Background: an optimization exercise with open tools, aiming at small area and a short achievable clock period. Do not read the settings as production practice.
The RTL was checked by simulation tests, not by an equivalence proof against the original design.
Some runs may be left out. An edit can pass the tests and still lose a function that they never use.
No activity file was given, so power comes from the tool's default toggle rates.

[flow/constraint.sdc]
create_clock -name core_clock -period 4.5 [get_ports {clk}]
set_input_delay 0.9000 -clock core_clock [delete_from_list [all_inputs] [get_ports {clk}]]
set_output_delay 0.9000 -clock core_clock [all_outputs]
set_load 0.01 [all_outputs]
[flow/flow/bubble2.py]
#!/usr/bin/env python3
"""Choose the polarity of every full-adder cell in a flat sky130hd Yosys netlist so that the
netlist needs as few inverters as possible, then rebuild its inverters.

A full adder with all three inputs complemented gives both outputs complemented:
fa(~a, ~b, ~c) = (~sum, ~cout). Synthesis maps many adders in the inverted form and puts an
inverter on adder inputs and outputs. Here every inverter is taken out, each signal is traced to
its source with the parity of the inverters on the way, each adder gets a polarity (0: as it is,
1: all its pins complemented) from a local search, and one inverter is put back for each signal
that some pin needs complemented. Registers, ports and all other cells keep their function and
names; the netlist's function is unchanged.

Gates that have a complemented twin with the same inputs (nand2 and and2, o21ai and o21a, ...)
may also be swapped for their twin where that saves area, so that a signal can be had in either
polarity without an inverter.

usage: bubble2.py LIB IN.v OUT.v
"""
import random, re, sys

libtxt = open(sys.argv[1]).read()
LIB = {}
for m in re.finditer(r'cell\s*\(\s*"?(sky130_fd_sc_hd__\w+)"?\s*\)\s*\{', libtxt):
    nxt = libtxt.find("cell (", m.end())
    seg = libtxt[m.end(): nxt if nxt > 0 else len(libtxt)]
    area = float(re.search(r"area\s*:\s*([0-9.]+)", seg).group(1))
    pins = re.findall(r'pin\s*\(\s*"?(\w+)"?\s*\)\s*\{\s*[^}]*?direction\s*:\s*"?(\w+)"?', seg, re.S)
    LIB[m.group(1)] = (area, {p for p, d in pins if d == "input"}, [p for p, d in pins if d == "output"])
PAIRS = """and2 nand2 and3 nand3 and4 nand4 or2 nor2 or3 nor3 or4 nor4 xor2 xnor2 xor3 xnor3
and2b nand2b and3b nand3b and4b nand4b and4bb nand4bb or2b nor2b or3b nor3b or4b nor4b or4bb nor4bb
a21o a21oi a211o a211oi a2111o a2111oi a21bo a21boi a22o a22oi a221o a221oi a2bb2o a2bb2oi
a311o a311oi a31o a31oi a32o a32oi a41o a41oi o21a o21ai o211a o211ai o2111a o2111ai o21ba o21bai
o221a o221ai o22a o22ai o2bb2a o2bb2ai o311a o311ai o31a o31ai o32a o32ai o41a o41ai mux2 mux2i""".split()
TWIN = {}
for i in range(0, len(PAIRS), 2):
    TWIN[PAIRS[i]] = PAIRS[i + 1]
    TWIN[PAIRS[i + 1]] = PAIRS[i]
P = "sky130_fd_sc_hd__"


def twin_of(typ):
    """The complemented twin cell of typ (same drive if the library has it), or None."""
    mm = re.match(P + r"(\w+?)_(\d+)$", typ)
    if not mm or mm.group(1) not in TWIN or typ not in LIB:
        return None
    base = P + TWIN[mm.group(1)]
    for size in (mm.group(2), "1", "2", "0", "4"):
        t = f"{base}_{size}"
        if t in LIB and LIB[t][1] == LIB[typ][1] and len(LIB[t][2]) == 1 and len(LIB[typ][2]) == 1:
            return t
    return None


src = open(sys.argv[2]).read()
OUT_PINS = {"Y", "X", "SUM", "COUT", "Q", "Q_N", "HI", "LO"}
FA_IN = ("A", "B", "CIN")
INV = "sky130_fd_sc_hd__inv_1"

m = re.search(r"module\s+(\w+)\s*\((.*?)\);(.*)endmodule", src, re.S)
top, portlist, body = m.group(1), m.group(2), m.group(3)
decls, assigns, cells, order, ports = [], [], {}, [], set()
for st in re.split(r";\s*\n", body):
    s = st.strip()
    if not s:
        continue
    if re.match(r"(input|output|inout|wire)\b", s):
        decls.append(s + " ;")
        mm = re.match(r"(input|output|inout)\s+(\[[^\]]*\]\s*)?(\S+)", s)
        if mm:
            ports.add(mm.group(3))
        continue
    if s.startswith("assign"):
        assigns.append(s + " ;")
        continue
    mm = re.match(r"(\S+)\s+(\S+)\s*\((.*)\)\s*$", s, re.S)
    if not mm:
        raise SystemExit("cannot parse: " + s[:200])
    typ, name, conns = mm.groups()
    pins = {pm.group(1): pm.group(2).strip() for pm in re.finditer(r"\.(\w+)\(([^()]*)\)", conns)}
    cells[name] = [typ, pins]
    order.append(name)
if assigns:
    raise SystemExit("netlist has assign statements; not handled")


def is_port(net):
    return re.sub(r"\[\d+\]$", "", net) in ports


driver = {}
for c in order:
    for p, net in cells[c][1].items():
        if p in OUT_PINS:
            driver[net] = c

# removable inverters: every inverter whose output is not a port
inv = {c for c in order if cells[c][0].startswith(("sky130_fd_sc_hd__inv_", "sky130_fd_sc_hd__clkinv_"))
       and not is_port(cells[c][1]["Y"])}
fas = [c for c in order if cells[c][0].startswith("sky130_fd_sc_hd__fa_")]
fixed = {c for c in fas if any(is_port(cells[c][1][p]) for p in ("SUM", "COUT"))}
flip_ok = [c for c in fas if c not in fixed]


def root(net):
    par = 0
    while net in driver and driver[net] in inv:
        net = cells[driver[net]][1]["A"]
        par ^= 1
    return net, par


# loads: every input pin of a kept cell, as (root, parity)
loads = {}          # root -> list of (cell, pin, parity)
pinroot = {}        # (cell, pin) -> (root, parity)
for c in order:
    if c in inv:
        continue
    for p, net in cells[c][1].items():
        if p in OUT_PINS or net.startswith("1'"):
            continue
        r, q = root(net)
        loads.setdefault(r, []).append((c, p, q))
        pinroot[(c, p)] = (r, q)
# inverter outputs that reach nothing are dropped with the inverter

isfa = set(fas)
twin = {}
for c in order:
    if c in inv or c in isfa:
        continue
    t = twin_of(cells[c][0])
    if t and not any(is_port(n) for p, n in cells[c][1].items() if p in OUT_PINS):
        twin[c] = t
var = flip_ok + list(twin)
pol = {c: 0 for c in var}
INV_AREA = LIB[INV][0]
swap_cost = {c: LIB[t][0] - LIB[cells[c][0]][0] for c, t in twin.items()}


def avail(r):
    return pol.get(driver.get(r), 0)


def need(c, p, q):
    return q ^ (pol[c] if (c in isfa and p in FA_IN and c in pol) else 0)


def cost(r):
    a = avail(r)
    return INV_AREA if any(need(c, p, q) != a for (c, p, q) in loads.get(r, ())) else 0.0


def outs(c):
    return [n for p, n in cells[c][1].items() if p in OUT_PINS]


def touched(f):
    rs = set(outs(f))
    if f in isfa:
        for p in FA_IN:
            if (f, p) in pinroot:
                rs.add(pinroot[(f, p)][0])
    return rs


def own(f):
    return swap_cost.get(f, 0.0) * pol[f]


def total():
    return sum(cost(r) for r in loads) + sum(own(c) for c in twin)


start = total()
best, best_pol = start, dict(pol)
cur = start
rng = random.Random(1)
for it in range(80):
    rng.shuffle(var)
    improved = False
    for f in var:
        rs = touched(f)
        before = sum(cost(r) for r in rs) + own(f)
        pol[f] ^= 1
        after = sum(cost(r) for r in rs) + own(f)
        d = after - before
        if d < -1e-9 or (abs(d) < 1e-9 and rng.random() < 0.3):
            cur += d
            if d < -1e-9:
                improved = True
        else:
            pol[f] ^= 1
    if cur < best - 1e-9:
        best, best_pol = cur, dict(pol)
    if not improved and it > 30:
        break
pol = best_pol
for c, t in twin.items():
    if pol[c]:
        pins = cells[c][1]
        (op,) = [p for p in pins if p in OUT_PINS]
        net = pins.pop(op)
        pins[LIB[t][2][0]] = net
        cells[c][0] = t

# rebuild
newdecl, k = [], [0]
comp = {}


def complement(r):
    if r not in comp:
        k[0] += 1
        nn = f"_bubn{k[0]}_"
        newdecl.append(f"wire {nn};")
        ci = f"_bubinv{k[0]}_"
        cells[ci] = [INV, {"A": r, "Y": nn}]
        order.append(ci)
        comp[r] = nn
    return comp[r]


for c in list(order):
    if c in inv or c not in cells:
        continue
    typ, pins = cells[c]
    for p in list(pins):
        if (c, p) not in pinroot:
            continue
        r, q = pinroot[(c, p)]
        pins[p] = r if need(c, p, q) == avail(r) else complement(r)
for c in inv:
    del cells[c]

n_inv0 = len(inv)
sys.stderr.write(f"bubble2: {len(fas)} adders, {sum(pol[c] for c in flip_ok)} flipped, "
                 f"{sum(pol[c] for c in twin)} of {len(twin)} gates swapped for their twin, "
                 f"inverters {n_inv0} -> {len(comp)} (area cost {start:.1f} -> {best:.1f})\n")

out = [f"module {top}({portlist});"]
out += ["  " + d for d in decls]
out += ["  " + d for d in newdecl]
for name in order:
    if name not in cells:
        continue
    typ, pins = cells[name]
    conn = ",\n".join(f"    .{p}({n}{' ' if n.startswith(chr(92)) else ''})" for p, n in pins.items())
    out.append(f"  {typ} {name} (\n{conn}\n  );")
out.append("endmodule")
open(sys.argv[3], "w").write("\n".join(out) + "\n")
[flow/standard.sh]
#!/bin/bash
# synth_recipe.tcl (not shown) runs the flow's synth.tcl, then flattens the netlist and writes it again
# the make line also repeats each setting of config.mk as NAME=value (left out here)
make -C /OpenROAD-flow-scripts/flow DESIGN_CONFIG=/design/flow/config.mk WORK_HOME=/design/flow/orfs CLKGATE_MAP_FILE= SYNTH_SCRIPT=/design/flow/synth_recipe.tcl "${@:-finish}"
[flow/flow/run.sh]
#!/bin/bash
# Standard layout, with one netlist step between synthesis and floorplan: bubble2.py chooses the
# polarity of the full-adder cells, fa(~a,~b,~c) = ~fa(a,b,c), and of gates that have a
# complemented twin, so that the netlist needs fewer inverters. Registers are not touched.
set -euo pipefail
R=$PWD/orfs/results/$FLOW_PLATFORM/simd_vector_mac/base
LIB=$FLOW_HOME/platforms/$FLOW_PLATFORM/lib/sky130_fd_sc_hd__tt_025C_1v80.lib
bash standard.sh "$R/1_2_yosys.v" > synth.log 2>&1
cp "$R/1_2_yosys.v" "$PWD/1_2_yosys_standard.v"
python3 flow/bubble2.py "$LIB" "$PWD/1_2_yosys_standard.v" "$R/1_2_yosys.v" > bubble.log 2>&1
bash standard.sh finish > layout.log 2>&1
[flow/config.mk]
export PLATFORM = sky130hd
export DESIGN_NAME = simd_vector_mac
export DESIGN_NICKNAME = simd_vector_mac
export VERILOG_FILES = /design/flow/design.v
export SDC_FILE = /design/flow/constraint.sdc
export NUM_CORES = 4
export LEC_CHECK = 0
export CAP_MARGIN = 20
export CORE_MARGIN = 2
export CORE_UTILIZATION = 40
export SETUP_SLACK_MARGIN = 1.8
export SLEW_MARGIN = 20
[flow/design.v]
module simd_vector_mac (
    input clk,
    input rst_n,
    input valid_i,
    input start_i,
    input last_i,
    input [63:0] A,
    input [63:0] B,
    output vector_mac_valid_o,
    output [37:0] vector_mac_data_o
);
    wire one1;
    wire two2;
    wire bp3;
    wire bp4;
    wire bp5;
    wire bp6;
    wire bp7;
    wire bp8;
    wire bp9;
    wire bp10;
    wire bp11;
    wire bp12;
    wire bp13;
    wire bp14;
    wire bp15;
    wire bp16;
    wire bp17;
    wire bp18;
    wire bp19;
    wire bn20;
    wire one21;
    wire two22;
    wire bp23;
    wire bp24;
    wire bp25;
    wire bp26;
    wire bp27;
    wire bp28;
    wire bp29;
    wire bp30;
    wire bp31;
    wire bp32;
    wire bp33;
    wire bp34;
    wire bp35;
    wire bp36;
    wire bp37;
    wire bp38;
    wire bp39;
    wire bn40;
    wire one41;
    wire two42;
    wire bp43;
    wire bp44;
    wire bp45;
    wire bp46;
    wire bp47;
    wire bp48;
    wire bp49;
    wire bp50;
    wire bp51;
    wire bp52;
    wire bp53;
    wire bp54;
    wire bp55;
    wire bp56;
    wire bp57;
    wire bp58;
    wire bp59;
    wire bn60;
    wire one61;
    wire two62;
    wire bp63;
    wire bp64;
    wire bp65;
    wire bp66;
    wire bp67;
    wire bp68;
    wire bp69;
    wire bp70;
    wire bp71;
    wire bp72;
    wire bp73;
    wire bp74;
    wire bp75;
    wire bp76;
    wire bp77;
    wire bp78;
    wire bp79;
    wire bn80;
    wire one81;
    wire two82;
    wire bp83;
    wire bp84;
    wire bp85;
    wire bp86;
    wire bp87;
    wire bp88;
    wire bp89;
    wire bp90;
    wire bp91;
    wire bp92;
    wire bp93;
    wire bp94;
    wire bp95;
    wire bp96;
    wire bp97;
    wire bp98;
    wire bp99;
    wire bn100;
    wire one101;
    wire two102;
    wire bp103;
    wire bp104;
    wire bp105;
    wire bp106;
    wire bp107;
    wire bp108;
    wire bp109;
    wire bp110;
    wire bp111;
    wire bp112;
    wire bp113;
    wire bp114;
    wire bp115;
    wire bp116;
    wire bp117;
    wire bp118;
    wire bp119;
    wire bn120;
    wire one121;
    wire two122;
    wire bp123;
    wire bp124;
    wire bp125;
    wire bp126;
    wire bp127;
    wire bp128;
    wire bp129;
    wire bp130;
    wire bp131;
    wire bp132;
    wire bp133;
    wire bp134;
    wire bp135;
    wire bp136;
    wire bp137;
    wire bp138;
    wire bp139;
    wire bn140;
    wire one141;
    wire two142;
    wire bp143;
    wire bp144;
    wire bp145;
    wire bp146;
    wire bp147;
    wire bp148;
    wire bp149;
    wire bp150;
    wire bp151;
    wire bp152;
    wire bp153;
    wire bp154;
    wire bp155;
    wire bp156;
    wire bp157;
    wire bp158;
    wire bp159;
    wire bn160;
    wire one161;
    wire two162;
    wire bp163;
    wire bp164;
    wire bp165;
    wire bp166;
    wire bp167;
    wire bp168;
    wire bp169;
    wire bp170;
    wire bp171;
    wire bp172;
    wire bp173;
    wire bp174;
    wire bp175;
    wire bp176;
    wire bp177;
    wire bp178;
    wire bp179;
    wire bn180;
    wire one181;
    wire two182;
    wire bp183;
    wire bp184;
    wire bp185;
    wire bp186;
    wire bp187;
    wire bp188;
    wire bp189;
    wire bp190;
    wire bp191;
    wire bp192;
    wire bp193;
    wire bp194;
    wire bp195;
    wire bp196;
    wire bp197;
    wire bp198;
    wire bp199;
    wire bn200;
    wire one201;
    wire two202;
    wire bp203;
    wire bp204;
    wire bp205;
    wire bp206;
    wire bp207;
    wire bp208;
    wire bp209;
    wire bp210;
    wire bp211;
    wire bp212;
    wire bp213;
    wire bp214;
    wire bp215;
    wire bp216;
    wire bp217;
    wire bp218;
    wire bp219;
    wire bn220;
    wire one221;
    wire two222;
    wire bp223;
    wire bp224;
    wire bp225;
    wire bp226;
    wire bp227;
    wire bp228;
    wire bp229;
    wire bp230;
    wire bp231;
    wire bp232;
    wire bp233;
    wire bp234;
    wire bp235;
    wire bp236;
    wire bp237;
    wire bp238;
    wire bp239;
    wire bn240;
    wire one241;
    wire two242;
    wire bp243;
    wire bp244;
    wire bp245;
    wire bp246;
    wire bp247;
    wire bp248;
    wire bp249;
    wire bp250;
    wire bp251;
    wire bp252;
    wire bp253;
    wire bp254;
    wire bp255;
    wire bp256;
    wire bp257;
    wire bp258;
    wire bp259;
    wire bn260;
    wire one261;
    wire two262;
    wire bp263;
    wire bp264;
    wire bp265;
    wire bp266;
    wire bp267;
    wire bp268;
    wire bp269;
    wire bp270;
    wire bp271;
    wire bp272;
    wire bp273;
    wire bp274;
    wire bp275;
    wire bp276;
    wire bp277;
    wire bp278;
    wire bp279;
    wire bn280;
    wire one281;
    wire two282;
    wire bp283;
    wire bp284;
    wire bp285;
    wire bp286;
    wire bp287;
    wire bp288;
    wire bp289;
    wire bp290;
    wire bp291;
    wire bp292;
    wire bp293;
    wire bp294;
    wire bp295;
    wire bp296;
    wire bp297;
    wire bp298;
    wire bp299;
    wire bn300;
    wire one301;
    wire two302;
    wire bp303;
    wire bp304;
    wire bp305;
    wire bp306;
    wire bp307;
    wire bp308;
    wire bp309;
    wire bp310;
    wire bp311;
    wire bp312;
    wire bp313;
    wire bp314;
    wire bp315;
    wire bp316;
    wire bp317;
    wire bp318;
    wire bp319;
    wire bn320;
    wire one321;
    wire two322;
    wire bp323;
    wire bp324;
    wire bp325;
    wire bp326;
    wire bp327;
    wire bp328;
    wire bp329;
    wire bp330;
    wire bp331;
    wire bp332;
    wire bp333;
    wire bp334;
    wire bp335;
    wire bp336;
    wire bp337;
    wire bp338;
    wire bp339;
    wire bn340;
    wire one341;
    wire two342;
    wire bp343;
    wire bp344;
    wire bp345;
    wire bp346;
    wire bp347;
    wire bp348;
    wire bp349;
    wire bp350;
    wire bp351;
    wire bp352;
    wire bp353;
    wire bp354;
    wire bp355;
    wire bp356;
    wire bp357;
    wire bp358;
    wire bp359;
    wire bn360;
    wire one361;
    wire two362;
    wire bp363;
    wire bp364;
    wire bp365;
    wire bp366;
    wire bp367;
    wire bp368;
    wire bp369;
    wire bp370;
    wire bp371;
    wire bp372;
    wire bp373;
    wire bp374;
    wire bp375;
    wire bp376;
    wire bp377;
    wire bp378;
    wire bp379;
    wire bn380;
    wire one381;
    wire two382;
    wire bp383;
    wire bp384;
    wire bp385;
    wire bp386;
    wire bp387;
    wire bp388;
    wire bp389;
    wire bp390;
    wire bp391;
    wire bp392;
    wire bp393;
    wire bp394;
    wire bp395;
    wire bp396;
    wire bp397;
    wire bp398;
    wire bp399;
    wire bn400;
    wire one401;
    wire two402;
    wire bp403;
    wire bp404;
    wire bp405;
    wire bp406;
    wire bp407;
    wire bp408;
    wire bp409;
    wire bp410;
    wire bp411;
    wire bp412;
    wire bp413;
    wire bp414;
    wire bp415;
    wire bp416;
    wire bp417;
    wire bp418;
    wire bp419;
    wire bn420;
    wire one421;
    wire two422;
    wire bp423;
    wire bp424;
    wire bp425;
    wire bp426;
    wire bp427;
    wire bp428;
    wire bp429;
    wire bp430;
    wire bp431;
    wire bp432;
    wire bp433;
    wire bp434;
    wire bp435;
    wire bp436;
    wire bp437;
    wire bp438;
    wire bp439;
    wire bn440;
    wire one441;
    wire two442;
    wire bp443;
    wire bp444;
    wire bp445;
    wire bp446;
    wire bp447;
    wire bp448;
    wire bp449;
    wire bp450;
    wire bp451;
    wire bp452;
    wire bp453;
    wire bp454;
    wire bp455;
    wire bp456;
    wire bp457;
    wire bp458;
    wire bp459;
    wire bn460;
    wire one461;
    wire two462;
    wire bp463;
    wire bp464;
    wire bp465;
    wire bp466;
    wire bp467;
    wire bp468;
    wire bp469;
    wire bp470;
    wire bp471;
    wire bp472;
    wire bp473;
    wire bp474;
    wire bp475;
    wire bp476;
    wire bp477;
    wire bp478;
    wire bp479;
    wire bn480;
    wire one481;
    wire two482;
    wire bp483;
    wire bp484;
    wire bp485;
    wire bp486;
    wire bp487;
    wire bp488;
    wire bp489;
    wire bp490;
    wire bp491;
    wire bp492;
    wire bp493;
    wire bp494;
    wire bp495;
    wire bp496;
    wire bp497;
    wire bp498;
    wire bp499;
    wire bn500;
    wire one501;
    wire two502;
    wire bp503;
    wire bp504;
    wire bp505;
    wire bp506;
    wire bp507;
    wire bp508;
    wire bp509;
    wire bp510;
    wire bp511;
    wire bp512;
    wire bp513;
    wire bp514;
    wire bp515;
    wire bp516;
    wire bp517;
    wire bp518;
    wire bp519;
    wire bn520;
    wire one521;
    wire two522;
    wire bp523;
    wire bp524;
    wire bp525;
    wire bp526;
    wire bp527;
    wire bp528;
    wire bp529;
    wire bp530;
    wire bp531;
    wire bp532;
    wire bp533;
    wire bp534;
    wire bp535;
    wire bp536;
    wire bp537;
    wire bp538;
    wire bp539;
    wire bn540;
    wire one541;
    wire two542;
    wire bp543;
    wire bp544;
    wire bp545;
    wire bp546;
    wire bp547;
    wire bp548;
    wire bp549;
    wire bp550;
    wire bp551;
    wire bp552;
    wire bp553;
    wire bp554;
    wire bp555;
    wire bp556;
    wire bp557;
    wire bp558;
    wire bp559;
    wire bn560;
    wire one561;
    wire two562;
    wire bp563;
    wire bp564;
    wire bp565;
    wire bp566;
    wire bp567;
    wire bp568;
    wire bp569;
    wire bp570;
    wire bp571;
    wire bp572;
    wire bp573;
    wire bp574;
    wire bp575;
    wire bp576;
    wire bp577;
    wire bp578;
    wire bp579;
    wire bn580;
    wire one581;
    wire two582;
    wire bp583;
    wire bp584;
    wire bp585;
    wire bp586;
    wire bp587;
    wire bp588;
    wire bp589;
    wire bp590;
    wire bp591;
    wire bp592;
    wire bp593;
    wire bp594;
    wire bp595;
    wire bp596;
    wire bp597;
    wire bp598;
    wire bp599;
    wire bn600;
    wire one601;
    wire two602;
    wire bp603;
    wire bp604;
    wire bp605;
    wire bp606;
    wire bp607;
    wire bp608;
    wire bp609;
    wire bp610;
    wire bp611;
    wire bp612;
    wire bp613;
    wire bp614;
    wire bp615;
    wire bp616;
    wire bp617;
    wire bp618;
    wire bp619;
    wire bn620;
    wire one621;
    wire two622;
    wire bp623;
    wire bp624;
    wire bp625;
    wire bp626;
    wire bp627;
    wire bp628;
    wire bp629;
    wire bp630;
    wire bp631;
    wire bp632;
    wire bp633;
    wire bp634;
    wire bp635;
    wire bp636;
    wire bp637;
    wire bp638;
    wire bp639;
    wire bn640;
    wire s641;
    wire c642;
    wire s643;
    wire c644;
    wire s645;
    wire c646;
    wire s647;
    wire c648;
    wire s649;
    wire c650;
    wire s651;
    wire c652;
    wire s653;
    wire c654;
    wire s655;
    wire c656;
    wire s657;
    wire c658;
    wire s659;
    wire c660;
    wire s661;
    wire c662;
    wire s663;
    wire c664;
    wire s665;
    wire c666;
    wire s667;
    wire c668;
    wire s669;
    wire c670;
    wire s671;
    wire c672;
    wire s673;
    wire c674;
    wire s675;
    wire c676;
    wire s677;
    wire c678;
    wire s679;
    wire c680;
    wire s681;
    wire c682;
    wire s683;
    wire c684;
    wire s685;
    wire c686;
    wire s687;
    wire c688;
    wire s689;
    wire c690;
    wire s691;
    wire c692;
    wire s693;
    wire c694;
    wire s695;
    wire c696;
    wire s697;
    wire c698;
    wire s699;
    wire c700;
    wire s701;
    wire c702;
    wire s703;
    wire c704;
    wire s705;
    wire c706;
    wire s707;
    wire c708;
    wire s709;
    wire c710;
    wire s711;
    wire c712;
    wire s713;
    wire c714;
    wire s715;
    wire c716;
    wire s717;
    wire c718;
    wire s719;
    wire c720;
    wire s721;
    wire c722;
    wire s723;
    wire c724;
    wire s725;
    wire c726;
    wire s727;
    wire c728;
    wire s729;
    wire c730;
    wire s731;
    wire c732;
    wire s733;
    wire c734;
    wire s735;
    wire c736;
    wire s737;
    wire c738;
    wire s739;
    wire c740;
    wire s741;
    wire c742;
    wire s743;
    wire c744;
    wire s745;
    wire c746;
    wire s747;
    wire c748;
    wire s749;
    wire c750;
    wire s751;
    wire c752;
    wire s753;
    wire c754;
    wire s755;
    wire c756;
    wire s757;
    wire c758;
    wire s759;
    wire c760;
    wire s761;
    wire c762;
    wire s763;
    wire c764;
    wire s765;
    wire c766;
    wire s767;
    wire c768;
    wire s769;
    wire c770;
    wire s771;
    wire c772;
    wire s773;
    wire c774;
    wire s775;
    wire c776;
    wire s777;
    wire c778;
    wire s779;
    wire c780;
    wire s781;
    wire c782;
    wire s783;
    wire c784;
    wire s785;
    wire c786;
    wire s787;
    wire c788;
    wire s789;
    wire c790;
    wire s791;
    wire c792;
    wire s793;
    wire c794;
    wire s795;
    wire c796;
    wire s797;
    wire c798;
    wire s799;
    wire c800;
    wire s801;
    wire c802;
    wire s803;
    wire c804;
    wire s805;
    wire c806;
    wire s807;
    wire c808;
    wire s809;
    wire c810;
    wire s811;
    wire c812;
    wire s813;
    wire c814;
    wire s815;
    wire c816;
    wire s817;
    wire c818;
    wire s819;
    wire c820;
    wire s821;
    wire c822;
    wire s823;
    wire c824;
    wire s825;
    wire c826;
    wire s827;
    wire c828;
    wire s829;
    wire c830;
    wire s831;
    wire c832;
    wire s833;
    wire c834;
    wire s835;
    wire c836;
    wire s837;
    wire c838;
    wire s839;
    wire c840;
    wire s841;
    wire c842;
    wire s843;
    wire c844;
    wire s845;
    wire c846;
    wire s847;
    wire c848;
    wire s849;
    wire c850;
    wire s851;
    wire c852;
    wire s853;
    wire c854;
    wire s855;
    wire c856;
    wire s857;
    wire c858;
    wire s859;
    wire c860;
    wire s861;
    wire c862;
    wire s863;
    wire c864;
    wire s865;
    wire c866;
    wire s867;
    wire c868;
    wire s869;
    wire c870;
    wire s871;
    wire c872;
    wire s873;
    wire c874;
    wire s875;
    wire c876;
    wire s877;
    wire c878;
    wire s879;
    wire c880;
    wire s881;
    wire c882;
    wire s883;
    wire c884;
    wire s885;
    wire c886;
    wire s887;
    wire c888;
    wire s889;
    wire c890;
    wire s891;
    wire c892;
    wire s893;
    wire c894;
    wire s895;
    wire c896;
    wire s897;
    wire c898;
    wire s899;
    wire c900;
    wire s901;
    wire c902;
    wire s903;
    wire c904;
    wire s905;
    wire c906;
    wire s907;
    wire c908;
    wire s909;
    wire c910;
    wire s911;
    wire c912;
    wire s913;
    wire c914;
    wire s915;
    wire c916;
    wire s917;
    wire c918;
    wire s919;
    wire c920;
    wire s921;
    wire c922;
    wire s923;
    wire c924;
    wire s925;
    wire c926;
    wire s927;
    wire c928;
    wire s929;
    wire c930;
    wire s931;
    wire c932;
    wire s933;
    wire c934;
    wire s935;
    wire c936;
    wire s937;
    wire c938;
    wire s939;
    wire c940;
    wire s941;
    wire c942;
    wire s943;
    wire c944;
    wire s945;
    wire c946;
    wire s947;
    wire c948;
    wire s949;
    wire c950;
    wire s951;
    wire c952;
    wire s953;
    wire c954;
    wire s955;
    wire c956;
    wire s957;
    wire c958;
    wire s959;
    wire c960;
    wire s961;
    wire c962;
    wire s963;
    wire c964;
    wire s965;
    wire c966;
    wire s967;
    wire c968;
    wire s969;
    wire c970;
    wire s971;
    wire c972;
    wire s973;
    wire c974;
    wire s975;
    wire c976;
    wire s977;
    wire c978;
    wire s979;
    wire c980;
    wire s981;
    wire c982;
    wire s983;
    wire c984;
    wire s985;
    wire c986;
    wire s987;
    wire c988;
    wire s989;
    wire c990;
    wire s991;
    wire c992;
    wire s993;
    wire c994;
    wire s995;
    wire c996;
    wire s997;
    wire c998;
    wire s999;
    wire c1000;
    wire s1001;
    wire c1002;
    wire s1003;
    wire c1004;
    wire s1005;
    wire c1006;
    wire s1007;
    wire c1008;
    wire s1009;
    wire c1010;
    wire s1011;
    wire c1012;
    wire s1013;
    wire c1014;
    wire s1015;
    wire c1016;
    wire s1017;
    wire c1018;
    wire s1019;
    wire c1020;
    wire s1021;
    wire c1022;
    wire s1023;
    wire c1024;
    wire s1025;
    wire c1026;
    wire s1027;
    wire c1028;
    wire s1029;
    wire c1030;
    wire s1031;
    wire c1032;
    wire s1033;
    wire c1034;
    wire s1035;
    wire c1036;
    wire s1037;
    wire c1038;
    wire s1039;
    wire c1040;
    wire s1041;
    wire c1042;
    wire s1043;
    wire c1044;
    wire s1045;
    wire c1046;
    wire s1047;
    wire c1048;
    wire s1049;
    wire c1050;
    wire s1051;
    wire c1052;
    wire s1053;
    wire c1054;
    wire s1055;
    wire c1056;
    wire s1057;
    wire c1058;
    wire s1059;
    wire c1060;
    wire s1061;
    wire c1062;
    wire s1063;
    wire c1064;
    wire s1065;
    wire c1066;
    wire s1067;
    wire c1068;
    wire s1069;
    wire c1070;
    wire s1071;
    wire c1072;
    wire s1073;
    wire c1074;
    wire s1075;
    wire c1076;
    wire s1077;
    wire c1078;
    wire s1079;
    wire c1080;
    wire s1081;
    wire c1082;
    wire s1083;
    wire c1084;
    wire s1085;
    wire c1086;
    wire s1087;
    wire c1088;
    wire s1089;
    wire c1090;
    wire s1091;
    wire c1092;
    wire s1093;
    wire c1094;
    wire s1095;
    wire c1096;
    wire s1097;
    wire c1098;
    wire s1099;
    wire c1100;
    wire s1101;
    wire c1102;
    wire s1103;
    wire c1104;
    wire s1105;
    wire c1106;
    wire s1107;
    wire c1108;
    wire s1109;
    wire c1110;
    wire s1111;
    wire c1112;
    wire s1113;
    wire c1114;
    wire s1115;
    wire c1116;
    wire s1117;
    wire c1118;
    wire s1119;
    wire c1120;
    wire s1121;
    wire c1122;
    wire s1123;
    wire c1124;
    wire s1125;
    wire c1126;
    wire s1127;
    wire c1128;
    wire s1129;
    wire c1130;
    wire s1131;
    wire c1132;
    wire s1133;
    wire c1134;
    wire s1135;
    wire c1136;
    wire s1137;
    wire c1138;
    wire s1139;
    wire c1140;
    wire s1141;
    wire c1142;
    wire s1143;
    wire c1144;
    wire s1145;
    wire c1146;
    wire s1147;
    wire c1148;
    wire s1149;
    wire c1150;
    wire s1151;
    wire c1152;
    wire s1153;
    wire c1154;
    wire s1155;
    wire c1156;
    wire s1157;
    wire c1158;
    wire s1159;
    wire c1160;
    wire s1161;
    wire c1162;
    wire s1163;
    wire c1164;
    wire s1165;
    wire c1166;
    wire s1167;
    wire c1168;
    wire s1169;
    wire c1170;
    wire s1171;
    wire c1172;
    wire s1173;
    wire c1174;
    wire s1175;
    wire c1176;
    wire s1177;
    wire c1178;
    wire s1179;
    wire c1180;
    wire s1181;
    wire c1182;
    wire s1183;
    wire c1184;
    wire s1185;
    wire c1186;
    wire s1187;
    wire c1188;
    wire s1189;
    wire c1190;
    wire s1191;
    wire c1192;
    wire s1193;
    wire c1194;
    wire s1195;
    wire c1196;
    wire s1197;
    wire c1198;
    wire s1199;
    wire c1200;
    wire s1201;
    wire c1202;
    wire s1203;
    wire c1204;
    wire s1205;
    wire c1206;
    wire s1207;
    wire c1208;
    wire s1209;
    wire c1210;
    wire s1211;
    wire c1212;
    wire s1213;
    wire c1214;
    wire s1215;
    wire c1216;
    wire s1217;
    wire c1218;
    wire s1219;
    wire c1220;
    wire s1221;
    wire c1222;
    wire s1223;
    wire c1224;
    wire s1225;
    wire c1226;
    wire s1227;
    wire c1228;
    wire s1229;
    wire c1230;
    wire s1231;
    wire c1232;
    wire s1233;
    wire c1234;
    wire s1235;
    wire c1236;
    wire s1237;
    wire c1238;
    wire s1239;
    wire c1240;
    wire s1241;
    wire c1242;
    wire s1243;
    wire c1244;
    wire s1245;
    wire c1246;
    wire s1247;
    wire c1248;
    wire s1249;
    wire c1250;
    logic t2_0;
    logic t2_1;
    logic t2_2;
    logic t2_3;
    logic t2_4;
    logic t2_5;
    logic t2_6;
    logic t2_7;
    logic t2_8;
    logic t2_9;
    logic t2_10;
    logic t2_11;
    logic t2_12;
    logic t2_13;
    logic t2_14;
    logic t2_15;
    logic t2_16;
    logic t2_17;
    logic t2_18;
    logic t2_19;
    logic t2_20;
    logic t2_21;
    logic t2_22;
    logic t2_23;
    logic t2_24;
    logic t2_25;
    logic t2_26;
    logic t2_27;
    logic t2_28;
    logic t2_29;
    logic t2_30;
    logic t2_31;
    logic t2_32;
    logic t2_33;
    logic t2_34;
    logic t2_35;
    logic t2_36;
    logic t2_37;
    logic t2_38;
    logic t2_39;
    logic t2_40;
    logic t2_41;
    logic t2_42;
    logic t2_43;
    logic t2_44;
    logic t2_45;
    logic t2_46;
    logic t2_47;
    logic t2_48;
    logic t2_49;
    logic t2_50;
    logic t2_51;
    logic t2_52;
    logic t2_53;
    logic t2_54;
    logic t2_55;
    logic t2_56;
    logic t2_57;
    logic t2_58;
    logic t2_59;
    logic t2_60;
    logic t2_61;
    logic t2_62;
    logic t2_63;
    logic t2_64;
    logic t2_65;
    logic t2_66;
    logic t2_67;
    logic t2_68;
    logic t2_69;
    logic t2_70;
    logic t2_71;
    logic t2_72;
    logic t2_73;
    logic t2_74;
    logic t2_75;
    logic t2_76;
    logic t2_77;
    logic t2_78;
    logic t2_79;
    logic t2_80;
    logic t2_81;
    logic t2_82;
    logic t2_83;
    logic t2_84;
    logic t2_85;
    logic t2_86;
    logic t2_87;
    logic t2_88;
    logic t2_89;
    logic t2_90;
    logic t2_91;
    logic t2_92;
    logic t2_93;
    logic t2_94;
    logic t2_95;
    logic t2_96;
    logic t2_97;
    logic t2_98;
    logic t2_99;
    logic t2_100;
    logic t2_101;
    logic t2_102;
    logic t2_103;
    logic t2_104;
    logic t2_105;
    logic t2_106;
    logic t2_107;
    logic t2_108;
    logic t2_109;
    logic t2_110;
    logic t2_111;
    logic t2_112;
    logic t2_113;
    logic t2_114;
    logic t2_115;
    logic t2_116;
    logic t2_117;
    logic t2_118;
    logic t2_119;
    logic t2_120;
    logic t2_121;
    logic t2_122;
    logic t2_123;
    logic t2_124;
    logic t2_125;
    logic t2_126;
    logic t2_127;
    logic t2_128;
    logic t2_129;
    logic t2_130;
    logic t2_131;
    logic t2_132;
    logic t2_133;
    logic t2_134;
    logic t2_135;
    logic t2_136;
    logic t2_137;
    logic t2_138;
    logic t2_139;
    logic t2_140;
    logic t2_141;
    logic t2_142;
    logic t2_143;
    logic t2_144;
    logic t2_145;
    logic t2_146;
    logic t2_147;
    logic t2_148;
    logic t2_149;
    logic t2_150;
    logic t2_151;
    logic t2_152;
    logic t2_153;
    logic t2_154;
    logic t2_155;
    logic t2_156;
    logic t2_157;
    logic t2_158;
    logic t2_159;
    logic t2_160;
    logic t2_161;
    logic t2_162;
    logic t2_163;
    logic t2_164;
    logic t2_165;
    logic t2_166;
    logic t2_167;
    logic t2_168;
    logic t2_169;
    logic t2_170;
    logic t2_171;
    logic t2_172;
    logic t2_173;
    logic t2_174;
    logic t2_175;
    logic t2_176;
    logic t2_177;
    logic t2_178;
    logic t2_179;
    logic t2_180;
    logic t2_181;
    logic t2_182;
    logic t2_183;
    logic t2_184;
    logic t2_185;
    logic t2_186;
    logic t2_187;
    logic t2_188;
    logic t2_189;
    logic t2_190;
    logic t2_191;
    logic t2_192;
    logic t2_193;
    logic t2_194;
    logic t2_195;
    logic t2_196;
    logic t2_197;
    logic t2_198;
    logic t2_199;
    logic t2_200;
    logic t2_201;
    logic t2_202;
    logic t2_203;
    logic t2_204;
    logic t2_205;
    logic t2_206;
    logic t2_207;
    logic t2_208;
    logic t2_209;
    logic t2_210;
    logic t2_211;
    logic t2_212;
    logic t2_213;
    logic t2_214;
    logic t2_215;
    logic t2_216;
    logic t2_217;
    logic t2_218;
    logic t2_219;
    logic t2_220;
    logic t2_221;
    logic t2_222;
    logic t2_223;
    logic t2_224;
    logic t2_225;
    logic t2_226;
    logic t2_227;
    logic t2_228;
    logic t2_229;
    logic t2_230;
    logic t2_231;
    logic t2_232;
    logic t2_233;
    logic t2_234;
    logic t2_235;
    logic t2_236;
    logic t2_237;
    logic t2_238;
    logic t2_239;
    logic t2_240;
    logic t2_241;
    logic t2_242;
    logic t2_243;
    logic t2_244;
    logic t2_245;
    logic t2_246;
    logic t2_247;
    logic t2_248;
    logic t2_249;
    logic t2_250;
    logic t2_251;
    logic t2_252;
    logic t2_253;
    logic t2_254;
    logic t2_255;
    logic t2_256;
    logic t2_257;
    logic t2_258;
    logic t2_259;
    logic t2_260;
    logic t2_261;
    logic t2_262;
    logic t2_263;
    logic t2_264;
    logic t2_265;
    logic t2_266;
    logic t2_267;
    logic t2_268;
    logic t2_269;
    logic t2_270;
    logic t2_271;
    logic t2_272;
    logic t2_273;
    logic t2_274;
    logic t2_275;
    logic t2_276;
    logic t2_277;
    wire s1251;
    wire c1252;
    wire s1253;
    wire c1254;
    wire s1255;
    wire c1256;
    wire s1257;
    wire c1258;
    wire s1259;
    wire c1260;
    wire s1261;
    wire c1262;
    wire s1263;
    wire c1264;
    wire s1265;
    wire c1266;
    wire s1267;
    wire c1268;
    wire s1269;
    wire c1270;
    wire s1271;
    wire c1272;
    wire s1273;
    wire c1274;
    wire s1275;
    wire c1276;
    wire s1277;
    wire c1278;
    wire s1279;
    wire c1280;
    wire s1281;
    wire c1282;
    wire s1283;
    wire c1284;
    wire s1285;
    wire c1286;
    wire s1287;
    wire c1288;
    wire s1289;
    wire c1290;
    wire s1291;
    wire c1292;
    wire s1293;
    wire c1294;
    wire s1295;
    wire c1296;
    wire s1297;
    wire c1298;
    wire s1299;
    wire c1300;
    wire s1301;
    wire c1302;
    wire s1303;
    wire c1304;
    wire s1305;
    wire c1306;
    wire s1307;
    wire c1308;
    wire s1309;
    wire c1310;
    wire s1311;
    wire c1312;
    wire s1313;
    wire c1314;
    wire s1315;
    wire c1316;
    wire s1317;
    wire c1318;
    wire s1319;
    wire c1320;
    wire s1321;
    wire c1322;
    wire s1323;
    wire c1324;
    wire s1325;
    wire c1326;
    wire s1327;
    wire c1328;
    wire s1329;
    wire c1330;
    wire s1331;
    wire c1332;
    wire s1333;
    wire c1334;
    wire s1335;
    wire c1336;
    wire s1337;
    wire c1338;
    wire s1339;
    wire c1340;
    wire s1341;
    wire c1342;
    wire s1343;
    wire c1344;
    wire s1345;
    wire c1346;
    wire s1347;
    wire c1348;
    wire s1349;
    wire c1350;
    wire s1351;
    wire c1352;
    wire s1353;
    wire c1354;
    wire s1355;
    wire c1356;
    wire s1357;
    wire c1358;
    wire s1359;
    wire c1360;
    wire s1361;
    wire c1362;
    wire s1363;
    wire c1364;
    wire s1365;
    wire c1366;
    wire s1367;
    wire c1368;
    wire s1369;
    wire c1370;
    wire s1371;
    wire c1372;
    wire s1373;
    wire c1374;
    wire s1375;
    wire c1376;
    wire s1377;
    wire c1378;
    wire s1379;
    wire c1380;
    wire s1381;
    wire c1382;
    wire s1383;
    wire c1384;
    wire s1385;
    wire c1386;
    wire s1387;
    wire c1388;
    wire s1389;
    wire c1390;
    wire s1391;
    wire c1392;
    wire s1393;
    wire c1394;
    wire s1395;
    wire c1396;
    wire s1397;
    wire c1398;
    wire s1399;
    wire c1400;
    wire s1401;
    wire c1402;
    wire s1403;
    wire c1404;
    wire s1405;
    wire c1406;
    wire s1407;
    wire c1408;
    wire s1409;
    wire c1410;
    wire s1411;
    wire c1412;
    wire s1413;
    wire c1414;
    wire s1415;
    wire c1416;
    wire s1417;
    wire c1418;
    wire s1419;
    wire c1420;
    wire s1421;
    wire c1422;
    wire s1423;
    wire c1424;
    wire s1425;
    wire c1426;
    wire s1427;
    wire c1428;
    wire s1429;
    wire c1430;
    wire s1431;
    wire c1432;
    wire s1433;
    wire c1434;
    wire s1435;
    wire c1436;
    wire s1437;
    wire c1438;
    wire s1439;
    wire c1440;
    wire s1441;
    wire c1442;
    wire s1443;
    wire c1444;
    wire s1445;
    wire c1446;
    wire s1447;
    wire c1448;
    wire s1449;
    wire c1450;
    wire s1451;
    wire c1452;
    wire s1453;
    wire c1454;
    wire s1455;
    wire c1456;
    wire s1457;
    wire c1458;
    wire s1459;
    wire c1460;
    wire s1461;
    wire c1462;
    wire s1463;
    wire c1464;
    wire s1465;
    wire c1466;
    wire s1467;
    wire c1468;
    wire s1469;
    wire c1470;
    wire s1471;
    wire c1472;
    wire s1473;
    wire c1474;
    wire s1475;
    wire c1476;
    wire s1477;
    wire c1478;
    wire s1479;
    wire c1480;
    wire s1481;
    wire c1482;
    wire s1483;
    wire c1484;
    wire s1485;
    wire c1486;
    wire s1487;
    wire c1488;
    wire s1489;
    wire c1490;
    wire s1491;
    wire c1492;
    wire s1493;
    wire c1494;
    wire s1495;
    wire c1496;
    wire s1497;
    wire c1498;
    wire s1499;
    wire c1500;
    wire s1501;
    wire c1502;
    wire s1503;
    wire c1504;
    wire s1505;
    wire c1506;
    wire s1507;
    wire c1508;
    wire s1509;
    wire c1510;
    wire s1511;
    wire c1512;
    wire s1513;
    wire c1514;
    wire s1515;
    wire c1516;
    wire s1517;
    wire c1518;
    wire s1519;
    wire c1520;
    wire s1521;
    wire c1522;
    wire s1523;
    wire c1524;
    wire s1525;
    wire c1526;
    wire s1527;
    wire c1528;
    wire s1529;
    wire c1530;
    wire s1531;
    wire c1532;
    wire s1533;
    wire c1534;
    wire s1535;
    wire c1536;
    wire s1537;
    wire c1538;
    wire s1539;
    wire c1540;
    wire s1541;
    wire c1542;
    wire s1543;
    wire c1544;
    wire s1545;
    wire c1546;
    wire s1547;
    wire c1548;
    wire s1549;
    wire c1550;
    wire s1551;
    wire c1552;
    wire s1553;
    wire c1554;
    wire s1555;
    wire c1556;
    wire s1557;
    wire c1558;
    wire s1559;
    wire c1560;
    wire s1561;
    wire c1562;
    wire s1563;
    wire c1564;
    wire s1565;
    wire c1566;
    wire s1567;
    wire c1568;
    wire s1569;
    wire c1570;
    wire s1571;
    wire c1572;
    wire s1573;
    wire c1574;
    wire s1575;
    wire c1576;
    wire s1577;
    wire c1578;
    wire s1579;
    wire c1580;
    wire s1581;
    wire c1582;
    wire s1583;
    wire c1584;
    wire s1585;
    wire c1586;
    wire s1587;
    wire c1588;
    wire s1589;
    wire c1590;
    wire s1591;
    wire c1592;
    wire s1593;
    wire c1594;
    wire s1595;
    wire c1596;
    wire s1597;
    wire c1598;
    wire s1599;
    wire c1600;
    wire s1601;
    wire c1602;
    wire s1603;
    wire c1604;
    wire s1605;
    wire c1606;
    wire s1607;
    wire c1608;
    wire s1609;
    wire c1610;
    wire s1611;
    wire c1612;
    wire s1613;
    wire c1614;
    wire s1615;
    wire c1616;
    wire s1617;
    wire c1618;
    wire s1619;
    wire c1620;
    wire s1621;
    wire c1622;
    wire s1623;
    wire c1624;
    wire s1625;
    wire c1626;
    wire s1627;
    wire c1628;
    wire s1629;
    wire c1630;
    wire s1631;
    wire c1632;
    wire s1633;
    wire c1634;
    wire s1635;
    wire c1636;
    wire s1637;
    wire c1638;
    wire s1639;
    wire c1640;
    wire s1641;
    wire c1642;
    logic t6_0;
    logic t6_1;
    logic t6_2;
    logic t6_3;
    logic t6_4;
    logic t6_5;
    logic t6_6;
    logic t6_7;
    logic t6_8;
    logic t6_9;
    logic t6_10;
    logic t6_11;
    logic t6_12;
    logic t6_13;
    logic t6_14;
    logic t6_15;
    logic t6_16;
    logic t6_17;
    logic t6_18;
    logic t6_19;
    logic t6_20;
    logic t6_21;
    logic t6_22;
    logic t6_23;
    logic t6_24;
    logic t6_25;
    logic t6_26;
    logic t6_27;
    logic t6_28;
    logic t6_29;
    logic t6_30;
    logic t6_31;
    logic t6_32;
    logic t6_33;
    logic t6_34;
    logic t6_35;
    logic t6_36;
    logic t6_37;
    logic t6_38;
    logic t6_39;
    logic t6_40;
    logic t6_41;
    logic t6_42;
    logic t6_43;
    logic t6_44;
    logic t6_45;
    logic t6_46;
    logic t6_47;
    logic t6_48;
    logic t6_49;
    logic t6_50;
    logic t6_51;
    logic t6_52;
    logic t6_53;
    logic t6_54;
    logic t6_55;
    logic t6_56;
    logic t6_57;
    logic t6_58;
    logic t6_59;
    logic t6_60;
    logic t6_61;
    logic t6_62;
    logic t6_63;
    logic t6_64;
    logic t6_65;
    logic t6_66;
    logic t6_67;
    logic t6_68;
    logic t6_69;
    logic t6_70;
    logic t6_71;
    logic t6_72;
    logic t6_73;
    logic t6_74;
    logic t6_75;
    logic t6_76;
    logic t6_77;
    logic t6_78;
    logic t6_79;
    logic t6_80;
    logic t6_81;
    logic t6_82;
    logic t6_83;
    logic t6_84;
    logic t6_85;
    logic t6_86;
    logic t6_87;
    wire s1643;
    wire c1644;
    wire s1645;
    wire c1646;
    wire s1647;
    wire c1648;
    wire s1649;
    wire c1650;
    wire s1651;
    wire c1652;
    wire s1653;
    wire c1654;
    wire s1655;
    wire c1656;
    wire s1657;
    wire c1658;
    wire s1659;
    wire c1660;
    wire s1661;
    wire c1662;
    wire s1663;
    wire c1664;
    wire s1665;
    wire c1666;
    wire s1667;
    wire c1668;
    wire s1669;
    wire c1670;
    wire s1671;
    wire c1672;
    wire s1673;
    wire c1674;
    wire s1675;
    wire c1676;
    wire s1677;
    wire c1678;
    wire s1679;
    wire c1680;
    wire s1681;
    wire c1682;
    wire s1683;
    wire c1684;
    wire s1685;
    wire c1686;
    wire s1687;
    wire c1688;
    wire s1689;
    wire c1690;
    wire s1691;
    wire c1692;
    wire s1693;
    wire c1694;
    wire s1695;
    wire c1696;
    wire s1697;
    wire c1698;
    wire s1699;
    wire c1700;
    wire s1701;
    wire c1702;
    wire s1703;
    wire c1704;
    wire s1705;
    wire c1706;
    wire s1707;
    wire c1708;
    wire s1709;
    wire c1710;
    wire s1711;
    wire c1712;
    wire s1713;
    wire c1714;
    wire s1715;
    wire c1716;
    wire s1717;
    wire c1718;
    wire s1719;
    wire c1720;
    wire s1721;
    wire c1722;
    wire s1723;
    wire c1724;
    wire [63:0] a_g = A;
    assign one1 = B[0] ^ 1'b0;
    assign two2 = (B[1] & ~B[0] & ~1'b0) | (~B[1] & B[0] & 1'b0);
    assign bp3 = ((one1 & a_g[0]) | (two2 & 1'b0)) ^ B[1];
    assign bp4 = ((one1 & a_g[1]) | (two2 & a_g[0])) ^ B[1];
    assign bp5 = ((one1 & a_g[2]) | (two2 & a_g[1])) ^ B[1];
    assign bp6 = ((one1 & a_g[3]) | (two2 & a_g[2])) ^ B[1];
    assign bp7 = ((one1 & a_g[4]) | (two2 & a_g[3])) ^ B[1];
    assign bp8 = ((one1 & a_g[5]) | (two2 & a_g[4])) ^ B[1];
    assign bp9 = ((one1 & a_g[6]) | (two2 & a_g[5])) ^ B[1];
    assign bp10 = ((one1 & a_g[7]) | (two2 & a_g[6])) ^ B[1];
    assign bp11 = ((one1 & a_g[8]) | (two2 & a_g[7])) ^ B[1];
    assign bp12 = ((one1 & a_g[9]) | (two2 & a_g[8])) ^ B[1];
    assign bp13 = ((one1 & a_g[10]) | (two2 & a_g[9])) ^ B[1];
    assign bp14 = ((one1 & a_g[11]) | (two2 & a_g[10])) ^ B[1];
    assign bp15 = ((one1 & a_g[12]) | (two2 & a_g[11])) ^ B[1];
    assign bp16 = ((one1 & a_g[13]) | (two2 & a_g[12])) ^ B[1];
    assign bp17 = ((one1 & a_g[14]) | (two2 & a_g[13])) ^ B[1];
    assign bp18 = ((one1 & a_g[15]) | (two2 & a_g[14])) ^ B[1];
    assign bp19 = ((one1 & a_g[15]) | (two2 & a_g[15])) ^ B[1];
    assign bn20 = ~bp19;
    assign one21 = B[2] ^ B[1];
    assign two22 = (B[3] & ~B[2] & ~B[1]) | (~B[3] & B[2] & B[1]);
    assign bp23 = ((one21 & a_g[0]) | (two22 & 1'b0)) ^ B[3];
    assign bp24 = ((one21 & a_g[1]) | (two22 & a_g[0])) ^ B[3];
    assign bp25 = ((one21 & a_g[2]) | (two22 & a_g[1])) ^ B[3];
    assign bp26 = ((one21 & a_g[3]) | (two22 & a_g[2])) ^ B[3];
    assign bp27 = ((one21 & a_g[4]) | (two22 & a_g[3])) ^ B[3];
    assign bp28 = ((one21 & a_g[5]) | (two22 & a_g[4])) ^ B[3];
    assign bp29 = ((one21 & a_g[6]) | (two22 & a_g[5])) ^ B[3];
    assign bp30 = ((one21 & a_g[7]) | (two22 & a_g[6])) ^ B[3];
    assign bp31 = ((one21 & a_g[8]) | (two22 & a_g[7])) ^ B[3];
    assign bp32 = ((one21 & a_g[9]) | (two22 & a_g[8])) ^ B[3];
    assign bp33 = ((one21 & a_g[10]) | (two22 & a_g[9])) ^ B[3];
    assign bp34 = ((one21 & a_g[11]) | (two22 & a_g[10])) ^ B[3];
    assign bp35 = ((one21 & a_g[12]) | (two22 & a_g[11])) ^ B[3];
    assign bp36 = ((one21 & a_g[13]) | (two22 & a_g[12])) ^ B[3];
    assign bp37 = ((one21 & a_g[14]) | (two22 & a_g[13])) ^ B[3];
    assign bp38 = ((one21 & a_g[15]) | (two22 & a_g[14])) ^ B[3];
    assign bp39 = ((one21 & a_g[15]) | (two22 & a_g[15])) ^ B[3];
    assign bn40 = ~bp39;
    assign one41 = B[4] ^ B[3];
    assign two42 = (B[5] & ~B[4] & ~B[3]) | (~B[5] & B[4] & B[3]);
    assign bp43 = ((one41 & a_g[0]) | (two42 & 1'b0)) ^ B[5];
    assign bp44 = ((one41 & a_g[1]) | (two42 & a_g[0])) ^ B[5];
    assign bp45 = ((one41 & a_g[2]) | (two42 & a_g[1])) ^ B[5];
    assign bp46 = ((one41 & a_g[3]) | (two42 & a_g[2])) ^ B[5];
    assign bp47 = ((one41 & a_g[4]) | (two42 & a_g[3])) ^ B[5];
    assign bp48 = ((one41 & a_g[5]) | (two42 & a_g[4])) ^ B[5];
    assign bp49 = ((one41 & a_g[6]) | (two42 & a_g[5])) ^ B[5];
    assign bp50 = ((one41 & a_g[7]) | (two42 & a_g[6])) ^ B[5];
    assign bp51 = ((one41 & a_g[8]) | (two42 & a_g[7])) ^ B[5];
    assign bp52 = ((one41 & a_g[9]) | (two42 & a_g[8])) ^ B[5];
    assign bp53 = ((one41 & a_g[10]) | (two42 & a_g[9])) ^ B[5];
    assign bp54 = ((one41 & a_g[11]) | (two42 & a_g[10])) ^ B[5];
    assign bp55 = ((one41 & a_g[12]) | (two42 & a_g[11])) ^ B[5];
    assign bp56 = ((one41 & a_g[13]) | (two42 & a_g[12])) ^ B[5];
    assign bp57 = ((one41 & a_g[14]) | (two42 & a_g[13])) ^ B[5];
    assign bp58 = ((one41 & a_g[15]) | (two42 & a_g[14])) ^ B[5];
    assign bp59 = ((one41 & a_g[15]) | (two42 & a_g[15])) ^ B[5];
    assign bn60 = ~bp59;
    assign one61 = B[6] ^ B[5];
    assign two62 = (B[7] & ~B[6] & ~B[5]) | (~B[7] & B[6] & B[5]);
    assign bp63 = ((one61 & a_g[0]) | (two62 & 1'b0)) ^ B[7];
    assign bp64 = ((one61 & a_g[1]) | (two62 & a_g[0])) ^ B[7];
    assign bp65 = ((one61 & a_g[2]) | (two62 & a_g[1])) ^ B[7];
    assign bp66 = ((one61 & a_g[3]) | (two62 & a_g[2])) ^ B[7];
    assign bp67 = ((one61 & a_g[4]) | (two62 & a_g[3])) ^ B[7];
    assign bp68 = ((one61 & a_g[5]) | (two62 & a_g[4])) ^ B[7];
    assign bp69 = ((one61 & a_g[6]) | (two62 & a_g[5])) ^ B[7];
    assign bp70 = ((one61 & a_g[7]) | (two62 & a_g[6])) ^ B[7];
    assign bp71 = ((one61 & a_g[8]) | (two62 & a_g[7])) ^ B[7];
    assign bp72 = ((one61 & a_g[9]) | (two62 & a_g[8])) ^ B[7];
    assign bp73 = ((one61 & a_g[10]) | (two62 & a_g[9])) ^ B[7];
    assign bp74 = ((one61 & a_g[11]) | (two62 & a_g[10])) ^ B[7];
    assign bp75 = ((one61 & a_g[12]) | (two62 & a_g[11])) ^ B[7];
    assign bp76 = ((one61 & a_g[13]) | (two62 & a_g[12])) ^ B[7];
    assign bp77 = ((one61 & a_g[14]) | (two62 & a_g[13])) ^ B[7];
    assign bp78 = ((one61 & a_g[15]) | (two62 & a_g[14])) ^ B[7];
    assign bp79 = ((one61 & a_g[15]) | (two62 & a_g[15])) ^ B[7];
    assign bn80 = ~bp79;
    assign one81 = B[8] ^ B[7];
    assign two82 = (B[9] & ~B[8] & ~B[7]) | (~B[9] & B[8] & B[7]);
    assign bp83 = ((one81 & a_g[0]) | (two82 & 1'b0)) ^ B[9];
    assign bp84 = ((one81 & a_g[1]) | (two82 & a_g[0])) ^ B[9];
    assign bp85 = ((one81 & a_g[2]) | (two82 & a_g[1])) ^ B[9];
    assign bp86 = ((one81 & a_g[3]) | (two82 & a_g[2])) ^ B[9];
    assign bp87 = ((one81 & a_g[4]) | (two82 & a_g[3])) ^ B[9];
    assign bp88 = ((one81 & a_g[5]) | (two82 & a_g[4])) ^ B[9];
    assign bp89 = ((one81 & a_g[6]) | (two82 & a_g[5])) ^ B[9];
    assign bp90 = ((one81 & a_g[7]) | (two82 & a_g[6])) ^ B[9];
    assign bp91 = ((one81 & a_g[8]) | (two82 & a_g[7])) ^ B[9];
    assign bp92 = ((one81 & a_g[9]) | (two82 & a_g[8])) ^ B[9];
    assign bp93 = ((one81 & a_g[10]) | (two82 & a_g[9])) ^ B[9];
    assign bp94 = ((one81 & a_g[11]) | (two82 & a_g[10])) ^ B[9];
    assign bp95 = ((one81 & a_g[12]) | (two82 & a_g[11])) ^ B[9];
    assign bp96 = ((one81 & a_g[13]) | (two82 & a_g[12])) ^ B[9];
    assign bp97 = ((one81 & a_g[14]) | (two82 & a_g[13])) ^ B[9];
    assign bp98 = ((one81 & a_g[15]) | (two82 & a_g[14])) ^ B[9];
    assign bp99 = ((one81 & a_g[15]) | (two82 & a_g[15])) ^ B[9];
    assign bn100 = ~bp99;
    assign one101 = B[10] ^ B[9];
    assign two102 = (B[11] & ~B[10] & ~B[9]) | (~B[11] & B[10] & B[9]);
    assign bp103 = ((one101 & a_g[0]) | (two102 & 1'b0)) ^ B[11];
    assign bp104 = ((one101 & a_g[1]) | (two102 & a_g[0])) ^ B[11];
    assign bp105 = ((one101 & a_g[2]) | (two102 & a_g[1])) ^ B[11];
    assign bp106 = ((one101 & a_g[3]) | (two102 & a_g[2])) ^ B[11];
    assign bp107 = ((one101 & a_g[4]) | (two102 & a_g[3])) ^ B[11];
    assign bp108 = ((one101 & a_g[5]) | (two102 & a_g[4])) ^ B[11];
    assign bp109 = ((one101 & a_g[6]) | (two102 & a_g[5])) ^ B[11];
    assign bp110 = ((one101 & a_g[7]) | (two102 & a_g[6])) ^ B[11];
    assign bp111 = ((one101 & a_g[8]) | (two102 & a_g[7])) ^ B[11];
    assign bp112 = ((one101 & a_g[9]) | (two102 & a_g[8])) ^ B[11];
    assign bp113 = ((one101 & a_g[10]) | (two102 & a_g[9])) ^ B[11];
    assign bp114 = ((one101 & a_g[11]) | (two102 & a_g[10])) ^ B[11];
    assign bp115 = ((one101 & a_g[12]) | (two102 & a_g[11])) ^ B[11];
    assign bp116 = ((one101 & a_g[13]) | (two102 & a_g[12])) ^ B[11];
    assign bp117 = ((one101 & a_g[14]) | (two102 & a_g[13])) ^ B[11];
    assign bp118 = ((one101 & a_g[15]) | (two102 & a_g[14])) ^ B[11];
    assign bp119 = ((one101 & a_g[15]) | (two102 & a_g[15])) ^ B[11];
    assign bn120 = ~bp119;
    assign one121 = B[12] ^ B[11];
    assign two122 = (B[13] & ~B[12] & ~B[11]) | (~B[13] & B[12] & B[11]);
    assign bp123 = ((one121 & a_g[0]) | (two122 & 1'b0)) ^ B[13];
    assign bp124 = ((one121 & a_g[1]) | (two122 & a_g[0])) ^ B[13];
    assign bp125 = ((one121 & a_g[2]) | (two122 & a_g[1])) ^ B[13];
    assign bp126 = ((one121 & a_g[3]) | (two122 & a_g[2])) ^ B[13];
    assign bp127 = ((one121 & a_g[4]) | (two122 & a_g[3])) ^ B[13];
    assign bp128 = ((one121 & a_g[5]) | (two122 & a_g[4])) ^ B[13];
    assign bp129 = ((one121 & a_g[6]) | (two122 & a_g[5])) ^ B[13];
    assign bp130 = ((one121 & a_g[7]) | (two122 & a_g[6])) ^ B[13];
    assign bp131 = ((one121 & a_g[8]) | (two122 & a_g[7])) ^ B[13];
    assign bp132 = ((one121 & a_g[9]) | (two122 & a_g[8])) ^ B[13];
    assign bp133 = ((one121 & a_g[10]) | (two122 & a_g[9])) ^ B[13];
    assign bp134 = ((one121 & a_g[11]) | (two122 & a_g[10])) ^ B[13];
    assign bp135 = ((one121 & a_g[12]) | (two122 & a_g[11])) ^ B[13];
    assign bp136 = ((one121 & a_g[13]) | (two122 & a_g[12])) ^ B[13];
    assign bp137 = ((one121 & a_g[14]) | (two122 & a_g[13])) ^ B[13];
    assign bp138 = ((one121 & a_g[15]) | (two122 & a_g[14])) ^ B[13];
    assign bp139 = ((one121 & a_g[15]) | (two122 & a_g[15])) ^ B[13];
    assign bn140 = ~bp139;
    assign one141 = B[14] ^ B[13];
    assign two142 = (B[15] & ~B[14] & ~B[13]) | (~B[15] & B[14] & B[13]);
    assign bp143 = ((one141 & a_g[0]) | (two142 & 1'b0)) ^ B[15];
    assign bp144 = ((one141 & a_g[1]) | (two142 & a_g[0])) ^ B[15];
    assign bp145 = ((one141 & a_g[2]) | (two142 & a_g[1])) ^ B[15];
    assign bp146 = ((one141 & a_g[3]) | (two142 & a_g[2])) ^ B[15];
    assign bp147 = ((one141 & a_g[4]) | (two142 & a_g[3])) ^ B[15];
    assign bp148 = ((one141 & a_g[5]) | (two142 & a_g[4])) ^ B[15];
    assign bp149 = ((one141 & a_g[6]) | (two142 & a_g[5])) ^ B[15];
    assign bp150 = ((one141 & a_g[7]) | (two142 & a_g[6])) ^ B[15];
    assign bp151 = ((one141 & a_g[8]) | (two142 & a_g[7])) ^ B[15];
    assign bp152 = ((one141 & a_g[9]) | (two142 & a_g[8])) ^ B[15];
    assign bp153 = ((one141 & a_g[10]) | (two142 & a_g[9])) ^ B[15];
    assign bp154 = ((one141 & a_g[11]) | (two142 & a_g[10])) ^ B[15];
    assign bp155 = ((one141 & a_g[12]) | (two142 & a_g[11])) ^ B[15];
    assign bp156 = ((one141 & a_g[13]) | (two142 & a_g[12])) ^ B[15];
    assign bp157 = ((one141 & a_g[14]) | (two142 & a_g[13])) ^ B[15];
    assign bp158 = ((one141 & a_g[15]) | (two142 & a_g[14])) ^ B[15];
    assign bp159 = ((one141 & a_g[15]) | (two142 & a_g[15])) ^ B[15];
    assign bn160 = ~bp159;
    assign one161 = B[16] ^ 1'b0;
    assign two162 = (B[17] & ~B[16] & ~1'b0) | (~B[17] & B[16] & 1'b0);
    assign bp163 = ((one161 & a_g[16]) | (two162 & 1'b0)) ^ B[17];
    assign bp164 = ((one161 & a_g[17]) | (two162 & a_g[16])) ^ B[17];
    assign bp165 = ((one161 & a_g[18]) | (two162 & a_g[17])) ^ B[17];
    assign bp166 = ((one161 & a_g[19]) | (two162 & a_g[18])) ^ B[17];
    assign bp167 = ((one161 & a_g[20]) | (two162 & a_g[19])) ^ B[17];
    assign bp168 = ((one161 & a_g[21]) | (two162 & a_g[20])) ^ B[17];
    assign bp169 = ((one161 & a_g[22]) | (two162 & a_g[21])) ^ B[17];
    assign bp170 = ((one161 & a_g[23]) | (two162 & a_g[22])) ^ B[17];
    assign bp171 = ((one161 & a_g[24]) | (two162 & a_g[23])) ^ B[17];
    assign bp172 = ((one161 & a_g[25]) | (two162 & a_g[24])) ^ B[17];
    assign bp173 = ((one161 & a_g[26]) | (two162 & a_g[25])) ^ B[17];
    assign bp174 = ((one161 & a_g[27]) | (two162 & a_g[26])) ^ B[17];
    assign bp175 = ((one161 & a_g[28]) | (two162 & a_g[27])) ^ B[17];
    assign bp176 = ((one161 & a_g[29]) | (two162 & a_g[28])) ^ B[17];
    assign bp177 = ((one161 & a_g[30]) | (two162 & a_g[29])) ^ B[17];
    assign bp178 = ((one161 & a_g[31]) | (two162 & a_g[30])) ^ B[17];
    assign bp179 = ((one161 & a_g[31]) | (two162 & a_g[31])) ^ B[17];
    assign bn180 = ~bp179;
    assign one181 = B[18] ^ B[17];
    assign two182 = (B[19] & ~B[18] & ~B[17]) | (~B[19] & B[18] & B[17]);
    assign bp183 = ((one181 & a_g[16]) | (two182 & 1'b0)) ^ B[19];
    assign bp184 = ((one181 & a_g[17]) | (two182 & a_g[16])) ^ B[19];
    assign bp185 = ((one181 & a_g[18]) | (two182 & a_g[17])) ^ B[19];
    assign bp186 = ((one181 & a_g[19]) | (two182 & a_g[18])) ^ B[19];
    assign bp187 = ((one181 & a_g[20]) | (two182 & a_g[19])) ^ B[19];
    assign bp188 = ((one181 & a_g[21]) | (two182 & a_g[20])) ^ B[19];
    assign bp189 = ((one181 & a_g[22]) | (two182 & a_g[21])) ^ B[19];
    assign bp190 = ((one181 & a_g[23]) | (two182 & a_g[22])) ^ B[19];
    assign bp191 = ((one181 & a_g[24]) | (two182 & a_g[23])) ^ B[19];
    assign bp192 = ((one181 & a_g[25]) | (two182 & a_g[24])) ^ B[19];
    assign bp193 = ((one181 & a_g[26]) | (two182 & a_g[25])) ^ B[19];
    assign bp194 = ((one181 & a_g[27]) | (two182 & a_g[26])) ^ B[19];
    assign bp195 = ((one181 & a_g[28]) | (two182 & a_g[27])) ^ B[19];
    assign bp196 = ((one181 & a_g[29]) | (two182 & a_g[28])) ^ B[19];
    assign bp197 = ((one181 & a_g[30]) | (two182 & a_g[29])) ^ B[19];
    assign bp198 = ((one181 & a_g[31]) | (two182 & a_g[30])) ^ B[19];
    assign bp199 = ((one181 & a_g[31]) | (two182 & a_g[31])) ^ B[19];
    assign bn200 = ~bp199;
    assign one201 = B[20] ^ B[19];
    assign two202 = (B[21] & ~B[20] & ~B[19]) | (~B[21] & B[20] & B[19]);
    assign bp203 = ((one201 & a_g[16]) | (two202 & 1'b0)) ^ B[21];
    assign bp204 = ((one201 & a_g[17]) | (two202 & a_g[16])) ^ B[21];
    assign bp205 = ((one201 & a_g[18]) | (two202 & a_g[17])) ^ B[21];
    assign bp206 = ((one201 & a_g[19]) | (two202 & a_g[18])) ^ B[21];
    assign bp207 = ((one201 & a_g[20]) | (two202 & a_g[19])) ^ B[21];
    assign bp208 = ((one201 & a_g[21]) | (two202 & a_g[20])) ^ B[21];
    assign bp209 = ((one201 & a_g[22]) | (two202 & a_g[21])) ^ B[21];
    assign bp210 = ((one201 & a_g[23]) | (two202 & a_g[22])) ^ B[21];
    assign bp211 = ((one201 & a_g[24]) | (two202 & a_g[23])) ^ B[21];
    assign bp212 = ((one201 & a_g[25]) | (two202 & a_g[24])) ^ B[21];
    assign bp213 = ((one201 & a_g[26]) | (two202 & a_g[25])) ^ B[21];
    assign bp214 = ((one201 & a_g[27]) | (two202 & a_g[26])) ^ B[21];
    assign bp215 = ((one201 & a_g[28]) | (two202 & a_g[27])) ^ B[21];
    assign bp216 = ((one201 & a_g[29]) | (two202 & a_g[28])) ^ B[21];
    assign bp217 = ((one201 & a_g[30]) | (two202 & a_g[29])) ^ B[21];
    assign bp218 = ((one201 & a_g[31]) | (two202 & a_g[30])) ^ B[21];
    assign bp219 = ((one201 & a_g[31]) | (two202 & a_g[31])) ^ B[21];
    assign bn220 = ~bp219;
    assign one221 = B[22] ^ B[21];
    assign two222 = (B[23] & ~B[22] & ~B[21]) | (~B[23] & B[22] & B[21]);
    assign bp223 = ((one221 & a_g[16]) | (two222 & 1'b0)) ^ B[23];
    assign bp224 = ((one221 & a_g[17]) | (two222 & a_g[16])) ^ B[23];
    assign bp225 = ((one221 & a_g[18]) | (two222 & a_g[17])) ^ B[23];
    assign bp226 = ((one221 & a_g[19]) | (two222 & a_g[18])) ^ B[23];
    assign bp227 = ((one221 & a_g[20]) | (two222 & a_g[19])) ^ B[23];
    assign bp228 = ((one221 & a_g[21]) | (two222 & a_g[20])) ^ B[23];
    assign bp229 = ((one221 & a_g[22]) | (two222 & a_g[21])) ^ B[23];
    assign bp230 = ((one221 & a_g[23]) | (two222 & a_g[22])) ^ B[23];
    assign bp231 = ((one221 & a_g[24]) | (two222 & a_g[23])) ^ B[23];
    assign bp232 = ((one221 & a_g[25]) | (two222 & a_g[24])) ^ B[23];
    assign bp233 = ((one221 & a_g[26]) | (two222 & a_g[25])) ^ B[23];
    assign bp234 = ((one221 & a_g[27]) | (two222 & a_g[26])) ^ B[23];
    assign bp235 = ((one221 & a_g[28]) | (two222 & a_g[27])) ^ B[23];
    assign bp236 = ((one221 & a_g[29]) | (two222 & a_g[28])) ^ B[23];
    assign bp237 = ((one221 & a_g[30]) | (two222 & a_g[29])) ^ B[23];
    assign bp238 = ((one221 & a_g[31]) | (two222 & a_g[30])) ^ B[23];
    assign bp239 = ((one221 & a_g[31]) | (two222 & a_g[31])) ^ B[23];
    assign bn240 = ~bp239;
    assign one241 = B[24] ^ B[23];
    assign two242 = (B[25] & ~B[24] & ~B[23]) | (~B[25] & B[24] & B[23]);
    assign bp243 = ((one241 & a_g[16]) | (two242 & 1'b0)) ^ B[25];
    assign bp244 = ((one241 & a_g[17]) | (two242 & a_g[16])) ^ B[25];
    assign bp245 = ((one241 & a_g[18]) | (two242 & a_g[17])) ^ B[25];
    assign bp246 = ((one241 & a_g[19]) | (two242 & a_g[18])) ^ B[25];
    assign bp247 = ((one241 & a_g[20]) | (two242 & a_g[19])) ^ B[25];
    assign bp248 = ((one241 & a_g[21]) | (two242 & a_g[20])) ^ B[25];
    assign bp249 = ((one241 & a_g[22]) | (two242 & a_g[21])) ^ B[25];
    assign bp250 = ((one241 & a_g[23]) | (two242 & a_g[22])) ^ B[25];
    assign bp251 = ((one241 & a_g[24]) | (two242 & a_g[23])) ^ B[25];
    assign bp252 = ((one241 & a_g[25]) | (two242 & a_g[24])) ^ B[25];
    assign bp253 = ((one241 & a_g[26]) | (two242 & a_g[25])) ^ B[25];
    assign bp254 = ((one241 & a_g[27]) | (two242 & a_g[26])) ^ B[25];
    assign bp255 = ((one241 & a_g[28]) | (two242 & a_g[27])) ^ B[25];
    assign bp256 = ((one241 & a_g[29]) | (two242 & a_g[28])) ^ B[25];
    assign bp257 = ((one241 & a_g[30]) | (two242 & a_g[29])) ^ B[25];
    assign bp258 = ((one241 & a_g[31]) | (two242 & a_g[30])) ^ B[25];
    assign bp259 = ((one241 & a_g[31]) | (two242 & a_g[31])) ^ B[25];
    assign bn260 = ~bp259;
    assign one261 = B[26] ^ B[25];
    assign two262 = (B[27] & ~B[26] & ~B[25]) | (~B[27] & B[26] & B[25]);
    assign bp263 = ((one261 & a_g[16]) | (two262 & 1'b0)) ^ B[27];
    assign bp264 = ((one261 & a_g[17]) | (two262 & a_g[16])) ^ B[27];
    assign bp265 = ((one261 & a_g[18]) | (two262 & a_g[17])) ^ B[27];
    assign bp266 = ((one261 & a_g[19]) | (two262 & a_g[18])) ^ B[27];
    assign bp267 = ((one261 & a_g[20]) | (two262 & a_g[19])) ^ B[27];
    assign bp268 = ((one261 & a_g[21]) | (two262 & a_g[20])) ^ B[27];
    assign bp269 = ((one261 & a_g[22]) | (two262 & a_g[21])) ^ B[27];
    assign bp270 = ((one261 & a_g[23]) | (two262 & a_g[22])) ^ B[27];
    assign bp271 = ((one261 & a_g[24]) | (two262 & a_g[23])) ^ B[27];
    assign bp272 = ((one261 & a_g[25]) | (two262 & a_g[24])) ^ B[27];
    assign bp273 = ((one261 & a_g[26]) | (two262 & a_g[25])) ^ B[27];
    assign bp274 = ((one261 & a_g[27]) | (two262 & a_g[26])) ^ B[27];
    assign bp275 = ((one261 & a_g[28]) | (two262 & a_g[27])) ^ B[27];
    assign bp276 = ((one261 & a_g[29]) | (two262 & a_g[28])) ^ B[27];
    assign bp277 = ((one261 & a_g[30]) | (two262 & a_g[29])) ^ B[27];
    assign bp278 = ((one261 & a_g[31]) | (two262 & a_g[30])) ^ B[27];
    assign bp279 = ((one261 & a_g[31]) | (two262 & a_g[31])) ^ B[27];
    assign bn280 = ~bp279;
    assign one281 = B[28] ^ B[27];
    assign two282 = (B[29] & ~B[28] & ~B[27]) | (~B[29] & B[28] & B[27]);
    assign bp283 = ((one281 & a_g[16]) | (two282 & 1'b0)) ^ B[29];
    assign bp284 = ((one281 & a_g[17]) | (two282 & a_g[16])) ^ B[29];
    assign bp285 = ((one281 & a_g[18]) | (two282 & a_g[17])) ^ B[29];
    assign bp286 = ((one281 & a_g[19]) | (two282 & a_g[18])) ^ B[29];
    assign bp287 = ((one281 & a_g[20]) | (two282 & a_g[19])) ^ B[29];
    assign bp288 = ((one281 & a_g[21]) | (two282 & a_g[20])) ^ B[29];
    assign bp289 = ((one281 & a_g[22]) | (two282 & a_g[21])) ^ B[29];
    assign bp290 = ((one281 & a_g[23]) | (two282 & a_g[22])) ^ B[29];
    assign bp291 = ((one281 & a_g[24]) | (two282 & a_g[23])) ^ B[29];
    assign bp292 = ((one281 & a_g[25]) | (two282 & a_g[24])) ^ B[29];
    assign bp293 = ((one281 & a_g[26]) | (two282 & a_g[25])) ^ B[29];
    assign bp294 = ((one281 & a_g[27]) | (two282 & a_g[26])) ^ B[29];
    assign bp295 = ((one281 & a_g[28]) | (two282 & a_g[27])) ^ B[29];
    assign bp296 = ((one281 & a_g[29]) | (two282 & a_g[28])) ^ B[29];
    assign bp297 = ((one281 & a_g[30]) | (two282 & a_g[29])) ^ B[29];
    assign bp298 = ((one281 & a_g[31]) | (two282 & a_g[30])) ^ B[29];
    assign bp299 = ((one281 & a_g[31]) | (two282 & a_g[31])) ^ B[29];
    assign bn300 = ~bp299;
    assign one301 = B[30] ^ B[29];
    assign two302 = (B[31] & ~B[30] & ~B[29]) | (~B[31] & B[30] & B[29]);
    assign bp303 = ((one301 & a_g[16]) | (two302 & 1'b0)) ^ B[31];
    assign bp304 = ((one301 & a_g[17]) | (two302 & a_g[16])) ^ B[31];
    assign bp305 = ((one301 & a_g[18]) | (two302 & a_g[17])) ^ B[31];
    assign bp306 = ((one301 & a_g[19]) | (two302 & a_g[18])) ^ B[31];
    assign bp307 = ((one301 & a_g[20]) | (two302 & a_g[19])) ^ B[31];
    assign bp308 = ((one301 & a_g[21]) | (two302 & a_g[20])) ^ B[31];
    assign bp309 = ((one301 & a_g[22]) | (two302 & a_g[21])) ^ B[31];
    assign bp310 = ((one301 & a_g[23]) | (two302 & a_g[22])) ^ B[31];
    assign bp311 = ((one301 & a_g[24]) | (two302 & a_g[23])) ^ B[31];
    assign bp312 = ((one301 & a_g[25]) | (two302 & a_g[24])) ^ B[31];
    assign bp313 = ((one301 & a_g[26]) | (two302 & a_g[25])) ^ B[31];
    assign bp314 = ((one301 & a_g[27]) | (two302 & a_g[26])) ^ B[31];
    assign bp315 = ((one301 & a_g[28]) | (two302 & a_g[27])) ^ B[31];
    assign bp316 = ((one301 & a_g[29]) | (two302 & a_g[28])) ^ B[31];
    assign bp317 = ((one301 & a_g[30]) | (two302 & a_g[29])) ^ B[31];
    assign bp318 = ((one301 & a_g[31]) | (two302 & a_g[30])) ^ B[31];
    assign bp319 = ((one301 & a_g[31]) | (two302 & a_g[31])) ^ B[31];
    assign bn320 = ~bp319;
    assign one321 = B[32] ^ 1'b0;
    assign two322 = (B[33] & ~B[32] & ~1'b0) | (~B[33] & B[32] & 1'b0);
    assign bp323 = ((one321 & a_g[32]) | (two322 & 1'b0)) ^ B[33];
    assign bp324 = ((one321 & a_g[33]) | (two322 & a_g[32])) ^ B[33];
    assign bp325 = ((one321 & a_g[34]) | (two322 & a_g[33])) ^ B[33];
    assign bp326 = ((one321 & a_g[35]) | (two322 & a_g[34])) ^ B[33];
    assign bp327 = ((one321 & a_g[36]) | (two322 & a_g[35])) ^ B[33];
    assign bp328 = ((one321 & a_g[37]) | (two322 & a_g[36])) ^ B[33];
    assign bp329 = ((one321 & a_g[38]) | (two322 & a_g[37])) ^ B[33];
    assign bp330 = ((one321 & a_g[39]) | (two322 & a_g[38])) ^ B[33];
    assign bp331 = ((one321 & a_g[40]) | (two322 & a_g[39])) ^ B[33];
    assign bp332 = ((one321 & a_g[41]) | (two322 & a_g[40])) ^ B[33];
    assign bp333 = ((one321 & a_g[42]) | (two322 & a_g[41])) ^ B[33];
    assign bp334 = ((one321 & a_g[43]) | (two322 & a_g[42])) ^ B[33];
    assign bp335 = ((one321 & a_g[44]) | (two322 & a_g[43])) ^ B[33];
    assign bp336 = ((one321 & a_g[45]) | (two322 & a_g[44])) ^ B[33];
    assign bp337 = ((one321 & a_g[46]) | (two322 & a_g[45])) ^ B[33];
    assign bp338 = ((one321 & a_g[47]) | (two322 & a_g[46])) ^ B[33];
    assign bp339 = ((one321 & a_g[47]) | (two322 & a_g[47])) ^ B[33];
    assign bn340 = ~bp339;
    assign one341 = B[34] ^ B[33];
    assign two342 = (B[35] & ~B[34] & ~B[33]) | (~B[35] & B[34] & B[33]);
    assign bp343 = ((one341 & a_g[32]) | (two342 & 1'b0)) ^ B[35];
    assign bp344 = ((one341 & a_g[33]) | (two342 & a_g[32])) ^ B[35];
    assign bp345 = ((one341 & a_g[34]) | (two342 & a_g[33])) ^ B[35];
    assign bp346 = ((one341 & a_g[35]) | (two342 & a_g[34])) ^ B[35];
    assign bp347 = ((one341 & a_g[36]) | (two342 & a_g[35])) ^ B[35];
    assign bp348 = ((one341 & a_g[37]) | (two342 & a_g[36])) ^ B[35];
    assign bp349 = ((one341 & a_g[38]) | (two342 & a_g[37])) ^ B[35];
    assign bp350 = ((one341 & a_g[39]) | (two342 & a_g[38])) ^ B[35];
    assign bp351 = ((one341 & a_g[40]) | (two342 & a_g[39])) ^ B[35];
    assign bp352 = ((one341 & a_g[41]) | (two342 & a_g[40])) ^ B[35];
    assign bp353 = ((one341 & a_g[42]) | (two342 & a_g[41])) ^ B[35];
    assign bp354 = ((one341 & a_g[43]) | (two342 & a_g[42])) ^ B[35];
    assign bp355 = ((one341 & a_g[44]) | (two342 & a_g[43])) ^ B[35];
    assign bp356 = ((one341 & a_g[45]) | (two342 & a_g[44])) ^ B[35];
    assign bp357 = ((one341 & a_g[46]) | (two342 & a_g[45])) ^ B[35];
    assign bp358 = ((one341 & a_g[47]) | (two342 & a_g[46])) ^ B[35];
    assign bp359 = ((one341 & a_g[47]) | (two342 & a_g[47])) ^ B[35];
    assign bn360 = ~bp359;
    assign one361 = B[36] ^ B[35];
    assign two362 = (B[37] & ~B[36] & ~B[35]) | (~B[37] & B[36] & B[35]);
    assign bp363 = ((one361 & a_g[32]) | (two362 & 1'b0)) ^ B[37];
    assign bp364 = ((one361 & a_g[33]) | (two362 & a_g[32])) ^ B[37];
    assign bp365 = ((one361 & a_g[34]) | (two362 & a_g[33])) ^ B[37];
    assign bp366 = ((one361 & a_g[35]) | (two362 & a_g[34])) ^ B[37];
    assign bp367 = ((one361 & a_g[36]) | (two362 & a_g[35])) ^ B[37];
    assign bp368 = ((one361 & a_g[37]) | (two362 & a_g[36])) ^ B[37];
    assign bp369 = ((one361 & a_g[38]) | (two362 & a_g[37])) ^ B[37];
    assign bp370 = ((one361 & a_g[39]) | (two362 & a_g[38])) ^ B[37];
    assign bp371 = ((one361 & a_g[40]) | (two362 & a_g[39])) ^ B[37];
    assign bp372 = ((one361 & a_g[41]) | (two362 & a_g[40])) ^ B[37];
    assign bp373 = ((one361 & a_g[42]) | (two362 & a_g[41])) ^ B[37];
    assign bp374 = ((one361 & a_g[43]) | (two362 & a_g[42])) ^ B[37];
    assign bp375 = ((one361 & a_g[44]) | (two362 & a_g[43])) ^ B[37];
    assign bp376 = ((one361 & a_g[45]) | (two362 & a_g[44])) ^ B[37];
    assign bp377 = ((one361 & a_g[46]) | (two362 & a_g[45])) ^ B[37];
    assign bp378 = ((one361 & a_g[47]) | (two362 & a_g[46])) ^ B[37];
    assign bp379 = ((one361 & a_g[47]) | (two362 & a_g[47])) ^ B[37];
    assign bn380 = ~bp379;
    assign one381 = B[38] ^ B[37];
    assign two382 = (B[39] & ~B[38] & ~B[37]) | (~B[39] & B[38] & B[37]);
    assign bp383 = ((one381 & a_g[32]) | (two382 & 1'b0)) ^ B[39];
    assign bp384 = ((one381 & a_g[33]) | (two382 & a_g[32])) ^ B[39];
    assign bp385 = ((one381 & a_g[34]) | (two382 & a_g[33])) ^ B[39];
    assign bp386 = ((one381 & a_g[35]) | (two382 & a_g[34])) ^ B[39];
    assign bp387 = ((one381 & a_g[36]) | (two382 & a_g[35])) ^ B[39];
    assign bp388 = ((one381 & a_g[37]) | (two382 & a_g[36])) ^ B[39];
    assign bp389 = ((one381 & a_g[38]) | (two382 & a_g[37])) ^ B[39];
    assign bp390 = ((one381 & a_g[39]) | (two382 & a_g[38])) ^ B[39];
    assign bp391 = ((one381 & a_g[40]) | (two382 & a_g[39])) ^ B[39];
    assign bp392 = ((one381 & a_g[41]) | (two382 & a_g[40])) ^ B[39];
    assign bp393 = ((one381 & a_g[42]) | (two382 & a_g[41])) ^ B[39];
    assign bp394 = ((one381 & a_g[43]) | (two382 & a_g[42])) ^ B[39];
    assign bp395 = ((one381 & a_g[44]) | (two382 & a_g[43])) ^ B[39];
    assign bp396 = ((one381 & a_g[45]) | (two382 & a_g[44])) ^ B[39];
    assign bp397 = ((one381 & a_g[46]) | (two382 & a_g[45])) ^ B[39];
    assign bp398 = ((one381 & a_g[47]) | (two382 & a_g[46])) ^ B[39];
    assign bp399 = ((one381 & a_g[47]) | (two382 & a_g[47])) ^ B[39];
    assign bn400 = ~bp399;
    assign one401 = B[40] ^ B[39];
    assign two402 = (B[41] & ~B[40] & ~B[39]) | (~B[41] & B[40] & B[39]);
    assign bp403 = ((one401 & a_g[32]) | (two402 & 1'b0)) ^ B[41];
    assign bp404 = ((one401 & a_g[33]) | (two402 & a_g[32])) ^ B[41];
    assign bp405 = ((one401 & a_g[34]) | (two402 & a_g[33])) ^ B[41];
    assign bp406 = ((one401 & a_g[35]) | (two402 & a_g[34])) ^ B[41];
    assign bp407 = ((one401 & a_g[36]) | (two402 & a_g[35])) ^ B[41];
    assign bp408 = ((one401 & a_g[37]) | (two402 & a_g[36])) ^ B[41];
    assign bp409 = ((one401 & a_g[38]) | (two402 & a_g[37])) ^ B[41];
    assign bp410 = ((one401 & a_g[39]) | (two402 & a_g[38])) ^ B[41];
    assign bp411 = ((one401 & a_g[40]) | (two402 & a_g[39])) ^ B[41];
    assign bp412 = ((one401 & a_g[41]) | (two402 & a_g[40])) ^ B[41];
    assign bp413 = ((one401 & a_g[42]) | (two402 & a_g[41])) ^ B[41];
    assign bp414 = ((one401 & a_g[43]) | (two402 & a_g[42])) ^ B[41];
    assign bp415 = ((one401 & a_g[44]) | (two402 & a_g[43])) ^ B[41];
    assign bp416 = ((one401 & a_g[45]) | (two402 & a_g[44])) ^ B[41];
    assign bp417 = ((one401 & a_g[46]) | (two402 & a_g[45])) ^ B[41];
    assign bp418 = ((one401 & a_g[47]) | (two402 & a_g[46])) ^ B[41];
    assign bp419 = ((one401 & a_g[47]) | (two402 & a_g[47])) ^ B[41];
    assign bn420 = ~bp419;
    assign one421 = B[42] ^ B[41];
    assign two422 = (B[43] & ~B[42] & ~B[41]) | (~B[43] & B[42] & B[41]);
    assign bp423 = ((one421 & a_g[32]) | (two422 & 1'b0)) ^ B[43];
    assign bp424 = ((one421 & a_g[33]) | (two422 & a_g[32])) ^ B[43];
    assign bp425 = ((one421 & a_g[34]) | (two422 & a_g[33])) ^ B[43];
    assign bp426 = ((one421 & a_g[35]) | (two422 & a_g[34])) ^ B[43];
    assign bp427 = ((one421 & a_g[36]) | (two422 & a_g[35])) ^ B[43];
    assign bp428 = ((one421 & a_g[37]) | (two422 & a_g[36])) ^ B[43];
    assign bp429 = ((one421 & a_g[38]) | (two422 & a_g[37])) ^ B[43];
    assign bp430 = ((one421 & a_g[39]) | (two422 & a_g[38])) ^ B[43];
    assign bp431 = ((one421 & a_g[40]) | (two422 & a_g[39])) ^ B[43];
    assign bp432 = ((one421 & a_g[41]) | (two422 & a_g[40])) ^ B[43];
    assign bp433 = ((one421 & a_g[42]) | (two422 & a_g[41])) ^ B[43];
    assign bp434 = ((one421 & a_g[43]) | (two422 & a_g[42])) ^ B[43];
    assign bp435 = ((one421 & a_g[44]) | (two422 & a_g[43])) ^ B[43];
    assign bp436 = ((one421 & a_g[45]) | (two422 & a_g[44])) ^ B[43];
    assign bp437 = ((one421 & a_g[46]) | (two422 & a_g[45])) ^ B[43];
    assign bp438 = ((one421 & a_g[47]) | (two422 & a_g[46])) ^ B[43];
    assign bp439 = ((one421 & a_g[47]) | (two422 & a_g[47])) ^ B[43];
    assign bn440 = ~bp439;
    assign one441 = B[44] ^ B[43];
    assign two442 = (B[45] & ~B[44] & ~B[43]) | (~B[45] & B[44] & B[43]);
    assign bp443 = ((one441 & a_g[32]) | (two442 & 1'b0)) ^ B[45];
    assign bp444 = ((one441 & a_g[33]) | (two442 & a_g[32])) ^ B[45];
    assign bp445 = ((one441 & a_g[34]) | (two442 & a_g[33])) ^ B[45];
    assign bp446 = ((one441 & a_g[35]) | (two442 & a_g[34])) ^ B[45];
    assign bp447 = ((one441 & a_g[36]) | (two442 & a_g[35])) ^ B[45];
    assign bp448 = ((one441 & a_g[37]) | (two442 & a_g[36])) ^ B[45];
    assign bp449 = ((one441 & a_g[38]) | (two442 & a_g[37])) ^ B[45];
    assign bp450 = ((one441 & a_g[39]) | (two442 & a_g[38])) ^ B[45];
    assign bp451 = ((one441 & a_g[40]) | (two442 & a_g[39])) ^ B[45];
    assign bp452 = ((one441 & a_g[41]) | (two442 & a_g[40])) ^ B[45];
    assign bp453 = ((one441 & a_g[42]) | (two442 & a_g[41])) ^ B[45];
    assign bp454 = ((one441 & a_g[43]) | (two442 & a_g[42])) ^ B[45];
    assign bp455 = ((one441 & a_g[44]) | (two442 & a_g[43])) ^ B[45];
    assign bp456 = ((one441 & a_g[45]) | (two442 & a_g[44])) ^ B[45];
    assign bp457 = ((one441 & a_g[46]) | (two442 & a_g[45])) ^ B[45];
    assign bp458 = ((one441 & a_g[47]) | (two442 & a_g[46])) ^ B[45];
    assign bp459 = ((one441 & a_g[47]) | (two442 & a_g[47])) ^ B[45];
    assign bn460 = ~bp459;
    assign one461 = B[46] ^ B[45];
    assign two462 = (B[47] & ~B[46] & ~B[45]) | (~B[47] & B[46] & B[45]);
    assign bp463 = ((one461 & a_g[32]) | (two462 & 1'b0)) ^ B[47];
    assign bp464 = ((one461 & a_g[33]) | (two462 & a_g[32])) ^ B[47];
    assign bp465 = ((one461 & a_g[34]) | (two462 & a_g[33])) ^ B[47];
    assign bp466 = ((one461 & a_g[35]) | (two462 & a_g[34])) ^ B[47];
    assign bp467 = ((one461 & a_g[36]) | (two462 & a_g[35])) ^ B[47];
    assign bp468 = ((one461 & a_g[37]) | (two462 & a_g[36])) ^ B[47];
    assign bp469 = ((one461 & a_g[38]) | (two462 & a_g[37])) ^ B[47];
    assign bp470 = ((one461 & a_g[39]) | (two462 & a_g[38])) ^ B[47];
    assign bp471 = ((one461 & a_g[40]) | (two462 & a_g[39])) ^ B[47];
    assign bp472 = ((one461 & a_g[41]) | (two462 & a_g[40])) ^ B[47];
    assign bp473 = ((one461 & a_g[42]) | (two462 & a_g[41])) ^ B[47];
    assign bp474 = ((one461 & a_g[43]) | (two462 & a_g[42])) ^ B[47];
    assign bp475 = ((one461 & a_g[44]) | (two462 & a_g[43])) ^ B[47];
    assign bp476 = ((one461 & a_g[45]) | (two462 & a_g[44])) ^ B[47];
    assign bp477 = ((one461 & a_g[46]) | (two462 & a_g[45])) ^ B[47];
    assign bp478 = ((one461 & a_g[47]) | (two462 & a_g[46])) ^ B[47];
    assign bp479 = ((one461 & a_g[47]) | (two462 & a_g[47])) ^ B[47];
    assign bn480 = ~bp479;
    assign one481 = B[48] ^ 1'b0;
    assign two482 = (B[49] & ~B[48] & ~1'b0) | (~B[49] & B[48] & 1'b0);
    assign bp483 = ((one481 & a_g[48]) | (two482 & 1'b0)) ^ B[49];
    assign bp484 = ((one481 & a_g[49]) | (two482 & a_g[48])) ^ B[49];
    assign bp485 = ((one481 & a_g[50]) | (two482 & a_g[49])) ^ B[49];
    assign bp486 = ((one481 & a_g[51]) | (two482 & a_g[50])) ^ B[49];
    assign bp487 = ((one481 & a_g[52]) | (two482 & a_g[51])) ^ B[49];
    assign bp488 = ((one481 & a_g[53]) | (two482 & a_g[52])) ^ B[49];
    assign bp489 = ((one481 & a_g[54]) | (two482 & a_g[53])) ^ B[49];
    assign bp490 = ((one481 & a_g[55]) | (two482 & a_g[54])) ^ B[49];
    assign bp491 = ((one481 & a_g[56]) | (two482 & a_g[55])) ^ B[49];
    assign bp492 = ((one481 & a_g[57]) | (two482 & a_g[56])) ^ B[49];
    assign bp493 = ((one481 & a_g[58]) | (two482 & a_g[57])) ^ B[49];
    assign bp494 = ((one481 & a_g[59]) | (two482 & a_g[58])) ^ B[49];
    assign bp495 = ((one481 & a_g[60]) | (two482 & a_g[59])) ^ B[49];
    assign bp496 = ((one481 & a_g[61]) | (two482 & a_g[60])) ^ B[49];
    assign bp497 = ((one481 & a_g[62]) | (two482 & a_g[61])) ^ B[49];
    assign bp498 = ((one481 & a_g[63]) | (two482 & a_g[62])) ^ B[49];
    assign bp499 = ((one481 & a_g[63]) | (two482 & a_g[63])) ^ B[49];
    assign bn500 = ~bp499;
    assign one501 = B[50] ^ B[49];
    assign two502 = (B[51] & ~B[50] & ~B[49]) | (~B[51] & B[50] & B[49]);
    assign bp503 = ((one501 & a_g[48]) | (two502 & 1'b0)) ^ B[51];
    assign bp504 = ((one501 & a_g[49]) | (two502 & a_g[48])) ^ B[51];
    assign bp505 = ((one501 & a_g[50]) | (two502 & a_g[49])) ^ B[51];
    assign bp506 = ((one501 & a_g[51]) | (two502 & a_g[50])) ^ B[51];
    assign bp507 = ((one501 & a_g[52]) | (two502 & a_g[51])) ^ B[51];
    assign bp508 = ((one501 & a_g[53]) | (two502 & a_g[52])) ^ B[51];
    assign bp509 = ((one501 & a_g[54]) | (two502 & a_g[53])) ^ B[51];
    assign bp510 = ((one501 & a_g[55]) | (two502 & a_g[54])) ^ B[51];
    assign bp511 = ((one501 & a_g[56]) | (two502 & a_g[55])) ^ B[51];
    assign bp512 = ((one501 & a_g[57]) | (two502 & a_g[56])) ^ B[51];
    assign bp513 = ((one501 & a_g[58]) | (two502 & a_g[57])) ^ B[51];
    assign bp514 = ((one501 & a_g[59]) | (two502 & a_g[58])) ^ B[51];
    assign bp515 = ((one501 & a_g[60]) | (two502 & a_g[59])) ^ B[51];
    assign bp516 = ((one501 & a_g[61]) | (two502 & a_g[60])) ^ B[51];
    assign bp517 = ((one501 & a_g[62]) | (two502 & a_g[61])) ^ B[51];
    assign bp518 = ((one501 & a_g[63]) | (two502 & a_g[62])) ^ B[51];
    assign bp519 = ((one501 & a_g[63]) | (two502 & a_g[63])) ^ B[51];
    assign bn520 = ~bp519;
    assign one521 = B[52] ^ B[51];
    assign two522 = (B[53] & ~B[52] & ~B[51]) | (~B[53] & B[52] & B[51]);
    assign bp523 = ((one521 & a_g[48]) | (two522 & 1'b0)) ^ B[53];
    assign bp524 = ((one521 & a_g[49]) | (two522 & a_g[48])) ^ B[53];
    assign bp525 = ((one521 & a_g[50]) | (two522 & a_g[49])) ^ B[53];
    assign bp526 = ((one521 & a_g[51]) | (two522 & a_g[50])) ^ B[53];
    assign bp527 = ((one521 & a_g[52]) | (two522 & a_g[51])) ^ B[53];
    assign bp528 = ((one521 & a_g[53]) | (two522 & a_g[52])) ^ B[53];
    assign bp529 = ((one521 & a_g[54]) | (two522 & a_g[53])) ^ B[53];
    assign bp530 = ((one521 & a_g[55]) | (two522 & a_g[54])) ^ B[53];
    assign bp531 = ((one521 & a_g[56]) | (two522 & a_g[55])) ^ B[53];
    assign bp532 = ((one521 & a_g[57]) | (two522 & a_g[56])) ^ B[53];
    assign bp533 = ((one521 & a_g[58]) | (two522 & a_g[57])) ^ B[53];
    assign bp534 = ((one521 & a_g[59]) | (two522 & a_g[58])) ^ B[53];
    assign bp535 = ((one521 & a_g[60]) | (two522 & a_g[59])) ^ B[53];
    assign bp536 = ((one521 & a_g[61]) | (two522 & a_g[60])) ^ B[53];
    assign bp537 = ((one521 & a_g[62]) | (two522 & a_g[61])) ^ B[53];
    assign bp538 = ((one521 & a_g[63]) | (two522 & a_g[62])) ^ B[53];
    assign bp539 = ((one521 & a_g[63]) | (two522 & a_g[63])) ^ B[53];
    assign bn540 = ~bp539;
    assign one541 = B[54] ^ B[53];
    assign two542 = (B[55] & ~B[54] & ~B[53]) | (~B[55] & B[54] & B[53]);
    assign bp543 = ((one541 & a_g[48]) | (two542 & 1'b0)) ^ B[55];
    assign bp544 = ((one541 & a_g[49]) | (two542 & a_g[48])) ^ B[55];
    assign bp545 = ((one541 & a_g[50]) | (two542 & a_g[49])) ^ B[55];
    assign bp546 = ((one541 & a_g[51]) | (two542 & a_g[50])) ^ B[55];
    assign bp547 = ((one541 & a_g[52]) | (two542 & a_g[51])) ^ B[55];
    assign bp548 = ((one541 & a_g[53]) | (two542 & a_g[52])) ^ B[55];
    assign bp549 = ((one541 & a_g[54]) | (two542 & a_g[53])) ^ B[55];
    assign bp550 = ((one541 & a_g[55]) | (two542 & a_g[54])) ^ B[55];
    assign bp551 = ((one541 & a_g[56]) | (two542 & a_g[55])) ^ B[55];
    assign bp552 = ((one541 & a_g[57]) | (two542 & a_g[56])) ^ B[55];
    assign bp553 = ((one541 & a_g[58]) | (two542 & a_g[57])) ^ B[55];
    assign bp554 = ((one541 & a_g[59]) | (two542 & a_g[58])) ^ B[55];
    assign bp555 = ((one541 & a_g[60]) | (two542 & a_g[59])) ^ B[55];
    assign bp556 = ((one541 & a_g[61]) | (two542 & a_g[60])) ^ B[55];
    assign bp557 = ((one541 & a_g[62]) | (two542 & a_g[61])) ^ B[55];
    assign bp558 = ((one541 & a_g[63]) | (two542 & a_g[62])) ^ B[55];
    assign bp559 = ((one541 & a_g[63]) | (two542 & a_g[63])) ^ B[55];
    assign bn560 = ~bp559;
    assign one561 = B[56] ^ B[55];
    assign two562 = (B[57] & ~B[56] & ~B[55]) | (~B[57] & B[56] & B[55]);
    assign bp563 = ((one561 & a_g[48]) | (two562 & 1'b0)) ^ B[57];
    assign bp564 = ((one561 & a_g[49]) | (two562 & a_g[48])) ^ B[57];
    assign bp565 = ((one561 & a_g[50]) | (two562 & a_g[49])) ^ B[57];
    assign bp566 = ((one561 & a_g[51]) | (two562 & a_g[50])) ^ B[57];
    assign bp567 = ((one561 & a_g[52]) | (two562 & a_g[51])) ^ B[57];
    assign bp568 = ((one561 & a_g[53]) | (two562 & a_g[52])) ^ B[57];
    assign bp569 = ((one561 & a_g[54]) | (two562 & a_g[53])) ^ B[57];
    assign bp570 = ((one561 & a_g[55]) | (two562 & a_g[54])) ^ B[57];
    assign bp571 = ((one561 & a_g[56]) | (two562 & a_g[55])) ^ B[57];
    assign bp572 = ((one561 & a_g[57]) | (two562 & a_g[56])) ^ B[57];
    assign bp573 = ((one561 & a_g[58]) | (two562 & a_g[57])) ^ B[57];
    assign bp574 = ((one561 & a_g[59]) | (two562 & a_g[58])) ^ B[57];
    assign bp575 = ((one561 & a_g[60]) | (two562 & a_g[59])) ^ B[57];
    assign bp576 = ((one561 & a_g[61]) | (two562 & a_g[60])) ^ B[57];
    assign bp577 = ((one561 & a_g[62]) | (two562 & a_g[61])) ^ B[57];
    assign bp578 = ((one561 & a_g[63]) | (two562 & a_g[62])) ^ B[57];
    assign bp579 = ((one561 & a_g[63]) | (two562 & a_g[63])) ^ B[57];
    assign bn580 = ~bp579;
    assign one581 = B[58] ^ B[57];
    assign two582 = (B[59] & ~B[58] & ~B[57]) | (~B[59] & B[58] & B[57]);
    assign bp583 = ((one581 & a_g[48]) | (two582 & 1'b0)) ^ B[59];
    assign bp584 = ((one581 & a_g[49]) | (two582 & a_g[48])) ^ B[59];
    assign bp585 = ((one581 & a_g[50]) | (two582 & a_g[49])) ^ B[59];
    assign bp586 = ((one581 & a_g[51]) | (two582 & a_g[50])) ^ B[59];
    assign bp587 = ((one581 & a_g[52]) | (two582 & a_g[51])) ^ B[59];
    assign bp588 = ((one581 & a_g[53]) | (two582 & a_g[52])) ^ B[59];
    assign bp589 = ((one581 & a_g[54]) | (two582 & a_g[53])) ^ B[59];
    assign bp590 = ((one581 & a_g[55]) | (two582 & a_g[54])) ^ B[59];
    assign bp591 = ((one581 & a_g[56]) | (two582 & a_g[55])) ^ B[59];
    assign bp592 = ((one581 & a_g[57]) | (two582 & a_g[56])) ^ B[59];
    assign bp593 = ((one581 & a_g[58]) | (two582 & a_g[57])) ^ B[59];
    assign bp594 = ((one581 & a_g[59]) | (two582 & a_g[58])) ^ B[59];
    assign bp595 = ((one581 & a_g[60]) | (two582 & a_g[59])) ^ B[59];
    assign bp596 = ((one581 & a_g[61]) | (two582 & a_g[60])) ^ B[59];
    assign bp597 = ((one581 & a_g[62]) | (two582 & a_g[61])) ^ B[59];
    assign bp598 = ((one581 & a_g[63]) | (two582 & a_g[62])) ^ B[59];
    assign bp599 = ((one581 & a_g[63]) | (two582 & a_g[63])) ^ B[59];
    assign bn600 = ~bp599;
    assign one601 = B[60] ^ B[59];
    assign two602 = (B[61] & ~B[60] & ~B[59]) | (~B[61] & B[60] & B[59]);
    assign bp603 = ((one601 & a_g[48]) | (two602 & 1'b0)) ^ B[61];
    assign bp604 = ((one601 & a_g[49]) | (two602 & a_g[48])) ^ B[61];
    assign bp605 = ((one601 & a_g[50]) | (two602 & a_g[49])) ^ B[61];
    assign bp606 = ((one601 & a_g[51]) | (two602 & a_g[50])) ^ B[61];
    assign bp607 = ((one601 & a_g[52]) | (two602 & a_g[51])) ^ B[61];
    assign bp608 = ((one601 & a_g[53]) | (two602 & a_g[52])) ^ B[61];
    assign bp609 = ((one601 & a_g[54]) | (two602 & a_g[53])) ^ B[61];
    assign bp610 = ((one601 & a_g[55]) | (two602 & a_g[54])) ^ B[61];
    assign bp611 = ((one601 & a_g[56]) | (two602 & a_g[55])) ^ B[61];
    assign bp612 = ((one601 & a_g[57]) | (two602 & a_g[56])) ^ B[61];
    assign bp613 = ((one601 & a_g[58]) | (two602 & a_g[57])) ^ B[61];
    assign bp614 = ((one601 & a_g[59]) | (two602 & a_g[58])) ^ B[61];
    assign bp615 = ((one601 & a_g[60]) | (two602 & a_g[59])) ^ B[61];
    assign bp616 = ((one601 & a_g[61]) | (two602 & a_g[60])) ^ B[61];
    assign bp617 = ((one601 & a_g[62]) | (two602 & a_g[61])) ^ B[61];
    assign bp618 = ((one601 & a_g[63]) | (two602 & a_g[62])) ^ B[61];
    assign bp619 = ((one601 & a_g[63]) | (two602 & a_g[63])) ^ B[61];
    assign bn620 = ~bp619;
    assign one621 = B[62] ^ B[61];
    assign two622 = (B[63] & ~B[62] & ~B[61]) | (~B[63] & B[62] & B[61]);
    assign bp623 = ((one621 & a_g[48]) | (two622 & 1'b0)) ^ B[63];
    assign bp624 = ((one621 & a_g[49]) | (two622 & a_g[48])) ^ B[63];
    assign bp625 = ((one621 & a_g[50]) | (two622 & a_g[49])) ^ B[63];
    assign bp626 = ((one621 & a_g[51]) | (two622 & a_g[50])) ^ B[63];
    assign bp627 = ((one621 & a_g[52]) | (two622 & a_g[51])) ^ B[63];
    assign bp628 = ((one621 & a_g[53]) | (two622 & a_g[52])) ^ B[63];
    assign bp629 = ((one621 & a_g[54]) | (two622 & a_g[53])) ^ B[63];
    assign bp630 = ((one621 & a_g[55]) | (two622 & a_g[54])) ^ B[63];
    assign bp631 = ((one621 & a_g[56]) | (two622 & a_g[55])) ^ B[63];
    assign bp632 = ((one621 & a_g[57]) | (two622 & a_g[56])) ^ B[63];
    assign bp633 = ((one621 & a_g[58]) | (two622 & a_g[57])) ^ B[63];
    assign bp634 = ((one621 & a_g[59]) | (two622 & a_g[58])) ^ B[63];
    assign bp635 = ((one621 & a_g[60]) | (two622 & a_g[59])) ^ B[63];
    assign bp636 = ((one621 & a_g[61]) | (two622 & a_g[60])) ^ B[63];
    assign bp637 = ((one621 & a_g[62]) | (two622 & a_g[61])) ^ B[63];
    assign bp638 = ((one621 & a_g[63]) | (two622 & a_g[62])) ^ B[63];
    assign bp639 = ((one621 & a_g[63]) | (two622 & a_g[63])) ^ B[63];
    assign bn640 = ~bp639;
    assign s641 = bp3 ^ B[1] ^ bp163;
    assign c642 = (bp3 & B[1]) | (bp3 & bp163) | (B[1] & bp163);
    assign s643 = B[17] ^ bp323 ^ B[33];
    assign c644 = (B[17] & bp323) | (B[17] & B[33]) | (bp323 & B[33]);
    assign s645 = bp4 ^ bp164 ^ bp324;
    assign c646 = (bp4 & bp164) | (bp4 & bp324) | (bp164 & bp324);
    assign s647 = bp5 ^ bp23 ^ B[3];
    assign c648 = (bp5 & bp23) | (bp5 & B[3]) | (bp23 & B[3]);
    assign s649 = bp165 ^ bp183 ^ B[19];
    assign c650 = (bp165 & bp183) | (bp165 & B[19]) | (bp183 & B[19]);
    assign s651 = bp325 ^ bp343 ^ B[35];
    assign c652 = (bp325 & bp343) | (bp325 & B[35]) | (bp343 & B[35]);
    assign s653 = bp485 ^ bp503 ^ B[51];
    assign c654 = (bp485 & bp503) | (bp485 & B[51]) | (bp503 & B[51]);
    assign s655 = bp6 ^ bp24 ^ bp166;
    assign c656 = (bp6 & bp24) | (bp6 & bp166) | (bp24 & bp166);
    assign s657 = bp184 ^ bp326 ^ bp344;
    assign c658 = (bp184 & bp326) | (bp184 & bp344) | (bp326 & bp344);
    assign s659 = bp7 ^ bp25 ^ bp43;
    assign c660 = (bp7 & bp25) | (bp7 & bp43) | (bp25 & bp43);
    assign s661 = B[5] ^ bp167 ^ bp185;
    assign c662 = (B[5] & bp167) | (B[5] & bp185) | (bp167 & bp185);
    assign s663 = bp203 ^ B[21] ^ bp327;
    assign c664 = (bp203 & B[21]) | (bp203 & bp327) | (B[21] & bp327);
    assign s665 = bp345 ^ bp363 ^ B[37];
    assign c666 = (bp345 & bp363) | (bp345 & B[37]) | (bp363 & B[37]);
    assign s667 = bp487 ^ bp505 ^ bp523;
    assign c668 = (bp487 & bp505) | (bp487 & bp523) | (bp505 & bp523);
    assign s669 = bp8 ^ bp26 ^ bp44;
    assign c670 = (bp8 & bp26) | (bp8 & bp44) | (bp26 & bp44);
    assign s671 = bp168 ^ bp186 ^ bp204;
    assign c672 = (bp168 & bp186) | (bp168 & bp204) | (bp186 & bp204);
    assign s673 = bp328 ^ bp346 ^ bp364;
    assign c674 = (bp328 & bp346) | (bp328 & bp364) | (bp346 & bp364);
    assign s675 = bp488 ^ bp506 ^ bp524;
    assign c676 = (bp488 & bp506) | (bp488 & bp524) | (bp506 & bp524);
    assign s677 = bp9 ^ bp27 ^ bp45;
    assign c678 = (bp9 & bp27) | (bp9 & bp45) | (bp27 & bp45);
    assign s679 = bp63 ^ B[7] ^ bp169;
    assign c680 = (bp63 & B[7]) | (bp63 & bp169) | (B[7] & bp169);
    assign s681 = bp187 ^ bp205 ^ bp223;
    assign c682 = (bp187 & bp205) | (bp187 & bp223) | (bp205 & bp223);
    assign s683 = B[23] ^ bp329 ^ bp347;
    assign c684 = (B[23] & bp329) | (B[23] & bp347) | (bp329 & bp347);
    assign s685 = bp365 ^ bp383 ^ B[39];
    assign c686 = (bp365 & bp383) | (bp365 & B[39]) | (bp383 & B[39]);
    assign s687 = bp489 ^ bp507 ^ bp525;
    assign c688 = (bp489 & bp507) | (bp489 & bp525) | (bp507 & bp525);
    assign s689 = bp10 ^ bp28 ^ bp46;
    assign c690 = (bp10 & bp28) | (bp10 & bp46) | (bp28 & bp46);
    assign s691 = bp64 ^ bp170 ^ bp188;
    assign c692 = (bp64 & bp170) | (bp64 & bp188) | (bp170 & bp188);
    assign s693 = bp206 ^ bp224 ^ bp330;
    assign c694 = (bp206 & bp224) | (bp206 & bp330) | (bp224 & bp330);
    assign s695 = bp348 ^ bp366 ^ bp384;
    assign c696 = (bp348 & bp366) | (bp348 & bp384) | (bp366 & bp384);
    assign s697 = bp490 ^ bp508 ^ bp526;
    assign c698 = (bp490 & bp508) | (bp490 & bp526) | (bp508 & bp526);
    assign s699 = bp11 ^ bp29 ^ bp47;
    assign c700 = (bp11 & bp29) | (bp11 & bp47) | (bp29 & bp47);
    assign s701 = bp65 ^ bp83 ^ B[9];
    assign c702 = (bp65 & bp83) | (bp65 & B[9]) | (bp83 & B[9]);
    assign s703 = bp171 ^ bp189 ^ bp207;
    assign c704 = (bp171 & bp189) | (bp171 & bp207) | (bp189 & bp207);
    assign s705 = bp225 ^ bp243 ^ B[25];
    assign c706 = (bp225 & bp243) | (bp225 & B[25]) | (bp243 & B[25]);
    assign s707 = bp331 ^ bp349 ^ bp367;
    assign c708 = (bp331 & bp349) | (bp331 & bp367) | (bp349 & bp367);
    assign s709 = bp385 ^ bp403 ^ B[41];
    assign c710 = (bp385 & bp403) | (bp385 & B[41]) | (bp403 & B[41]);
    assign s711 = bp491 ^ bp509 ^ bp527;
    assign c712 = (bp491 & bp509) | (bp491 & bp527) | (bp509 & bp527);
    assign s713 = bp545 ^ bp563 ^ B[57];
    assign c714 = (bp545 & bp563) | (bp545 & B[57]) | (bp563 & B[57]);
    assign s715 = bp12 ^ bp30 ^ bp48;
    assign c716 = (bp12 & bp30) | (bp12 & bp48) | (bp30 & bp48);
    assign s717 = bp66 ^ bp84 ^ bp172;
    assign c718 = (bp66 & bp84) | (bp66 & bp172) | (bp84 & bp172);
    assign s719 = bp190 ^ bp208 ^ bp226;
    assign c720 = (bp190 & bp208) | (bp190 & bp226) | (bp208 & bp226);
    assign s721 = bp244 ^ bp332 ^ bp350;
    assign c722 = (bp244 & bp332) | (bp244 & bp350) | (bp332 & bp350);
    assign s723 = bp368 ^ bp386 ^ bp404;
    assign c724 = (bp368 & bp386) | (bp368 & bp404) | (bp386 & bp404);
    assign s725 = bp492 ^ bp510 ^ bp528;
    assign c726 = (bp492 & bp510) | (bp492 & bp528) | (bp510 & bp528);
    assign s727 = bp13 ^ bp31 ^ bp49;
    assign c728 = (bp13 & bp31) | (bp13 & bp49) | (bp31 & bp49);
    assign s729 = bp67 ^ bp85 ^ bp103;
    assign c730 = (bp67 & bp85) | (bp67 & bp103) | (bp85 & bp103);
    assign s731 = B[11] ^ bp173 ^ bp191;
    assign c732 = (B[11] & bp173) | (B[11] & bp191) | (bp173 & bp191);
    assign s733 = bp209 ^ bp227 ^ bp245;
    assign c734 = (bp209 & bp227) | (bp209 & bp245) | (bp227 & bp245);
    assign s735 = bp263 ^ B[27] ^ bp333;
    assign c736 = (bp263 & B[27]) | (bp263 & bp333) | (B[27] & bp333);
    assign s737 = bp351 ^ bp369 ^ bp387;
    assign c738 = (bp351 & bp369) | (bp351 & bp387) | (bp369 & bp387);
    assign s739 = bp405 ^ bp423 ^ B[43];
    assign c740 = (bp405 & bp423) | (bp405 & B[43]) | (bp423 & B[43]);
    assign s741 = bp493 ^ bp511 ^ bp529;
    assign c742 = (bp493 & bp511) | (bp493 & bp529) | (bp511 & bp529);
    assign s743 = bp547 ^ bp565 ^ bp583;
    assign c744 = (bp547 & bp565) | (bp547 & bp583) | (bp565 & bp583);
    assign s745 = bp14 ^ bp32 ^ bp50;
    assign c746 = (bp14 & bp32) | (bp14 & bp50) | (bp32 & bp50);
    assign s747 = bp68 ^ bp86 ^ bp104;
    assign c748 = (bp68 & bp86) | (bp68 & bp104) | (bp86 & bp104);
    assign s749 = bp174 ^ bp192 ^ bp210;
    assign c750 = (bp174 & bp192) | (bp174 & bp210) | (bp192 & bp210);
    assign s751 = bp228 ^ bp246 ^ bp264;
    assign c752 = (bp228 & bp246) | (bp228 & bp264) | (bp246 & bp264);
    assign s753 = bp334 ^ bp352 ^ bp370;
    assign c754 = (bp334 & bp352) | (bp334 & bp370) | (bp352 & bp370);
    assign s755 = bp388 ^ bp406 ^ bp424;
    assign c756 = (bp388 & bp406) | (bp388 & bp424) | (bp406 & bp424);
    assign s757 = bp494 ^ bp512 ^ bp530;
    assign c758 = (bp494 & bp512) | (bp494 & bp530) | (bp512 & bp530);
    assign s759 = bp548 ^ bp566 ^ bp584;
    assign c760 = (bp548 & bp566) | (bp548 & bp584) | (bp566 & bp584);
    assign s761 = bp15 ^ bp33 ^ bp51;
    assign c762 = (bp15 & bp33) | (bp15 & bp51) | (bp33 & bp51);
    assign s763 = bp69 ^ bp87 ^ bp105;
    assign c764 = (bp69 & bp87) | (bp69 & bp105) | (bp87 & bp105);
    assign s765 = bp123 ^ B[13] ^ bp175;
    assign c766 = (bp123 & B[13]) | (bp123 & bp175) | (B[13] & bp175);
    assign s767 = bp193 ^ bp211 ^ bp229;
    assign c768 = (bp193 & bp211) | (bp193 & bp229) | (bp211 & bp229);
    assign s769 = bp247 ^ bp265 ^ bp283;
    assign c770 = (bp247 & bp265) | (bp247 & bp283) | (bp265 & bp283);
    assign s771 = B[29] ^ bp335 ^ bp353;
    assign c772 = (B[29] & bp335) | (B[29] & bp353) | (bp335 & bp353);
    assign s773 = bp371 ^ bp389 ^ bp407;
    assign c774 = (bp371 & bp389) | (bp371 & bp407) | (bp389 & bp407);
    assign s775 = bp425 ^ bp443 ^ B[45];
    assign c776 = (bp425 & bp443) | (bp425 & B[45]) | (bp443 & B[45]);
    assign s777 = bp495 ^ bp513 ^ bp531;
    assign c778 = (bp495 & bp513) | (bp495 & bp531) | (bp513 & bp531);
    assign s779 = bp549 ^ bp567 ^ bp585;
    assign c780 = (bp549 & bp567) | (bp549 & bp585) | (bp567 & bp585);
    assign s781 = bp16 ^ bp34 ^ bp52;
    assign c782 = (bp16 & bp34) | (bp16 & bp52) | (bp34 & bp52);
    assign s783 = bp70 ^ bp88 ^ bp106;
    assign c784 = (bp70 & bp88) | (bp70 & bp106) | (bp88 & bp106);
    assign s785 = bp124 ^ bp176 ^ bp194;
    assign c786 = (bp124 & bp176) | (bp124 & bp194) | (bp176 & bp194);
    assign s787 = bp212 ^ bp230 ^ bp248;
    assign c788 = (bp212 & bp230) | (bp212 & bp248) | (bp230 & bp248);
    assign s789 = bp266 ^ bp284 ^ bp336;
    assign c790 = (bp266 & bp284) | (bp266 & bp336) | (bp284 & bp336);
    assign s791 = bp354 ^ bp372 ^ bp390;
    assign c792 = (bp354 & bp372) | (bp354 & bp390) | (bp372 & bp390);
    assign s793 = bp408 ^ bp426 ^ bp444;
    assign c794 = (bp408 & bp426) | (bp408 & bp444) | (bp426 & bp444);
    assign s795 = bp496 ^ bp514 ^ bp532;
    assign c796 = (bp496 & bp514) | (bp496 & bp532) | (bp514 & bp532);
    assign s797 = bp550 ^ bp568 ^ bp586;
    assign c798 = (bp550 & bp568) | (bp550 & bp586) | (bp568 & bp586);
    assign s799 = bp17 ^ bp35 ^ bp53;
    assign c800 = (bp17 & bp35) | (bp17 & bp53) | (bp35 & bp53);
    assign s801 = bp71 ^ bp89 ^ bp107;
    assign c802 = (bp71 & bp89) | (bp71 & bp107) | (bp89 & bp107);
    assign s803 = bp125 ^ bp143 ^ B[15];
    assign c804 = (bp125 & bp143) | (bp125 & B[15]) | (bp143 & B[15]);
    assign s805 = bp177 ^ bp195 ^ bp213;
    assign c806 = (bp177 & bp195) | (bp177 & bp213) | (bp195 & bp213);
    assign s807 = bp231 ^ bp249 ^ bp267;
    assign c808 = (bp231 & bp249) | (bp231 & bp267) | (bp249 & bp267);
    assign s809 = bp285 ^ bp303 ^ B[31];
    assign c810 = (bp285 & bp303) | (bp285 & B[31]) | (bp303 & B[31]);
    assign s811 = bp337 ^ bp355 ^ bp373;
    assign c812 = (bp337 & bp355) | (bp337 & bp373) | (bp355 & bp373);
    assign s813 = bp391 ^ bp409 ^ bp427;
    assign c814 = (bp391 & bp409) | (bp391 & bp427) | (bp409 & bp427);
    assign s815 = bp445 ^ bp463 ^ B[47];
    assign c816 = (bp445 & bp463) | (bp445 & B[47]) | (bp463 & B[47]);
    assign s817 = bp497 ^ bp515 ^ bp533;
    assign c818 = (bp497 & bp515) | (bp497 & bp533) | (bp515 & bp533);
    assign s819 = bp551 ^ bp569 ^ bp587;
    assign c820 = (bp551 & bp569) | (bp551 & bp587) | (bp569 & bp587);
    assign s821 = bp605 ^ bp623 ^ B[63];
    assign c822 = (bp605 & bp623) | (bp605 & B[63]) | (bp623 & B[63]);
    assign s823 = bp18 ^ bp36 ^ bp54;
    assign c824 = (bp18 & bp36) | (bp18 & bp54) | (bp36 & bp54);
    assign s825 = bp72 ^ bp90 ^ bp108;
    assign c826 = (bp72 & bp90) | (bp72 & bp108) | (bp90 & bp108);
    assign s827 = bp126 ^ bp144 ^ bp178;
    assign c828 = (bp126 & bp144) | (bp126 & bp178) | (bp144 & bp178);
    assign s829 = bp196 ^ bp214 ^ bp232;
    assign c830 = (bp196 & bp214) | (bp196 & bp232) | (bp214 & bp232);
    assign s831 = bp250 ^ bp268 ^ bp286;
    assign c832 = (bp250 & bp268) | (bp250 & bp286) | (bp268 & bp286);
    assign s833 = bp304 ^ bp338 ^ bp356;
    assign c834 = (bp304 & bp338) | (bp304 & bp356) | (bp338 & bp356);
    assign s835 = bp374 ^ bp392 ^ bp410;
    assign c836 = (bp374 & bp392) | (bp374 & bp410) | (bp392 & bp410);
    assign s837 = bp428 ^ bp446 ^ bp464;
    assign c838 = (bp428 & bp446) | (bp428 & bp464) | (bp446 & bp464);
    assign s839 = bp498 ^ bp516 ^ bp534;
    assign c840 = (bp498 & bp516) | (bp498 & bp534) | (bp516 & bp534);
    assign s841 = bp552 ^ bp570 ^ bp588;
    assign c842 = (bp552 & bp570) | (bp552 & bp588) | (bp570 & bp588);
    assign s843 = bn20 ^ bp37 ^ bp55;
    assign c844 = (bn20 & bp37) | (bn20 & bp55) | (bp37 & bp55);
    assign s845 = bp73 ^ bp91 ^ bp109;
    assign c846 = (bp73 & bp91) | (bp73 & bp109) | (bp91 & bp109);
    assign s847 = bp127 ^ bp145 ^ bn180;
    assign c848 = (bp127 & bp145) | (bp127 & bn180) | (bp145 & bn180);
    assign s849 = bp197 ^ bp215 ^ bp233;
    assign c850 = (bp197 & bp215) | (bp197 & bp233) | (bp215 & bp233);
    assign s851 = bp251 ^ bp269 ^ bp287;
    assign c852 = (bp251 & bp269) | (bp251 & bp287) | (bp269 & bp287);
    assign s853 = bp305 ^ bn340 ^ bp357;
    assign c854 = (bp305 & bn340) | (bp305 & bp357) | (bn340 & bp357);
    assign s855 = bp375 ^ bp393 ^ bp411;
    assign c856 = (bp375 & bp393) | (bp375 & bp411) | (bp393 & bp411);
    assign s857 = bp429 ^ bp447 ^ bp465;
    assign c858 = (bp429 & bp447) | (bp429 & bp465) | (bp447 & bp465);
    assign s859 = bn500 ^ bp517 ^ bp535;
    assign c860 = (bn500 & bp517) | (bn500 & bp535) | (bp517 & bp535);
    assign s861 = bp553 ^ bp571 ^ bp589;
    assign c862 = (bp553 & bp571) | (bp553 & bp589) | (bp571 & bp589);
    assign s863 = bp38 ^ bp56 ^ bp74;
    assign c864 = (bp38 & bp56) | (bp38 & bp74) | (bp56 & bp74);
    assign s865 = bp92 ^ bp110 ^ bp128;
    assign c866 = (bp92 & bp110) | (bp92 & bp128) | (bp110 & bp128);
    assign s867 = bp146 ^ bp198 ^ bp216;
    assign c868 = (bp146 & bp198) | (bp146 & bp216) | (bp198 & bp216);
    assign s869 = bp234 ^ bp252 ^ bp270;
    assign c870 = (bp234 & bp252) | (bp234 & bp270) | (bp252 & bp270);
    assign s871 = bp288 ^ bp306 ^ bp358;
    assign c872 = (bp288 & bp306) | (bp288 & bp358) | (bp306 & bp358);
    assign s873 = bp376 ^ bp394 ^ bp412;
    assign c874 = (bp376 & bp394) | (bp376 & bp412) | (bp394 & bp412);
    assign s875 = bp430 ^ bp448 ^ bp466;
    assign c876 = (bp430 & bp448) | (bp430 & bp466) | (bp448 & bp466);
    assign s877 = bp518 ^ bp536 ^ bp554;
    assign c878 = (bp518 & bp536) | (bp518 & bp554) | (bp536 & bp554);
    assign s879 = bp572 ^ bp590 ^ bp608;
    assign c880 = (bp572 & bp590) | (bp572 & bp608) | (bp590 & bp608);
    assign s881 = bn40 ^ bp57 ^ bp75;
    assign c882 = (bn40 & bp57) | (bn40 & bp75) | (bp57 & bp75);
    assign s883 = bp93 ^ bp111 ^ bp129;
    assign c884 = (bp93 & bp111) | (bp93 & bp129) | (bp111 & bp129);
    assign s885 = bp147 ^ bn200 ^ bp217;
    assign c886 = (bp147 & bn200) | (bp147 & bp217) | (bn200 & bp217);
    assign s887 = bp235 ^ bp253 ^ bp271;
    assign c888 = (bp235 & bp253) | (bp235 & bp271) | (bp253 & bp271);
    assign s889 = bp289 ^ bp307 ^ bn360;
    assign c890 = (bp289 & bp307) | (bp289 & bn360) | (bp307 & bn360);
    assign s891 = bp377 ^ bp395 ^ bp413;
    assign c892 = (bp377 & bp395) | (bp377 & bp413) | (bp395 & bp413);
    assign s893 = bp431 ^ bp449 ^ bp467;
    assign c894 = (bp431 & bp449) | (bp431 & bp467) | (bp449 & bp467);
    assign s895 = bn520 ^ bp537 ^ bp555;
    assign c896 = (bn520 & bp537) | (bn520 & bp555) | (bp537 & bp555);
    assign s897 = bp573 ^ bp591 ^ bp609;
    assign c898 = (bp573 & bp591) | (bp573 & bp609) | (bp591 & bp609);
    assign s899 = bp58 ^ bp76 ^ bp94;
    assign c900 = (bp58 & bp76) | (bp58 & bp94) | (bp76 & bp94);
    assign s901 = bp112 ^ bp130 ^ bp148;
    assign c902 = (bp112 & bp130) | (bp112 & bp148) | (bp130 & bp148);
    assign s903 = bp218 ^ bp236 ^ bp254;
    assign c904 = (bp218 & bp236) | (bp218 & bp254) | (bp236 & bp254);
    assign s905 = bp272 ^ bp290 ^ bp308;
    assign c906 = (bp272 & bp290) | (bp272 & bp308) | (bp290 & bp308);
    assign s907 = bp378 ^ bp396 ^ bp414;
    assign c908 = (bp378 & bp396) | (bp378 & bp414) | (bp396 & bp414);
    assign s909 = bp432 ^ bp450 ^ bp468;
    assign c910 = (bp432 & bp450) | (bp432 & bp468) | (bp450 & bp468);
    assign s911 = bp538 ^ bp556 ^ bp574;
    assign c912 = (bp538 & bp556) | (bp538 & bp574) | (bp556 & bp574);
    assign s913 = bp592 ^ bp610 ^ bp628;
    assign c914 = (bp592 & bp610) | (bp592 & bp628) | (bp610 & bp628);
    assign s915 = bn60 ^ bp77 ^ bp95;
    assign c916 = (bn60 & bp77) | (bn60 & bp95) | (bp77 & bp95);
    assign s917 = bp113 ^ bp131 ^ bp149;
    assign c918 = (bp113 & bp131) | (bp113 & bp149) | (bp131 & bp149);
    assign s919 = bn220 ^ bp237 ^ bp255;
    assign c920 = (bn220 & bp237) | (bn220 & bp255) | (bp237 & bp255);
    assign s921 = bp273 ^ bp291 ^ bp309;
    assign c922 = (bp273 & bp291) | (bp273 & bp309) | (bp291 & bp309);
    assign s923 = bn380 ^ bp397 ^ bp415;
    assign c924 = (bn380 & bp397) | (bn380 & bp415) | (bp397 & bp415);
    assign s925 = bp433 ^ bp451 ^ bp469;
    assign c926 = (bp433 & bp451) | (bp433 & bp469) | (bp451 & bp469);
    assign s927 = bn540 ^ bp557 ^ bp575;
    assign c928 = (bn540 & bp557) | (bn540 & bp575) | (bp557 & bp575);
    assign s929 = bp593 ^ bp611 ^ bp629;
    assign c930 = (bp593 & bp611) | (bp593 & bp629) | (bp611 & bp629);
    assign s931 = bp78 ^ bp96 ^ bp114;
    assign c932 = (bp78 & bp96) | (bp78 & bp114) | (bp96 & bp114);
    assign s933 = bp132 ^ bp150 ^ bp238;
    assign c934 = (bp132 & bp150) | (bp132 & bp238) | (bp150 & bp238);
    assign s935 = bp256 ^ bp274 ^ bp292;
    assign c936 = (bp256 & bp274) | (bp256 & bp292) | (bp274 & bp292);
    assign s937 = bp310 ^ bp398 ^ bp416;
    assign c938 = (bp310 & bp398) | (bp310 & bp416) | (bp398 & bp416);
    assign s939 = bp434 ^ bp452 ^ bp470;
    assign c940 = (bp434 & bp452) | (bp434 & bp470) | (bp452 & bp470);
    assign s941 = bp558 ^ bp576 ^ bp594;
    assign c942 = (bp558 & bp576) | (bp558 & bp594) | (bp576 & bp594);
    assign s943 = bp612 ^ bp630 ^ 1'b1;
    assign c944 = (bp612 & bp630) | (bp612 & 1'b1) | (bp630 & 1'b1);
    assign s945 = bn80 ^ bp97 ^ bp115;
    assign c946 = (bn80 & bp97) | (bn80 & bp115) | (bp97 & bp115);
    assign s947 = bp133 ^ bp151 ^ bn240;
    assign c948 = (bp133 & bp151) | (bp133 & bn240) | (bp151 & bn240);
    assign s949 = bp257 ^ bp275 ^ bp293;
    assign c950 = (bp257 & bp275) | (bp257 & bp293) | (bp275 & bp293);
    assign s951 = bp311 ^ bn400 ^ bp417;
    assign c952 = (bp311 & bn400) | (bp311 & bp417) | (bn400 & bp417);
    assign s953 = bp435 ^ bp453 ^ bp471;
    assign c954 = (bp435 & bp453) | (bp435 & bp471) | (bp453 & bp471);
    assign s955 = bn560 ^ bp577 ^ bp595;
    assign c956 = (bn560 & bp577) | (bn560 & bp595) | (bp577 & bp595);
    assign s957 = bp98 ^ bp116 ^ bp134;
    assign c958 = (bp98 & bp116) | (bp98 & bp134) | (bp116 & bp134);
    assign s959 = bp152 ^ bp258 ^ bp276;
    assign c960 = (bp152 & bp258) | (bp152 & bp276) | (bp258 & bp276);
    assign s961 = bp294 ^ bp312 ^ bp418;
    assign c962 = (bp294 & bp312) | (bp294 & bp418) | (bp312 & bp418);
    assign s963 = bp436 ^ bp454 ^ bp472;
    assign c964 = (bp436 & bp454) | (bp436 & bp472) | (bp454 & bp472);
    assign s965 = bp578 ^ bp596 ^ bp614;
    assign c966 = (bp578 & bp596) | (bp578 & bp614) | (bp596 & bp614);
    assign s967 = bn100 ^ bp117 ^ bp135;
    assign c968 = (bn100 & bp117) | (bn100 & bp135) | (bp117 & bp135);
    assign s969 = bp153 ^ bn260 ^ bp277;
    assign c970 = (bp153 & bn260) | (bp153 & bp277) | (bn260 & bp277);
    assign s971 = bp295 ^ bp313 ^ bn420;
    assign c972 = (bp295 & bp313) | (bp295 & bn420) | (bp313 & bn420);
    assign s973 = bp437 ^ bp455 ^ bp473;
    assign c974 = (bp437 & bp455) | (bp437 & bp473) | (bp455 & bp473);
    assign s975 = bn580 ^ bp597 ^ bp615;
    assign c976 = (bn580 & bp597) | (bn580 & bp615) | (bp597 & bp615);
    assign s977 = bp118 ^ bp136 ^ bp154;
    assign c978 = (bp118 & bp136) | (bp118 & bp154) | (bp136 & bp154);
    assign s979 = bp278 ^ bp296 ^ bp314;
    assign c980 = (bp278 & bp296) | (bp278 & bp314) | (bp296 & bp314);
    assign s981 = bp438 ^ bp456 ^ bp474;
    assign c982 = (bp438 & bp456) | (bp438 & bp474) | (bp456 & bp474);
    assign s983 = bp598 ^ bp616 ^ bp634;
    assign c984 = (bp598 & bp616) | (bp598 & bp634) | (bp616 & bp634);
    assign s985 = bn120 ^ bp137 ^ bp155;
    assign c986 = (bn120 & bp137) | (bn120 & bp155) | (bp137 & bp155);
    assign s987 = bn280 ^ bp297 ^ bp315;
    assign c988 = (bn280 & bp297) | (bn280 & bp315) | (bp297 & bp315);
    assign s989 = bn440 ^ bp457 ^ bp475;
    assign c990 = (bn440 & bp457) | (bn440 & bp475) | (bp457 & bp475);
    assign s991 = bn600 ^ bp617 ^ bp635;
    assign c992 = (bn600 & bp617) | (bn600 & bp635) | (bp617 & bp635);
    assign s993 = bp138 ^ bp156 ^ bp298;
    assign c994 = (bp138 & bp156) | (bp138 & bp298) | (bp156 & bp298);
    assign s995 = bp316 ^ bp458 ^ bp476;
    assign c996 = (bp316 & bp458) | (bp316 & bp476) | (bp458 & bp476);
    assign s997 = bp618 ^ bp636 ^ 1'b1;
    assign c998 = (bp618 & bp636) | (bp618 & 1'b1) | (bp636 & 1'b1);
    assign s999 = bn140 ^ bp157 ^ bn300;
    assign c1000 = (bn140 & bp157) | (bn140 & bn300) | (bp157 & bn300);
    assign s1001 = bp317 ^ bn460 ^ bp477;
    assign c1002 = (bp317 & bn460) | (bp317 & bp477) | (bn460 & bp477);
    assign s1003 = bp158 ^ bp318 ^ bp478;
    assign c1004 = (bp158 & bp318) | (bp158 & bp478) | (bp318 & bp478);
    assign s1005 = bn160 ^ bn320 ^ bn480;
    assign c1006 = (bn160 & bn320) | (bn160 & bn480) | (bn320 & bn480);
    assign s1007 = s641 ^ s643 ^ bp483;
    assign c1008 = (s641 & s643) | (s641 & bp483) | (s643 & bp483);
    assign s1009 = s645 ^ bp484 ^ c642;
    assign c1010 = (s645 & bp484) | (s645 & c642) | (bp484 & c642);
    assign s1011 = s647 ^ s649 ^ s651;
    assign c1012 = (s647 & s649) | (s647 & s651) | (s649 & s651);
    assign s1013 = s655 ^ s657 ^ bp486;
    assign c1014 = (s655 & s657) | (s655 & bp486) | (s657 & bp486);
    assign s1015 = bp504 ^ c648 ^ c650;
    assign c1016 = (bp504 & c648) | (bp504 & c650) | (c648 & c650);
    assign s1017 = s659 ^ s661 ^ s663;
    assign c1018 = (s659 & s661) | (s659 & s663) | (s661 & s663);
    assign s1019 = s665 ^ s667 ^ B[53];
    assign c1020 = (s665 & s667) | (s665 & B[53]) | (s667 & B[53]);
    assign s1021 = s669 ^ s671 ^ s673;
    assign c1022 = (s669 & s671) | (s669 & s673) | (s671 & s673);
    assign s1023 = s675 ^ c660 ^ c662;
    assign c1024 = (s675 & c660) | (s675 & c662) | (c660 & c662);
    assign s1025 = c664 ^ c666 ^ c668;
    assign c1026 = (c664 & c666) | (c664 & c668) | (c666 & c668);
    assign s1027 = s677 ^ s679 ^ s681;
    assign c1028 = (s677 & s679) | (s677 & s681) | (s679 & s681);
    assign s1029 = s683 ^ s685 ^ s687;
    assign c1030 = (s683 & s685) | (s683 & s687) | (s685 & s687);
    assign s1031 = bp543 ^ B[55] ^ c670;
    assign c1032 = (bp543 & B[55]) | (bp543 & c670) | (B[55] & c670);
    assign s1033 = c672 ^ c674 ^ c676;
    assign c1034 = (c672 & c674) | (c672 & c676) | (c674 & c676);
    assign s1035 = s689 ^ s691 ^ s693;
    assign c1036 = (s689 & s691) | (s689 & s693) | (s691 & s693);
    assign s1037 = s695 ^ s697 ^ bp544;
    assign c1038 = (s695 & s697) | (s695 & bp544) | (s697 & bp544);
    assign s1039 = c678 ^ c680 ^ c682;
    assign c1040 = (c678 & c680) | (c678 & c682) | (c680 & c682);
    assign s1041 = c684 ^ c686 ^ c688;
    assign c1042 = (c684 & c686) | (c684 & c688) | (c686 & c688);
    assign s1043 = s699 ^ s701 ^ s703;
    assign c1044 = (s699 & s701) | (s699 & s703) | (s701 & s703);
    assign s1045 = s705 ^ s707 ^ s709;
    assign c1046 = (s705 & s707) | (s705 & s709) | (s707 & s709);
    assign s1047 = s711 ^ s713 ^ c690;
    assign c1048 = (s711 & s713) | (s711 & c690) | (s713 & c690);
    assign s1049 = c692 ^ c694 ^ c696;
    assign c1050 = (c692 & c694) | (c692 & c696) | (c694 & c696);
    assign s1051 = s715 ^ s717 ^ s719;
    assign c1052 = (s715 & s717) | (s715 & s719) | (s717 & s719);
    assign s1053 = s721 ^ s723 ^ s725;
    assign c1054 = (s721 & s723) | (s721 & s725) | (s723 & s725);
    assign s1055 = bp546 ^ bp564 ^ c700;
    assign c1056 = (bp546 & bp564) | (bp546 & c700) | (bp564 & c700);
    assign s1057 = c702 ^ c704 ^ c706;
    assign c1058 = (c702 & c704) | (c702 & c706) | (c704 & c706);
    assign s1059 = c708 ^ c710 ^ c712;
    assign c1060 = (c708 & c710) | (c708 & c712) | (c710 & c712);
    assign s1061 = s727 ^ s729 ^ s731;
    assign c1062 = (s727 & s729) | (s727 & s731) | (s729 & s731);
    assign s1063 = s733 ^ s735 ^ s737;
    assign c1064 = (s733 & s735) | (s733 & s737) | (s735 & s737);
    assign s1065 = s739 ^ s741 ^ s743;
    assign c1066 = (s739 & s741) | (s739 & s743) | (s741 & s743);
    assign s1067 = B[59] ^ c716 ^ c718;
    assign c1068 = (B[59] & c716) | (B[59] & c718) | (c716 & c718);
    assign s1069 = c720 ^ c722 ^ c724;
    assign c1070 = (c720 & c722) | (c720 & c724) | (c722 & c724);
    assign s1071 = s745 ^ s747 ^ s749;
    assign c1072 = (s745 & s747) | (s745 & s749) | (s747 & s749);
    assign s1073 = s751 ^ s753 ^ s755;
    assign c1074 = (s751 & s753) | (s751 & s755) | (s753 & s755);
    assign s1075 = s757 ^ s759 ^ c728;
    assign c1076 = (s757 & s759) | (s757 & c728) | (s759 & c728);
    assign s1077 = c730 ^ c732 ^ c734;
    assign c1078 = (c730 & c732) | (c730 & c734) | (c732 & c734);
    assign s1079 = c736 ^ c738 ^ c740;
    assign c1080 = (c736 & c738) | (c736 & c740) | (c738 & c740);
    assign s1081 = s761 ^ s763 ^ s765;
    assign c1082 = (s761 & s763) | (s761 & s765) | (s763 & s765);
    assign s1083 = s767 ^ s769 ^ s771;
    assign c1084 = (s767 & s769) | (s767 & s771) | (s769 & s771);
    assign s1085 = s773 ^ s775 ^ s777;
    assign c1086 = (s773 & s775) | (s773 & s777) | (s775 & s777);
    assign s1087 = s779 ^ bp603 ^ B[61];
    assign c1088 = (s779 & bp603) | (s779 & B[61]) | (bp603 & B[61]);
    assign s1089 = c746 ^ c748 ^ c750;
    assign c1090 = (c746 & c748) | (c746 & c750) | (c748 & c750);
    assign s1091 = c752 ^ c754 ^ c756;
    assign c1092 = (c752 & c754) | (c752 & c756) | (c754 & c756);
    assign s1093 = s781 ^ s783 ^ s785;
    assign c1094 = (s781 & s783) | (s781 & s785) | (s783 & s785);
    assign s1095 = s787 ^ s789 ^ s791;
    assign c1096 = (s787 & s789) | (s787 & s791) | (s789 & s791);
    assign s1097 = s793 ^ s795 ^ s797;
    assign c1098 = (s793 & s795) | (s793 & s797) | (s795 & s797);
    assign s1099 = bp604 ^ c762 ^ c764;
    assign c1100 = (bp604 & c762) | (bp604 & c764) | (c762 & c764);
    assign s1101 = c766 ^ c768 ^ c770;
    assign c1102 = (c766 & c768) | (c766 & c770) | (c768 & c770);
    assign s1103 = c772 ^ c774 ^ c776;
    assign c1104 = (c772 & c774) | (c772 & c776) | (c774 & c776);
    assign s1105 = s799 ^ s801 ^ s803;
    assign c1106 = (s799 & s801) | (s799 & s803) | (s801 & s803);
    assign s1107 = s805 ^ s807 ^ s809;
    assign c1108 = (s805 & s807) | (s805 & s809) | (s807 & s809);
    assign s1109 = s811 ^ s813 ^ s815;
    assign c1110 = (s811 & s813) | (s811 & s815) | (s813 & s815);
    assign s1111 = s817 ^ s819 ^ s821;
    assign c1112 = (s817 & s819) | (s817 & s821) | (s819 & s821);
    assign s1113 = c782 ^ c784 ^ c786;
    assign c1114 = (c782 & c784) | (c782 & c786) | (c784 & c786);
    assign s1115 = c788 ^ c790 ^ c792;
    assign c1116 = (c788 & c790) | (c788 & c792) | (c790 & c792);
    assign s1117 = c794 ^ c796 ^ c798;
    assign c1118 = (c794 & c796) | (c794 & c798) | (c796 & c798);
    assign s1119 = s823 ^ s825 ^ s827;
    assign c1120 = (s823 & s825) | (s823 & s827) | (s825 & s827);
    assign s1121 = s829 ^ s831 ^ s833;
    assign c1122 = (s829 & s831) | (s829 & s833) | (s831 & s833);
    assign s1123 = s835 ^ s837 ^ s839;
    assign c1124 = (s835 & s837) | (s835 & s839) | (s837 & s839);
    assign s1125 = s841 ^ bp606 ^ bp624;
    assign c1126 = (s841 & bp606) | (s841 & bp624) | (bp606 & bp624);
    assign s1127 = c800 ^ c802 ^ c804;
    assign c1128 = (c800 & c802) | (c800 & c804) | (c802 & c804);
    assign s1129 = c806 ^ c808 ^ c810;
    assign c1130 = (c806 & c808) | (c806 & c810) | (c808 & c810);
    assign s1131 = c812 ^ c814 ^ c816;
    assign c1132 = (c812 & c814) | (c812 & c816) | (c814 & c816);
    assign s1133 = c818 ^ c820 ^ c822;
    assign c1134 = (c818 & c820) | (c818 & c822) | (c820 & c822);
    assign s1135 = s843 ^ s845 ^ s847;
    assign c1136 = (s843 & s845) | (s843 & s847) | (s845 & s847);
    assign s1137 = s849 ^ s851 ^ s853;
    assign c1138 = (s849 & s851) | (s849 & s853) | (s851 & s853);
    assign s1139 = s855 ^ s857 ^ s859;
    assign c1140 = (s855 & s857) | (s855 & s859) | (s857 & s859);
    assign s1141 = s861 ^ bp607 ^ bp625;
    assign c1142 = (s861 & bp607) | (s861 & bp625) | (bp607 & bp625);
    assign s1143 = c824 ^ c826 ^ c828;
    assign c1144 = (c824 & c826) | (c824 & c828) | (c826 & c828);
    assign s1145 = c830 ^ c832 ^ c834;
    assign c1146 = (c830 & c832) | (c830 & c834) | (c832 & c834);
    assign s1147 = c836 ^ c838 ^ c840;
    assign c1148 = (c836 & c838) | (c836 & c840) | (c838 & c840);
    assign s1149 = s863 ^ s865 ^ s867;
    assign c1150 = (s863 & s865) | (s863 & s867) | (s865 & s867);
    assign s1151 = s869 ^ s871 ^ s873;
    assign c1152 = (s869 & s871) | (s869 & s873) | (s871 & s873);
    assign s1153 = s875 ^ s877 ^ s879;
    assign c1154 = (s875 & s877) | (s875 & s879) | (s877 & s879);
    assign s1155 = bp626 ^ c844 ^ c846;
    assign c1156 = (bp626 & c844) | (bp626 & c846) | (c844 & c846);
    assign s1157 = c848 ^ c850 ^ c852;
    assign c1158 = (c848 & c850) | (c848 & c852) | (c850 & c852);
    assign s1159 = c854 ^ c856 ^ c858;
    assign c1160 = (c854 & c856) | (c854 & c858) | (c856 & c858);
    assign s1161 = s881 ^ s883 ^ s885;
    assign c1162 = (s881 & s883) | (s881 & s885) | (s883 & s885);
    assign s1163 = s887 ^ s889 ^ s891;
    assign c1164 = (s887 & s889) | (s887 & s891) | (s889 & s891);
    assign s1165 = s893 ^ s895 ^ s897;
    assign c1166 = (s893 & s895) | (s893 & s897) | (s895 & s897);
    assign s1167 = bp627 ^ 1'b1 ^ c864;
    assign c1168 = (bp627 & 1'b1) | (bp627 & c864) | (1'b1 & c864);
    assign s1169 = c866 ^ c868 ^ c870;
    assign c1170 = (c866 & c868) | (c866 & c870) | (c868 & c870);
    assign s1171 = c872 ^ c874 ^ c876;
    assign c1172 = (c872 & c874) | (c872 & c876) | (c874 & c876);
    assign s1173 = s899 ^ s901 ^ s903;
    assign c1174 = (s899 & s901) | (s899 & s903) | (s901 & s903);
    assign s1175 = s905 ^ s907 ^ s909;
    assign c1176 = (s905 & s907) | (s905 & s909) | (s907 & s909);
    assign s1177 = s911 ^ s913 ^ 1'b1;
    assign c1178 = (s911 & s913) | (s911 & 1'b1) | (s913 & 1'b1);
    assign s1179 = c882 ^ c884 ^ c886;
    assign c1180 = (c882 & c884) | (c882 & c886) | (c884 & c886);
    assign s1181 = c888 ^ c890 ^ c892;
    assign c1182 = (c888 & c890) | (c888 & c892) | (c890 & c892);
    assign s1183 = c894 ^ c896 ^ c898;
    assign c1184 = (c894 & c896) | (c894 & c898) | (c896 & c898);
    assign s1185 = s915 ^ s917 ^ s919;
    assign c1186 = (s915 & s917) | (s915 & s919) | (s917 & s919);
    assign s1187 = s921 ^ s923 ^ s925;
    assign c1188 = (s921 & s923) | (s921 & s925) | (s923 & s925);
    assign s1189 = s927 ^ s929 ^ c900;
    assign c1190 = (s927 & s929) | (s927 & c900) | (s929 & c900);
    assign s1191 = c902 ^ c904 ^ c906;
    assign c1192 = (c902 & c904) | (c902 & c906) | (c904 & c906);
    assign s1193 = c908 ^ c910 ^ c912;
    assign c1194 = (c908 & c910) | (c908 & c912) | (c910 & c912);
    assign s1195 = s931 ^ s933 ^ s935;
    assign c1196 = (s931 & s933) | (s931 & s935) | (s933 & s935);
    assign s1197 = s937 ^ s939 ^ s941;
    assign c1198 = (s937 & s939) | (s937 & s941) | (s939 & s941);
    assign s1199 = s943 ^ c916 ^ c918;
    assign c1200 = (s943 & c916) | (s943 & c918) | (c916 & c918);
    assign s1201 = c920 ^ c922 ^ c924;
    assign c1202 = (c920 & c922) | (c920 & c924) | (c922 & c924);
    assign s1203 = c926 ^ c928 ^ c930;
    assign c1204 = (c926 & c928) | (c926 & c930) | (c928 & c930);
    assign s1205 = s945 ^ s947 ^ s949;
    assign c1206 = (s945 & s947) | (s945 & s949) | (s947 & s949);
    assign s1207 = s951 ^ s953 ^ s955;
    assign c1208 = (s951 & s953) | (s951 & s955) | (s953 & s955);
    assign s1209 = bp613 ^ bp631 ^ c932;
    assign c1210 = (bp613 & bp631) | (bp613 & c932) | (bp631 & c932);
    assign s1211 = c934 ^ c936 ^ c938;
    assign c1212 = (c934 & c936) | (c934 & c938) | (c936 & c938);
    assign s1213 = c940 ^ c942 ^ c944;
    assign c1214 = (c940 & c942) | (c940 & c944) | (c942 & c944);
    assign s1215 = s957 ^ s959 ^ s961;
    assign c1216 = (s957 & s959) | (s957 & s961) | (s959 & s961);
    assign s1217 = s963 ^ s965 ^ bp632;
    assign c1218 = (s963 & s965) | (s963 & bp632) | (s965 & bp632);
    assign s1219 = 1'b1 ^ c946 ^ c948;
    assign c1220 = (1'b1 & c946) | (1'b1 & c948) | (c946 & c948);
    assign s1221 = c950 ^ c952 ^ c954;
    assign c1222 = (c950 & c952) | (c950 & c954) | (c952 & c954);
    assign s1223 = s967 ^ s969 ^ s971;
    assign c1224 = (s967 & s969) | (s967 & s971) | (s969 & s971);
    assign s1225 = s973 ^ s975 ^ bp633;
    assign c1226 = (s973 & s975) | (s973 & bp633) | (s975 & bp633);
    assign s1227 = c958 ^ c960 ^ c962;
    assign c1228 = (c958 & c960) | (c958 & c962) | (c960 & c962);
    assign s1229 = s977 ^ s979 ^ s981;
    assign c1230 = (s977 & s979) | (s977 & s981) | (s979 & s981);
    assign s1231 = s983 ^ 1'b1 ^ c968;
    assign c1232 = (s983 & 1'b1) | (s983 & c968) | (1'b1 & c968);
    assign s1233 = c970 ^ c972 ^ c974;
    assign c1234 = (c970 & c972) | (c970 & c974) | (c972 & c974);
    assign s1235 = s985 ^ s987 ^ s989;
    assign c1236 = (s985 & s987) | (s985 & s989) | (s987 & s989);
    assign s1237 = s991 ^ c978 ^ c980;
    assign c1238 = (s991 & c978) | (s991 & c980) | (c978 & c980);
    assign s1239 = s993 ^ s995 ^ s997;
    assign c1240 = (s993 & s995) | (s993 & s997) | (s995 & s997);
    assign s1241 = c986 ^ c988 ^ c990;
    assign c1242 = (c986 & c988) | (c986 & c990) | (c988 & c990);
    assign s1243 = s999 ^ s1001 ^ bn620;
    assign c1244 = (s999 & s1001) | (s999 & bn620) | (s1001 & bn620);
    assign s1245 = bp637 ^ c994 ^ c996;
    assign c1246 = (bp637 & c994) | (bp637 & c996) | (c994 & c996);
    assign s1247 = s1003 ^ bp638 ^ 1'b1;
    assign c1248 = (s1003 & bp638) | (s1003 & 1'b1) | (bp638 & 1'b1);
    assign s1249 = s1005 ^ bn640 ^ c1004;
    assign c1250 = (s1005 & bn640) | (s1005 & c1004) | (bn640 & c1004);
    assign s1251 = t2_2 ^ t2_3 ^ t2_4;
    assign c1252 = (t2_2 & t2_3) | (t2_2 & t2_4) | (t2_3 & t2_4);
    assign s1253 = t2_5 ^ t2_6 ^ t2_7;
    assign c1254 = (t2_5 & t2_6) | (t2_5 & t2_7) | (t2_6 & t2_7);
    assign s1255 = t2_9 ^ t2_10 ^ t2_11;
    assign c1256 = (t2_9 & t2_10) | (t2_9 & t2_11) | (t2_10 & t2_11);
    assign s1257 = t2_14 ^ t2_15 ^ t2_16;
    assign c1258 = (t2_14 & t2_15) | (t2_14 & t2_16) | (t2_15 & t2_16);
    assign s1259 = t2_17 ^ t2_18 ^ t2_19;
    assign c1260 = (t2_17 & t2_18) | (t2_17 & t2_19) | (t2_18 & t2_19);
    assign s1261 = t2_20 ^ t2_21 ^ t2_22;
    assign c1262 = (t2_20 & t2_21) | (t2_20 & t2_22) | (t2_21 & t2_22);
    assign s1263 = t2_25 ^ t2_26 ^ t2_27;
    assign c1264 = (t2_25 & t2_26) | (t2_25 & t2_27) | (t2_26 & t2_27);
    assign s1265 = t2_28 ^ t2_29 ^ t2_30;
    assign c1266 = (t2_28 & t2_29) | (t2_28 & t2_30) | (t2_29 & t2_30);
    assign s1267 = t2_32 ^ t2_33 ^ t2_34;
    assign c1268 = (t2_32 & t2_33) | (t2_32 & t2_34) | (t2_33 & t2_34);
    assign s1269 = t2_35 ^ t2_36 ^ t2_37;
    assign c1270 = (t2_35 & t2_36) | (t2_35 & t2_37) | (t2_36 & t2_37);
    assign s1271 = t2_40 ^ t2_41 ^ t2_42;
    assign c1272 = (t2_40 & t2_41) | (t2_40 & t2_42) | (t2_41 & t2_42);
    assign s1273 = t2_43 ^ t2_44 ^ t2_45;
    assign c1274 = (t2_43 & t2_44) | (t2_43 & t2_45) | (t2_44 & t2_45);
    assign s1275 = t2_46 ^ t2_47 ^ t2_48;
    assign c1276 = (t2_46 & t2_47) | (t2_46 & t2_48) | (t2_47 & t2_48);
    assign s1277 = t2_49 ^ t2_50 ^ t2_51;
    assign c1278 = (t2_49 & t2_50) | (t2_49 & t2_51) | (t2_50 & t2_51);
    assign s1279 = t2_52 ^ t2_53 ^ t2_54;
    assign c1280 = (t2_52 & t2_53) | (t2_52 & t2_54) | (t2_53 & t2_54);
    assign s1281 = t2_55 ^ t2_56 ^ t2_57;
    assign c1282 = (t2_55 & t2_56) | (t2_55 & t2_57) | (t2_56 & t2_57);
    assign s1283 = t2_59 ^ t2_60 ^ t2_61;
    assign c1284 = (t2_59 & t2_60) | (t2_59 & t2_61) | (t2_60 & t2_61);
    assign s1285 = t2_62 ^ t2_63 ^ t2_64;
    assign c1286 = (t2_62 & t2_63) | (t2_62 & t2_64) | (t2_63 & t2_64);
    assign s1287 = t2_65 ^ t2_66 ^ t2_67;
    assign c1288 = (t2_65 & t2_66) | (t2_65 & t2_67) | (t2_66 & t2_67);
    assign s1289 = t2_70 ^ t2_71 ^ t2_72;
    assign c1290 = (t2_70 & t2_71) | (t2_70 & t2_72) | (t2_71 & t2_72);
    assign s1291 = t2_73 ^ t2_74 ^ t2_75;
    assign c1292 = (t2_73 & t2_74) | (t2_73 & t2_75) | (t2_74 & t2_75);
    assign s1293 = t2_76 ^ t2_77 ^ t2_78;
    assign c1294 = (t2_76 & t2_77) | (t2_76 & t2_78) | (t2_77 & t2_78);
    assign s1295 = t2_79 ^ t2_80 ^ t2_81;
    assign c1296 = (t2_79 & t2_80) | (t2_79 & t2_81) | (t2_80 & t2_81);
    assign s1297 = t2_82 ^ t2_83 ^ t2_84;
    assign c1298 = (t2_82 & t2_83) | (t2_82 & t2_84) | (t2_83 & t2_84);
    assign s1299 = t2_85 ^ t2_86 ^ t2_87;
    assign c1300 = (t2_85 & t2_86) | (t2_85 & t2_87) | (t2_86 & t2_87);
    assign s1301 = t2_88 ^ t2_89 ^ t2_90;
    assign c1302 = (t2_88 & t2_89) | (t2_88 & t2_90) | (t2_89 & t2_90);
    assign s1303 = t2_91 ^ t2_92 ^ t2_93;
    assign c1304 = (t2_91 & t2_92) | (t2_91 & t2_93) | (t2_92 & t2_93);
    assign s1305 = t2_95 ^ t2_96 ^ t2_97;
    assign c1306 = (t2_95 & t2_96) | (t2_95 & t2_97) | (t2_96 & t2_97);
    assign s1307 = t2_98 ^ t2_99 ^ t2_100;
    assign c1308 = (t2_98 & t2_99) | (t2_98 & t2_100) | (t2_99 & t2_100);
    assign s1309 = t2_101 ^ t2_102 ^ t2_103;
    assign c1310 = (t2_101 & t2_102) | (t2_101 & t2_103) | (t2_102 & t2_103);
    assign s1311 = t2_104 ^ t2_105 ^ t2_106;
    assign c1312 = (t2_104 & t2_105) | (t2_104 & t2_106) | (t2_105 & t2_106);
    assign s1313 = t2_109 ^ t2_110 ^ t2_111;
    assign c1314 = (t2_109 & t2_110) | (t2_109 & t2_111) | (t2_110 & t2_111);
    assign s1315 = t2_112 ^ t2_113 ^ t2_114;
    assign c1316 = (t2_112 & t2_113) | (t2_112 & t2_114) | (t2_113 & t2_114);
    assign s1317 = t2_115 ^ t2_116 ^ t2_117;
    assign c1318 = (t2_115 & t2_116) | (t2_115 & t2_117) | (t2_116 & t2_117);
    assign s1319 = t2_118 ^ t2_119 ^ t2_120;
    assign c1320 = (t2_118 & t2_119) | (t2_118 & t2_120) | (t2_119 & t2_120);
    assign s1321 = t2_122 ^ t2_123 ^ t2_124;
    assign c1322 = (t2_122 & t2_123) | (t2_122 & t2_124) | (t2_123 & t2_124);
    assign s1323 = t2_125 ^ t2_126 ^ t2_127;
    assign c1324 = (t2_125 & t2_126) | (t2_125 & t2_127) | (t2_126 & t2_127);
    assign s1325 = t2_128 ^ t2_129 ^ t2_130;
    assign c1326 = (t2_128 & t2_129) | (t2_128 & t2_130) | (t2_129 & t2_130);
    assign s1327 = t2_131 ^ t2_132 ^ t2_133;
    assign c1328 = (t2_131 & t2_132) | (t2_131 & t2_133) | (t2_132 & t2_133);
    assign s1329 = t2_134 ^ t2_135 ^ t2_136;
    assign c1330 = (t2_134 & t2_135) | (t2_134 & t2_136) | (t2_135 & t2_136);
    assign s1331 = t2_137 ^ t2_138 ^ t2_139;
    assign c1332 = (t2_137 & t2_138) | (t2_137 & t2_139) | (t2_138 & t2_139);
    assign s1333 = t2_140 ^ t2_141 ^ t2_142;
    assign c1334 = (t2_140 & t2_141) | (t2_140 & t2_142) | (t2_141 & t2_142);
    assign s1335 = t2_143 ^ t2_144 ^ t2_145;
    assign c1336 = (t2_143 & t2_144) | (t2_143 & t2_145) | (t2_144 & t2_145);
    assign s1337 = t2_146 ^ t2_147 ^ t2_148;
    assign c1338 = (t2_146 & t2_147) | (t2_146 & t2_148) | (t2_147 & t2_148);
    assign s1339 = t2_149 ^ t2_150 ^ t2_151;
    assign c1340 = (t2_149 & t2_150) | (t2_149 & t2_151) | (t2_150 & t2_151);
    assign s1341 = t2_153 ^ t2_154 ^ t2_155;
    assign c1342 = (t2_153 & t2_154) | (t2_153 & t2_155) | (t2_154 & t2_155);
    assign s1343 = t2_156 ^ t2_157 ^ t2_158;
    assign c1344 = (t2_156 & t2_157) | (t2_156 & t2_158) | (t2_157 & t2_158);
    assign s1345 = t2_159 ^ t2_160 ^ t2_161;
    assign c1346 = (t2_159 & t2_160) | (t2_159 & t2_161) | (t2_160 & t2_161);
    assign s1347 = t2_162 ^ t2_163 ^ t2_164;
    assign c1348 = (t2_162 & t2_163) | (t2_162 & t2_164) | (t2_163 & t2_164);
    assign s1349 = t2_165 ^ t2_166 ^ t2_167;
    assign c1350 = (t2_165 & t2_166) | (t2_165 & t2_167) | (t2_166 & t2_167);
    assign s1351 = t2_168 ^ t2_169 ^ t2_170;
    assign c1352 = (t2_168 & t2_169) | (t2_168 & t2_170) | (t2_169 & t2_170);
    assign s1353 = t2_171 ^ t2_172 ^ t2_173;
    assign c1354 = (t2_171 & t2_172) | (t2_171 & t2_173) | (t2_172 & t2_173);
    assign s1355 = t2_174 ^ t2_175 ^ t2_176;
    assign c1356 = (t2_174 & t2_175) | (t2_174 & t2_176) | (t2_175 & t2_176);
    assign s1357 = t2_177 ^ t2_178 ^ t2_179;
    assign c1358 = (t2_177 & t2_178) | (t2_177 & t2_179) | (t2_178 & t2_179);
    assign s1359 = t2_182 ^ t2_183 ^ t2_184;
    assign c1360 = (t2_182 & t2_183) | (t2_182 & t2_184) | (t2_183 & t2_184);
    assign s1361 = t2_185 ^ t2_186 ^ t2_187;
    assign c1362 = (t2_185 & t2_186) | (t2_185 & t2_187) | (t2_186 & t2_187);
    assign s1363 = t2_188 ^ t2_189 ^ t2_190;
    assign c1364 = (t2_188 & t2_189) | (t2_188 & t2_190) | (t2_189 & t2_190);
    assign s1365 = t2_191 ^ t2_192 ^ t2_193;
    assign c1366 = (t2_191 & t2_192) | (t2_191 & t2_193) | (t2_192 & t2_193);
    assign s1367 = t2_194 ^ t2_195 ^ t2_196;
    assign c1368 = (t2_194 & t2_195) | (t2_194 & t2_196) | (t2_195 & t2_196);
    assign s1369 = t2_197 ^ t2_198 ^ t2_199;
    assign c1370 = (t2_197 & t2_198) | (t2_197 & t2_199) | (t2_198 & t2_199);
    assign s1371 = t2_200 ^ t2_201 ^ t2_202;
    assign c1372 = (t2_200 & t2_201) | (t2_200 & t2_202) | (t2_201 & t2_202);
    assign s1373 = t2_203 ^ t2_204 ^ t2_205;
    assign c1374 = (t2_203 & t2_204) | (t2_203 & t2_205) | (t2_204 & t2_205);
    assign s1375 = t2_206 ^ t2_207 ^ t2_208;
    assign c1376 = (t2_206 & t2_207) | (t2_206 & t2_208) | (t2_207 & t2_208);
    assign s1377 = t2_209 ^ t2_210 ^ t2_211;
    assign c1378 = (t2_209 & t2_210) | (t2_209 & t2_211) | (t2_210 & t2_211);
    assign s1379 = t2_212 ^ t2_213 ^ t2_214;
    assign c1380 = (t2_212 & t2_213) | (t2_212 & t2_214) | (t2_213 & t2_214);
    assign s1381 = t2_216 ^ t2_217 ^ t2_218;
    assign c1382 = (t2_216 & t2_217) | (t2_216 & t2_218) | (t2_217 & t2_218);
    assign s1383 = t2_219 ^ t2_220 ^ t2_221;
    assign c1384 = (t2_219 & t2_220) | (t2_219 & t2_221) | (t2_220 & t2_221);
    assign s1385 = t2_222 ^ t2_223 ^ t2_224;
    assign c1386 = (t2_222 & t2_223) | (t2_222 & t2_224) | (t2_223 & t2_224);
    assign s1387 = t2_226 ^ t2_227 ^ t2_228;
    assign c1388 = (t2_226 & t2_227) | (t2_226 & t2_228) | (t2_227 & t2_228);
    assign s1389 = t2_229 ^ t2_230 ^ t2_231;
    assign c1390 = (t2_229 & t2_230) | (t2_229 & t2_231) | (t2_230 & t2_231);
    assign s1391 = t2_232 ^ t2_233 ^ t2_234;
    assign c1392 = (t2_232 & t2_233) | (t2_232 & t2_234) | (t2_233 & t2_234);
    assign s1393 = t2_236 ^ t2_237 ^ t2_238;
    assign c1394 = (t2_236 & t2_237) | (t2_236 & t2_238) | (t2_237 & t2_238);
    assign s1395 = t2_239 ^ t2_240 ^ t2_241;
    assign c1396 = (t2_239 & t2_240) | (t2_239 & t2_241) | (t2_240 & t2_241);
    assign s1397 = t2_242 ^ t2_243 ^ t2_244;
    assign c1398 = (t2_242 & t2_243) | (t2_242 & t2_244) | (t2_243 & t2_244);
    assign s1399 = t2_245 ^ t2_246 ^ t2_247;
    assign c1400 = (t2_245 & t2_246) | (t2_245 & t2_247) | (t2_246 & t2_247);
    assign s1401 = t2_248 ^ t2_249 ^ t2_250;
    assign c1402 = (t2_248 & t2_249) | (t2_248 & t2_250) | (t2_249 & t2_250);
    assign s1403 = t2_252 ^ t2_253 ^ t2_254;
    assign c1404 = (t2_252 & t2_253) | (t2_252 & t2_254) | (t2_253 & t2_254);
    assign s1405 = t2_255 ^ t2_256 ^ t2_257;
    assign c1406 = (t2_255 & t2_256) | (t2_255 & t2_257) | (t2_256 & t2_257);
    assign s1407 = t2_259 ^ t2_260 ^ t2_261;
    assign c1408 = (t2_259 & t2_260) | (t2_259 & t2_261) | (t2_260 & t2_261);
    assign s1409 = t2_264 ^ t2_265 ^ t2_266;
    assign c1410 = (t2_264 & t2_265) | (t2_264 & t2_266) | (t2_265 & t2_266);
    assign s1411 = t2_269 ^ t2_270 ^ t2_271;
    assign c1412 = (t2_269 & t2_270) | (t2_269 & t2_271) | (t2_270 & t2_271);
    assign s1413 = 1'b1 ^ t2_276 ^ t2_277;
    assign c1414 = (1'b1 & t2_276) | (1'b1 & t2_277) | (t2_276 & t2_277);
    assign s1415 = s1253 ^ t2_8 ^ c1252;
    assign c1416 = (s1253 & t2_8) | (s1253 & c1252) | (t2_8 & c1252);
    assign s1417 = s1255 ^ t2_12 ^ t2_13;
    assign c1418 = (s1255 & t2_12) | (s1255 & t2_13) | (t2_12 & t2_13);
    assign s1419 = s1257 ^ s1259 ^ c1256;
    assign c1420 = (s1257 & s1259) | (s1257 & c1256) | (s1259 & c1256);
    assign s1421 = s1261 ^ t2_23 ^ t2_24;
    assign c1422 = (s1261 & t2_23) | (s1261 & t2_24) | (t2_23 & t2_24);
    assign s1423 = s1263 ^ s1265 ^ t2_31;
    assign c1424 = (s1263 & s1265) | (s1263 & t2_31) | (s1265 & t2_31);
    assign s1425 = s1267 ^ s1269 ^ t2_38;
    assign c1426 = (s1267 & s1269) | (s1267 & t2_38) | (s1269 & t2_38);
    assign s1427 = t2_39 ^ c1264 ^ c1266;
    assign c1428 = (t2_39 & c1264) | (t2_39 & c1266) | (c1264 & c1266);
    assign s1429 = s1271 ^ s1273 ^ s1275;
    assign c1430 = (s1271 & s1273) | (s1271 & s1275) | (s1273 & s1275);
    assign s1431 = s1277 ^ s1279 ^ s1281;
    assign c1432 = (s1277 & s1279) | (s1277 & s1281) | (s1279 & s1281);
    assign s1433 = t2_58 ^ c1272 ^ c1274;
    assign c1434 = (t2_58 & c1272) | (t2_58 & c1274) | (c1272 & c1274);
    assign s1435 = s1283 ^ s1285 ^ s1287;
    assign c1436 = (s1283 & s1285) | (s1283 & s1287) | (s1285 & s1287);
    assign s1437 = t2_68 ^ t2_69 ^ c1278;
    assign c1438 = (t2_68 & t2_69) | (t2_68 & c1278) | (t2_69 & c1278);
    assign s1439 = s1289 ^ s1291 ^ s1293;
    assign c1440 = (s1289 & s1291) | (s1289 & s1293) | (s1291 & s1293);
    assign s1441 = s1295 ^ c1284 ^ c1286;
    assign c1442 = (s1295 & c1284) | (s1295 & c1286) | (c1284 & c1286);
    assign s1443 = s1297 ^ s1299 ^ s1301;
    assign c1444 = (s1297 & s1299) | (s1297 & s1301) | (s1299 & s1301);
    assign s1445 = s1303 ^ t2_94 ^ c1290;
    assign c1446 = (s1303 & t2_94) | (s1303 & c1290) | (t2_94 & c1290);
    assign s1447 = c1292 ^ c1294 ^ c1296;
    assign c1448 = (c1292 & c1294) | (c1292 & c1296) | (c1294 & c1296);
    assign s1449 = s1305 ^ s1307 ^ s1309;
    assign c1450 = (s1305 & s1307) | (s1305 & s1309) | (s1307 & s1309);
    assign s1451 = s1311 ^ t2_107 ^ t2_108;
    assign c1452 = (s1311 & t2_107) | (s1311 & t2_108) | (t2_107 & t2_108);
    assign s1453 = c1298 ^ c1300 ^ c1302;
    assign c1454 = (c1298 & c1300) | (c1298 & c1302) | (c1300 & c1302);
    assign s1455 = s1313 ^ s1315 ^ s1317;
    assign c1456 = (s1313 & s1315) | (s1313 & s1317) | (s1315 & s1317);
    assign s1457 = s1319 ^ t2_121 ^ c1306;
    assign c1458 = (s1319 & t2_121) | (s1319 & c1306) | (t2_121 & c1306);
    assign s1459 = c1308 ^ c1310 ^ c1312;
    assign c1460 = (c1308 & c1310) | (c1308 & c1312) | (c1310 & c1312);
    assign s1461 = s1321 ^ s1323 ^ s1325;
    assign c1462 = (s1321 & s1323) | (s1321 & s1325) | (s1323 & s1325);
    assign s1463 = s1327 ^ s1329 ^ c1314;
    assign c1464 = (s1327 & s1329) | (s1327 & c1314) | (s1329 & c1314);
    assign s1465 = c1316 ^ c1318 ^ c1320;
    assign c1466 = (c1316 & c1318) | (c1316 & c1320) | (c1318 & c1320);
    assign s1467 = s1331 ^ s1333 ^ s1335;
    assign c1468 = (s1331 & s1333) | (s1331 & s1335) | (s1333 & s1335);
    assign s1469 = s1337 ^ s1339 ^ t2_152;
    assign c1470 = (s1337 & s1339) | (s1337 & t2_152) | (s1339 & t2_152);
    assign s1471 = c1322 ^ c1324 ^ c1326;
    assign c1472 = (c1322 & c1324) | (c1322 & c1326) | (c1324 & c1326);
    assign s1473 = s1341 ^ s1343 ^ s1345;
    assign c1474 = (s1341 & s1343) | (s1341 & s1345) | (s1343 & s1345);
    assign s1475 = s1347 ^ s1349 ^ c1332;
    assign c1476 = (s1347 & s1349) | (s1347 & c1332) | (s1349 & c1332);
    assign s1477 = c1334 ^ c1336 ^ c1338;
    assign c1478 = (c1334 & c1336) | (c1334 & c1338) | (c1336 & c1338);
    assign s1479 = s1351 ^ s1353 ^ s1355;
    assign c1480 = (s1351 & s1353) | (s1351 & s1355) | (s1353 & s1355);
    assign s1481 = s1357 ^ t2_180 ^ t2_181;
    assign c1482 = (s1357 & t2_180) | (s1357 & t2_181) | (t2_180 & t2_181);
    assign s1483 = c1342 ^ c1344 ^ c1346;
    assign c1484 = (c1342 & c1344) | (c1342 & c1346) | (c1344 & c1346);
    assign s1485 = s1359 ^ s1361 ^ s1363;
    assign c1486 = (s1359 & s1361) | (s1359 & s1363) | (s1361 & s1363);
    assign s1487 = s1365 ^ c1352 ^ c1354;
    assign c1488 = (s1365 & c1352) | (s1365 & c1354) | (c1352 & c1354);
    assign s1489 = s1367 ^ s1369 ^ s1371;
    assign c1490 = (s1367 & s1369) | (s1367 & s1371) | (s1369 & s1371);
    assign s1491 = s1373 ^ c1360 ^ c1362;
    assign c1492 = (s1373 & c1360) | (s1373 & c1362) | (c1360 & c1362);
    assign s1493 = s1375 ^ s1377 ^ s1379;
    assign c1494 = (s1375 & s1377) | (s1375 & s1379) | (s1377 & s1379);
    assign s1495 = t2_215 ^ c1368 ^ c1370;
    assign c1496 = (t2_215 & c1368) | (t2_215 & c1370) | (c1368 & c1370);
    assign s1497 = s1381 ^ s1383 ^ s1385;
    assign c1498 = (s1381 & s1383) | (s1381 & s1385) | (s1383 & s1385);
    assign s1499 = t2_225 ^ c1376 ^ c1378;
    assign c1500 = (t2_225 & c1376) | (t2_225 & c1378) | (c1376 & c1378);
    assign s1501 = s1387 ^ s1389 ^ s1391;
    assign c1502 = (s1387 & s1389) | (s1387 & s1391) | (s1389 & s1391);
    assign s1503 = t2_235 ^ c1382 ^ c1384;
    assign c1504 = (t2_235 & c1382) | (t2_235 & c1384) | (c1382 & c1384);
    assign s1505 = s1393 ^ s1395 ^ s1397;
    assign c1506 = (s1393 & s1395) | (s1393 & s1397) | (s1395 & s1397);
    assign s1507 = c1388 ^ c1390 ^ c1392;
    assign c1508 = (c1388 & c1390) | (c1388 & c1392) | (c1390 & c1392);
    assign s1509 = s1399 ^ s1401 ^ t2_251;
    assign c1510 = (s1399 & s1401) | (s1399 & t2_251) | (s1401 & t2_251);
    assign s1511 = c1394 ^ c1396 ^ c1398;
    assign c1512 = (c1394 & c1396) | (c1394 & c1398) | (c1396 & c1398);
    assign s1513 = s1403 ^ s1405 ^ t2_258;
    assign c1514 = (s1403 & s1405) | (s1403 & t2_258) | (s1405 & t2_258);
    assign s1515 = s1407 ^ t2_262 ^ t2_263;
    assign c1516 = (s1407 & t2_262) | (s1407 & t2_263) | (t2_262 & t2_263);
    assign s1517 = s1409 ^ t2_267 ^ t2_268;
    assign c1518 = (s1409 & t2_267) | (s1409 & t2_268) | (t2_267 & t2_268);
    assign s1519 = s1411 ^ t2_272 ^ t2_273;
    assign c1520 = (s1411 & t2_272) | (s1411 & t2_273) | (t2_272 & t2_273);
    assign s1521 = t2_274 ^ t2_275 ^ c1412;
    assign c1522 = (t2_274 & t2_275) | (t2_274 & c1412) | (t2_275 & c1412);
    assign s1523 = s1417 ^ c1254 ^ c1416;
    assign c1524 = (s1417 & c1254) | (s1417 & c1416) | (c1254 & c1416);
    assign s1525 = s1421 ^ c1258 ^ c1260;
    assign c1526 = (s1421 & c1258) | (s1421 & c1260) | (c1258 & c1260);
    assign s1527 = s1423 ^ c1262 ^ c1422;
    assign c1528 = (s1423 & c1262) | (s1423 & c1422) | (c1262 & c1422);
    assign s1529 = s1425 ^ s1427 ^ c1424;
    assign c1530 = (s1425 & s1427) | (s1425 & c1424) | (s1427 & c1424);
    assign s1531 = s1429 ^ c1268 ^ c1270;
    assign c1532 = (s1429 & c1268) | (s1429 & c1270) | (c1268 & c1270);
    assign s1533 = s1431 ^ s1433 ^ c1276;
    assign c1534 = (s1431 & s1433) | (s1431 & c1276) | (s1433 & c1276);
    assign s1535 = s1435 ^ s1437 ^ c1280;
    assign c1536 = (s1435 & s1437) | (s1435 & c1280) | (s1437 & c1280);
    assign s1537 = c1282 ^ c1432 ^ c1434;
    assign c1538 = (c1282 & c1432) | (c1282 & c1434) | (c1432 & c1434);
    assign s1539 = s1439 ^ s1441 ^ c1288;
    assign c1540 = (s1439 & s1441) | (s1439 & c1288) | (s1441 & c1288);
    assign s1541 = s1443 ^ s1445 ^ s1447;
    assign c1542 = (s1443 & s1445) | (s1443 & s1447) | (s1445 & s1447);
    assign s1543 = s1449 ^ s1451 ^ s1453;
    assign c1544 = (s1449 & s1451) | (s1449 & s1453) | (s1451 & s1453);
    assign s1545 = c1304 ^ c1444 ^ c1446;
    assign c1546 = (c1304 & c1444) | (c1304 & c1446) | (c1444 & c1446);
    assign s1547 = s1455 ^ s1457 ^ s1459;
    assign c1548 = (s1455 & s1457) | (s1455 & s1459) | (s1457 & s1459);
    assign s1549 = c1450 ^ c1452 ^ c1454;
    assign c1550 = (c1450 & c1452) | (c1450 & c1454) | (c1452 & c1454);
    assign s1551 = s1461 ^ s1463 ^ s1465;
    assign c1552 = (s1461 & s1463) | (s1461 & s1465) | (s1463 & s1465);
    assign s1553 = c1456 ^ c1458 ^ c1460;
    assign c1554 = (c1456 & c1458) | (c1456 & c1460) | (c1458 & c1460);
    assign s1555 = s1467 ^ s1469 ^ s1471;
    assign c1556 = (s1467 & s1469) | (s1467 & s1471) | (s1469 & s1471);
    assign s1557 = c1328 ^ c1330 ^ c1462;
    assign c1558 = (c1328 & c1330) | (c1328 & c1462) | (c1330 & c1462);
    assign s1559 = s1473 ^ s1475 ^ s1477;
    assign c1560 = (s1473 & s1475) | (s1473 & s1477) | (s1475 & s1477);
    assign s1561 = c1340 ^ c1468 ^ c1470;
    assign c1562 = (c1340 & c1468) | (c1340 & c1470) | (c1468 & c1470);
    assign s1563 = s1479 ^ s1481 ^ s1483;
    assign c1564 = (s1479 & s1481) | (s1479 & s1483) | (s1481 & s1483);
    assign s1565 = c1348 ^ c1350 ^ c1474;
    assign c1566 = (c1348 & c1350) | (c1348 & c1474) | (c1350 & c1474);
    assign s1567 = s1485 ^ s1487 ^ c1356;
    assign c1568 = (s1485 & s1487) | (s1485 & c1356) | (s1487 & c1356);
    assign s1569 = c1358 ^ c1480 ^ c1482;
    assign c1570 = (c1358 & c1480) | (c1358 & c1482) | (c1480 & c1482);
    assign s1571 = s1489 ^ s1491 ^ c1364;
    assign c1572 = (s1489 & s1491) | (s1489 & c1364) | (s1491 & c1364);
    assign s1573 = c1366 ^ c1486 ^ c1488;
    assign c1574 = (c1366 & c1486) | (c1366 & c1488) | (c1486 & c1488);
    assign s1575 = s1493 ^ s1495 ^ c1372;
    assign c1576 = (s1493 & s1495) | (s1493 & c1372) | (s1495 & c1372);
    assign s1577 = c1374 ^ c1490 ^ c1492;
    assign c1578 = (c1374 & c1490) | (c1374 & c1492) | (c1490 & c1492);
    assign s1579 = s1497 ^ s1499 ^ c1380;
    assign c1580 = (s1497 & s1499) | (s1497 & c1380) | (s1499 & c1380);
    assign s1581 = s1501 ^ s1503 ^ c1386;
    assign c1582 = (s1501 & s1503) | (s1501 & c1386) | (s1503 & c1386);
    assign s1583 = s1505 ^ s1507 ^ c1502;
    assign c1584 = (s1505 & s1507) | (s1505 & c1502) | (s1507 & c1502);
    assign s1585 = s1509 ^ s1511 ^ c1506;
    assign c1586 = (s1509 & s1511) | (s1509 & c1506) | (s1511 & c1506);
    assign s1587 = s1513 ^ c1400 ^ c1402;
    assign c1588 = (s1513 & c1400) | (s1513 & c1402) | (c1400 & c1402);
    assign s1589 = s1515 ^ c1404 ^ c1406;
    assign c1590 = (s1515 & c1404) | (s1515 & c1406) | (c1404 & c1406);
    assign s1591 = s1517 ^ c1408 ^ c1516;
    assign c1592 = (s1517 & c1408) | (s1517 & c1516) | (c1408 & c1516);
    assign s1593 = s1519 ^ c1410 ^ c1518;
    assign c1594 = (s1519 & c1410) | (s1519 & c1518) | (c1410 & c1518);
    assign s1595 = s1419 ^ c1418 ^ c1524;
    assign c1596 = (s1419 & c1418) | (s1419 & c1524) | (c1418 & c1524);
    assign s1597 = s1531 ^ c1426 ^ c1428;
    assign c1598 = (s1531 & c1426) | (s1531 & c1428) | (c1426 & c1428);
    assign s1599 = s1533 ^ c1430 ^ c1532;
    assign c1600 = (s1533 & c1430) | (s1533 & c1532) | (c1430 & c1532);
    assign s1601 = s1535 ^ s1537 ^ c1534;
    assign c1602 = (s1535 & s1537) | (s1535 & c1534) | (s1537 & c1534);
    assign s1603 = s1539 ^ c1436 ^ c1438;
    assign c1604 = (s1539 & c1436) | (s1539 & c1438) | (c1436 & c1438);
    assign s1605 = s1541 ^ c1440 ^ c1442;
    assign c1606 = (s1541 & c1440) | (s1541 & c1442) | (c1440 & c1442);
    assign s1607 = s1543 ^ s1545 ^ c1448;
    assign c1608 = (s1543 & s1545) | (s1543 & c1448) | (s1545 & c1448);
    assign s1609 = s1547 ^ s1549 ^ c1544;
    assign c1610 = (s1547 & s1549) | (s1547 & c1544) | (s1549 & c1544);
    assign s1611 = s1551 ^ s1553 ^ c1548;
    assign c1612 = (s1551 & s1553) | (s1551 & c1548) | (s1553 & c1548);
    assign s1613 = s1555 ^ s1557 ^ c1464;
    assign c1614 = (s1555 & s1557) | (s1555 & c1464) | (s1557 & c1464);
    assign s1615 = c1466 ^ c1552 ^ c1554;
    assign c1616 = (c1466 & c1552) | (c1466 & c1554) | (c1552 & c1554);
    assign s1617 = s1559 ^ s1561 ^ c1472;
    assign c1618 = (s1559 & s1561) | (s1559 & c1472) | (s1561 & c1472);
    assign s1619 = s1563 ^ s1565 ^ c1476;
    assign c1620 = (s1563 & s1565) | (s1563 & c1476) | (s1565 & c1476);
    assign s1621 = c1478 ^ c1560 ^ c1562;
    assign c1622 = (c1478 & c1560) | (c1478 & c1562) | (c1560 & c1562);
    assign s1623 = s1567 ^ s1569 ^ c1484;
    assign c1624 = (s1567 & s1569) | (s1567 & c1484) | (s1569 & c1484);
    assign s1625 = s1571 ^ s1573 ^ c1568;
    assign c1626 = (s1571 & s1573) | (s1571 & c1568) | (s1573 & c1568);
    assign s1627 = s1575 ^ s1577 ^ c1572;
    assign c1628 = (s1575 & s1577) | (s1575 & c1572) | (s1577 & c1572);
    assign s1629 = s1579 ^ c1494 ^ c1496;
    assign c1630 = (s1579 & c1494) | (s1579 & c1496) | (c1494 & c1496);
    assign s1631 = s1581 ^ c1498 ^ c1500;
    assign c1632 = (s1581 & c1498) | (s1581 & c1500) | (c1498 & c1500);
    assign s1633 = s1583 ^ c1504 ^ c1582;
    assign c1634 = (s1583 & c1504) | (s1583 & c1582) | (c1504 & c1582);
    assign s1635 = s1585 ^ c1508 ^ c1584;
    assign c1636 = (s1585 & c1508) | (s1585 & c1584) | (c1508 & c1584);
    assign s1637 = s1587 ^ c1510 ^ c1512;
    assign c1638 = (s1587 & c1510) | (s1587 & c1512) | (c1510 & c1512);
    assign s1639 = s1589 ^ c1514 ^ c1588;
    assign c1640 = (s1589 & c1514) | (s1589 & c1588) | (c1514 & c1588);
    assign s1641 = s1521 ^ c1520 ^ c1594;
    assign c1642 = (s1521 & c1520) | (s1521 & c1594) | (c1520 & c1594);
    assign s1643 = t6_6 ^ t6_7 ^ t6_8;
    assign c1644 = (t6_6 & t6_7) | (t6_6 & t6_8) | (t6_7 & t6_8);
    assign s1645 = t6_19 ^ t6_20 ^ t6_21;
    assign c1646 = (t6_19 & t6_20) | (t6_19 & t6_21) | (t6_20 & t6_21);
    assign s1647 = t6_23 ^ t6_24 ^ t6_25;
    assign c1648 = (t6_23 & t6_24) | (t6_23 & t6_25) | (t6_24 & t6_25);
    assign s1649 = t6_26 ^ t6_27 ^ t6_28;
    assign c1650 = (t6_26 & t6_27) | (t6_26 & t6_28) | (t6_27 & t6_28);
    assign s1651 = t6_29 ^ t6_30 ^ t6_31;
    assign c1652 = (t6_29 & t6_30) | (t6_29 & t6_31) | (t6_30 & t6_31);
    assign s1653 = t6_32 ^ t6_33 ^ t6_34;
    assign c1654 = (t6_32 & t6_33) | (t6_32 & t6_34) | (t6_33 & t6_34);
    assign s1655 = t6_35 ^ t6_36 ^ t6_37;
    assign c1656 = (t6_35 & t6_36) | (t6_35 & t6_37) | (t6_36 & t6_37);
    assign s1657 = t6_38 ^ t6_39 ^ t6_40;
    assign c1658 = (t6_38 & t6_39) | (t6_38 & t6_40) | (t6_39 & t6_40);
    assign s1659 = t6_43 ^ t6_44 ^ t6_45;
    assign c1660 = (t6_43 & t6_44) | (t6_43 & t6_45) | (t6_44 & t6_45);
    assign s1661 = t6_46 ^ t6_47 ^ t6_48;
    assign c1662 = (t6_46 & t6_47) | (t6_46 & t6_48) | (t6_47 & t6_48);
    assign s1663 = t6_51 ^ t6_52 ^ t6_53;
    assign c1664 = (t6_51 & t6_52) | (t6_51 & t6_53) | (t6_52 & t6_53);
    assign s1665 = t6_54 ^ t6_55 ^ t6_56;
    assign c1666 = (t6_54 & t6_55) | (t6_54 & t6_56) | (t6_55 & t6_56);
    assign s1667 = t6_57 ^ t6_58 ^ t6_59;
    assign c1668 = (t6_57 & t6_58) | (t6_57 & t6_59) | (t6_58 & t6_59);
    assign s1669 = t6_61 ^ t6_62 ^ t6_63;
    assign c1670 = (t6_61 & t6_62) | (t6_61 & t6_63) | (t6_62 & t6_63);
    assign s1671 = t6_68 ^ t6_69 ^ t6_70;
    assign c1672 = (t6_68 & t6_69) | (t6_68 & t6_70) | (t6_69 & t6_70);
    assign s1673 = t6_73 ^ t6_74 ^ t6_75;
    assign c1674 = (t6_73 & t6_74) | (t6_73 & t6_75) | (t6_74 & t6_75);
    assign s1675 = t6_79 ^ t6_80 ^ t6_81;
    assign c1676 = (t6_79 & t6_80) | (t6_79 & t6_81) | (t6_80 & t6_81);
    assign s1677 = s1657 ^ t6_41;
    assign c1678 = s1657 & t6_41;
    assign s1679 = s1661 ^ t6_49;
    assign c1680 = s1661 & t6_49;
    assign s1681 = t6_9 ^ t6_10;
    assign c1682 = t6_9 & t6_10;
    assign s1683 = t6_11 ^ t6_12;
    assign c1684 = t6_11 & t6_12;
    assign s1685 = t6_13 ^ t6_14;
    assign c1686 = t6_13 & t6_14;
    assign s1687 = t6_15 ^ t6_16;
    assign c1688 = t6_15 & t6_16;
    assign s1689 = t6_17 ^ t6_18;
    assign c1690 = t6_17 & t6_18;
    assign s1691 = s1645 ^ t6_22;
    assign c1692 = s1645 & t6_22;
    assign s1693 = s1647 ^ c1646;
    assign c1694 = s1647 & c1646;
    assign s1695 = s1649 ^ c1648;
    assign c1696 = s1649 & c1648;
    assign s1697 = s1651 ^ c1650;
    assign c1698 = s1651 & c1650;
    assign s1699 = s1653 ^ c1652;
    assign c1700 = s1653 & c1652;
    assign s1701 = s1655 ^ c1654;
    assign c1702 = s1655 & c1654;
    assign s1703 = s1677 ^ t6_42 ^ c1656;
    assign c1704 = (s1677 & t6_42) | (s1677 & c1656) | (t6_42 & c1656);
    assign s1705 = s1659 ^ c1658 ^ c1678;
    assign c1706 = (s1659 & c1658) | (s1659 & c1678) | (c1658 & c1678);
    assign s1707 = s1679 ^ t6_50 ^ c1660;
    assign c1708 = (s1679 & t6_50) | (s1679 & c1660) | (t6_50 & c1660);
    assign s1709 = s1663 ^ c1662 ^ c1680;
    assign c1710 = (s1663 & c1662) | (s1663 & c1680) | (c1662 & c1680);
    assign s1711 = s1665 ^ c1664;
    assign c1712 = s1665 & c1664;
    assign s1713 = s1667 ^ t6_60 ^ c1666;
    assign c1714 = (s1667 & t6_60) | (s1667 & c1666) | (t6_60 & c1666);
    assign s1715 = s1669 ^ c1668;
    assign c1716 = s1669 & c1668;
    assign s1717 = t6_64 ^ t6_65 ^ c1670;
    assign c1718 = (t6_64 & t6_65) | (t6_64 & c1670) | (t6_65 & c1670);
    assign s1719 = t6_66 ^ t6_67;
    assign c1720 = t6_66 & t6_67;
    assign s1721 = t6_71 ^ t6_72;
    assign c1722 = t6_71 & t6_72;
    assign s1723 = t6_76 ^ t6_77;
    assign c1724 = t6_76 & t6_77;
    wire [37:0] row0 = {t6_87, t6_86, t6_85, t6_84, t6_83, t6_82, s1675, t6_78, s1723, s1673, s1721, s1671, s1719, s1717, s1715, s1713, s1711, s1709, s1707, s1705, s1703, s1701, s1699, s1697, s1695, s1693, s1691, s1689, s1687, s1685, s1683, s1681, s1643, t6_5, t6_4, t6_3, t6_2, t6_0};
    wire [37:0] row1 = {1'b0, 1'b0, 1'b0, 1'b0, 1'b0, c1676, 1'b0, c1724, c1674, c1722, c1672, c1720, c1718, c1716, c1714, c1712, c1710, c1708, c1706, c1704, c1702, c1700, c1698, c1696, c1694, c1692, c1690, c1688, c1686, c1684, c1682, c1644, 1'b0, 1'b0, 1'b0, 1'b0, 1'b0, t6_1};
    logic [2:0] v_p, s_p, l_p;
    logic [2:0] clr;   
    assign v_p[0] = valid_i;
    assign s_p[0] = valid_i & start_i;
    assign l_p[0] = valid_i & last_i;
    assign clr[0] = 1'b0;
    always_ff @(posedge clk or negedge rst_n)
        if (!rst_n) begin
            v_p[2:1] <= '0;
            s_p[2:1] <= '0;
            l_p[2:1] <= '0;
            clr[2:1] <= '1;
        end else begin
            v_p[2:1] <= v_p[1:0];
            s_p[2:1] <= s_p[1:0];
            l_p[2:1] <= l_p[1:0];
            clr[2:1] <= clr[1:0];
        end
    always_ff @(posedge clk) begin
        t2_0 <= s1007;
        t2_1 <= B[49];
        t2_2 <= s1009;
        t2_3 <= c644;
        t2_4 <= c1008;
        t2_5 <= s1011;
        t2_6 <= s653;
        t2_7 <= c646;
        t2_8 <= c1010;
        t2_9 <= s1013;
        t2_10 <= s1015;
        t2_11 <= c652;
        t2_12 <= c654;
        t2_13 <= c1012;
        t2_14 <= s1017;
        t2_15 <= s1019;
        t2_16 <= c656;
        t2_17 <= c658;
        t2_18 <= c1014;
        t2_19 <= c1016;
        t2_20 <= s1021;
        t2_21 <= s1023;
        t2_22 <= s1025;
        t2_23 <= c1018;
        t2_24 <= c1020;
        t2_25 <= s1027;
        t2_26 <= s1029;
        t2_27 <= s1031;
        t2_28 <= s1033;
        t2_29 <= c1022;
        t2_30 <= c1024;
        t2_31 <= c1026;
        t2_32 <= s1035;
        t2_33 <= s1037;
        t2_34 <= s1039;
        t2_35 <= s1041;
        t2_36 <= c1028;
        t2_37 <= c1030;
        t2_38 <= c1032;
        t2_39 <= c1034;
        t2_40 <= s1043;
        t2_41 <= s1045;
        t2_42 <= s1047;
        t2_43 <= s1049;
        t2_44 <= c698;
        t2_45 <= c1036;
        t2_46 <= c1038;
        t2_47 <= c1040;
        t2_48 <= c1042;
        t2_49 <= s1051;
        t2_50 <= s1053;
        t2_51 <= s1055;
        t2_52 <= s1057;
        t2_53 <= s1059;
        t2_54 <= c714;
        t2_55 <= c1044;
        t2_56 <= c1046;
        t2_57 <= c1048;
        t2_58 <= c1050;
        t2_59 <= s1061;
        t2_60 <= s1063;
        t2_61 <= s1065;
        t2_62 <= s1067;
        t2_63 <= s1069;
        t2_64 <= c726;
        t2_65 <= c1052;
        t2_66 <= c1054;
        t2_67 <= c1056;
        t2_68 <= c1058;
        t2_69 <= c1060;
        t2_70 <= s1071;
        t2_71 <= s1073;
        t2_72 <= s1075;
        t2_73 <= s1077;
        t2_74 <= s1079;
        t2_75 <= c742;
        t2_76 <= c744;
        t2_77 <= c1062;
        t2_78 <= c1064;
        t2_79 <= c1066;
        t2_80 <= c1068;
        t2_81 <= c1070;
        t2_82 <= s1081;
        t2_83 <= s1083;
        t2_84 <= s1085;
        t2_85 <= s1087;
        t2_86 <= s1089;
        t2_87 <= s1091;
        t2_88 <= c758;
        t2_89 <= c760;
        t2_90 <= c1072;
        t2_91 <= c1074;
        t2_92 <= c1076;
        t2_93 <= c1078;
        t2_94 <= c1080;
        t2_95 <= s1093;
        t2_96 <= s1095;
        t2_97 <= s1097;
        t2_98 <= s1099;
        t2_99 <= s1101;
        t2_100 <= s1103;
        t2_101 <= c778;
        t2_102 <= c780;
        t2_103 <= c1082;
        t2_104 <= c1084;
        t2_105 <= c1086;
        t2_106 <= c1088;
        t2_107 <= c1090;
        t2_108 <= c1092;
        t2_109 <= s1105;
        t2_110 <= s1107;
        t2_111 <= s1109;
        t2_112 <= s1111;
        t2_113 <= s1113;
        t2_114 <= s1115;
        t2_115 <= s1117;
        t2_116 <= c1094;
        t2_117 <= c1096;
        t2_118 <= c1098;
        t2_119 <= c1100;
        t2_120 <= c1102;
        t2_121 <= c1104;
        t2_122 <= s1119;
        t2_123 <= s1121;
        t2_124 <= s1123;
        t2_125 <= s1125;
        t2_126 <= s1127;
        t2_127 <= s1129;
        t2_128 <= s1131;
        t2_129 <= s1133;
        t2_130 <= c1106;
        t2_131 <= c1108;
        t2_132 <= c1110;
        t2_133 <= c1112;
        t2_134 <= c1114;
        t2_135 <= c1116;
        t2_136 <= c1118;
        t2_137 <= s1135;
        t2_138 <= s1137;
        t2_139 <= s1139;
        t2_140 <= s1141;
        t2_141 <= s1143;
        t2_142 <= s1145;
        t2_143 <= s1147;
        t2_144 <= c842;
        t2_145 <= c1120;
        t2_146 <= c1122;
        t2_147 <= c1124;
        t2_148 <= c1126;
        t2_149 <= c1128;
        t2_150 <= c1130;
        t2_151 <= c1132;
        t2_152 <= c1134;
        t2_153 <= s1149;
        t2_154 <= s1151;
        t2_155 <= s1153;
        t2_156 <= s1155;
        t2_157 <= s1157;
        t2_158 <= s1159;
        t2_159 <= c860;
        t2_160 <= c862;
        t2_161 <= c1136;
        t2_162 <= c1138;
        t2_163 <= c1140;
        t2_164 <= c1142;
        t2_165 <= c1144;
        t2_166 <= c1146;
        t2_167 <= c1148;
        t2_168 <= s1161;
        t2_169 <= s1163;
        t2_170 <= s1165;
        t2_171 <= s1167;
        t2_172 <= s1169;
        t2_173 <= s1171;
        t2_174 <= c878;
        t2_175 <= c880;
        t2_176 <= c1150;
        t2_177 <= c1152;
        t2_178 <= c1154;
        t2_179 <= c1156;
        t2_180 <= c1158;
        t2_181 <= c1160;
        t2_182 <= s1173;
        t2_183 <= s1175;
        t2_184 <= s1177;
        t2_185 <= s1179;
        t2_186 <= s1181;
        t2_187 <= s1183;
        t2_188 <= c1162;
        t2_189 <= c1164;
        t2_190 <= c1166;
        t2_191 <= c1168;
        t2_192 <= c1170;
        t2_193 <= c1172;
        t2_194 <= s1185;
        t2_195 <= s1187;
        t2_196 <= s1189;
        t2_197 <= s1191;
        t2_198 <= s1193;
        t2_199 <= c914;
        t2_200 <= c1174;
        t2_201 <= c1176;
        t2_202 <= c1178;
        t2_203 <= c1180;
        t2_204 <= c1182;
        t2_205 <= c1184;
        t2_206 <= s1195;
        t2_207 <= s1197;
        t2_208 <= s1199;
        t2_209 <= s1201;
        t2_210 <= s1203;
        t2_211 <= c1186;
        t2_212 <= c1188;
        t2_213 <= c1190;
        t2_214 <= c1192;
        t2_215 <= c1194;
        t2_216 <= s1205;
        t2_217 <= s1207;
        t2_218 <= s1209;
        t2_219 <= s1211;
        t2_220 <= s1213;
        t2_221 <= c1196;
        t2_222 <= c1198;
        t2_223 <= c1200;
        t2_224 <= c1202;
        t2_225 <= c1204;
        t2_226 <= s1215;
        t2_227 <= s1217;
        t2_228 <= s1219;
        t2_229 <= s1221;
        t2_230 <= c956;
        t2_231 <= c1206;
        t2_232 <= c1208;
        t2_233 <= c1210;
        t2_234 <= c1212;
        t2_235 <= c1214;
        t2_236 <= s1223;
        t2_237 <= s1225;
        t2_238 <= s1227;
        t2_239 <= c964;
        t2_240 <= c966;
        t2_241 <= c1216;
        t2_242 <= c1218;
        t2_243 <= c1220;
        t2_244 <= c1222;
        t2_245 <= s1229;
        t2_246 <= s1231;
        t2_247 <= s1233;
        t2_248 <= c976;
        t2_249 <= c1224;
        t2_250 <= c1226;
        t2_251 <= c1228;
        t2_252 <= s1235;
        t2_253 <= s1237;
        t2_254 <= c982;
        t2_255 <= c984;
        t2_256 <= c1230;
        t2_257 <= c1232;
        t2_258 <= c1234;
        t2_259 <= s1239;
        t2_260 <= s1241;
        t2_261 <= c992;
        t2_262 <= c1236;
        t2_263 <= c1238;
        t2_264 <= s1243;
        t2_265 <= s1245;
        t2_266 <= c998;
        t2_267 <= c1240;
        t2_268 <= c1242;
        t2_269 <= s1247;
        t2_270 <= c1000;
        t2_271 <= c1002;
        t2_272 <= c1244;
        t2_273 <= c1246;
        t2_274 <= s1249;
        t2_275 <= c1248;
        t2_276 <= c1006;
        t2_277 <= c1250;
        t6_0 <= t2_0 & v_p[1];
        t6_1 <= t2_1 & v_p[1];
        t6_2 <= s1251 & v_p[1];
        t6_3 <= s1415 & v_p[1];
        t6_4 <= s1523 & v_p[1];
        t6_5 <= s1595 & v_p[1];
        t6_6 <= s1525 & v_p[1];
        t6_7 <= c1420 & v_p[1];
        t6_8 <= c1596 & v_p[1];
        t6_9 <= s1527 & v_p[1];
        t6_10 <= c1526 & v_p[1];
        t6_11 <= s1529 & v_p[1];
        t6_12 <= c1528 & v_p[1];
        t6_13 <= s1597 & v_p[1];
        t6_14 <= c1530 & v_p[1];
        t6_15 <= s1599 & v_p[1];
        t6_16 <= c1598 & v_p[1];
        t6_17 <= s1601 & v_p[1];
        t6_18 <= c1600 & v_p[1];
        t6_19 <= s1603 & v_p[1];
        t6_20 <= c1536 & v_p[1];
        t6_21 <= c1538 & v_p[1];
        t6_22 <= c1602 & v_p[1];
        t6_23 <= s1605 & v_p[1];
        t6_24 <= c1540 & v_p[1];
        t6_25 <= c1604 & v_p[1];
        t6_26 <= s1607 & v_p[1];
        t6_27 <= c1542 & v_p[1];
        t6_28 <= c1606 & v_p[1];
        t6_29 <= s1609 & v_p[1];
        t6_30 <= c1546 & v_p[1];
        t6_31 <= c1608 & v_p[1];
        t6_32 <= s1611 & v_p[1];
        t6_33 <= c1550 & v_p[1];
        t6_34 <= c1610 & v_p[1];
        t6_35 <= s1613 & v_p[1];
        t6_36 <= s1615 & v_p[1];
        t6_37 <= c1612 & v_p[1];
        t6_38 <= s1617 & v_p[1];
        t6_39 <= c1556 & v_p[1];
        t6_40 <= c1558 & v_p[1];
        t6_41 <= c1614 & v_p[1];
        t6_42 <= c1616 & v_p[1];
        t6_43 <= s1619 & v_p[1];
        t6_44 <= s1621 & v_p[1];
        t6_45 <= c1618 & v_p[1];
        t6_46 <= s1623 & v_p[1];
        t6_47 <= c1564 & v_p[1];
        t6_48 <= c1566 & v_p[1];
        t6_49 <= c1620 & v_p[1];
        t6_50 <= c1622 & v_p[1];
        t6_51 <= s1625 & v_p[1];
        t6_52 <= c1570 & v_p[1];
        t6_53 <= c1624 & v_p[1];
        t6_54 <= s1627 & v_p[1];
        t6_55 <= c1574 & v_p[1];
        t6_56 <= c1626 & v_p[1];
        t6_57 <= s1629 & v_p[1];
        t6_58 <= c1576 & v_p[1];
        t6_59 <= c1578 & v_p[1];
        t6_60 <= c1628 & v_p[1];
        t6_61 <= s1631 & v_p[1];
        t6_62 <= c1580 & v_p[1];
        t6_63 <= c1630 & v_p[1];
        t6_64 <= s1633 & v_p[1];
        t6_65 <= c1632 & v_p[1];
        t6_66 <= s1635 & v_p[1];
        t6_67 <= c1634 & v_p[1];
        t6_68 <= s1637 & v_p[1];
        t6_69 <= c1586 & v_p[1];
        t6_70 <= c1636 & v_p[1];
        t6_71 <= s1639 & v_p[1];
        t6_72 <= c1638 & v_p[1];
        t6_73 <= s1591 & v_p[1];
        t6_74 <= c1590 & v_p[1];
        t6_75 <= c1640 & v_p[1];
        t6_76 <= s1593 & v_p[1];
        t6_77 <= c1592 & v_p[1];
        t6_78 <= s1641 & v_p[1];
        t6_79 <= s1413 & v_p[1];
        t6_80 <= c1522 & v_p[1];
        t6_81 <= c1642 & v_p[1];
        t6_82 <= c1414 & v_p[1];
        t6_83 <= v_p[1];
        t6_84 <= v_p[1];
        t6_85 <= v_p[1];
        t6_86 <= v_p[1];
        t6_87 <= v_p[1];
    end
    logic [37:0] acc_s, acc_c;
    wire          acc_zero = s_p[2] | clr[2];
    wire [37:0] as_g = acc_zero ? '0 : acc_s;
    wire [37:0] ac_g = acc_zero ? '0 : acc_c;
    wire [37:0] x_s = as_g ^ ac_g ^ row0;
    wire [37:0] x_c = ((as_g & ac_g) | (as_g & row0) | (ac_g & row0)) << 1;
    wire [37:0] y_s = x_s ^ x_c ^ row1;
    wire [37:0] y_c = ((x_s & x_c) | (x_s & row1) | (x_c & row1)) << 1;
    always_ff @(posedge clk) begin
        acc_s <= y_s;
        acc_c <= y_c;
    end
    logic [37:0] res_d;
    logic res_v, out_v;
    always_ff @(posedge clk or negedge rst_n)
        if (!rst_n) begin
            res_v <= 1'b0;
            out_v <= 1'b0;
        end else begin
            res_v <= l_p[2];
            out_v <= res_v;
        end
    always_ff @(posedge clk)
        res_d <= acc_s + acc_c;
    assign vector_mac_valid_o = out_v;
    assign vector_mac_data_o = res_d;
endmodule
==> results.tsv, run 1 <==
stage	metric	value	unit
outcome	status	complete, no violations	
worst_hold_path	Hold Startpoint	l_p[2]$_DFF_PN0_	
final_layout	utilization after layout	48.4	%
sta	RSZ-0062 raised after global routing	yes	
job	max-cap viol count	0	
sta	Slew Limit Fails	0	
placement	dpl hpwl	127000	microns
clock_network	Worst-path clk slew	0.06	ns
global_route	largest net degree at the start of global routing	85	
final_layout	Synth-to-Final Area Change	20.0	%
critical_path	critical path class	flop to flop	
detailed_routing	TritonRoute pass-1 iters	6	
final_layout	share of layout cells above drive strength 1	18.7	%
floorplanning	Core ar.	0.113	sq mm
critical_path	worst r2r src	t6_46$_DFF_P_	
synthesis	Mapped Cells	5639	
critical_path	Worst path slowest cell	fa_1	
power_and_ir_drop	P_leak	22.0	nW
floorplanning	Die Ht	341	microns
synthesis	synthesized cell area	0.0455	sq mm
global_route	Remaining Overflow, GRT	0	
sta	worst setup margin	1.79	ns
synthesis	warnings from Yosys	1	
critical_path	Worst path top cell family by delay	adder cells	
critical_path	most used cell, CP	fa_1	
sta	relative slew slack	44.5	%
global_route	Tot GR Track Use	28.4	%
critical_path	R2R Setup Slk	1.79	ns
synthesis	Mapped Nets	6401	
critical_path	FF-to-FF End	acc_s[19]$_DFF_P_	
sta	final setup fails	0	
worst_hold_path	Hold Path End	res_v$_DFF_PN0_	
detailed_routing	residual DRC count	0	
worst_hold_path	Hold Path Depth	0	
sta	Final min period	2.71	ns
clock_network	clock latency (worst-skew pair)	0.62	ns
clock_network	number of buffers created by CTS	52	
global_route	vias in the first global route	37737	
detailed_routing	drt initial violations	5255	
sta	fin crit share	60.1	%
sta	fmax	370	MHz
critical_path	Max stage delay on crit path	0.57	ns
critical_path	Arr. time, crit path	3.20	ns
==> run 1: power by group <==
part           switching, W  internal [W]
combinational        0.0120       0.00943
clock               0.00190       0.00270
sequential          0.00153       0.00633
total                0.0155        0.0185
==> run 1: sequential cells by signal, summed over array words and instances, names as in the netlist, 2 cells and up <==
| name | cells |
|---|---|
| acc_s | 38 |
| res_d | 38 |
| acc_c | 37 |
| clr | 2 |
| l_p | 2 |
| s_p | 2 |
==> run 1: layout make-up <==
class                      instances  area, sq um
fill                           10737        58100
multi-input combinational       4224        34200
sequential                       484         9780
timing repair buffer             511         5680
tap                             1500         1880
clock buffer                      69         1490
inverter                         319         1250
clock inverter                    27          349
timing repair inverter             1         5.00
==> run 1: cells in the final DEF (no fill, tap or decap), drive strengths merged, types with 46 or more instances in the layout <==
cell type,n
nand2,754
fa,555
a21oi,491
dfxtp,475
o21ai,472
nor2,437
buf,349
inv,314
o22ai,175
a22oi,157
maj3,157
nor2b,148
and2,122
clkbuf,106
a221oi,93
ha,74
xor2,60
o211ai,57
a211oi,54
nand3,53
xnor2,50
a31oi,46
==> run 1: per-layer routing <==
metal	GRT usage (%)	part of all wire [%]
met5	0	0.013
met4	11.1	4.9
met3	3.72	8.4
met2	46.0	46
met1	38.7	41
==> run 1: how the worst max path moves through the flow <==
stage / startpoint / to / slack [ns] / depth (start not counted)
after CTS: B[48] / t2_124$_DFF_P_ / 1.77 / 7
final: t6_46$_DFF_P_ / acc_s[19]$_DFF_P_ / 1.79 / 5
after global routing: t6_46$_DFF_P_ / acc_s[19]$_DFF_P_ / 1.72 / 5
after detailed placement: B[49] / t2_21$_DFF_P_ / 0.46 / 6
after global placement: B[49] / t2_21$_DFF_P_ / 0.50 / 6
after floorplan: B[44] / t2_237$_DFF_P_ / 1.47 / 10
==> run 1: through the flow <==
step / total power, W / area (sq um)
floorplan: 0.0208 / 47800
global placement: 0.0280 / 49300
detailed placement: 0.0285 / 49300
CTS: 0.0335 / 53600
global route: 0.0370 / 54600
finish: 0.0339 / 54600
==> run 1: timing repair <==
action,CTS,global route
setup endpoints to repair,255,158
pin swaps,44,50
gates cloned,29,12
resized for setup,571,300
buffers inserted,42,24
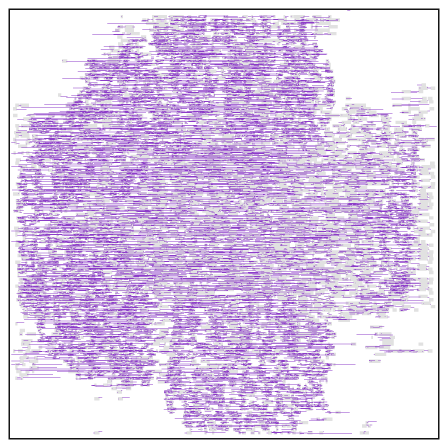
Fig. 1. M1 wires (run 1).
main direction = horizontal
longest straight run = 111 microns
nets with wire on the layer = 5,828
final WL: 172,000 microns
grt met1 use: 38.7%
vias: 41,665

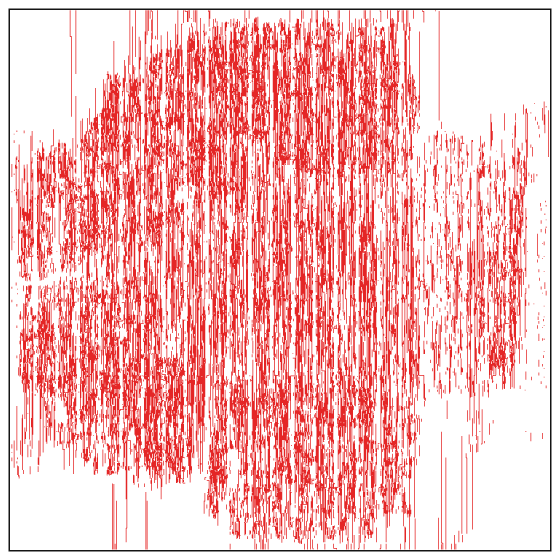
Fig. 2. M2 wires (run 1).
main direction = vertical
wire length on this layer = 79.5 mm
nets with wire on the layer = 5,021
global routing usage on met2: 46.0%

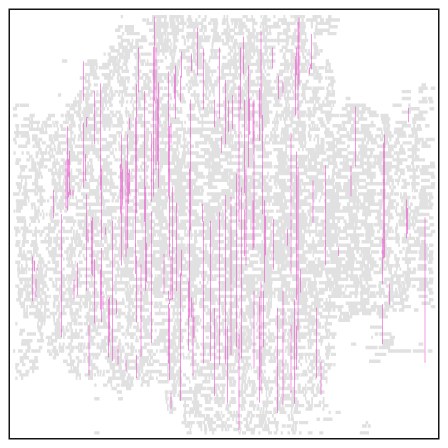
Fig. 3. The metal 4 layer (run 1).
main direction = vertical
nets with wire on the layer = 143
wire length on this layer = 8,460 microns
share of all routed wire = 4.9%

Fig. 4: run 1, met3 routing
The bar under the picture is 100 microns long.
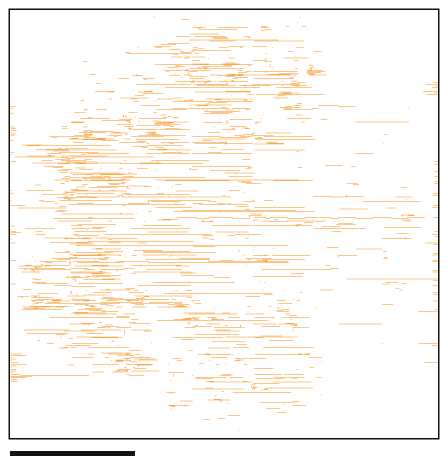

--- run 2 (diff from run 1) ---
--- a/flow/flow/bubble2.py
+++ b/flow/flow/bubble2.py
@@ -172,8 +172,49 @@
 
 
 start = total()
-best, best_pol = start, dict(pol)
-cur = start
+# Seed the search: adders joined sum/carry to input want p_g = p_f ^ parity; set them by a
+# breadth-first walk over those joins, then try each connected group in both polarities.
+adj = {f: [] for f in flip_ok}
+for r, ls in loads.items():
+    f = driver.get(r)
+    if f not in adj:
+        continue
+    for (g, p, q) in ls:
+        if g in adj and p in FA_IN and g != f:
+            adj[f].append((g, q))
+            adj[g].append((f, q))
+seen = set()
+groups = []
+for s0 in flip_ok:
+    if s0 in seen:
+        continue
+    seen.add(s0)
+    comp_l = [s0]
+    pol[s0] = 0
+    queue = [s0]
+    while queue:
+        f = queue.pop()
+        for g, q in adj[f]:
+            if g not in seen:
+                seen.add(g)
+                pol[g] = pol[f] ^ q
+                comp_l.append(g)
+                queue.append(g)
+    groups.append(comp_l)
+seeded = total()
+for comp_l in groups:
+    before = total()
+    for f in comp_l:
+        pol[f] ^= 1
+    if total() >= before:
+        for f in comp_l:
+            pol[f] ^= 1
+if total() > start:
+    for f in flip_ok:
+        pol[f] = 0
+start_seeded = total()
+best, best_pol = start_seeded, dict(pol)
+cur = start_seeded
 rng = random.Random(1)
 for it in range(80):
     rng.shuffle(var)
@@ -235,7 +276,8 @@
 n_inv0 = len(inv)
 sys.stderr.write(f"bubble2: {len(fas)} adders, {sum(pol[c] for c in flip_ok)} flipped, "
                  f"{sum(pol[c] for c in twin)} of {len(twin)} gates swapped for their twin, "
-                 f"inverters {n_inv0} -> {len(comp)} (area cost {start:.1f} -> {best:.1f})\n")
+                 f"inverters {n_inv0} -> {len(comp)} (area cost {start:.1f}, seeded {start_seeded:.1f}, "
+                 f"{len(groups)} groups, final {best:.1f})\n")
 
 out = [f"module {top}({portlist});"]
 out += ["  " + d for d in decls]
--- a/flow/config.mk
+++ b/flow/config.mk
@@ -5,6 +5,7 @@
 export SDC_FILE = /design/flow/constraint.sdc
 export NUM_CORES = 4
 export LEC_CHECK = 0
+export ABC_AREA = 1
 export CAP_MARGIN = 20
 export CORE_MARGIN = 2
 export CORE_UTILIZATION = 40
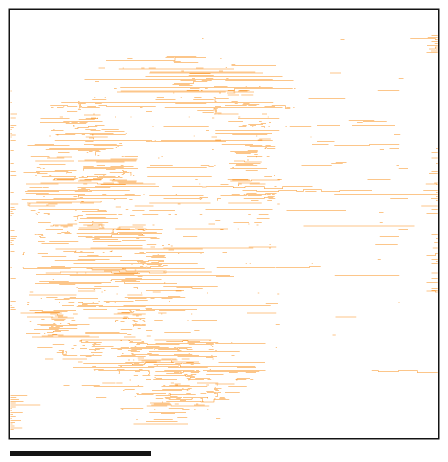
Fig. 5. Met3 routing (run 2).
The bar under the picture is 100 microns long.
share of all routed wire = 9.1%
nets with wire on the layer = 619
longest straight run = 150 microns
main direction = horizontal
wire length on this layer = 12,100 microns
vias: 28,614
met3 usage: 5.50%
final WL: 133,000 microns

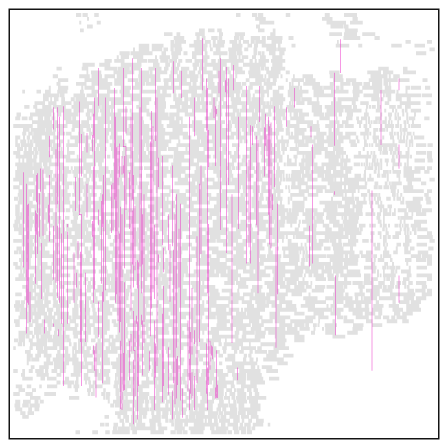
Fig. 6. The metal 4 layer (run 2).
longest straight run = 199 microns
nets with wire on the layer = 170
wire length on this layer = 10,300 microns

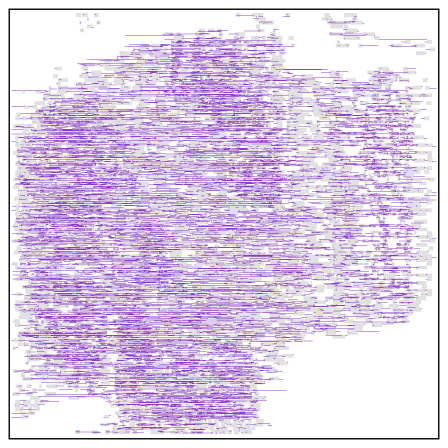
Fig. 7. M1 wires (run 2).
main direction = horizontal
nets with wire on the layer = 4,386
share of all routed wire = 38%
wire length on this layer = 50.9 mm
grt met1 use: 35.9%

==> results.tsv, run 2 <==
stage	metric	value	unit
outcome	status	complete, no violations	
detailed_routing	routed length on met3	12100	microns
sta	final setup fails	0	
floorplanning	Die Ht	304	microns
global_route	Remaining Overflow, GRT	0	
detailed_routing	TritonRoute pass-1 iters	5	
detailed_routing	residual DRC count	0	
power_and_ir_drop	P_leak	20.3	nW
detailed_routing	Top Layer Used	met5	
final_layout	most frequent cells in the layout	454 x dfxtp_1, 433 x fa_1, 317 x inv_1, 306 x xor2_1, 284 x nand2_1	
placement	Placed Area	0.0403	sq mm
sta	fmax	366	MHz
clock_network	clock latency (worst-skew pair)	0.62	ns
final_layout	Synth-to-Final Area Change	32.2	%
final_layout	commonest non-fill, non-tap cell in the layout	dfxtp_1	
final_layout	share of layout cells above drive strength 1	29.0	%
job	max-cap viol count	0	
critical_path	Arr. time, crit path	3.30	ns
sta	relative slew slack	40.3	%
sta	worst setup margin	1.76	ns
detailed_routing	met2 wire length	59500	microns
synthesis	Mapped Cells	3629	
synthesis	Mapped Nets	4391	
floorplanning	Core ar.	0.0896	sq mm
sta	fin crit share	60.8	%
synthesis	warnings from Yosys	1	
final_layout	top flop regs	acc_s x38, res_d x38, acc_c x37	
sta	Hold Fails Final Rpt	0	
critical_path	critical path class	primary input to flop	
synthesis	synthesized cell area	0.0360	sq mm
sta	Slew Limit Fails	0	
global_route	largest net degree at the start of global routing	54	
clock_network	Worst-path clk slew	0.06	ns
global_route	vias in the first global route	28963	
detailed_routing	wl on met1	50900	microns
power_and_ir_drop	Power, Total	0.0378	W
detailed_routing	drt initial violations	2832	
placement	dpl hpwl	98900	microns
sta	RSZ-0062 raised after global routing	yes	
clock_network	number of buffers created by CTS	55	
global_route	Tot GR Track Use	28.2	%
final_layout	Design Area, Final	0.0476	sq mm
final_layout	utilization after layout	53.2	%
run 2: changes by cell type in the layout (fill, tap and decap cells not counted), moves of 68 or more:
cell        previous run  this run
nor2_1               404       185
nor2b_1              143         0
xor2_1                55       306
clkinvlp_4            14        82
a21oi_1              463        59
maj3_1               142         0
xnor2_1               48       156
o21ai_0              319        42
a22oi_1              155         0
nand2_1              735       284
o22ai_2               18       181
o22ai_1              155       274
o21ai_1              131         4
run 2: report_power, final:
| part | internal [W] | total [W] | switching, W |
|---|---|---|---|
| sequential | 0.00649 | 0.00796 | 0.00147 |
| combinational | 0.0107 | 0.0250 | 0.0142 |
| clock | 0.00289 | 0.00488 | 0.00199 |
run 2: what timing repair did:
item	CTS	global route
setup endpoints to repair	288	126
pin swaps	143	165
buffers inserted	232	41
endpoints found under the hold margin	0	0
resized for setup	424	260
cloned	18	6
run 2: area by class of cell:
cell class | count | area [sq um]
flip-flops and latches | 484 | 9770
repair inverters | 4 | 27.5
multi-input cells | 2531 | 27000
fillers | 7843 | 42000
well taps | 1176 | 1470
clock buffers | 64 | 1460
repair buffers | 538 | 5410
diodes | 1 | 2.50
clock inverters | 40 | 527
inverters | 429 | 1950
run 2: final timing paths:
check                      cells after the start             start  slack, ns                to
setup / recovery                               7              A[3]       1.76    t2_168$_DFF_P_
hold / removal                                 0  s_p[1]$_DFF_PN0_       0.35  s_p[2]$_DFF_PN0_
setup reg to reg                               6    t2_226$_DFF_P_       1.77     t6_61$_DFF_P_
hold reg to reg                                0  s_p[1]$_DFF_PN0_       0.35  s_p[2]$_DFF_PN0_
max in group asynchronous                      1             rst_n       3.60  clr[2]$_DFF_PN1_
min in group asynchronous                      1             rst_n       0.59   res_v$_DFF_PN0_
run 2: metal layers:
metal / vias up / track usage [%]
met3: 419 / 5.50
met1: 14069 / 35.9
met4: 2 / 16.9
met5: - / 0
li1: 12478 / -
met2: 1646 / 44.6
run 2: critical path: stages:
cell	delay [ns]
clkdlybuf4s50_1	0.50
clkinvlp_4	0.14
buf_12	0.17
o22ai_1	0.26
xnor2_1	0.20
fa_1	0.52
fa_2	0.60
Fig. 8: run 2, M2 wires
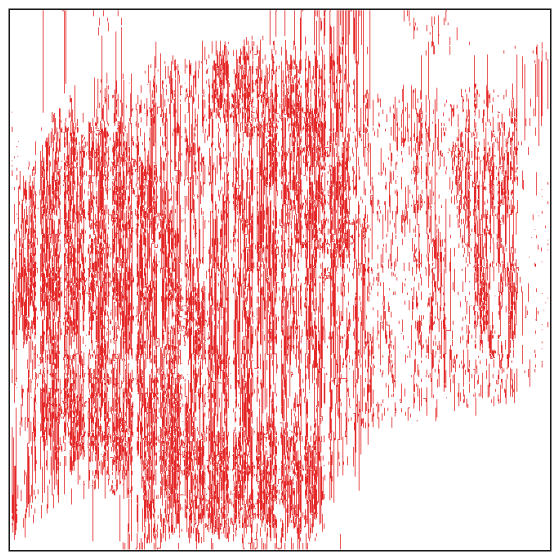

--- run 3 (diff from run 2) ---
--- a/flow/config.mk
+++ b/flow/config.mk
@@ -8,6 +8,6 @@
 export ABC_AREA = 1
 export CAP_MARGIN = 20
 export CORE_MARGIN = 2
-export CORE_UTILIZATION = 40
+export CORE_UTILIZATION = 55
 export SETUP_SLACK_MARGIN = 1.8
 export SLEW_MARGIN = 20
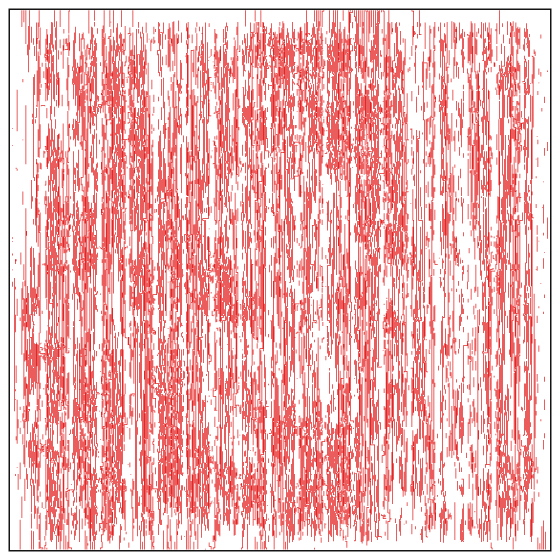
Fig. 9. M2 wires (run 3).
main direction = vertical
share of all routed wire = 46%
wire length on this layer = 61.8 mm
longest straight run = 108 microns

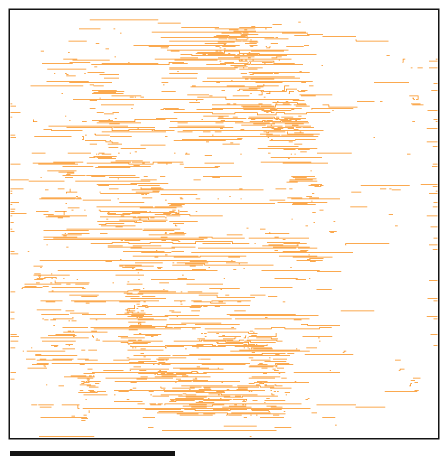
Fig. 10. Met3 routing (run 3).
The bar under the picture is 100 microns long.
nets with wire on the layer = 687
share of all routed wire = 10%
longest straight run = 138 microns
main direction = horizontal
met3 usage: 9.08%
vias: 29,384

==> results.tsv, run 3 <==
stage	metric	value	unit
detailed_routing	wl on met1	48200	microns
final_layout	utilization after layout	73.1	%
synthesis	synthesized cell area	0.0360	sq mm
final_layout	area of the multi-input gates	0.0275	sq mm
sta	relative slew slack	39.9	%
critical_path	Arr. time, crit path	3.28	ns
detailed_routing	met2 wire length	61800	microns
synthesis	Mapped Nets	4391	
clock_network	clock latency (worst-skew pair)	0.63	ns
power_and_ir_drop	P_leak	20.2	nW
sta	Final min period	2.75	ns
final_layout	non-filler cells, final	4896	
detailed_routing	drt initial violations	3460	
synthesis	Mapped Cells	3629	
detailed_routing	Top Layer Used	met5	
placement	Placed Area	0.0399	sq mm
sta	fin crit share	61.0	%
sta	Hold Fails Final Rpt	0	
outcome	status	complete, no violations	
final_layout	Reg area	0.00977	sq mm
final_layout	commonest non-fill, non-tap cell in the layout	dfxtp_1	
final_layout	most frequent cells in the layout	455 x dfxtp_1, 419 x fa_1, 321 x inv_1, 283 x xor2_1, 283 x nand2_1	
detailed_routing	final WL	135000	microns
global_route	Tot GR Track Use	39.8	%
final_layout	Synth-to-Final Area Change	31.1	%
clock_network	Worst-path clk slew	0.07	ns
floorplanning	Die Ht	260	microns
sta	Slew Limit Fails	0	
detailed_routing	TritonRoute pass-1 iters	6	
critical_path	critical path class	flop to flop	
clock_network	number of buffers created by CTS	52	
job	max-cap viol count	0	
final_layout	top flop regs	acc_s x38, res_d x38, acc_c x37	
floorplanning	Core ar.	0.0646	sq mm
final_layout	fillers	4444	
sta	RSZ-0062 raised after global routing	yes	
placement	dpl hpwl	100000	microns
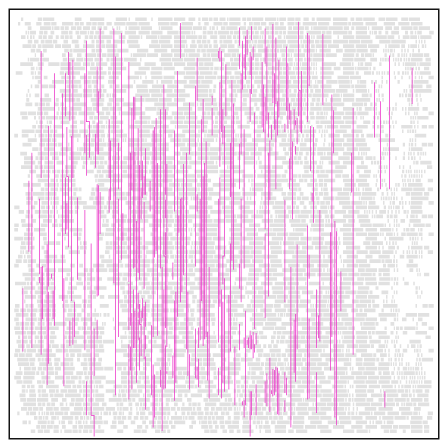
Fig. 11. The metal 4 layer (run 3).
share of all routed wire = 8.6%
longest straight run = 205 microns
wire length on this layer = 11,700 microns

-- run 3: what timing repair did --
| item | CTS | global route |
|---|---|---|
| pin swaps | 157 | 164 |
| cloned | 15 | 4 |
| gates resized for setup | 442 | 315 |
| endpoints found under the setup margin | 254 | 167 |
| buffers inserted | 200 | 37 |
-- run 3: power by group --
group	switching [W]	leakage [nW]	internal (W)
clock	0.00187	0.900	0.00275
sequential	0.00141	4.10	0.00649
combinational	0.0140	15.2	0.0108
total	0.0173	20.2	0.0200
-- run 3: final cells by class --
class	instances	share of cell area, %
clock inverters	25	0.771
clock buffers	71	3.16
repair buffers	501	10.9
inverters	429	4.05
repair inverters	1	0.0159
flip-flops and latches	484	20.7
multi-input cells	2529	58.1
diodes	1	0.00530
well taps	855	2.26
-- run 3: path summary, 6_finish.rpt --
| kind | to | slack [ns] | cells after the start | from |
|---|---|---|---|---|
| worst max-delay path | t6_64$_DFF_P_ | 1.75 | 6 | t2_243$_DFF_P_ |
| worst min-delay path | l_p[2]$_DFF_PN0_ | 0.35 | 0 | l_p[1]$_DFF_PN0_ |
| worst max register to register | t6_64$_DFF_P_ | 1.75 | 6 | t2_243$_DFF_P_ |
| worst min register to register | l_p[2]$_DFF_PN0_ | 0.35 | 0 | l_p[1]$_DFF_PN0_ |
| max in group asynchronous | clr[2]$_DFF_PN1_ | 3.62 | 1 | rst_n |
| min in group asynchronous | v_p[1]$_DFF_PN0_ | 0.56 | 1 | rst_n |
-- run 3: worst max-delay path, cell delays in order, from the launching register on --
cell	delay, ns
dfxtp_2	0.32
fa_1	0.51
fa_1	0.61
fa_2	0.47
fa_2	0.62
inv_2	0.04
nor2_1	0.09
-- run 3: metal layers --
metal,up-vias,global-route usage [%]
met4,2,23.9
li1,12352,-
met2,1895,64.5
met1,14568,48.7
met5,-,0
met3,567,9.08
-- run 3: per-stage QoR --
step | power [W] | hold WS [ns] | worst slack [ns]
after CTS | 0.0363 | 0.350 | 1.76
after floorplan | 0.0218 | 0.331 | 1.52
after detailed placement | 0.0307 | 0.335 | 0.280
after global routing | 0.0400 | 0.361 | 1.70
after global placement | 0.0297 | 0.333 | 0.302
final | 0.0373 | 0.351 | 1.75
Fig. 12: run 3, M1 wires
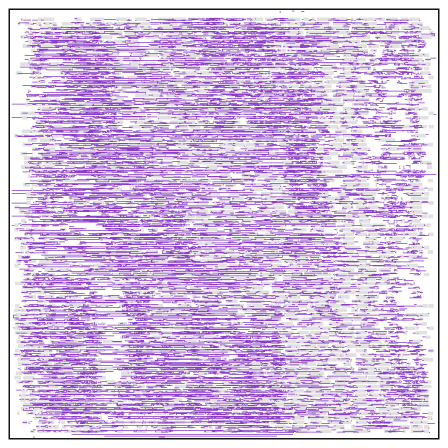

--- run 4 (diff from run 3) ---
--- a/flow/config.mk
+++ b/flow/config.mk
@@ -8,6 +8,6 @@
 export ABC_AREA = 1
 export CAP_MARGIN = 20
 export CORE_MARGIN = 2
-export CORE_UTILIZATION = 55
-export SETUP_SLACK_MARGIN = 1.8
+export CORE_UTILIZATION = 40
+export SETUP_SLACK_MARGIN = 2.0
 export SLEW_MARGIN = 20
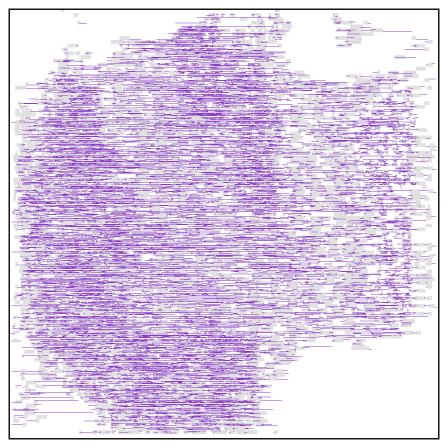
Fig. 13. M1 wires (run 4).
nets with wire on the layer = 4,450
main direction = horizontal
longest straight run = 98.9 microns
wire length on this layer = 52.6 mm
final WL: 140,000 microns
grt met1 use: 37.0%

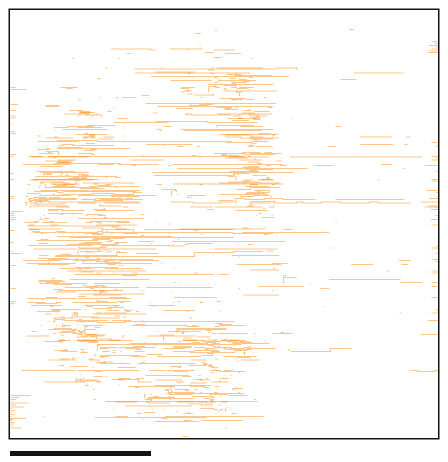
Fig. 14. Met3 routing (run 4).
The bar under the picture is 100 microns long.
main direction = horizontal
nets with wire on the layer = 664
wire length on this layer = 12,800 microns
share of all routed wire = 9.1%
longest straight run = 139 microns

==> results.tsv, run 4 <==
stage	metric	value	unit
outcome	status	complete, no violations	
power_and_ir_drop	P_leak	21.3	nW
synthesis	warnings from Yosys	1	
critical_path	Worst path slowest cell	fa_2	
clock_network	number of buffers created by CTS	53	
global_route	Remaining Overflow, GRT	0	
sta	Hold Fails Final Rpt	0	
critical_path	WP depth	6	
sta	RSZ-0062 raised after global routing	yes	
power_and_ir_drop	switching share of power	46.7	%
sta	Slew Limit Fails	0	
critical_path	cells along the critical path	fa_1 -> fa_2 -> fa_2 -> fa_2 -> inv_2 -> nor2_1	
detailed_routing	TritonRoute pass-1 iters	6	
final_layout	most frequent cells in the layout	405 x dfxtp_1, 324 x fa_1, 298 x buf_4, 280 x nand2_1, 271 x inv_1	
detailed_routing	residual DRC count	0	
clock_network	Worst-path clk slew	0.06	ns
worst_hold_path	Hold Path Depth	0	
final_layout	fillers	7275	
final_layout	top flop regs	acc_s x38, res_d x38, acc_c x37	
sta	final setup fails	0	
detailed_routing	drt initial violations	2659	
critical_path	Worst path top cell family by delay	adder cells	
synthesis	Mapped Cells	3629	
placement	Placed Area	0.0406	sq mm
synthesis	Mapped Nets	4391	
critical_path	most used cell, CP	fa_2	
sta	fmax	373	MHz
floorplanning	Die Ht	304	microns
sta	relative slew slack	40.4	%
synthesis	synthesized cell area	0.0360	sq mm
critical_path	Max stage delay on crit path	0.57	ns
job	max-cap viol count	0	
critical_path	reg2reg path depth	6	
placement	Place WS	0.537	ns
critical_path	Arr. time, crit path	3.15	ns
power_and_ir_drop	P_int	0.0214	W
global_route	largest net degree at the start of global routing	51	
power_and_ir_drop	Power, Total	0.0401	W
final_layout	share of layout cells above drive strength 1	41.6	%
final_layout	Design Area, Final	0.0516	sq mm
sta	fin crit share	59.6	%
power_and_ir_drop	register share of total power	19.9	%
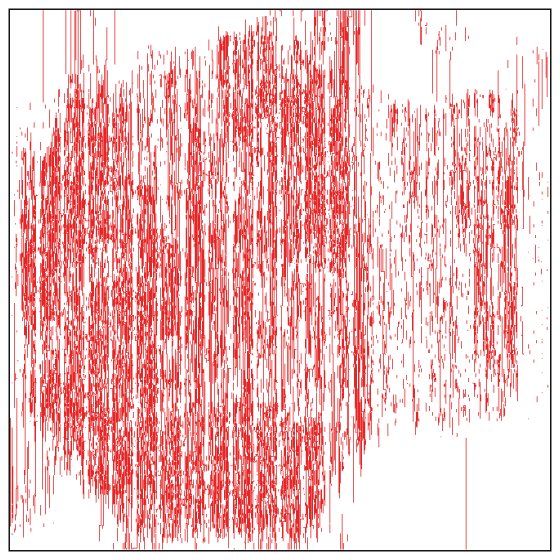
Fig. 15. M2 wires (run 4).
wire length on this layer = 63.5 mm
longest straight run = 120 microns
nets with wire on the layer = 4,212

-- run 4: changes by cell type in the layout (fill, tap and decap cells not counted), moves of 50 or more --
cell | before | now
buf_4 | 225 | 298
fa_2 | 136 | 231
dfxtp_1 | 455 | 405
o22ai_4 | 22 | 94
inv_1 | 321 | 271
fa_1 | 419 | 324
o22ai_1 | 258 | 169
-- run 4: layout make-up --
class,instances,area (sq um),area share [%]
timing repair inverter,2,16.3,0.0315
clock inverter,30,378,0.732
antenna,1,2.50,0.00485
clock buffer,69,1530,2.96
sequential,484,9850,19.1
timing repair buffer,635,6680,12.9
multi-input combinational,2540,29700,57.5
tap,1176,1470,2.85
inverter,429,1990,3.85
-- run 4: timing repair --
| action | 4_1_cts | 5_1_grt |
|---|---|---|
| pin swaps | 349 | 335 |
| endpoints found under the setup margin | 341 | 180 |
| setup buffers | 287 | 76 |
| cloned | 32 | 8 |
| gates resized for setup | 980 | 448 |
-- run 4: stage by stage --
step / util, % / hold WS, ns / instances
global route: 57.6 / 0.354 / 5365
floorplan: - / 0.331 / 3629
global placement: 45.3 / 0.334 / 4863
finish: 57.6 / 0.346 / 5366
CTS: 54.7 / 0.350 / 5281
detailed placement: 45.3 / 0.336 / 4863
-- run 4: power groups by stage --
stage	Sequential [W]	Combinational [W]	Clock, W
floorplan	0.00738	0.0145	0
global placement	0.00797	0.0236	0
detailed placement	0.00797	0.0240	0
CTS	0.00795	0.0261	0.00476
global route	0.00811	0.0299	0.00494
finish	0.00796	0.0274	0.00469
-- run 4: final timing paths --
check	start	endpoint	slack, ns
setup / recovery	t2_203$_DFF_P_	t6_51$_DFF_P_	1.82
setup reg to reg	t2_203$_DFF_P_	t6_51$_DFF_P_	1.82
min in group asynchronous	rst_n	l_p[1]$_DFF_PN0_	0.57
hold / removal	l_p[1]$_DFF_PN0_	l_p[2]$_DFF_PN0_	0.35
max in group asynchronous	rst_n	clr[2]$_DFF_PN1_	3.62
hold reg to reg	l_p[1]$_DFF_PN0_	l_p[2]$_DFF_PN0_	0.35
-- run 4: routing by layer --
metal,share of wire [%],vias up,wire [microns],global-route usage [%]
li1,-,12671,-,-
met2,45,1689,63500,46.9
met3,9.1,517,12800,6.14
met1,37,14452,52600,37.0
met4,8.2,2,11500,16.7
met5,0.0093,-,13,0
Fig. 16: run 4, the metal 4 layer
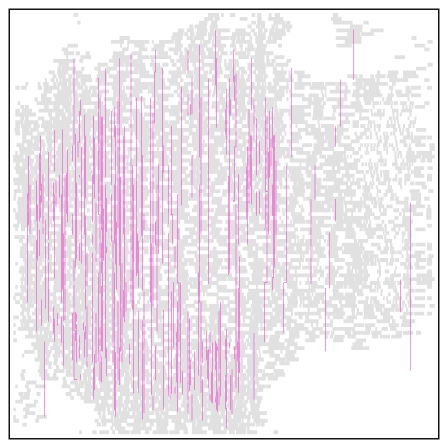

--- run 5 (diff from run 4) ---
==> flow/flow/run.sh (replaced) <==
#!/bin/bash
# Standard layout, with one netlist step between synthesis and floorplan: bubble2.py chooses the
# polarity of the full-adder cells, fa(~a,~b,~c) = ~fa(a,b,c), and of gates that have a
# complemented twin, so that the netlist needs fewer inverters. Registers are not touched.
# Port buffers are buf_2 cells instead of the delay cells buffer_ports picks by itself.
set -euo pipefail
R=$PWD/orfs/results/$FLOW_PLATFORM/simd_vector_mac/base
LIB=$FLOW_HOME/platforms/$FLOW_PLATFORM/lib/sky130_fd_sc_hd__tt_025C_1v80.lib
bash standard.sh "$R/1_2_yosys.v" > synth.log 2>&1
cp "$R/1_2_yosys.v" "$PWD/1_2_yosys_standard.v"
python3 flow/bubble2.py "$LIB" "$PWD/1_2_yosys_standard.v" "$R/1_2_yosys.v" > bubble.log 2>&1
export BUFFER_PORTS_ARGS="-buffer_cell sky130_fd_sc_hd__buf_2"
bash standard.sh finish > layout.log 2>&1
--- a/flow/config.mk
+++ b/flow/config.mk
@@ -9,5 +9,5 @@
 export CAP_MARGIN = 20
 export CORE_MARGIN = 2
 export CORE_UTILIZATION = 40
-export SETUP_SLACK_MARGIN = 2.0
+export SETUP_SLACK_MARGIN = 1.8
 export SLEW_MARGIN = 20
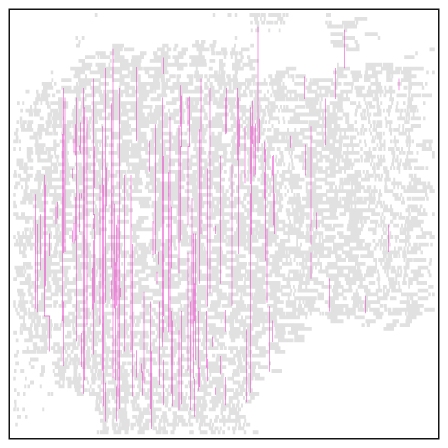
Fig. 17. The metal 4 layer (run 5).
share of all routed wire = 6.7%
longest straight run = 233 microns
main direction = vertical

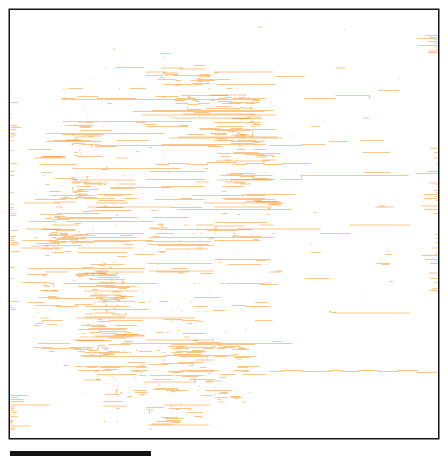
Fig. 18. Met3 routing (run 5).
The bar under the picture is 100 microns long.
wire length on this layer = 10,600 microns
longest straight run = 139 microns
vias: 26,974
final WL: 126,000 microns
met3 usage: 4.46%

==> results.tsv, run 5 <==
stage	metric	value	unit
outcome	status	complete, no violations	
sta	relative slew slack	32.3	%
power_and_ir_drop	Power, Total	0.0371	W
critical_path	R2R Setup Slk	1.78	ns
synthesis	synthesized cell area	0.0360	sq mm
worst_hold_path	HP Class	primary input to asynchronous set/reset pin	
detailed_routing	residual DRC count	0	
final_layout	most frequent cells in the layout	445 x fa_1, 441 x dfxtp_1, 370 x inv_1, 342 x o22ai_1, 336 x xor2_1	
global_route	largest net degree at the start of global routing	52	
critical_path	worst r2r src	t2_128$_DFF_P_	
final_layout	Reg area	0.00979	sq mm
global_route	Remaining Overflow, GRT	0	
power_and_ir_drop	P_leak	18.1	nW
placement	dpl cells	4813	
critical_path	Arr. time, crit path	3.26	ns
placement	Place WS	0.576	ns
final_layout	area of the multi-input gates	0.0255	sq mm
detailed_routing	drt initial violations	2491	
detailed_routing	TritonRoute pass-1 iters	6	
critical_path	reg2reg path depth	6	
floorplanning	Die Ht	304	microns
sta	RSZ-0062 raised after global routing	yes	
sta	worst setup margin	1.74	ns
sta	final setup fails	0	
global_route	vias in the first global route	27160	
sta	Hold Fails Final Rpt	0	
placement	dpl hpwl	98400	microns
clock_network	Max H-tree Level	2	
clock_network	clock latency (worst-skew pair)	0.64	ns
global_route	Tot GR Track Use	27.0	%
final_layout	non-filler cells, final	5000	
global_route	global routing usage on met2	42.0	%
clock_network	Worst-path clk slew	0.06	ns
final_layout	commonest non-fill, non-tap cell in the layout	fa_1	
final_layout	top flop regs	acc_s x38, res_d x38, acc_c x37	
synthesis	Mapped Cells	3629	
sta	Final min period	2.76	ns
floorplanning	Core ar.	0.0896	sq mm
global_route	Most Used Layer, Global Route	met2	
sta	Slew Limit Fails	0	
sta	fin crit share	61.4	%
floorplanning	io pins	172	
floorplanning	row count	110	
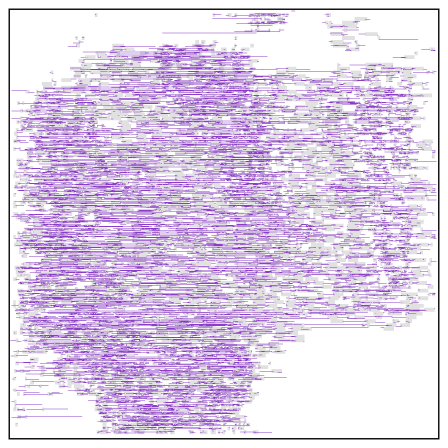
Fig. 19. M1 wires (run 5).
nets with wire on the layer = 4,175
share of all routed wire = 41%
longest straight run = 94.3 microns
wire length on this layer = 51.3 mm
grt met1 use: 36.0%

run 5: cell types whose count changed in the layout (fill, tap and decap cells not counted), sizes merged:
cell	delta
inv	+37
bufinv	-4
dlygate4sd2	-39
bufbuf	-2
dlymetal6s2s	-3
clkbuf	-21
nand2	-20
or2	-2
clkinvlp	-45
clkdlybuf4s50	-43
buf	-207
clkdlybuf4s18	-1
clkinv	+6
clkdlybuf4s15	-22
run 5: critical path: stages:
cell and delay [ns]:
buf_4 0.19, or2_2 0.34, nand2_4 0.25, o22ai_2 0.12, xor2_1 0.19, fa_1 0.76, fa_1 0.50
run 5: layout make-up:
class	count	share of cell area (%)
diodes	1	0.00590
clock buffers	73	3.52
clock inverters	25	0.575
inverters	429	4.27
multi-input cells	2518	60.2
flip-flops and latches	484	23.1
well taps	1176	3.47
repair buffers	293	4.87
repair inverters	1	0.0177
run 5: metal layers:
layer,wire [microns],vias to the layer above
li1,-,11951
met1,51300,13314
met2,56100,1412
met3,10600,297
met4,8530,0
met5,0,-
run 5: report_power, final:
group | switching (W) | internal, W | leakage (nW)
registers | 0.00152 | 0.00650 | 4.10
logic | 0.0144 | 0.0103 | 13.2
clock network | 0.00191 | 0.00246 | 0.854
total | 0.0178 | 0.0193 | 18.1
run 5: per-stage QoR:
stage               cell area, sq um  hold slack, ns
global route                   42400           0.116
global placement               39000           0.334
finish                         42400           0.126
floorplan                      37900           0.331
CTS                            41600          0.0934
detailed placement             39000           0.337
run 5: worst max-delay path by stage:
stage                         startpoint              to  slack (ns)  cells after the start
after floorplan                    B[39]  t2_195$_DFF_P_        1.52                     11
after global placement             B[51]  t2_124$_DFF_P_        0.60                      7
after detailed placement           B[35]   t2_50$_DFF_P_        0.58                      8
after CTS                          A[36]   t2_20$_DFF_P_        1.68                      6
after global routing      t2_128$_DFF_P_   t6_32$_DFF_P_        1.75                      6
final                              B[11]  t2_236$_DFF_P_        1.74                      7
run 5: timing repair:
| item | CTS | global route |
|---|---|---|
| cloned | 1 | 3 |
| buffers inserted | 56 | 28 |
| endpoints found under the hold margin | 0 | 0 |
| pin swaps | 20 | 57 |
| resized for setup | 83 | 136 |
| endpoints found under the setup margin | 257 | 115 |
Fig. 20: run 5, M2 wires
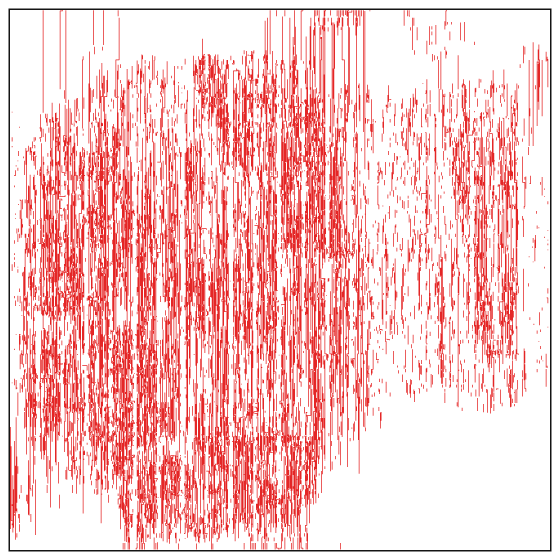

--- run 6 (diff from run 5) ---
--- a/flow/config.mk
+++ b/flow/config.mk
@@ -9,5 +9,6 @@
 export CAP_MARGIN = 20
 export CORE_MARGIN = 2
 export CORE_UTILIZATION = 40
+export PLACE_DENSITY = 0.8
 export SETUP_SLACK_MARGIN = 1.8
 export SLEW_MARGIN = 20
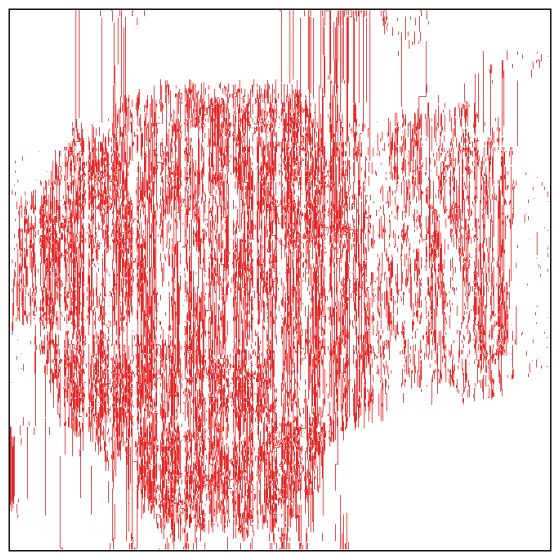
Fig. 21. M2 wires (run 6).
main direction = vertical
share of all routed wire = 44%
nets with wire on the layer = 3,888

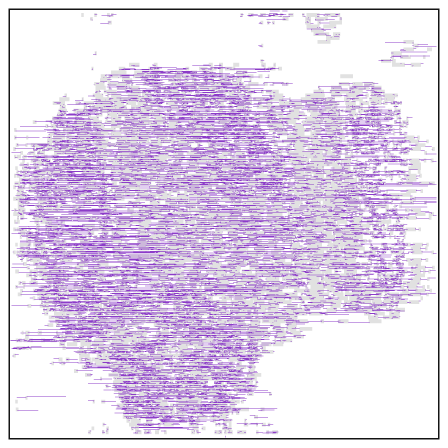
Fig. 22. M1 wires (run 6).
nets with wire on the layer = 4,146
main direction = horizontal
share of all routed wire = 37%

==> results.tsv, run 6 <==
stage	metric	value	unit
outcome	status	complete, no violations	
final_layout	Synth-to-Final Area Change	18.1	%
synthesis	warnings from Yosys	1	
placement	dpl hpwl	96900	microns
power_and_ir_drop	P_leak	18.2	nW
detailed_routing	TritonRoute pass-1 iters	6	
sta	relative slew slack	18.9	%
final_layout	fillers	8016	
detailed_routing	drt initial violations	3092	
worst_hold_path	HP Class	primary input to asynchronous set/reset pin	
final_layout	top flop regs	acc_s x38, res_d x38, acc_c x37	
final_layout	commonest non-fill, non-tap cell in the layout	fa_1	
sta	fmax	366	MHz
global_route	Remaining Overflow, GRT	0	
clock_network	clock latency (worst-skew pair)	0.63	ns
clock_network	Max H-tree Level	2	
sta	worst setup margin	1.77	ns
floorplanning	io pins	172	
sta	Clock Skew	0.0302	ns
sta	Hold Fails Final Rpt	0	
synthesis	Avg Cell Area, Syn	9.93	sq um
synthesis	synthesized cell area	0.0360	sq mm
final_layout	most frequent cells in the layout	444 x fa_1, 432 x dfxtp_1, 360 x inv_1, 347 x o22ai_1, 343 x xor2_1	
floorplanning	row count	110	
global_route	first-pass GRT wire length	183000	microns
placement	Place WS	0.541	ns
job	max-cap viol count	0	
sta	fin crit share	60.7	%
critical_path	reg2reg path depth	6	
clock_network	Worst-path clk slew	0.07	ns
critical_path	R2R Setup Slk	1.77	ns
sta	Slew Limit Fails	0	
detailed_routing	residual DRC count	0	
sta	final setup fails	0	
floorplanning	Starting Density	40.2	%
critical_path	FF-to-FF End	t6_66$_DFF_P_	
synthesis	Mapped Cells	3629	
critical_path	worst r2r src	t2_245$_DFF_P_	
critical_path	critical path class	flop to flop	
global_route	vias in the first global route	28060	
floorplanning	Core ar.	0.0896	sq mm
final_layout	share of layout cells above drive strength 1	23.4	%
critical_path	startpoint types	flop	
synthesis	Mapped Nets	4391	
critical_path	Arr. time, crit path	3.28	ns
critical_path	CP Max Fanout	1	
sta	RSZ-0062 raised after global routing	yes	
global_route	Tot GR Track Use	26.7	%
global_route	largest net degree at the start of global routing	80	
floorplanning	Die Ht	304	microns
clock_network	number of buffers created by CTS	53	
sta	Final min period	2.73	ns
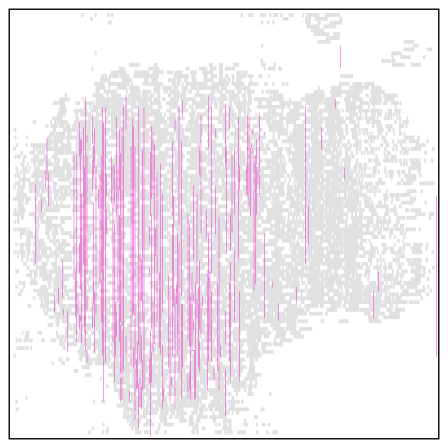
Fig. 23. The metal 4 layer (run 6).
wire length on this layer = 10,100 microns
share of all routed wire = 8.1%
final WL: 125,000 microns
vias: 27,805

[run 6: per-layer routing]
metal  vias to the layer above  share of wire [%]  global-route usage [%]
met1                     13653                 37                    33.8
met5                         -              0.013                       0
met4                         4                8.1                    17.5
met2                      1779                 44                    41.3
li1                      11976                  -                       -
met3                       393                 10                    5.86
[run 6: power breakdown]
group / internal [W] / switching [W]
combinational: 0.0108 / 0.0147
sequential: 0.00653 / 0.00152
clock: 0.00270 / 0.00195
[run 6: layout make-up]
type                    instances  area, sq um  share of cell area, %
multi-input cells            2518        25500                   59.8
flip-flops and latches        484         9820                   23.1
repair buffers                303         2100                   4.93
inverters                     429         1840                   4.32
well taps                    1176         1470                   3.46
clock buffers                  61         1420                   3.33
clock inverters                36          435                   1.02
repair inverters                1         7.51                 0.0176
diodes                          1         2.50                0.00588
[run 6: critical path, cell delays in order (launching register included)]
cell     delay (ns)
dfxtp_4        0.41
fa_1           0.45
fa_1           0.50
fa_1           0.51
fa_2           0.66
inv_2          0.04
nor2_1         0.07
[run 6: repair_timing]
item                       CTS  global route
setup endpoints to repair  271           130
hold endpoints to repair     0             0
cloned                       1             3
setup buffers               49            49
gates resized for setup    101           139
pin swaps                   29            72
[run 6: worst max path at each step]
| stage | startpoint | to | slack, ns | depth (start not counted) |
|---|---|---|---|---|
| global placement | B[13] | t2_259$_DFF_P_ | 0.55 | 9 |
| CTS | B[11] | t2_259$_DFF_P_ | 1.73 | 9 |
| floorplan | B[39] | t2_195$_DFF_P_ | 1.52 | 11 |
| detailed placement | B[13] | t2_259$_DFF_P_ | 0.54 | 9 |
| global route | t2_216$_DFF_P_ | t6_57$_DFF_P_ | 1.73 | 6 |
| finish | t2_245$_DFF_P_ | t6_66$_DFF_P_ | 1.77 | 6 |
[run 6: stage by stage]
stage	instance area, sq um	power [W]	hold WS [ns]	utilization (%)	std cells
6_report	42600	0.0383	0.134	47.5	5009
3_5_place_dp	39000	0.0316	0.336	43.5	4809
3_3_place_gp	39000	0.0308	0.334	43.5	4809
4_1_cts	41700	0.0367	0.107	46.5	4956
5_1_grt	42600	0.0409	0.123	47.5	5009
2_1_floorplan	37900	0.0218	0.331	-	3629
Fig. 24: run 6, met3 routing
The bar under the picture is 100 microns long.
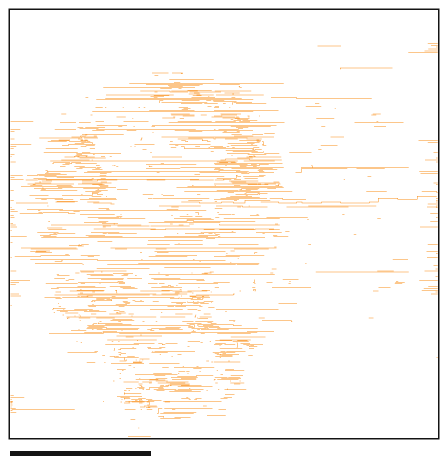

--- run 7 (diff from run 6) ---
--- a/flow/config.mk
+++ b/flow/config.mk
@@ -9,6 +9,6 @@
 export CAP_MARGIN = 20
 export CORE_MARGIN = 2
 export CORE_UTILIZATION = 40
-export PLACE_DENSITY = 0.8
+export CTS_BUF_LIST = sky130_fd_sc_hd__clkbuf_4 sky130_fd_sc_hd__clkbuf_8
 export SETUP_SLACK_MARGIN = 1.8
 export SLEW_MARGIN = 20
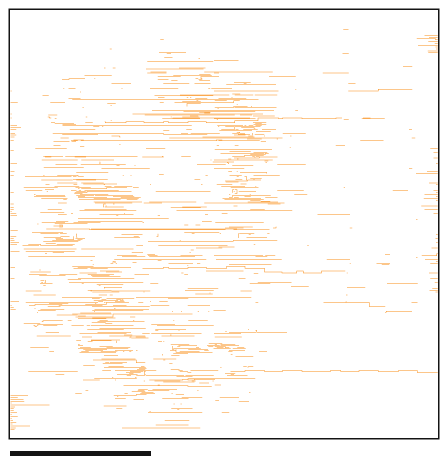
Fig. 25. Met3 routing (run 7).
The bar under the picture is 100 microns long.
main direction = horizontal
wire length on this layer = 10,600 microns
vias: 27,002
met3 usage: 4.93%
final WL: 126,000 microns

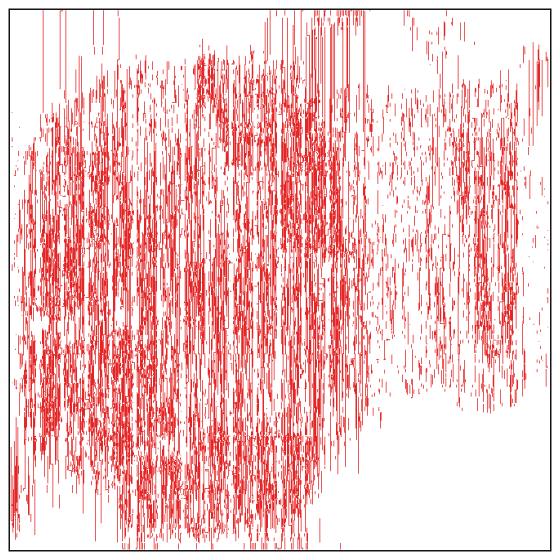
Fig. 26. M2 wires (run 7).
nets with wire on the layer = 3,761
share of all routed wire = 44%
longest straight run = 145 microns
wire length on this layer = 55.9 mm
main direction = vertical
global routing usage on met2: 41.8%

==> results.tsv, run 7 <==
stage	metric	value	unit
outcome	status	complete, no violations	
synthesis	Mapped Nets	4391	
sta	Slew Limit Fails	0	
sta	Hold Fails Final Rpt	0	
final_layout	non-filler cells, final	5030	
power_and_ir_drop	switching share of power	47.9	%
sta	Clock Skew	0.0377	ns
final_layout	Synth-to-Final Area Change	16.5	%
floorplanning	Die Ht	304	microns
placement	dpl cells	4813	
final_layout	fillers	8430	
worst_hold_path	Hold Path Depth	1	
worst_hold_path	Hold Startpoint	valid_i	
sta	Final min period	2.76	ns
floorplanning	Starting Density	40.2	%
synthesis	Avg Cell Area, Syn	9.93	sq um
clock_network	clock latency (worst-skew pair)	0.70	ns
power_and_ir_drop	Power, Total	0.0370	W
clock_network	Worst-path clk slew	0.06	ns
synthesis	Mapped Cells	3629	
detailed_routing	TritonRoute pass-1 iters	6	
critical_path	R2R Setup Slk	1.78	ns
detailed_routing	met2 wire length	55900	microns
placement	Place WS	0.576	ns
power_and_ir_drop	P_leak	18.1	nW
power_and_ir_drop	P_int	0.0193	W
critical_path	startpoint types	primary input	
power_and_ir_drop	Clk pwr share	11.8	%
floorplanning	Core ar.	0.0896	sq mm
worst_hold_path	HP Class	primary input to flop	
global_route	Remaining Overflow, GRT	0	
global_route	Tot GR Track Use	27.0	%
detailed_routing	drt initial violations	2385	
global_route	first-pass GRT wire length	184000	microns
synthesis	warnings from Yosys	1	
critical_path	CP Max Fanout	16	
floorplanning	row count	110	
detailed_routing	routed length on met3	10600	microns
critical_path	Arr. time, crit path	3.37	ns
sta	fin crit share	61.2	%
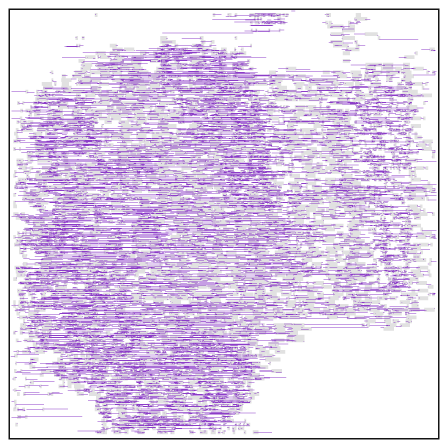
Fig. 27. M1 wires (run 7).
wire length on this layer = 50.8 mm
nets with wire on the layer = 4,194

[run 7: worst max path at each step]
stage                              start              to  slack, ns  cells past startpoint
after floorplan                    B[39]  t2_195$_DFF_P_       1.52                     11
after global placement             B[51]  t2_124$_DFF_P_       0.60                      7
after detailed placement           B[35]   t2_50$_DFF_P_       0.58                      8
after CTS                          B[35]  t2_124$_DFF_P_       1.76                      8
after global routing      t2_128$_DFF_P_   t6_32$_DFF_P_       1.74                      6
final                              A[58]  t2_124$_DFF_P_       1.74                      6
[run 7: routing by layer]
layer	vias to the layer above	track usage, %
li1	11978	-
met1	13389	35.9
met2	1364	41.8
met3	271	4.93
met4	0	15.2
met5	-	0
[run 7: metrics by stage]
stage	util, %	area [sq um]
after detailed placement	43.5	39000
after global routing	46.8	42000
after floorplan	-	37900
after global placement	43.5	39000
after CTS	46.2	41400
final	46.9	42000
[run 7: power by group through the flow]
stage                     Clock [W]  Combinational (W)  Sequential (W)
after detailed placement          0             0.0234         0.00805
final                       0.00435             0.0246         0.00800
after floorplan                   0             0.0144         0.00738
after global placement            0             0.0231         0.00805
after CTS                   0.00444             0.0237         0.00798
after global routing        0.00462             0.0273         0.00812
[run 7: repair_timing]
| item | 4_1_cts | 5_1_grt |
|---|---|---|
| gates resized for setup | 50 | 96 |
| pin swaps | 13 | 33 |
| hold buffers | 1 | 0 |
| cloned | 1 | 1 |
| setup buffers | 46 | 25 |
| endpoints found under the setup margin | 228 | 126 |
| endpoints found under the hold margin | 7 | 0 |
[run 7: layout make-up]
| type | instances | area [sq um] | share of cell area, % |
|---|---|---|---|
| sequential | 484 | 9780 | 23.3 |
| antenna | 2 | 5.00 | 0.0119 |
| tap | 1176 | 1470 | 3.51 |
| clock buffer | 117 | 1500 | 3.58 |
| timing repair buffer | 281 | 1840 | 4.39 |
| timing repair inverter | 1 | 7.51 | 0.0179 |
| inverter | 429 | 1740 | 4.15 |
| multi-input combinational | 2516 | 25300 | 60.4 |
| clock inverter | 24 | 289 | 0.689 |
[run 7: worst max-delay path, cell delays in order]
cell and delay (ns):
buf_2 0.09, inv_1 0.63, o22ai_1 0.22, xnor2_1 0.41, fa_2 0.54, fa_2 0.56
Fig. 28: run 7, the metal 4 layer
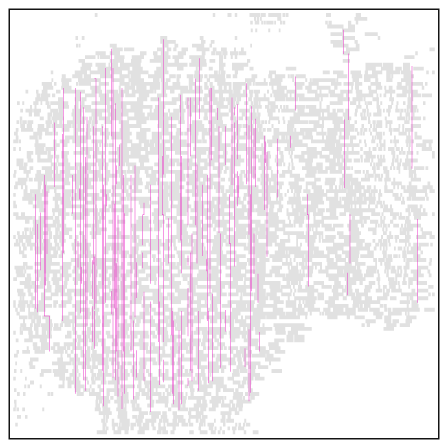

--- run 8 (diff from run 7) ---
--- a/flow/config.mk
+++ b/flow/config.mk
@@ -9,6 +9,5 @@
 export CAP_MARGIN = 20
 export CORE_MARGIN = 2
 export CORE_UTILIZATION = 40
-export CTS_BUF_LIST = sky130_fd_sc_hd__clkbuf_4 sky130_fd_sc_hd__clkbuf_8
-export SETUP_SLACK_MARGIN = 1.8
+export SETUP_SLACK_MARGIN = 1.6
 export SLEW_MARGIN = 20
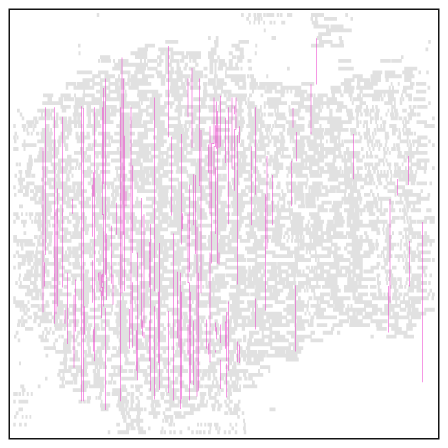
Fig. 29. The metal 4 layer (run 8).
main direction = vertical
wire length on this layer = 7,390 microns
final WL: 123,000 microns
vias: 26,631

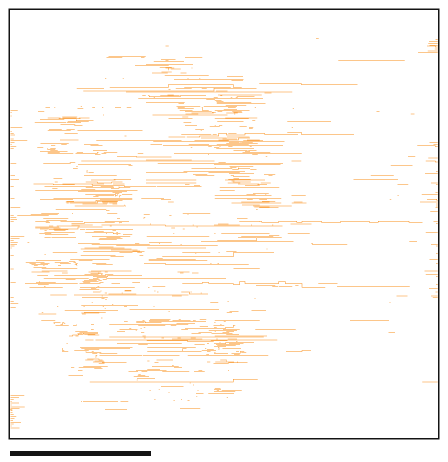
Fig. 30. Met3 routing (run 8).
The bar under the picture is 100 microns long.
nets with wire on the layer = 513
main direction = horizontal
longest straight run = 129 microns
wire length on this layer = 10,300 microns

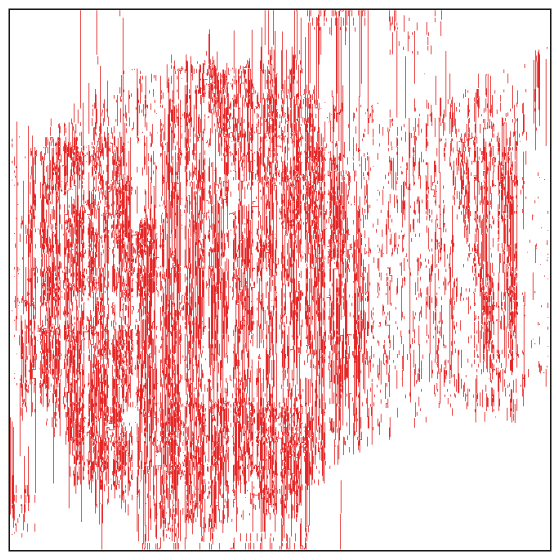
Fig. 31. M2 wires (run 8).
longest straight run = 161 microns
main direction = vertical
nets with wire on the layer = 3,714
share of all routed wire = 45%
wire length on this layer = 54.9 mm
global routing usage on met2: 40.6%

==> results.tsv, run 8 <==
stage	metric	value	unit
sta	fmax	346	MHz
sta	Slew Limit Fails	0	
detailed_routing	drt initial violations	2725	
synthesis	synthesized cell area	0.0360	sq mm
clock_network	number of buffers created by CTS	57	
critical_path	R2R Setup Slk	1.67	ns
floorplanning	io pins	172	
critical_path	Arr. time, crit path	3.38	ns
critical_path	most used cell, CP	fa_1	
sta	relative slew slack	29.8	%
global_route	met3 usage	5.31	%
placement	Place WS	0.618	ns
floorplanning	Die Ht	304	microns
critical_path	FF-to-FF End	t6_64$_DFF_P_	
critical_path	Worst setup startpoint	B[16]	
critical_path	Crit path buffers/inverters	2	
final_layout	Synth-to-Final Area Change	12.9	%
global_route	largest net degree at the start of global routing	54	
detailed_routing	wl on met1	50200	microns
clock_network	cts hold-fix bufs	0	
global_route	Tot GR Track Use	26.2	%
synthesis	Mapped Cells	3629	
outcome	status	complete, no violations	
power_and_ir_drop	Power, Total	0.0369	W
power_and_ir_drop	P_leak	17.8	nW
synthesis	Mapped Nets	4391	
clock_network	Worst-path clk slew	0.06	ns
sta	fin crit share	64.2	%
final_layout	diode count	0	
detailed_routing	residual DRC count	0	
critical_path	worst r2r src	t2_241$_DFF_P_	
global_route	grt met1 use	35.1	%
sta	Final min period	2.89	ns
[run 8: changes by cell type in the layout (fill, tap and decap cells not counted), sizes merged]
cell | previous run | this run
buf | 269 | 234
bufinv | 5 | 7
clkbuf | 128 | 80
clkinvlp | 28 | 25
diode | 2 | 0
dlygate4sd3 | 1 | 0
inv | 411 | 417
nand2 | 400 | 399
o21ai | 62 | 63
[run 8: worst min-delay path by stage]
stage / startpoint / endpoint / slack (ns)
6_report: rst_n / out_v$_DFF_PN0_ / 0.11
3_3_place_gp: l_p[1]$_DFF_PN0_ / l_p[2]$_DFF_PN0_ / 0.33
2_1_floorplan: acc_s[0]$_DFF_P_ / res_d[0]$_DFF_P_ / 0.33
3_5_place_dp: s_p[1]$_DFF_PN0_ / s_p[2]$_DFF_PN0_ / 0.34
4_1_cts: rst_n / out_v$_DFF_PN0_ / 0.09
5_1_grt: rst_n / out_v$_DFF_PN0_ / 0.1
[run 8: report_power, final]
| part | switching, W | internal, W |
|---|---|---|
| sequential | 0.00148 | 0.00646 |
| combinational | 0.0142 | 0.00990 |
| clock | 0.00195 | 0.00293 |
[run 8: per-stage QoR]
step	cell area (sq um)	hold slack, ns
2_1_floorplan	36600	0.331
6_report	40700	0.113
3_3_place_gp	38000	0.333
3_5_place_dp	38000	0.337
4_1_cts	40200	0.0891
5_1_grt	40700	0.0977
[run 8: worst register-to-register path, stage by stage (launching register included)]
cell	delay, ns
dfxtp_1	0.51
fa_1	0.51
fa_1	0.54
fa_1	0.44
fa_1	0.59
inv_1	0.06
nor2_1	0.11
[run 8: area by class of cell]
| type | count | area [sq um] | area share, % |
|---|---|---|---|
| timing repair inverter | 1 | 7.51 | 0.0185 |
| multi-input combinational | 2516 | 24300 | 59.7 |
| inverter | 429 | 1700 | 4.18 |
| tap | 1176 | 1470 | 3.62 |
| clock buffer | 74 | 1610 | 3.96 |
| timing repair buffer | 240 | 1510 | 3.70 |
| sequential | 484 | 9740 | 23.9 |
| clock inverter | 29 | 373 | 0.917 |
[run 8: repair_timing]
action	4_1_cts	5_1_grt
pin swaps	5	10
cloned	0	2
buffers inserted	18	19
gates resized for setup	28	51
setup endpoints to repair	208	135
Fig. 32: run 8, M1 wires
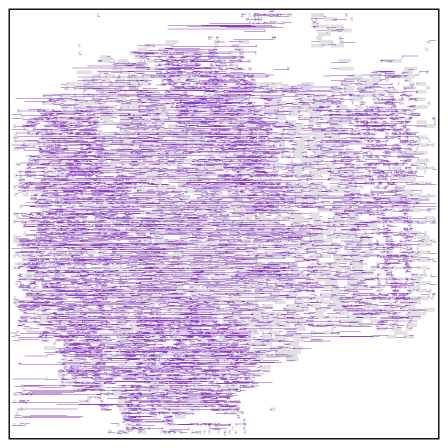

--- run 9 (diff from run 8) ---
--- a/flow/config.mk
+++ b/flow/config.mk
@@ -9,5 +9,6 @@
 export CAP_MARGIN = 20
 export CORE_MARGIN = 2
 export CORE_UTILIZATION = 40
-export SETUP_SLACK_MARGIN = 1.6
+export PLACE_DENSITY = 0.8
+export SETUP_SLACK_MARGIN = 1.9
 export SLEW_MARGIN = 20
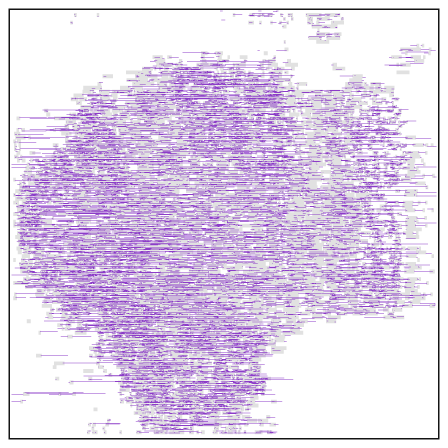
Fig. 33. M1 wires (run 9).
wire length on this layer = 46.4 mm
nets with wire on the layer = 4,235
longest straight run = 101 microns
main direction = horizontal
share of all routed wire = 36%
final WL: 128,000 microns
vias: 28,568
grt met1 use: 33.4%

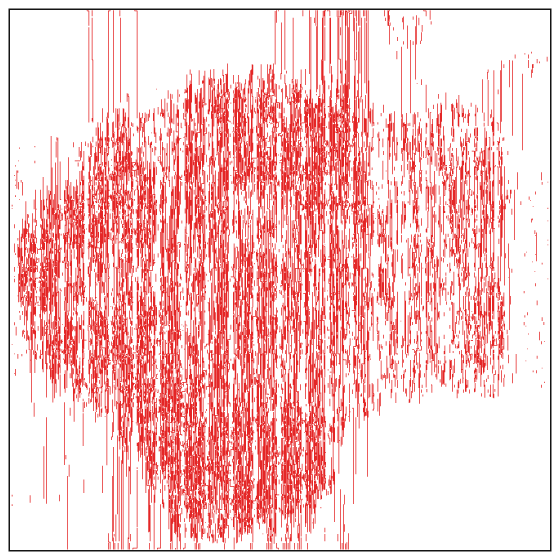
Fig. 34. M2 wires (run 9).
wire length on this layer = 57.6 mm
longest straight run = 117 microns
nets with wire on the layer = 4,027

==> results.tsv, run 9 <==
stage	metric	value	unit
outcome	status	complete, no violations	
sta	Clock Skew	0.0291	ns
power_and_ir_drop	register share of total power	21.0	%
power_and_ir_drop	P_sw	0.0181	W
power_and_ir_drop	Comb power frac	66.8	%
clock_network	cts hold-fix bufs	0	
critical_path	R2R Setup Slk	1.76	ns
critical_path	startpoint types	flop	
power_and_ir_drop	Clk pwr share	12.2	%
critical_path	Arr. time, crit path	3.28	ns
synthesis	Mapped Cells	3629	
synthesis	synthesized cell area	0.0360	sq mm
critical_path	worst r2r src	t2_236$_DFF_P_	
detailed_routing	residual DRC count	0	
final_layout	top flop regs	acc_s x38, res_d x38, acc_c x37	
global_route	largest net degree at the start of global routing	80	
final_layout	Design Area, Final	0.0446	sq mm
sta	RSZ-0062 raised after global routing	yes	
critical_path	critical path class	flop to flop	
power_and_ir_drop	switching share of power	47.0	%
floorplanning	row count	110	
final_layout	Synth-to-Final Area Change	23.8	%
final_layout	non-filler cells, final	5099	
clock_network	number of buffers created by CTS	54	
final_layout	commonest non-fill, non-tap cell in the layout	dfxtp_1	
global_route	Remaining Overflow, GRT	0	
sta	final setup fails	0	
power_and_ir_drop	P_int	0.0205	W
synthesis	Avg Cell Area, Syn	9.93	sq um
power_and_ir_drop	P_leak	18.7	nW
sta	fmax	365	MHz
detailed_routing	drt initial violations	3345	
final_layout	share of layout cells above drive strength 1	30.7	%
sta	fin crit share	61.0	%
placement	dpl cells	4804	
job	max-cap viol count	0	
sta	relative slew slack	22.7	%
synthesis	warnings from Yosys	1	
worst_hold_path	HP Class	primary input to asynchronous set/reset pin	
placement	dpl hpwl	95900	microns
clock_network	Max H-tree Level	2	
sta	Slew Limit Fails	0	
clock_network	clock latency (worst-skew pair)	0.63	ns
floorplanning	io pins	172	
critical_path	Worst setup startpoint	t2_236$_DFF_P_	
placement	Placed Area	0.0392	sq mm
sta	Final min period	2.74	ns
global_route	vias in the first global route	28526	
sta	worst hold slack	0.133	ns
global_route	Tot GR Track Use	26.7	%
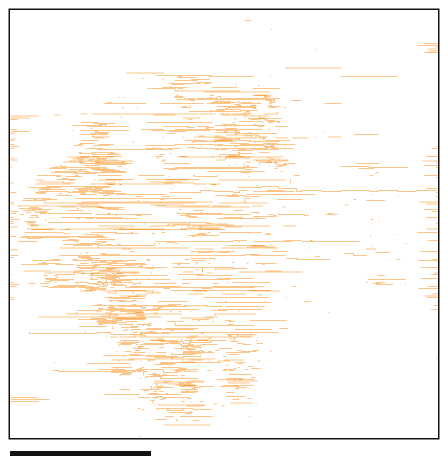
Fig. 35. Met3 routing (run 9).
The bar under the picture is 100 microns long.
nets with wire on the layer = 697
share of all routed wire = 11%
main direction = horizontal
wire length on this layer = 13,600 microns
longest straight run = 132 microns
met3 usage: 5.70%

## run 9: layout make-up
type	count	area (sq um)
inverters	429	1970
multi-input cells	2525	26300
repair buffers	380	3070
clock buffers	73	1530
diodes	2	5.00
well taps	1176	1470
repair inverters	1	7.51
clock inverters	29	374
flip-flops and latches	484	9850
fillers	7749	45000
## run 9: worst paths after layout
kind	end	cells past startpoint
min in group core_clock	s_p[2]$_DFF_PN0_	0
worst max register to register	t6_64$_DFF_P_	6
max in group asynchronous	clr[1]$_DFF_PN1_	1
worst max-delay path	t6_64$_DFF_P_	6
worst min-delay path	out_v$_DFF_PN0_	1
worst min register to register	s_p[2]$_DFF_PN0_	0
## run 9: power by group through the flow
stage                     registers (W)  clock network (W)  logic, W
after detailed placement        0.00802                  0    0.0234
final                           0.00811            0.00472    0.0258
after global placement          0.00800                  0    0.0223
after global routing            0.00820            0.00493    0.0282
after CTS                       0.00800            0.00475    0.0241
after floorplan                 0.00738                  0    0.0145
## run 9: critical path: stages, from the launching register on
cell and delay, ns:
dfxtp_2 0.39, fa_1 0.48, fa_1 0.55, fa_2 0.47, fa_2 0.61, inv_2 0.05, nor2_2 0.09
## run 9: repair_timing
action	CTS	global route
cloned	4	7
hold endpoints to repair	0	0
endpoints found under the setup margin	301	162
pin swaps	56	139
setup buffers	65	115
gates resized for setup	190	255
## run 9: layer usage
metal	track usage, %	part of all wire (%)	vias to the layer above
met3	5.70	11	490
met4	16.4	7.9	8
met1	33.4	36	13953
li1	-	-	12151
met2	42.5	45	1966
met5	0	0.034	-
## run 9: stage by stage
step	setup WS, ns	util [%]
2_1_floorplan	1.52	-
3_3_place_gp	0.727	43.8
3_5_place_dp	0.684	43.8
4_1_cts	1.75	47.4
5_1_grt	1.73	49.8
6_report	1.76	49.8

[re-timing with driven ports]
How much do the figures lean on ideal ports? The routed layouts below were timed once more, with nothing changed but the port constraints.
Step 1 assumes that a clkbuf_16 drives the clock port and a buf_2 every other input.
Step 2 moves the port delays by t, midway between the first and last clock arrival at a register: inputs arrive t later, outputs are due t later. That takes back most of the time a late clock gives input paths.
Slacks: ideal / step 1 / step 2; pairs: ideal / step 1.
| run | t (ns) | slack for setup (ns) | worst data-port slew with drivers (ns) | cell pins on the clock port's net |
|---|---|---|---|---|
| run 1 | 0.675 | 1.795 / 1.795 / 1.161 | 0.10 | 1 |
| run 2 | 0.674 | 1.764 / 1.774 / 1.128 | 0.09 | 1 |
| run 3 | 0.684 | 1.754 / 1.754 / 1.107 | 0.08 | 1 |
| run 4 | 0.672 | 1.819 / 1.819 / 1.261 | 0.09 | 1 |
| run 5 | 0.689 | 1.736 / 1.784 / 1.096 | 0.08 | 1 |
| run 6 | 0.676 | 1.766 / 1.766 / 1.137 | 0.10 | 1 |
| run 7 | 0.746 | 1.744 / 1.780 / 1.044 | 0.08 | 1 |
| run 8 | 0.685 | 1.609 / 1.654 / 0.969 | 0.07 | 1 |
| run 9 | 0.682 | 1.757 / 1.757 / 1.191 | 0.08 | 1 |
After both steps every run listed still meets setup and hold. The setup slack of run 7, which loses most, moves by +0.036 ns with the drivers and by -0.700 ns with both steps.
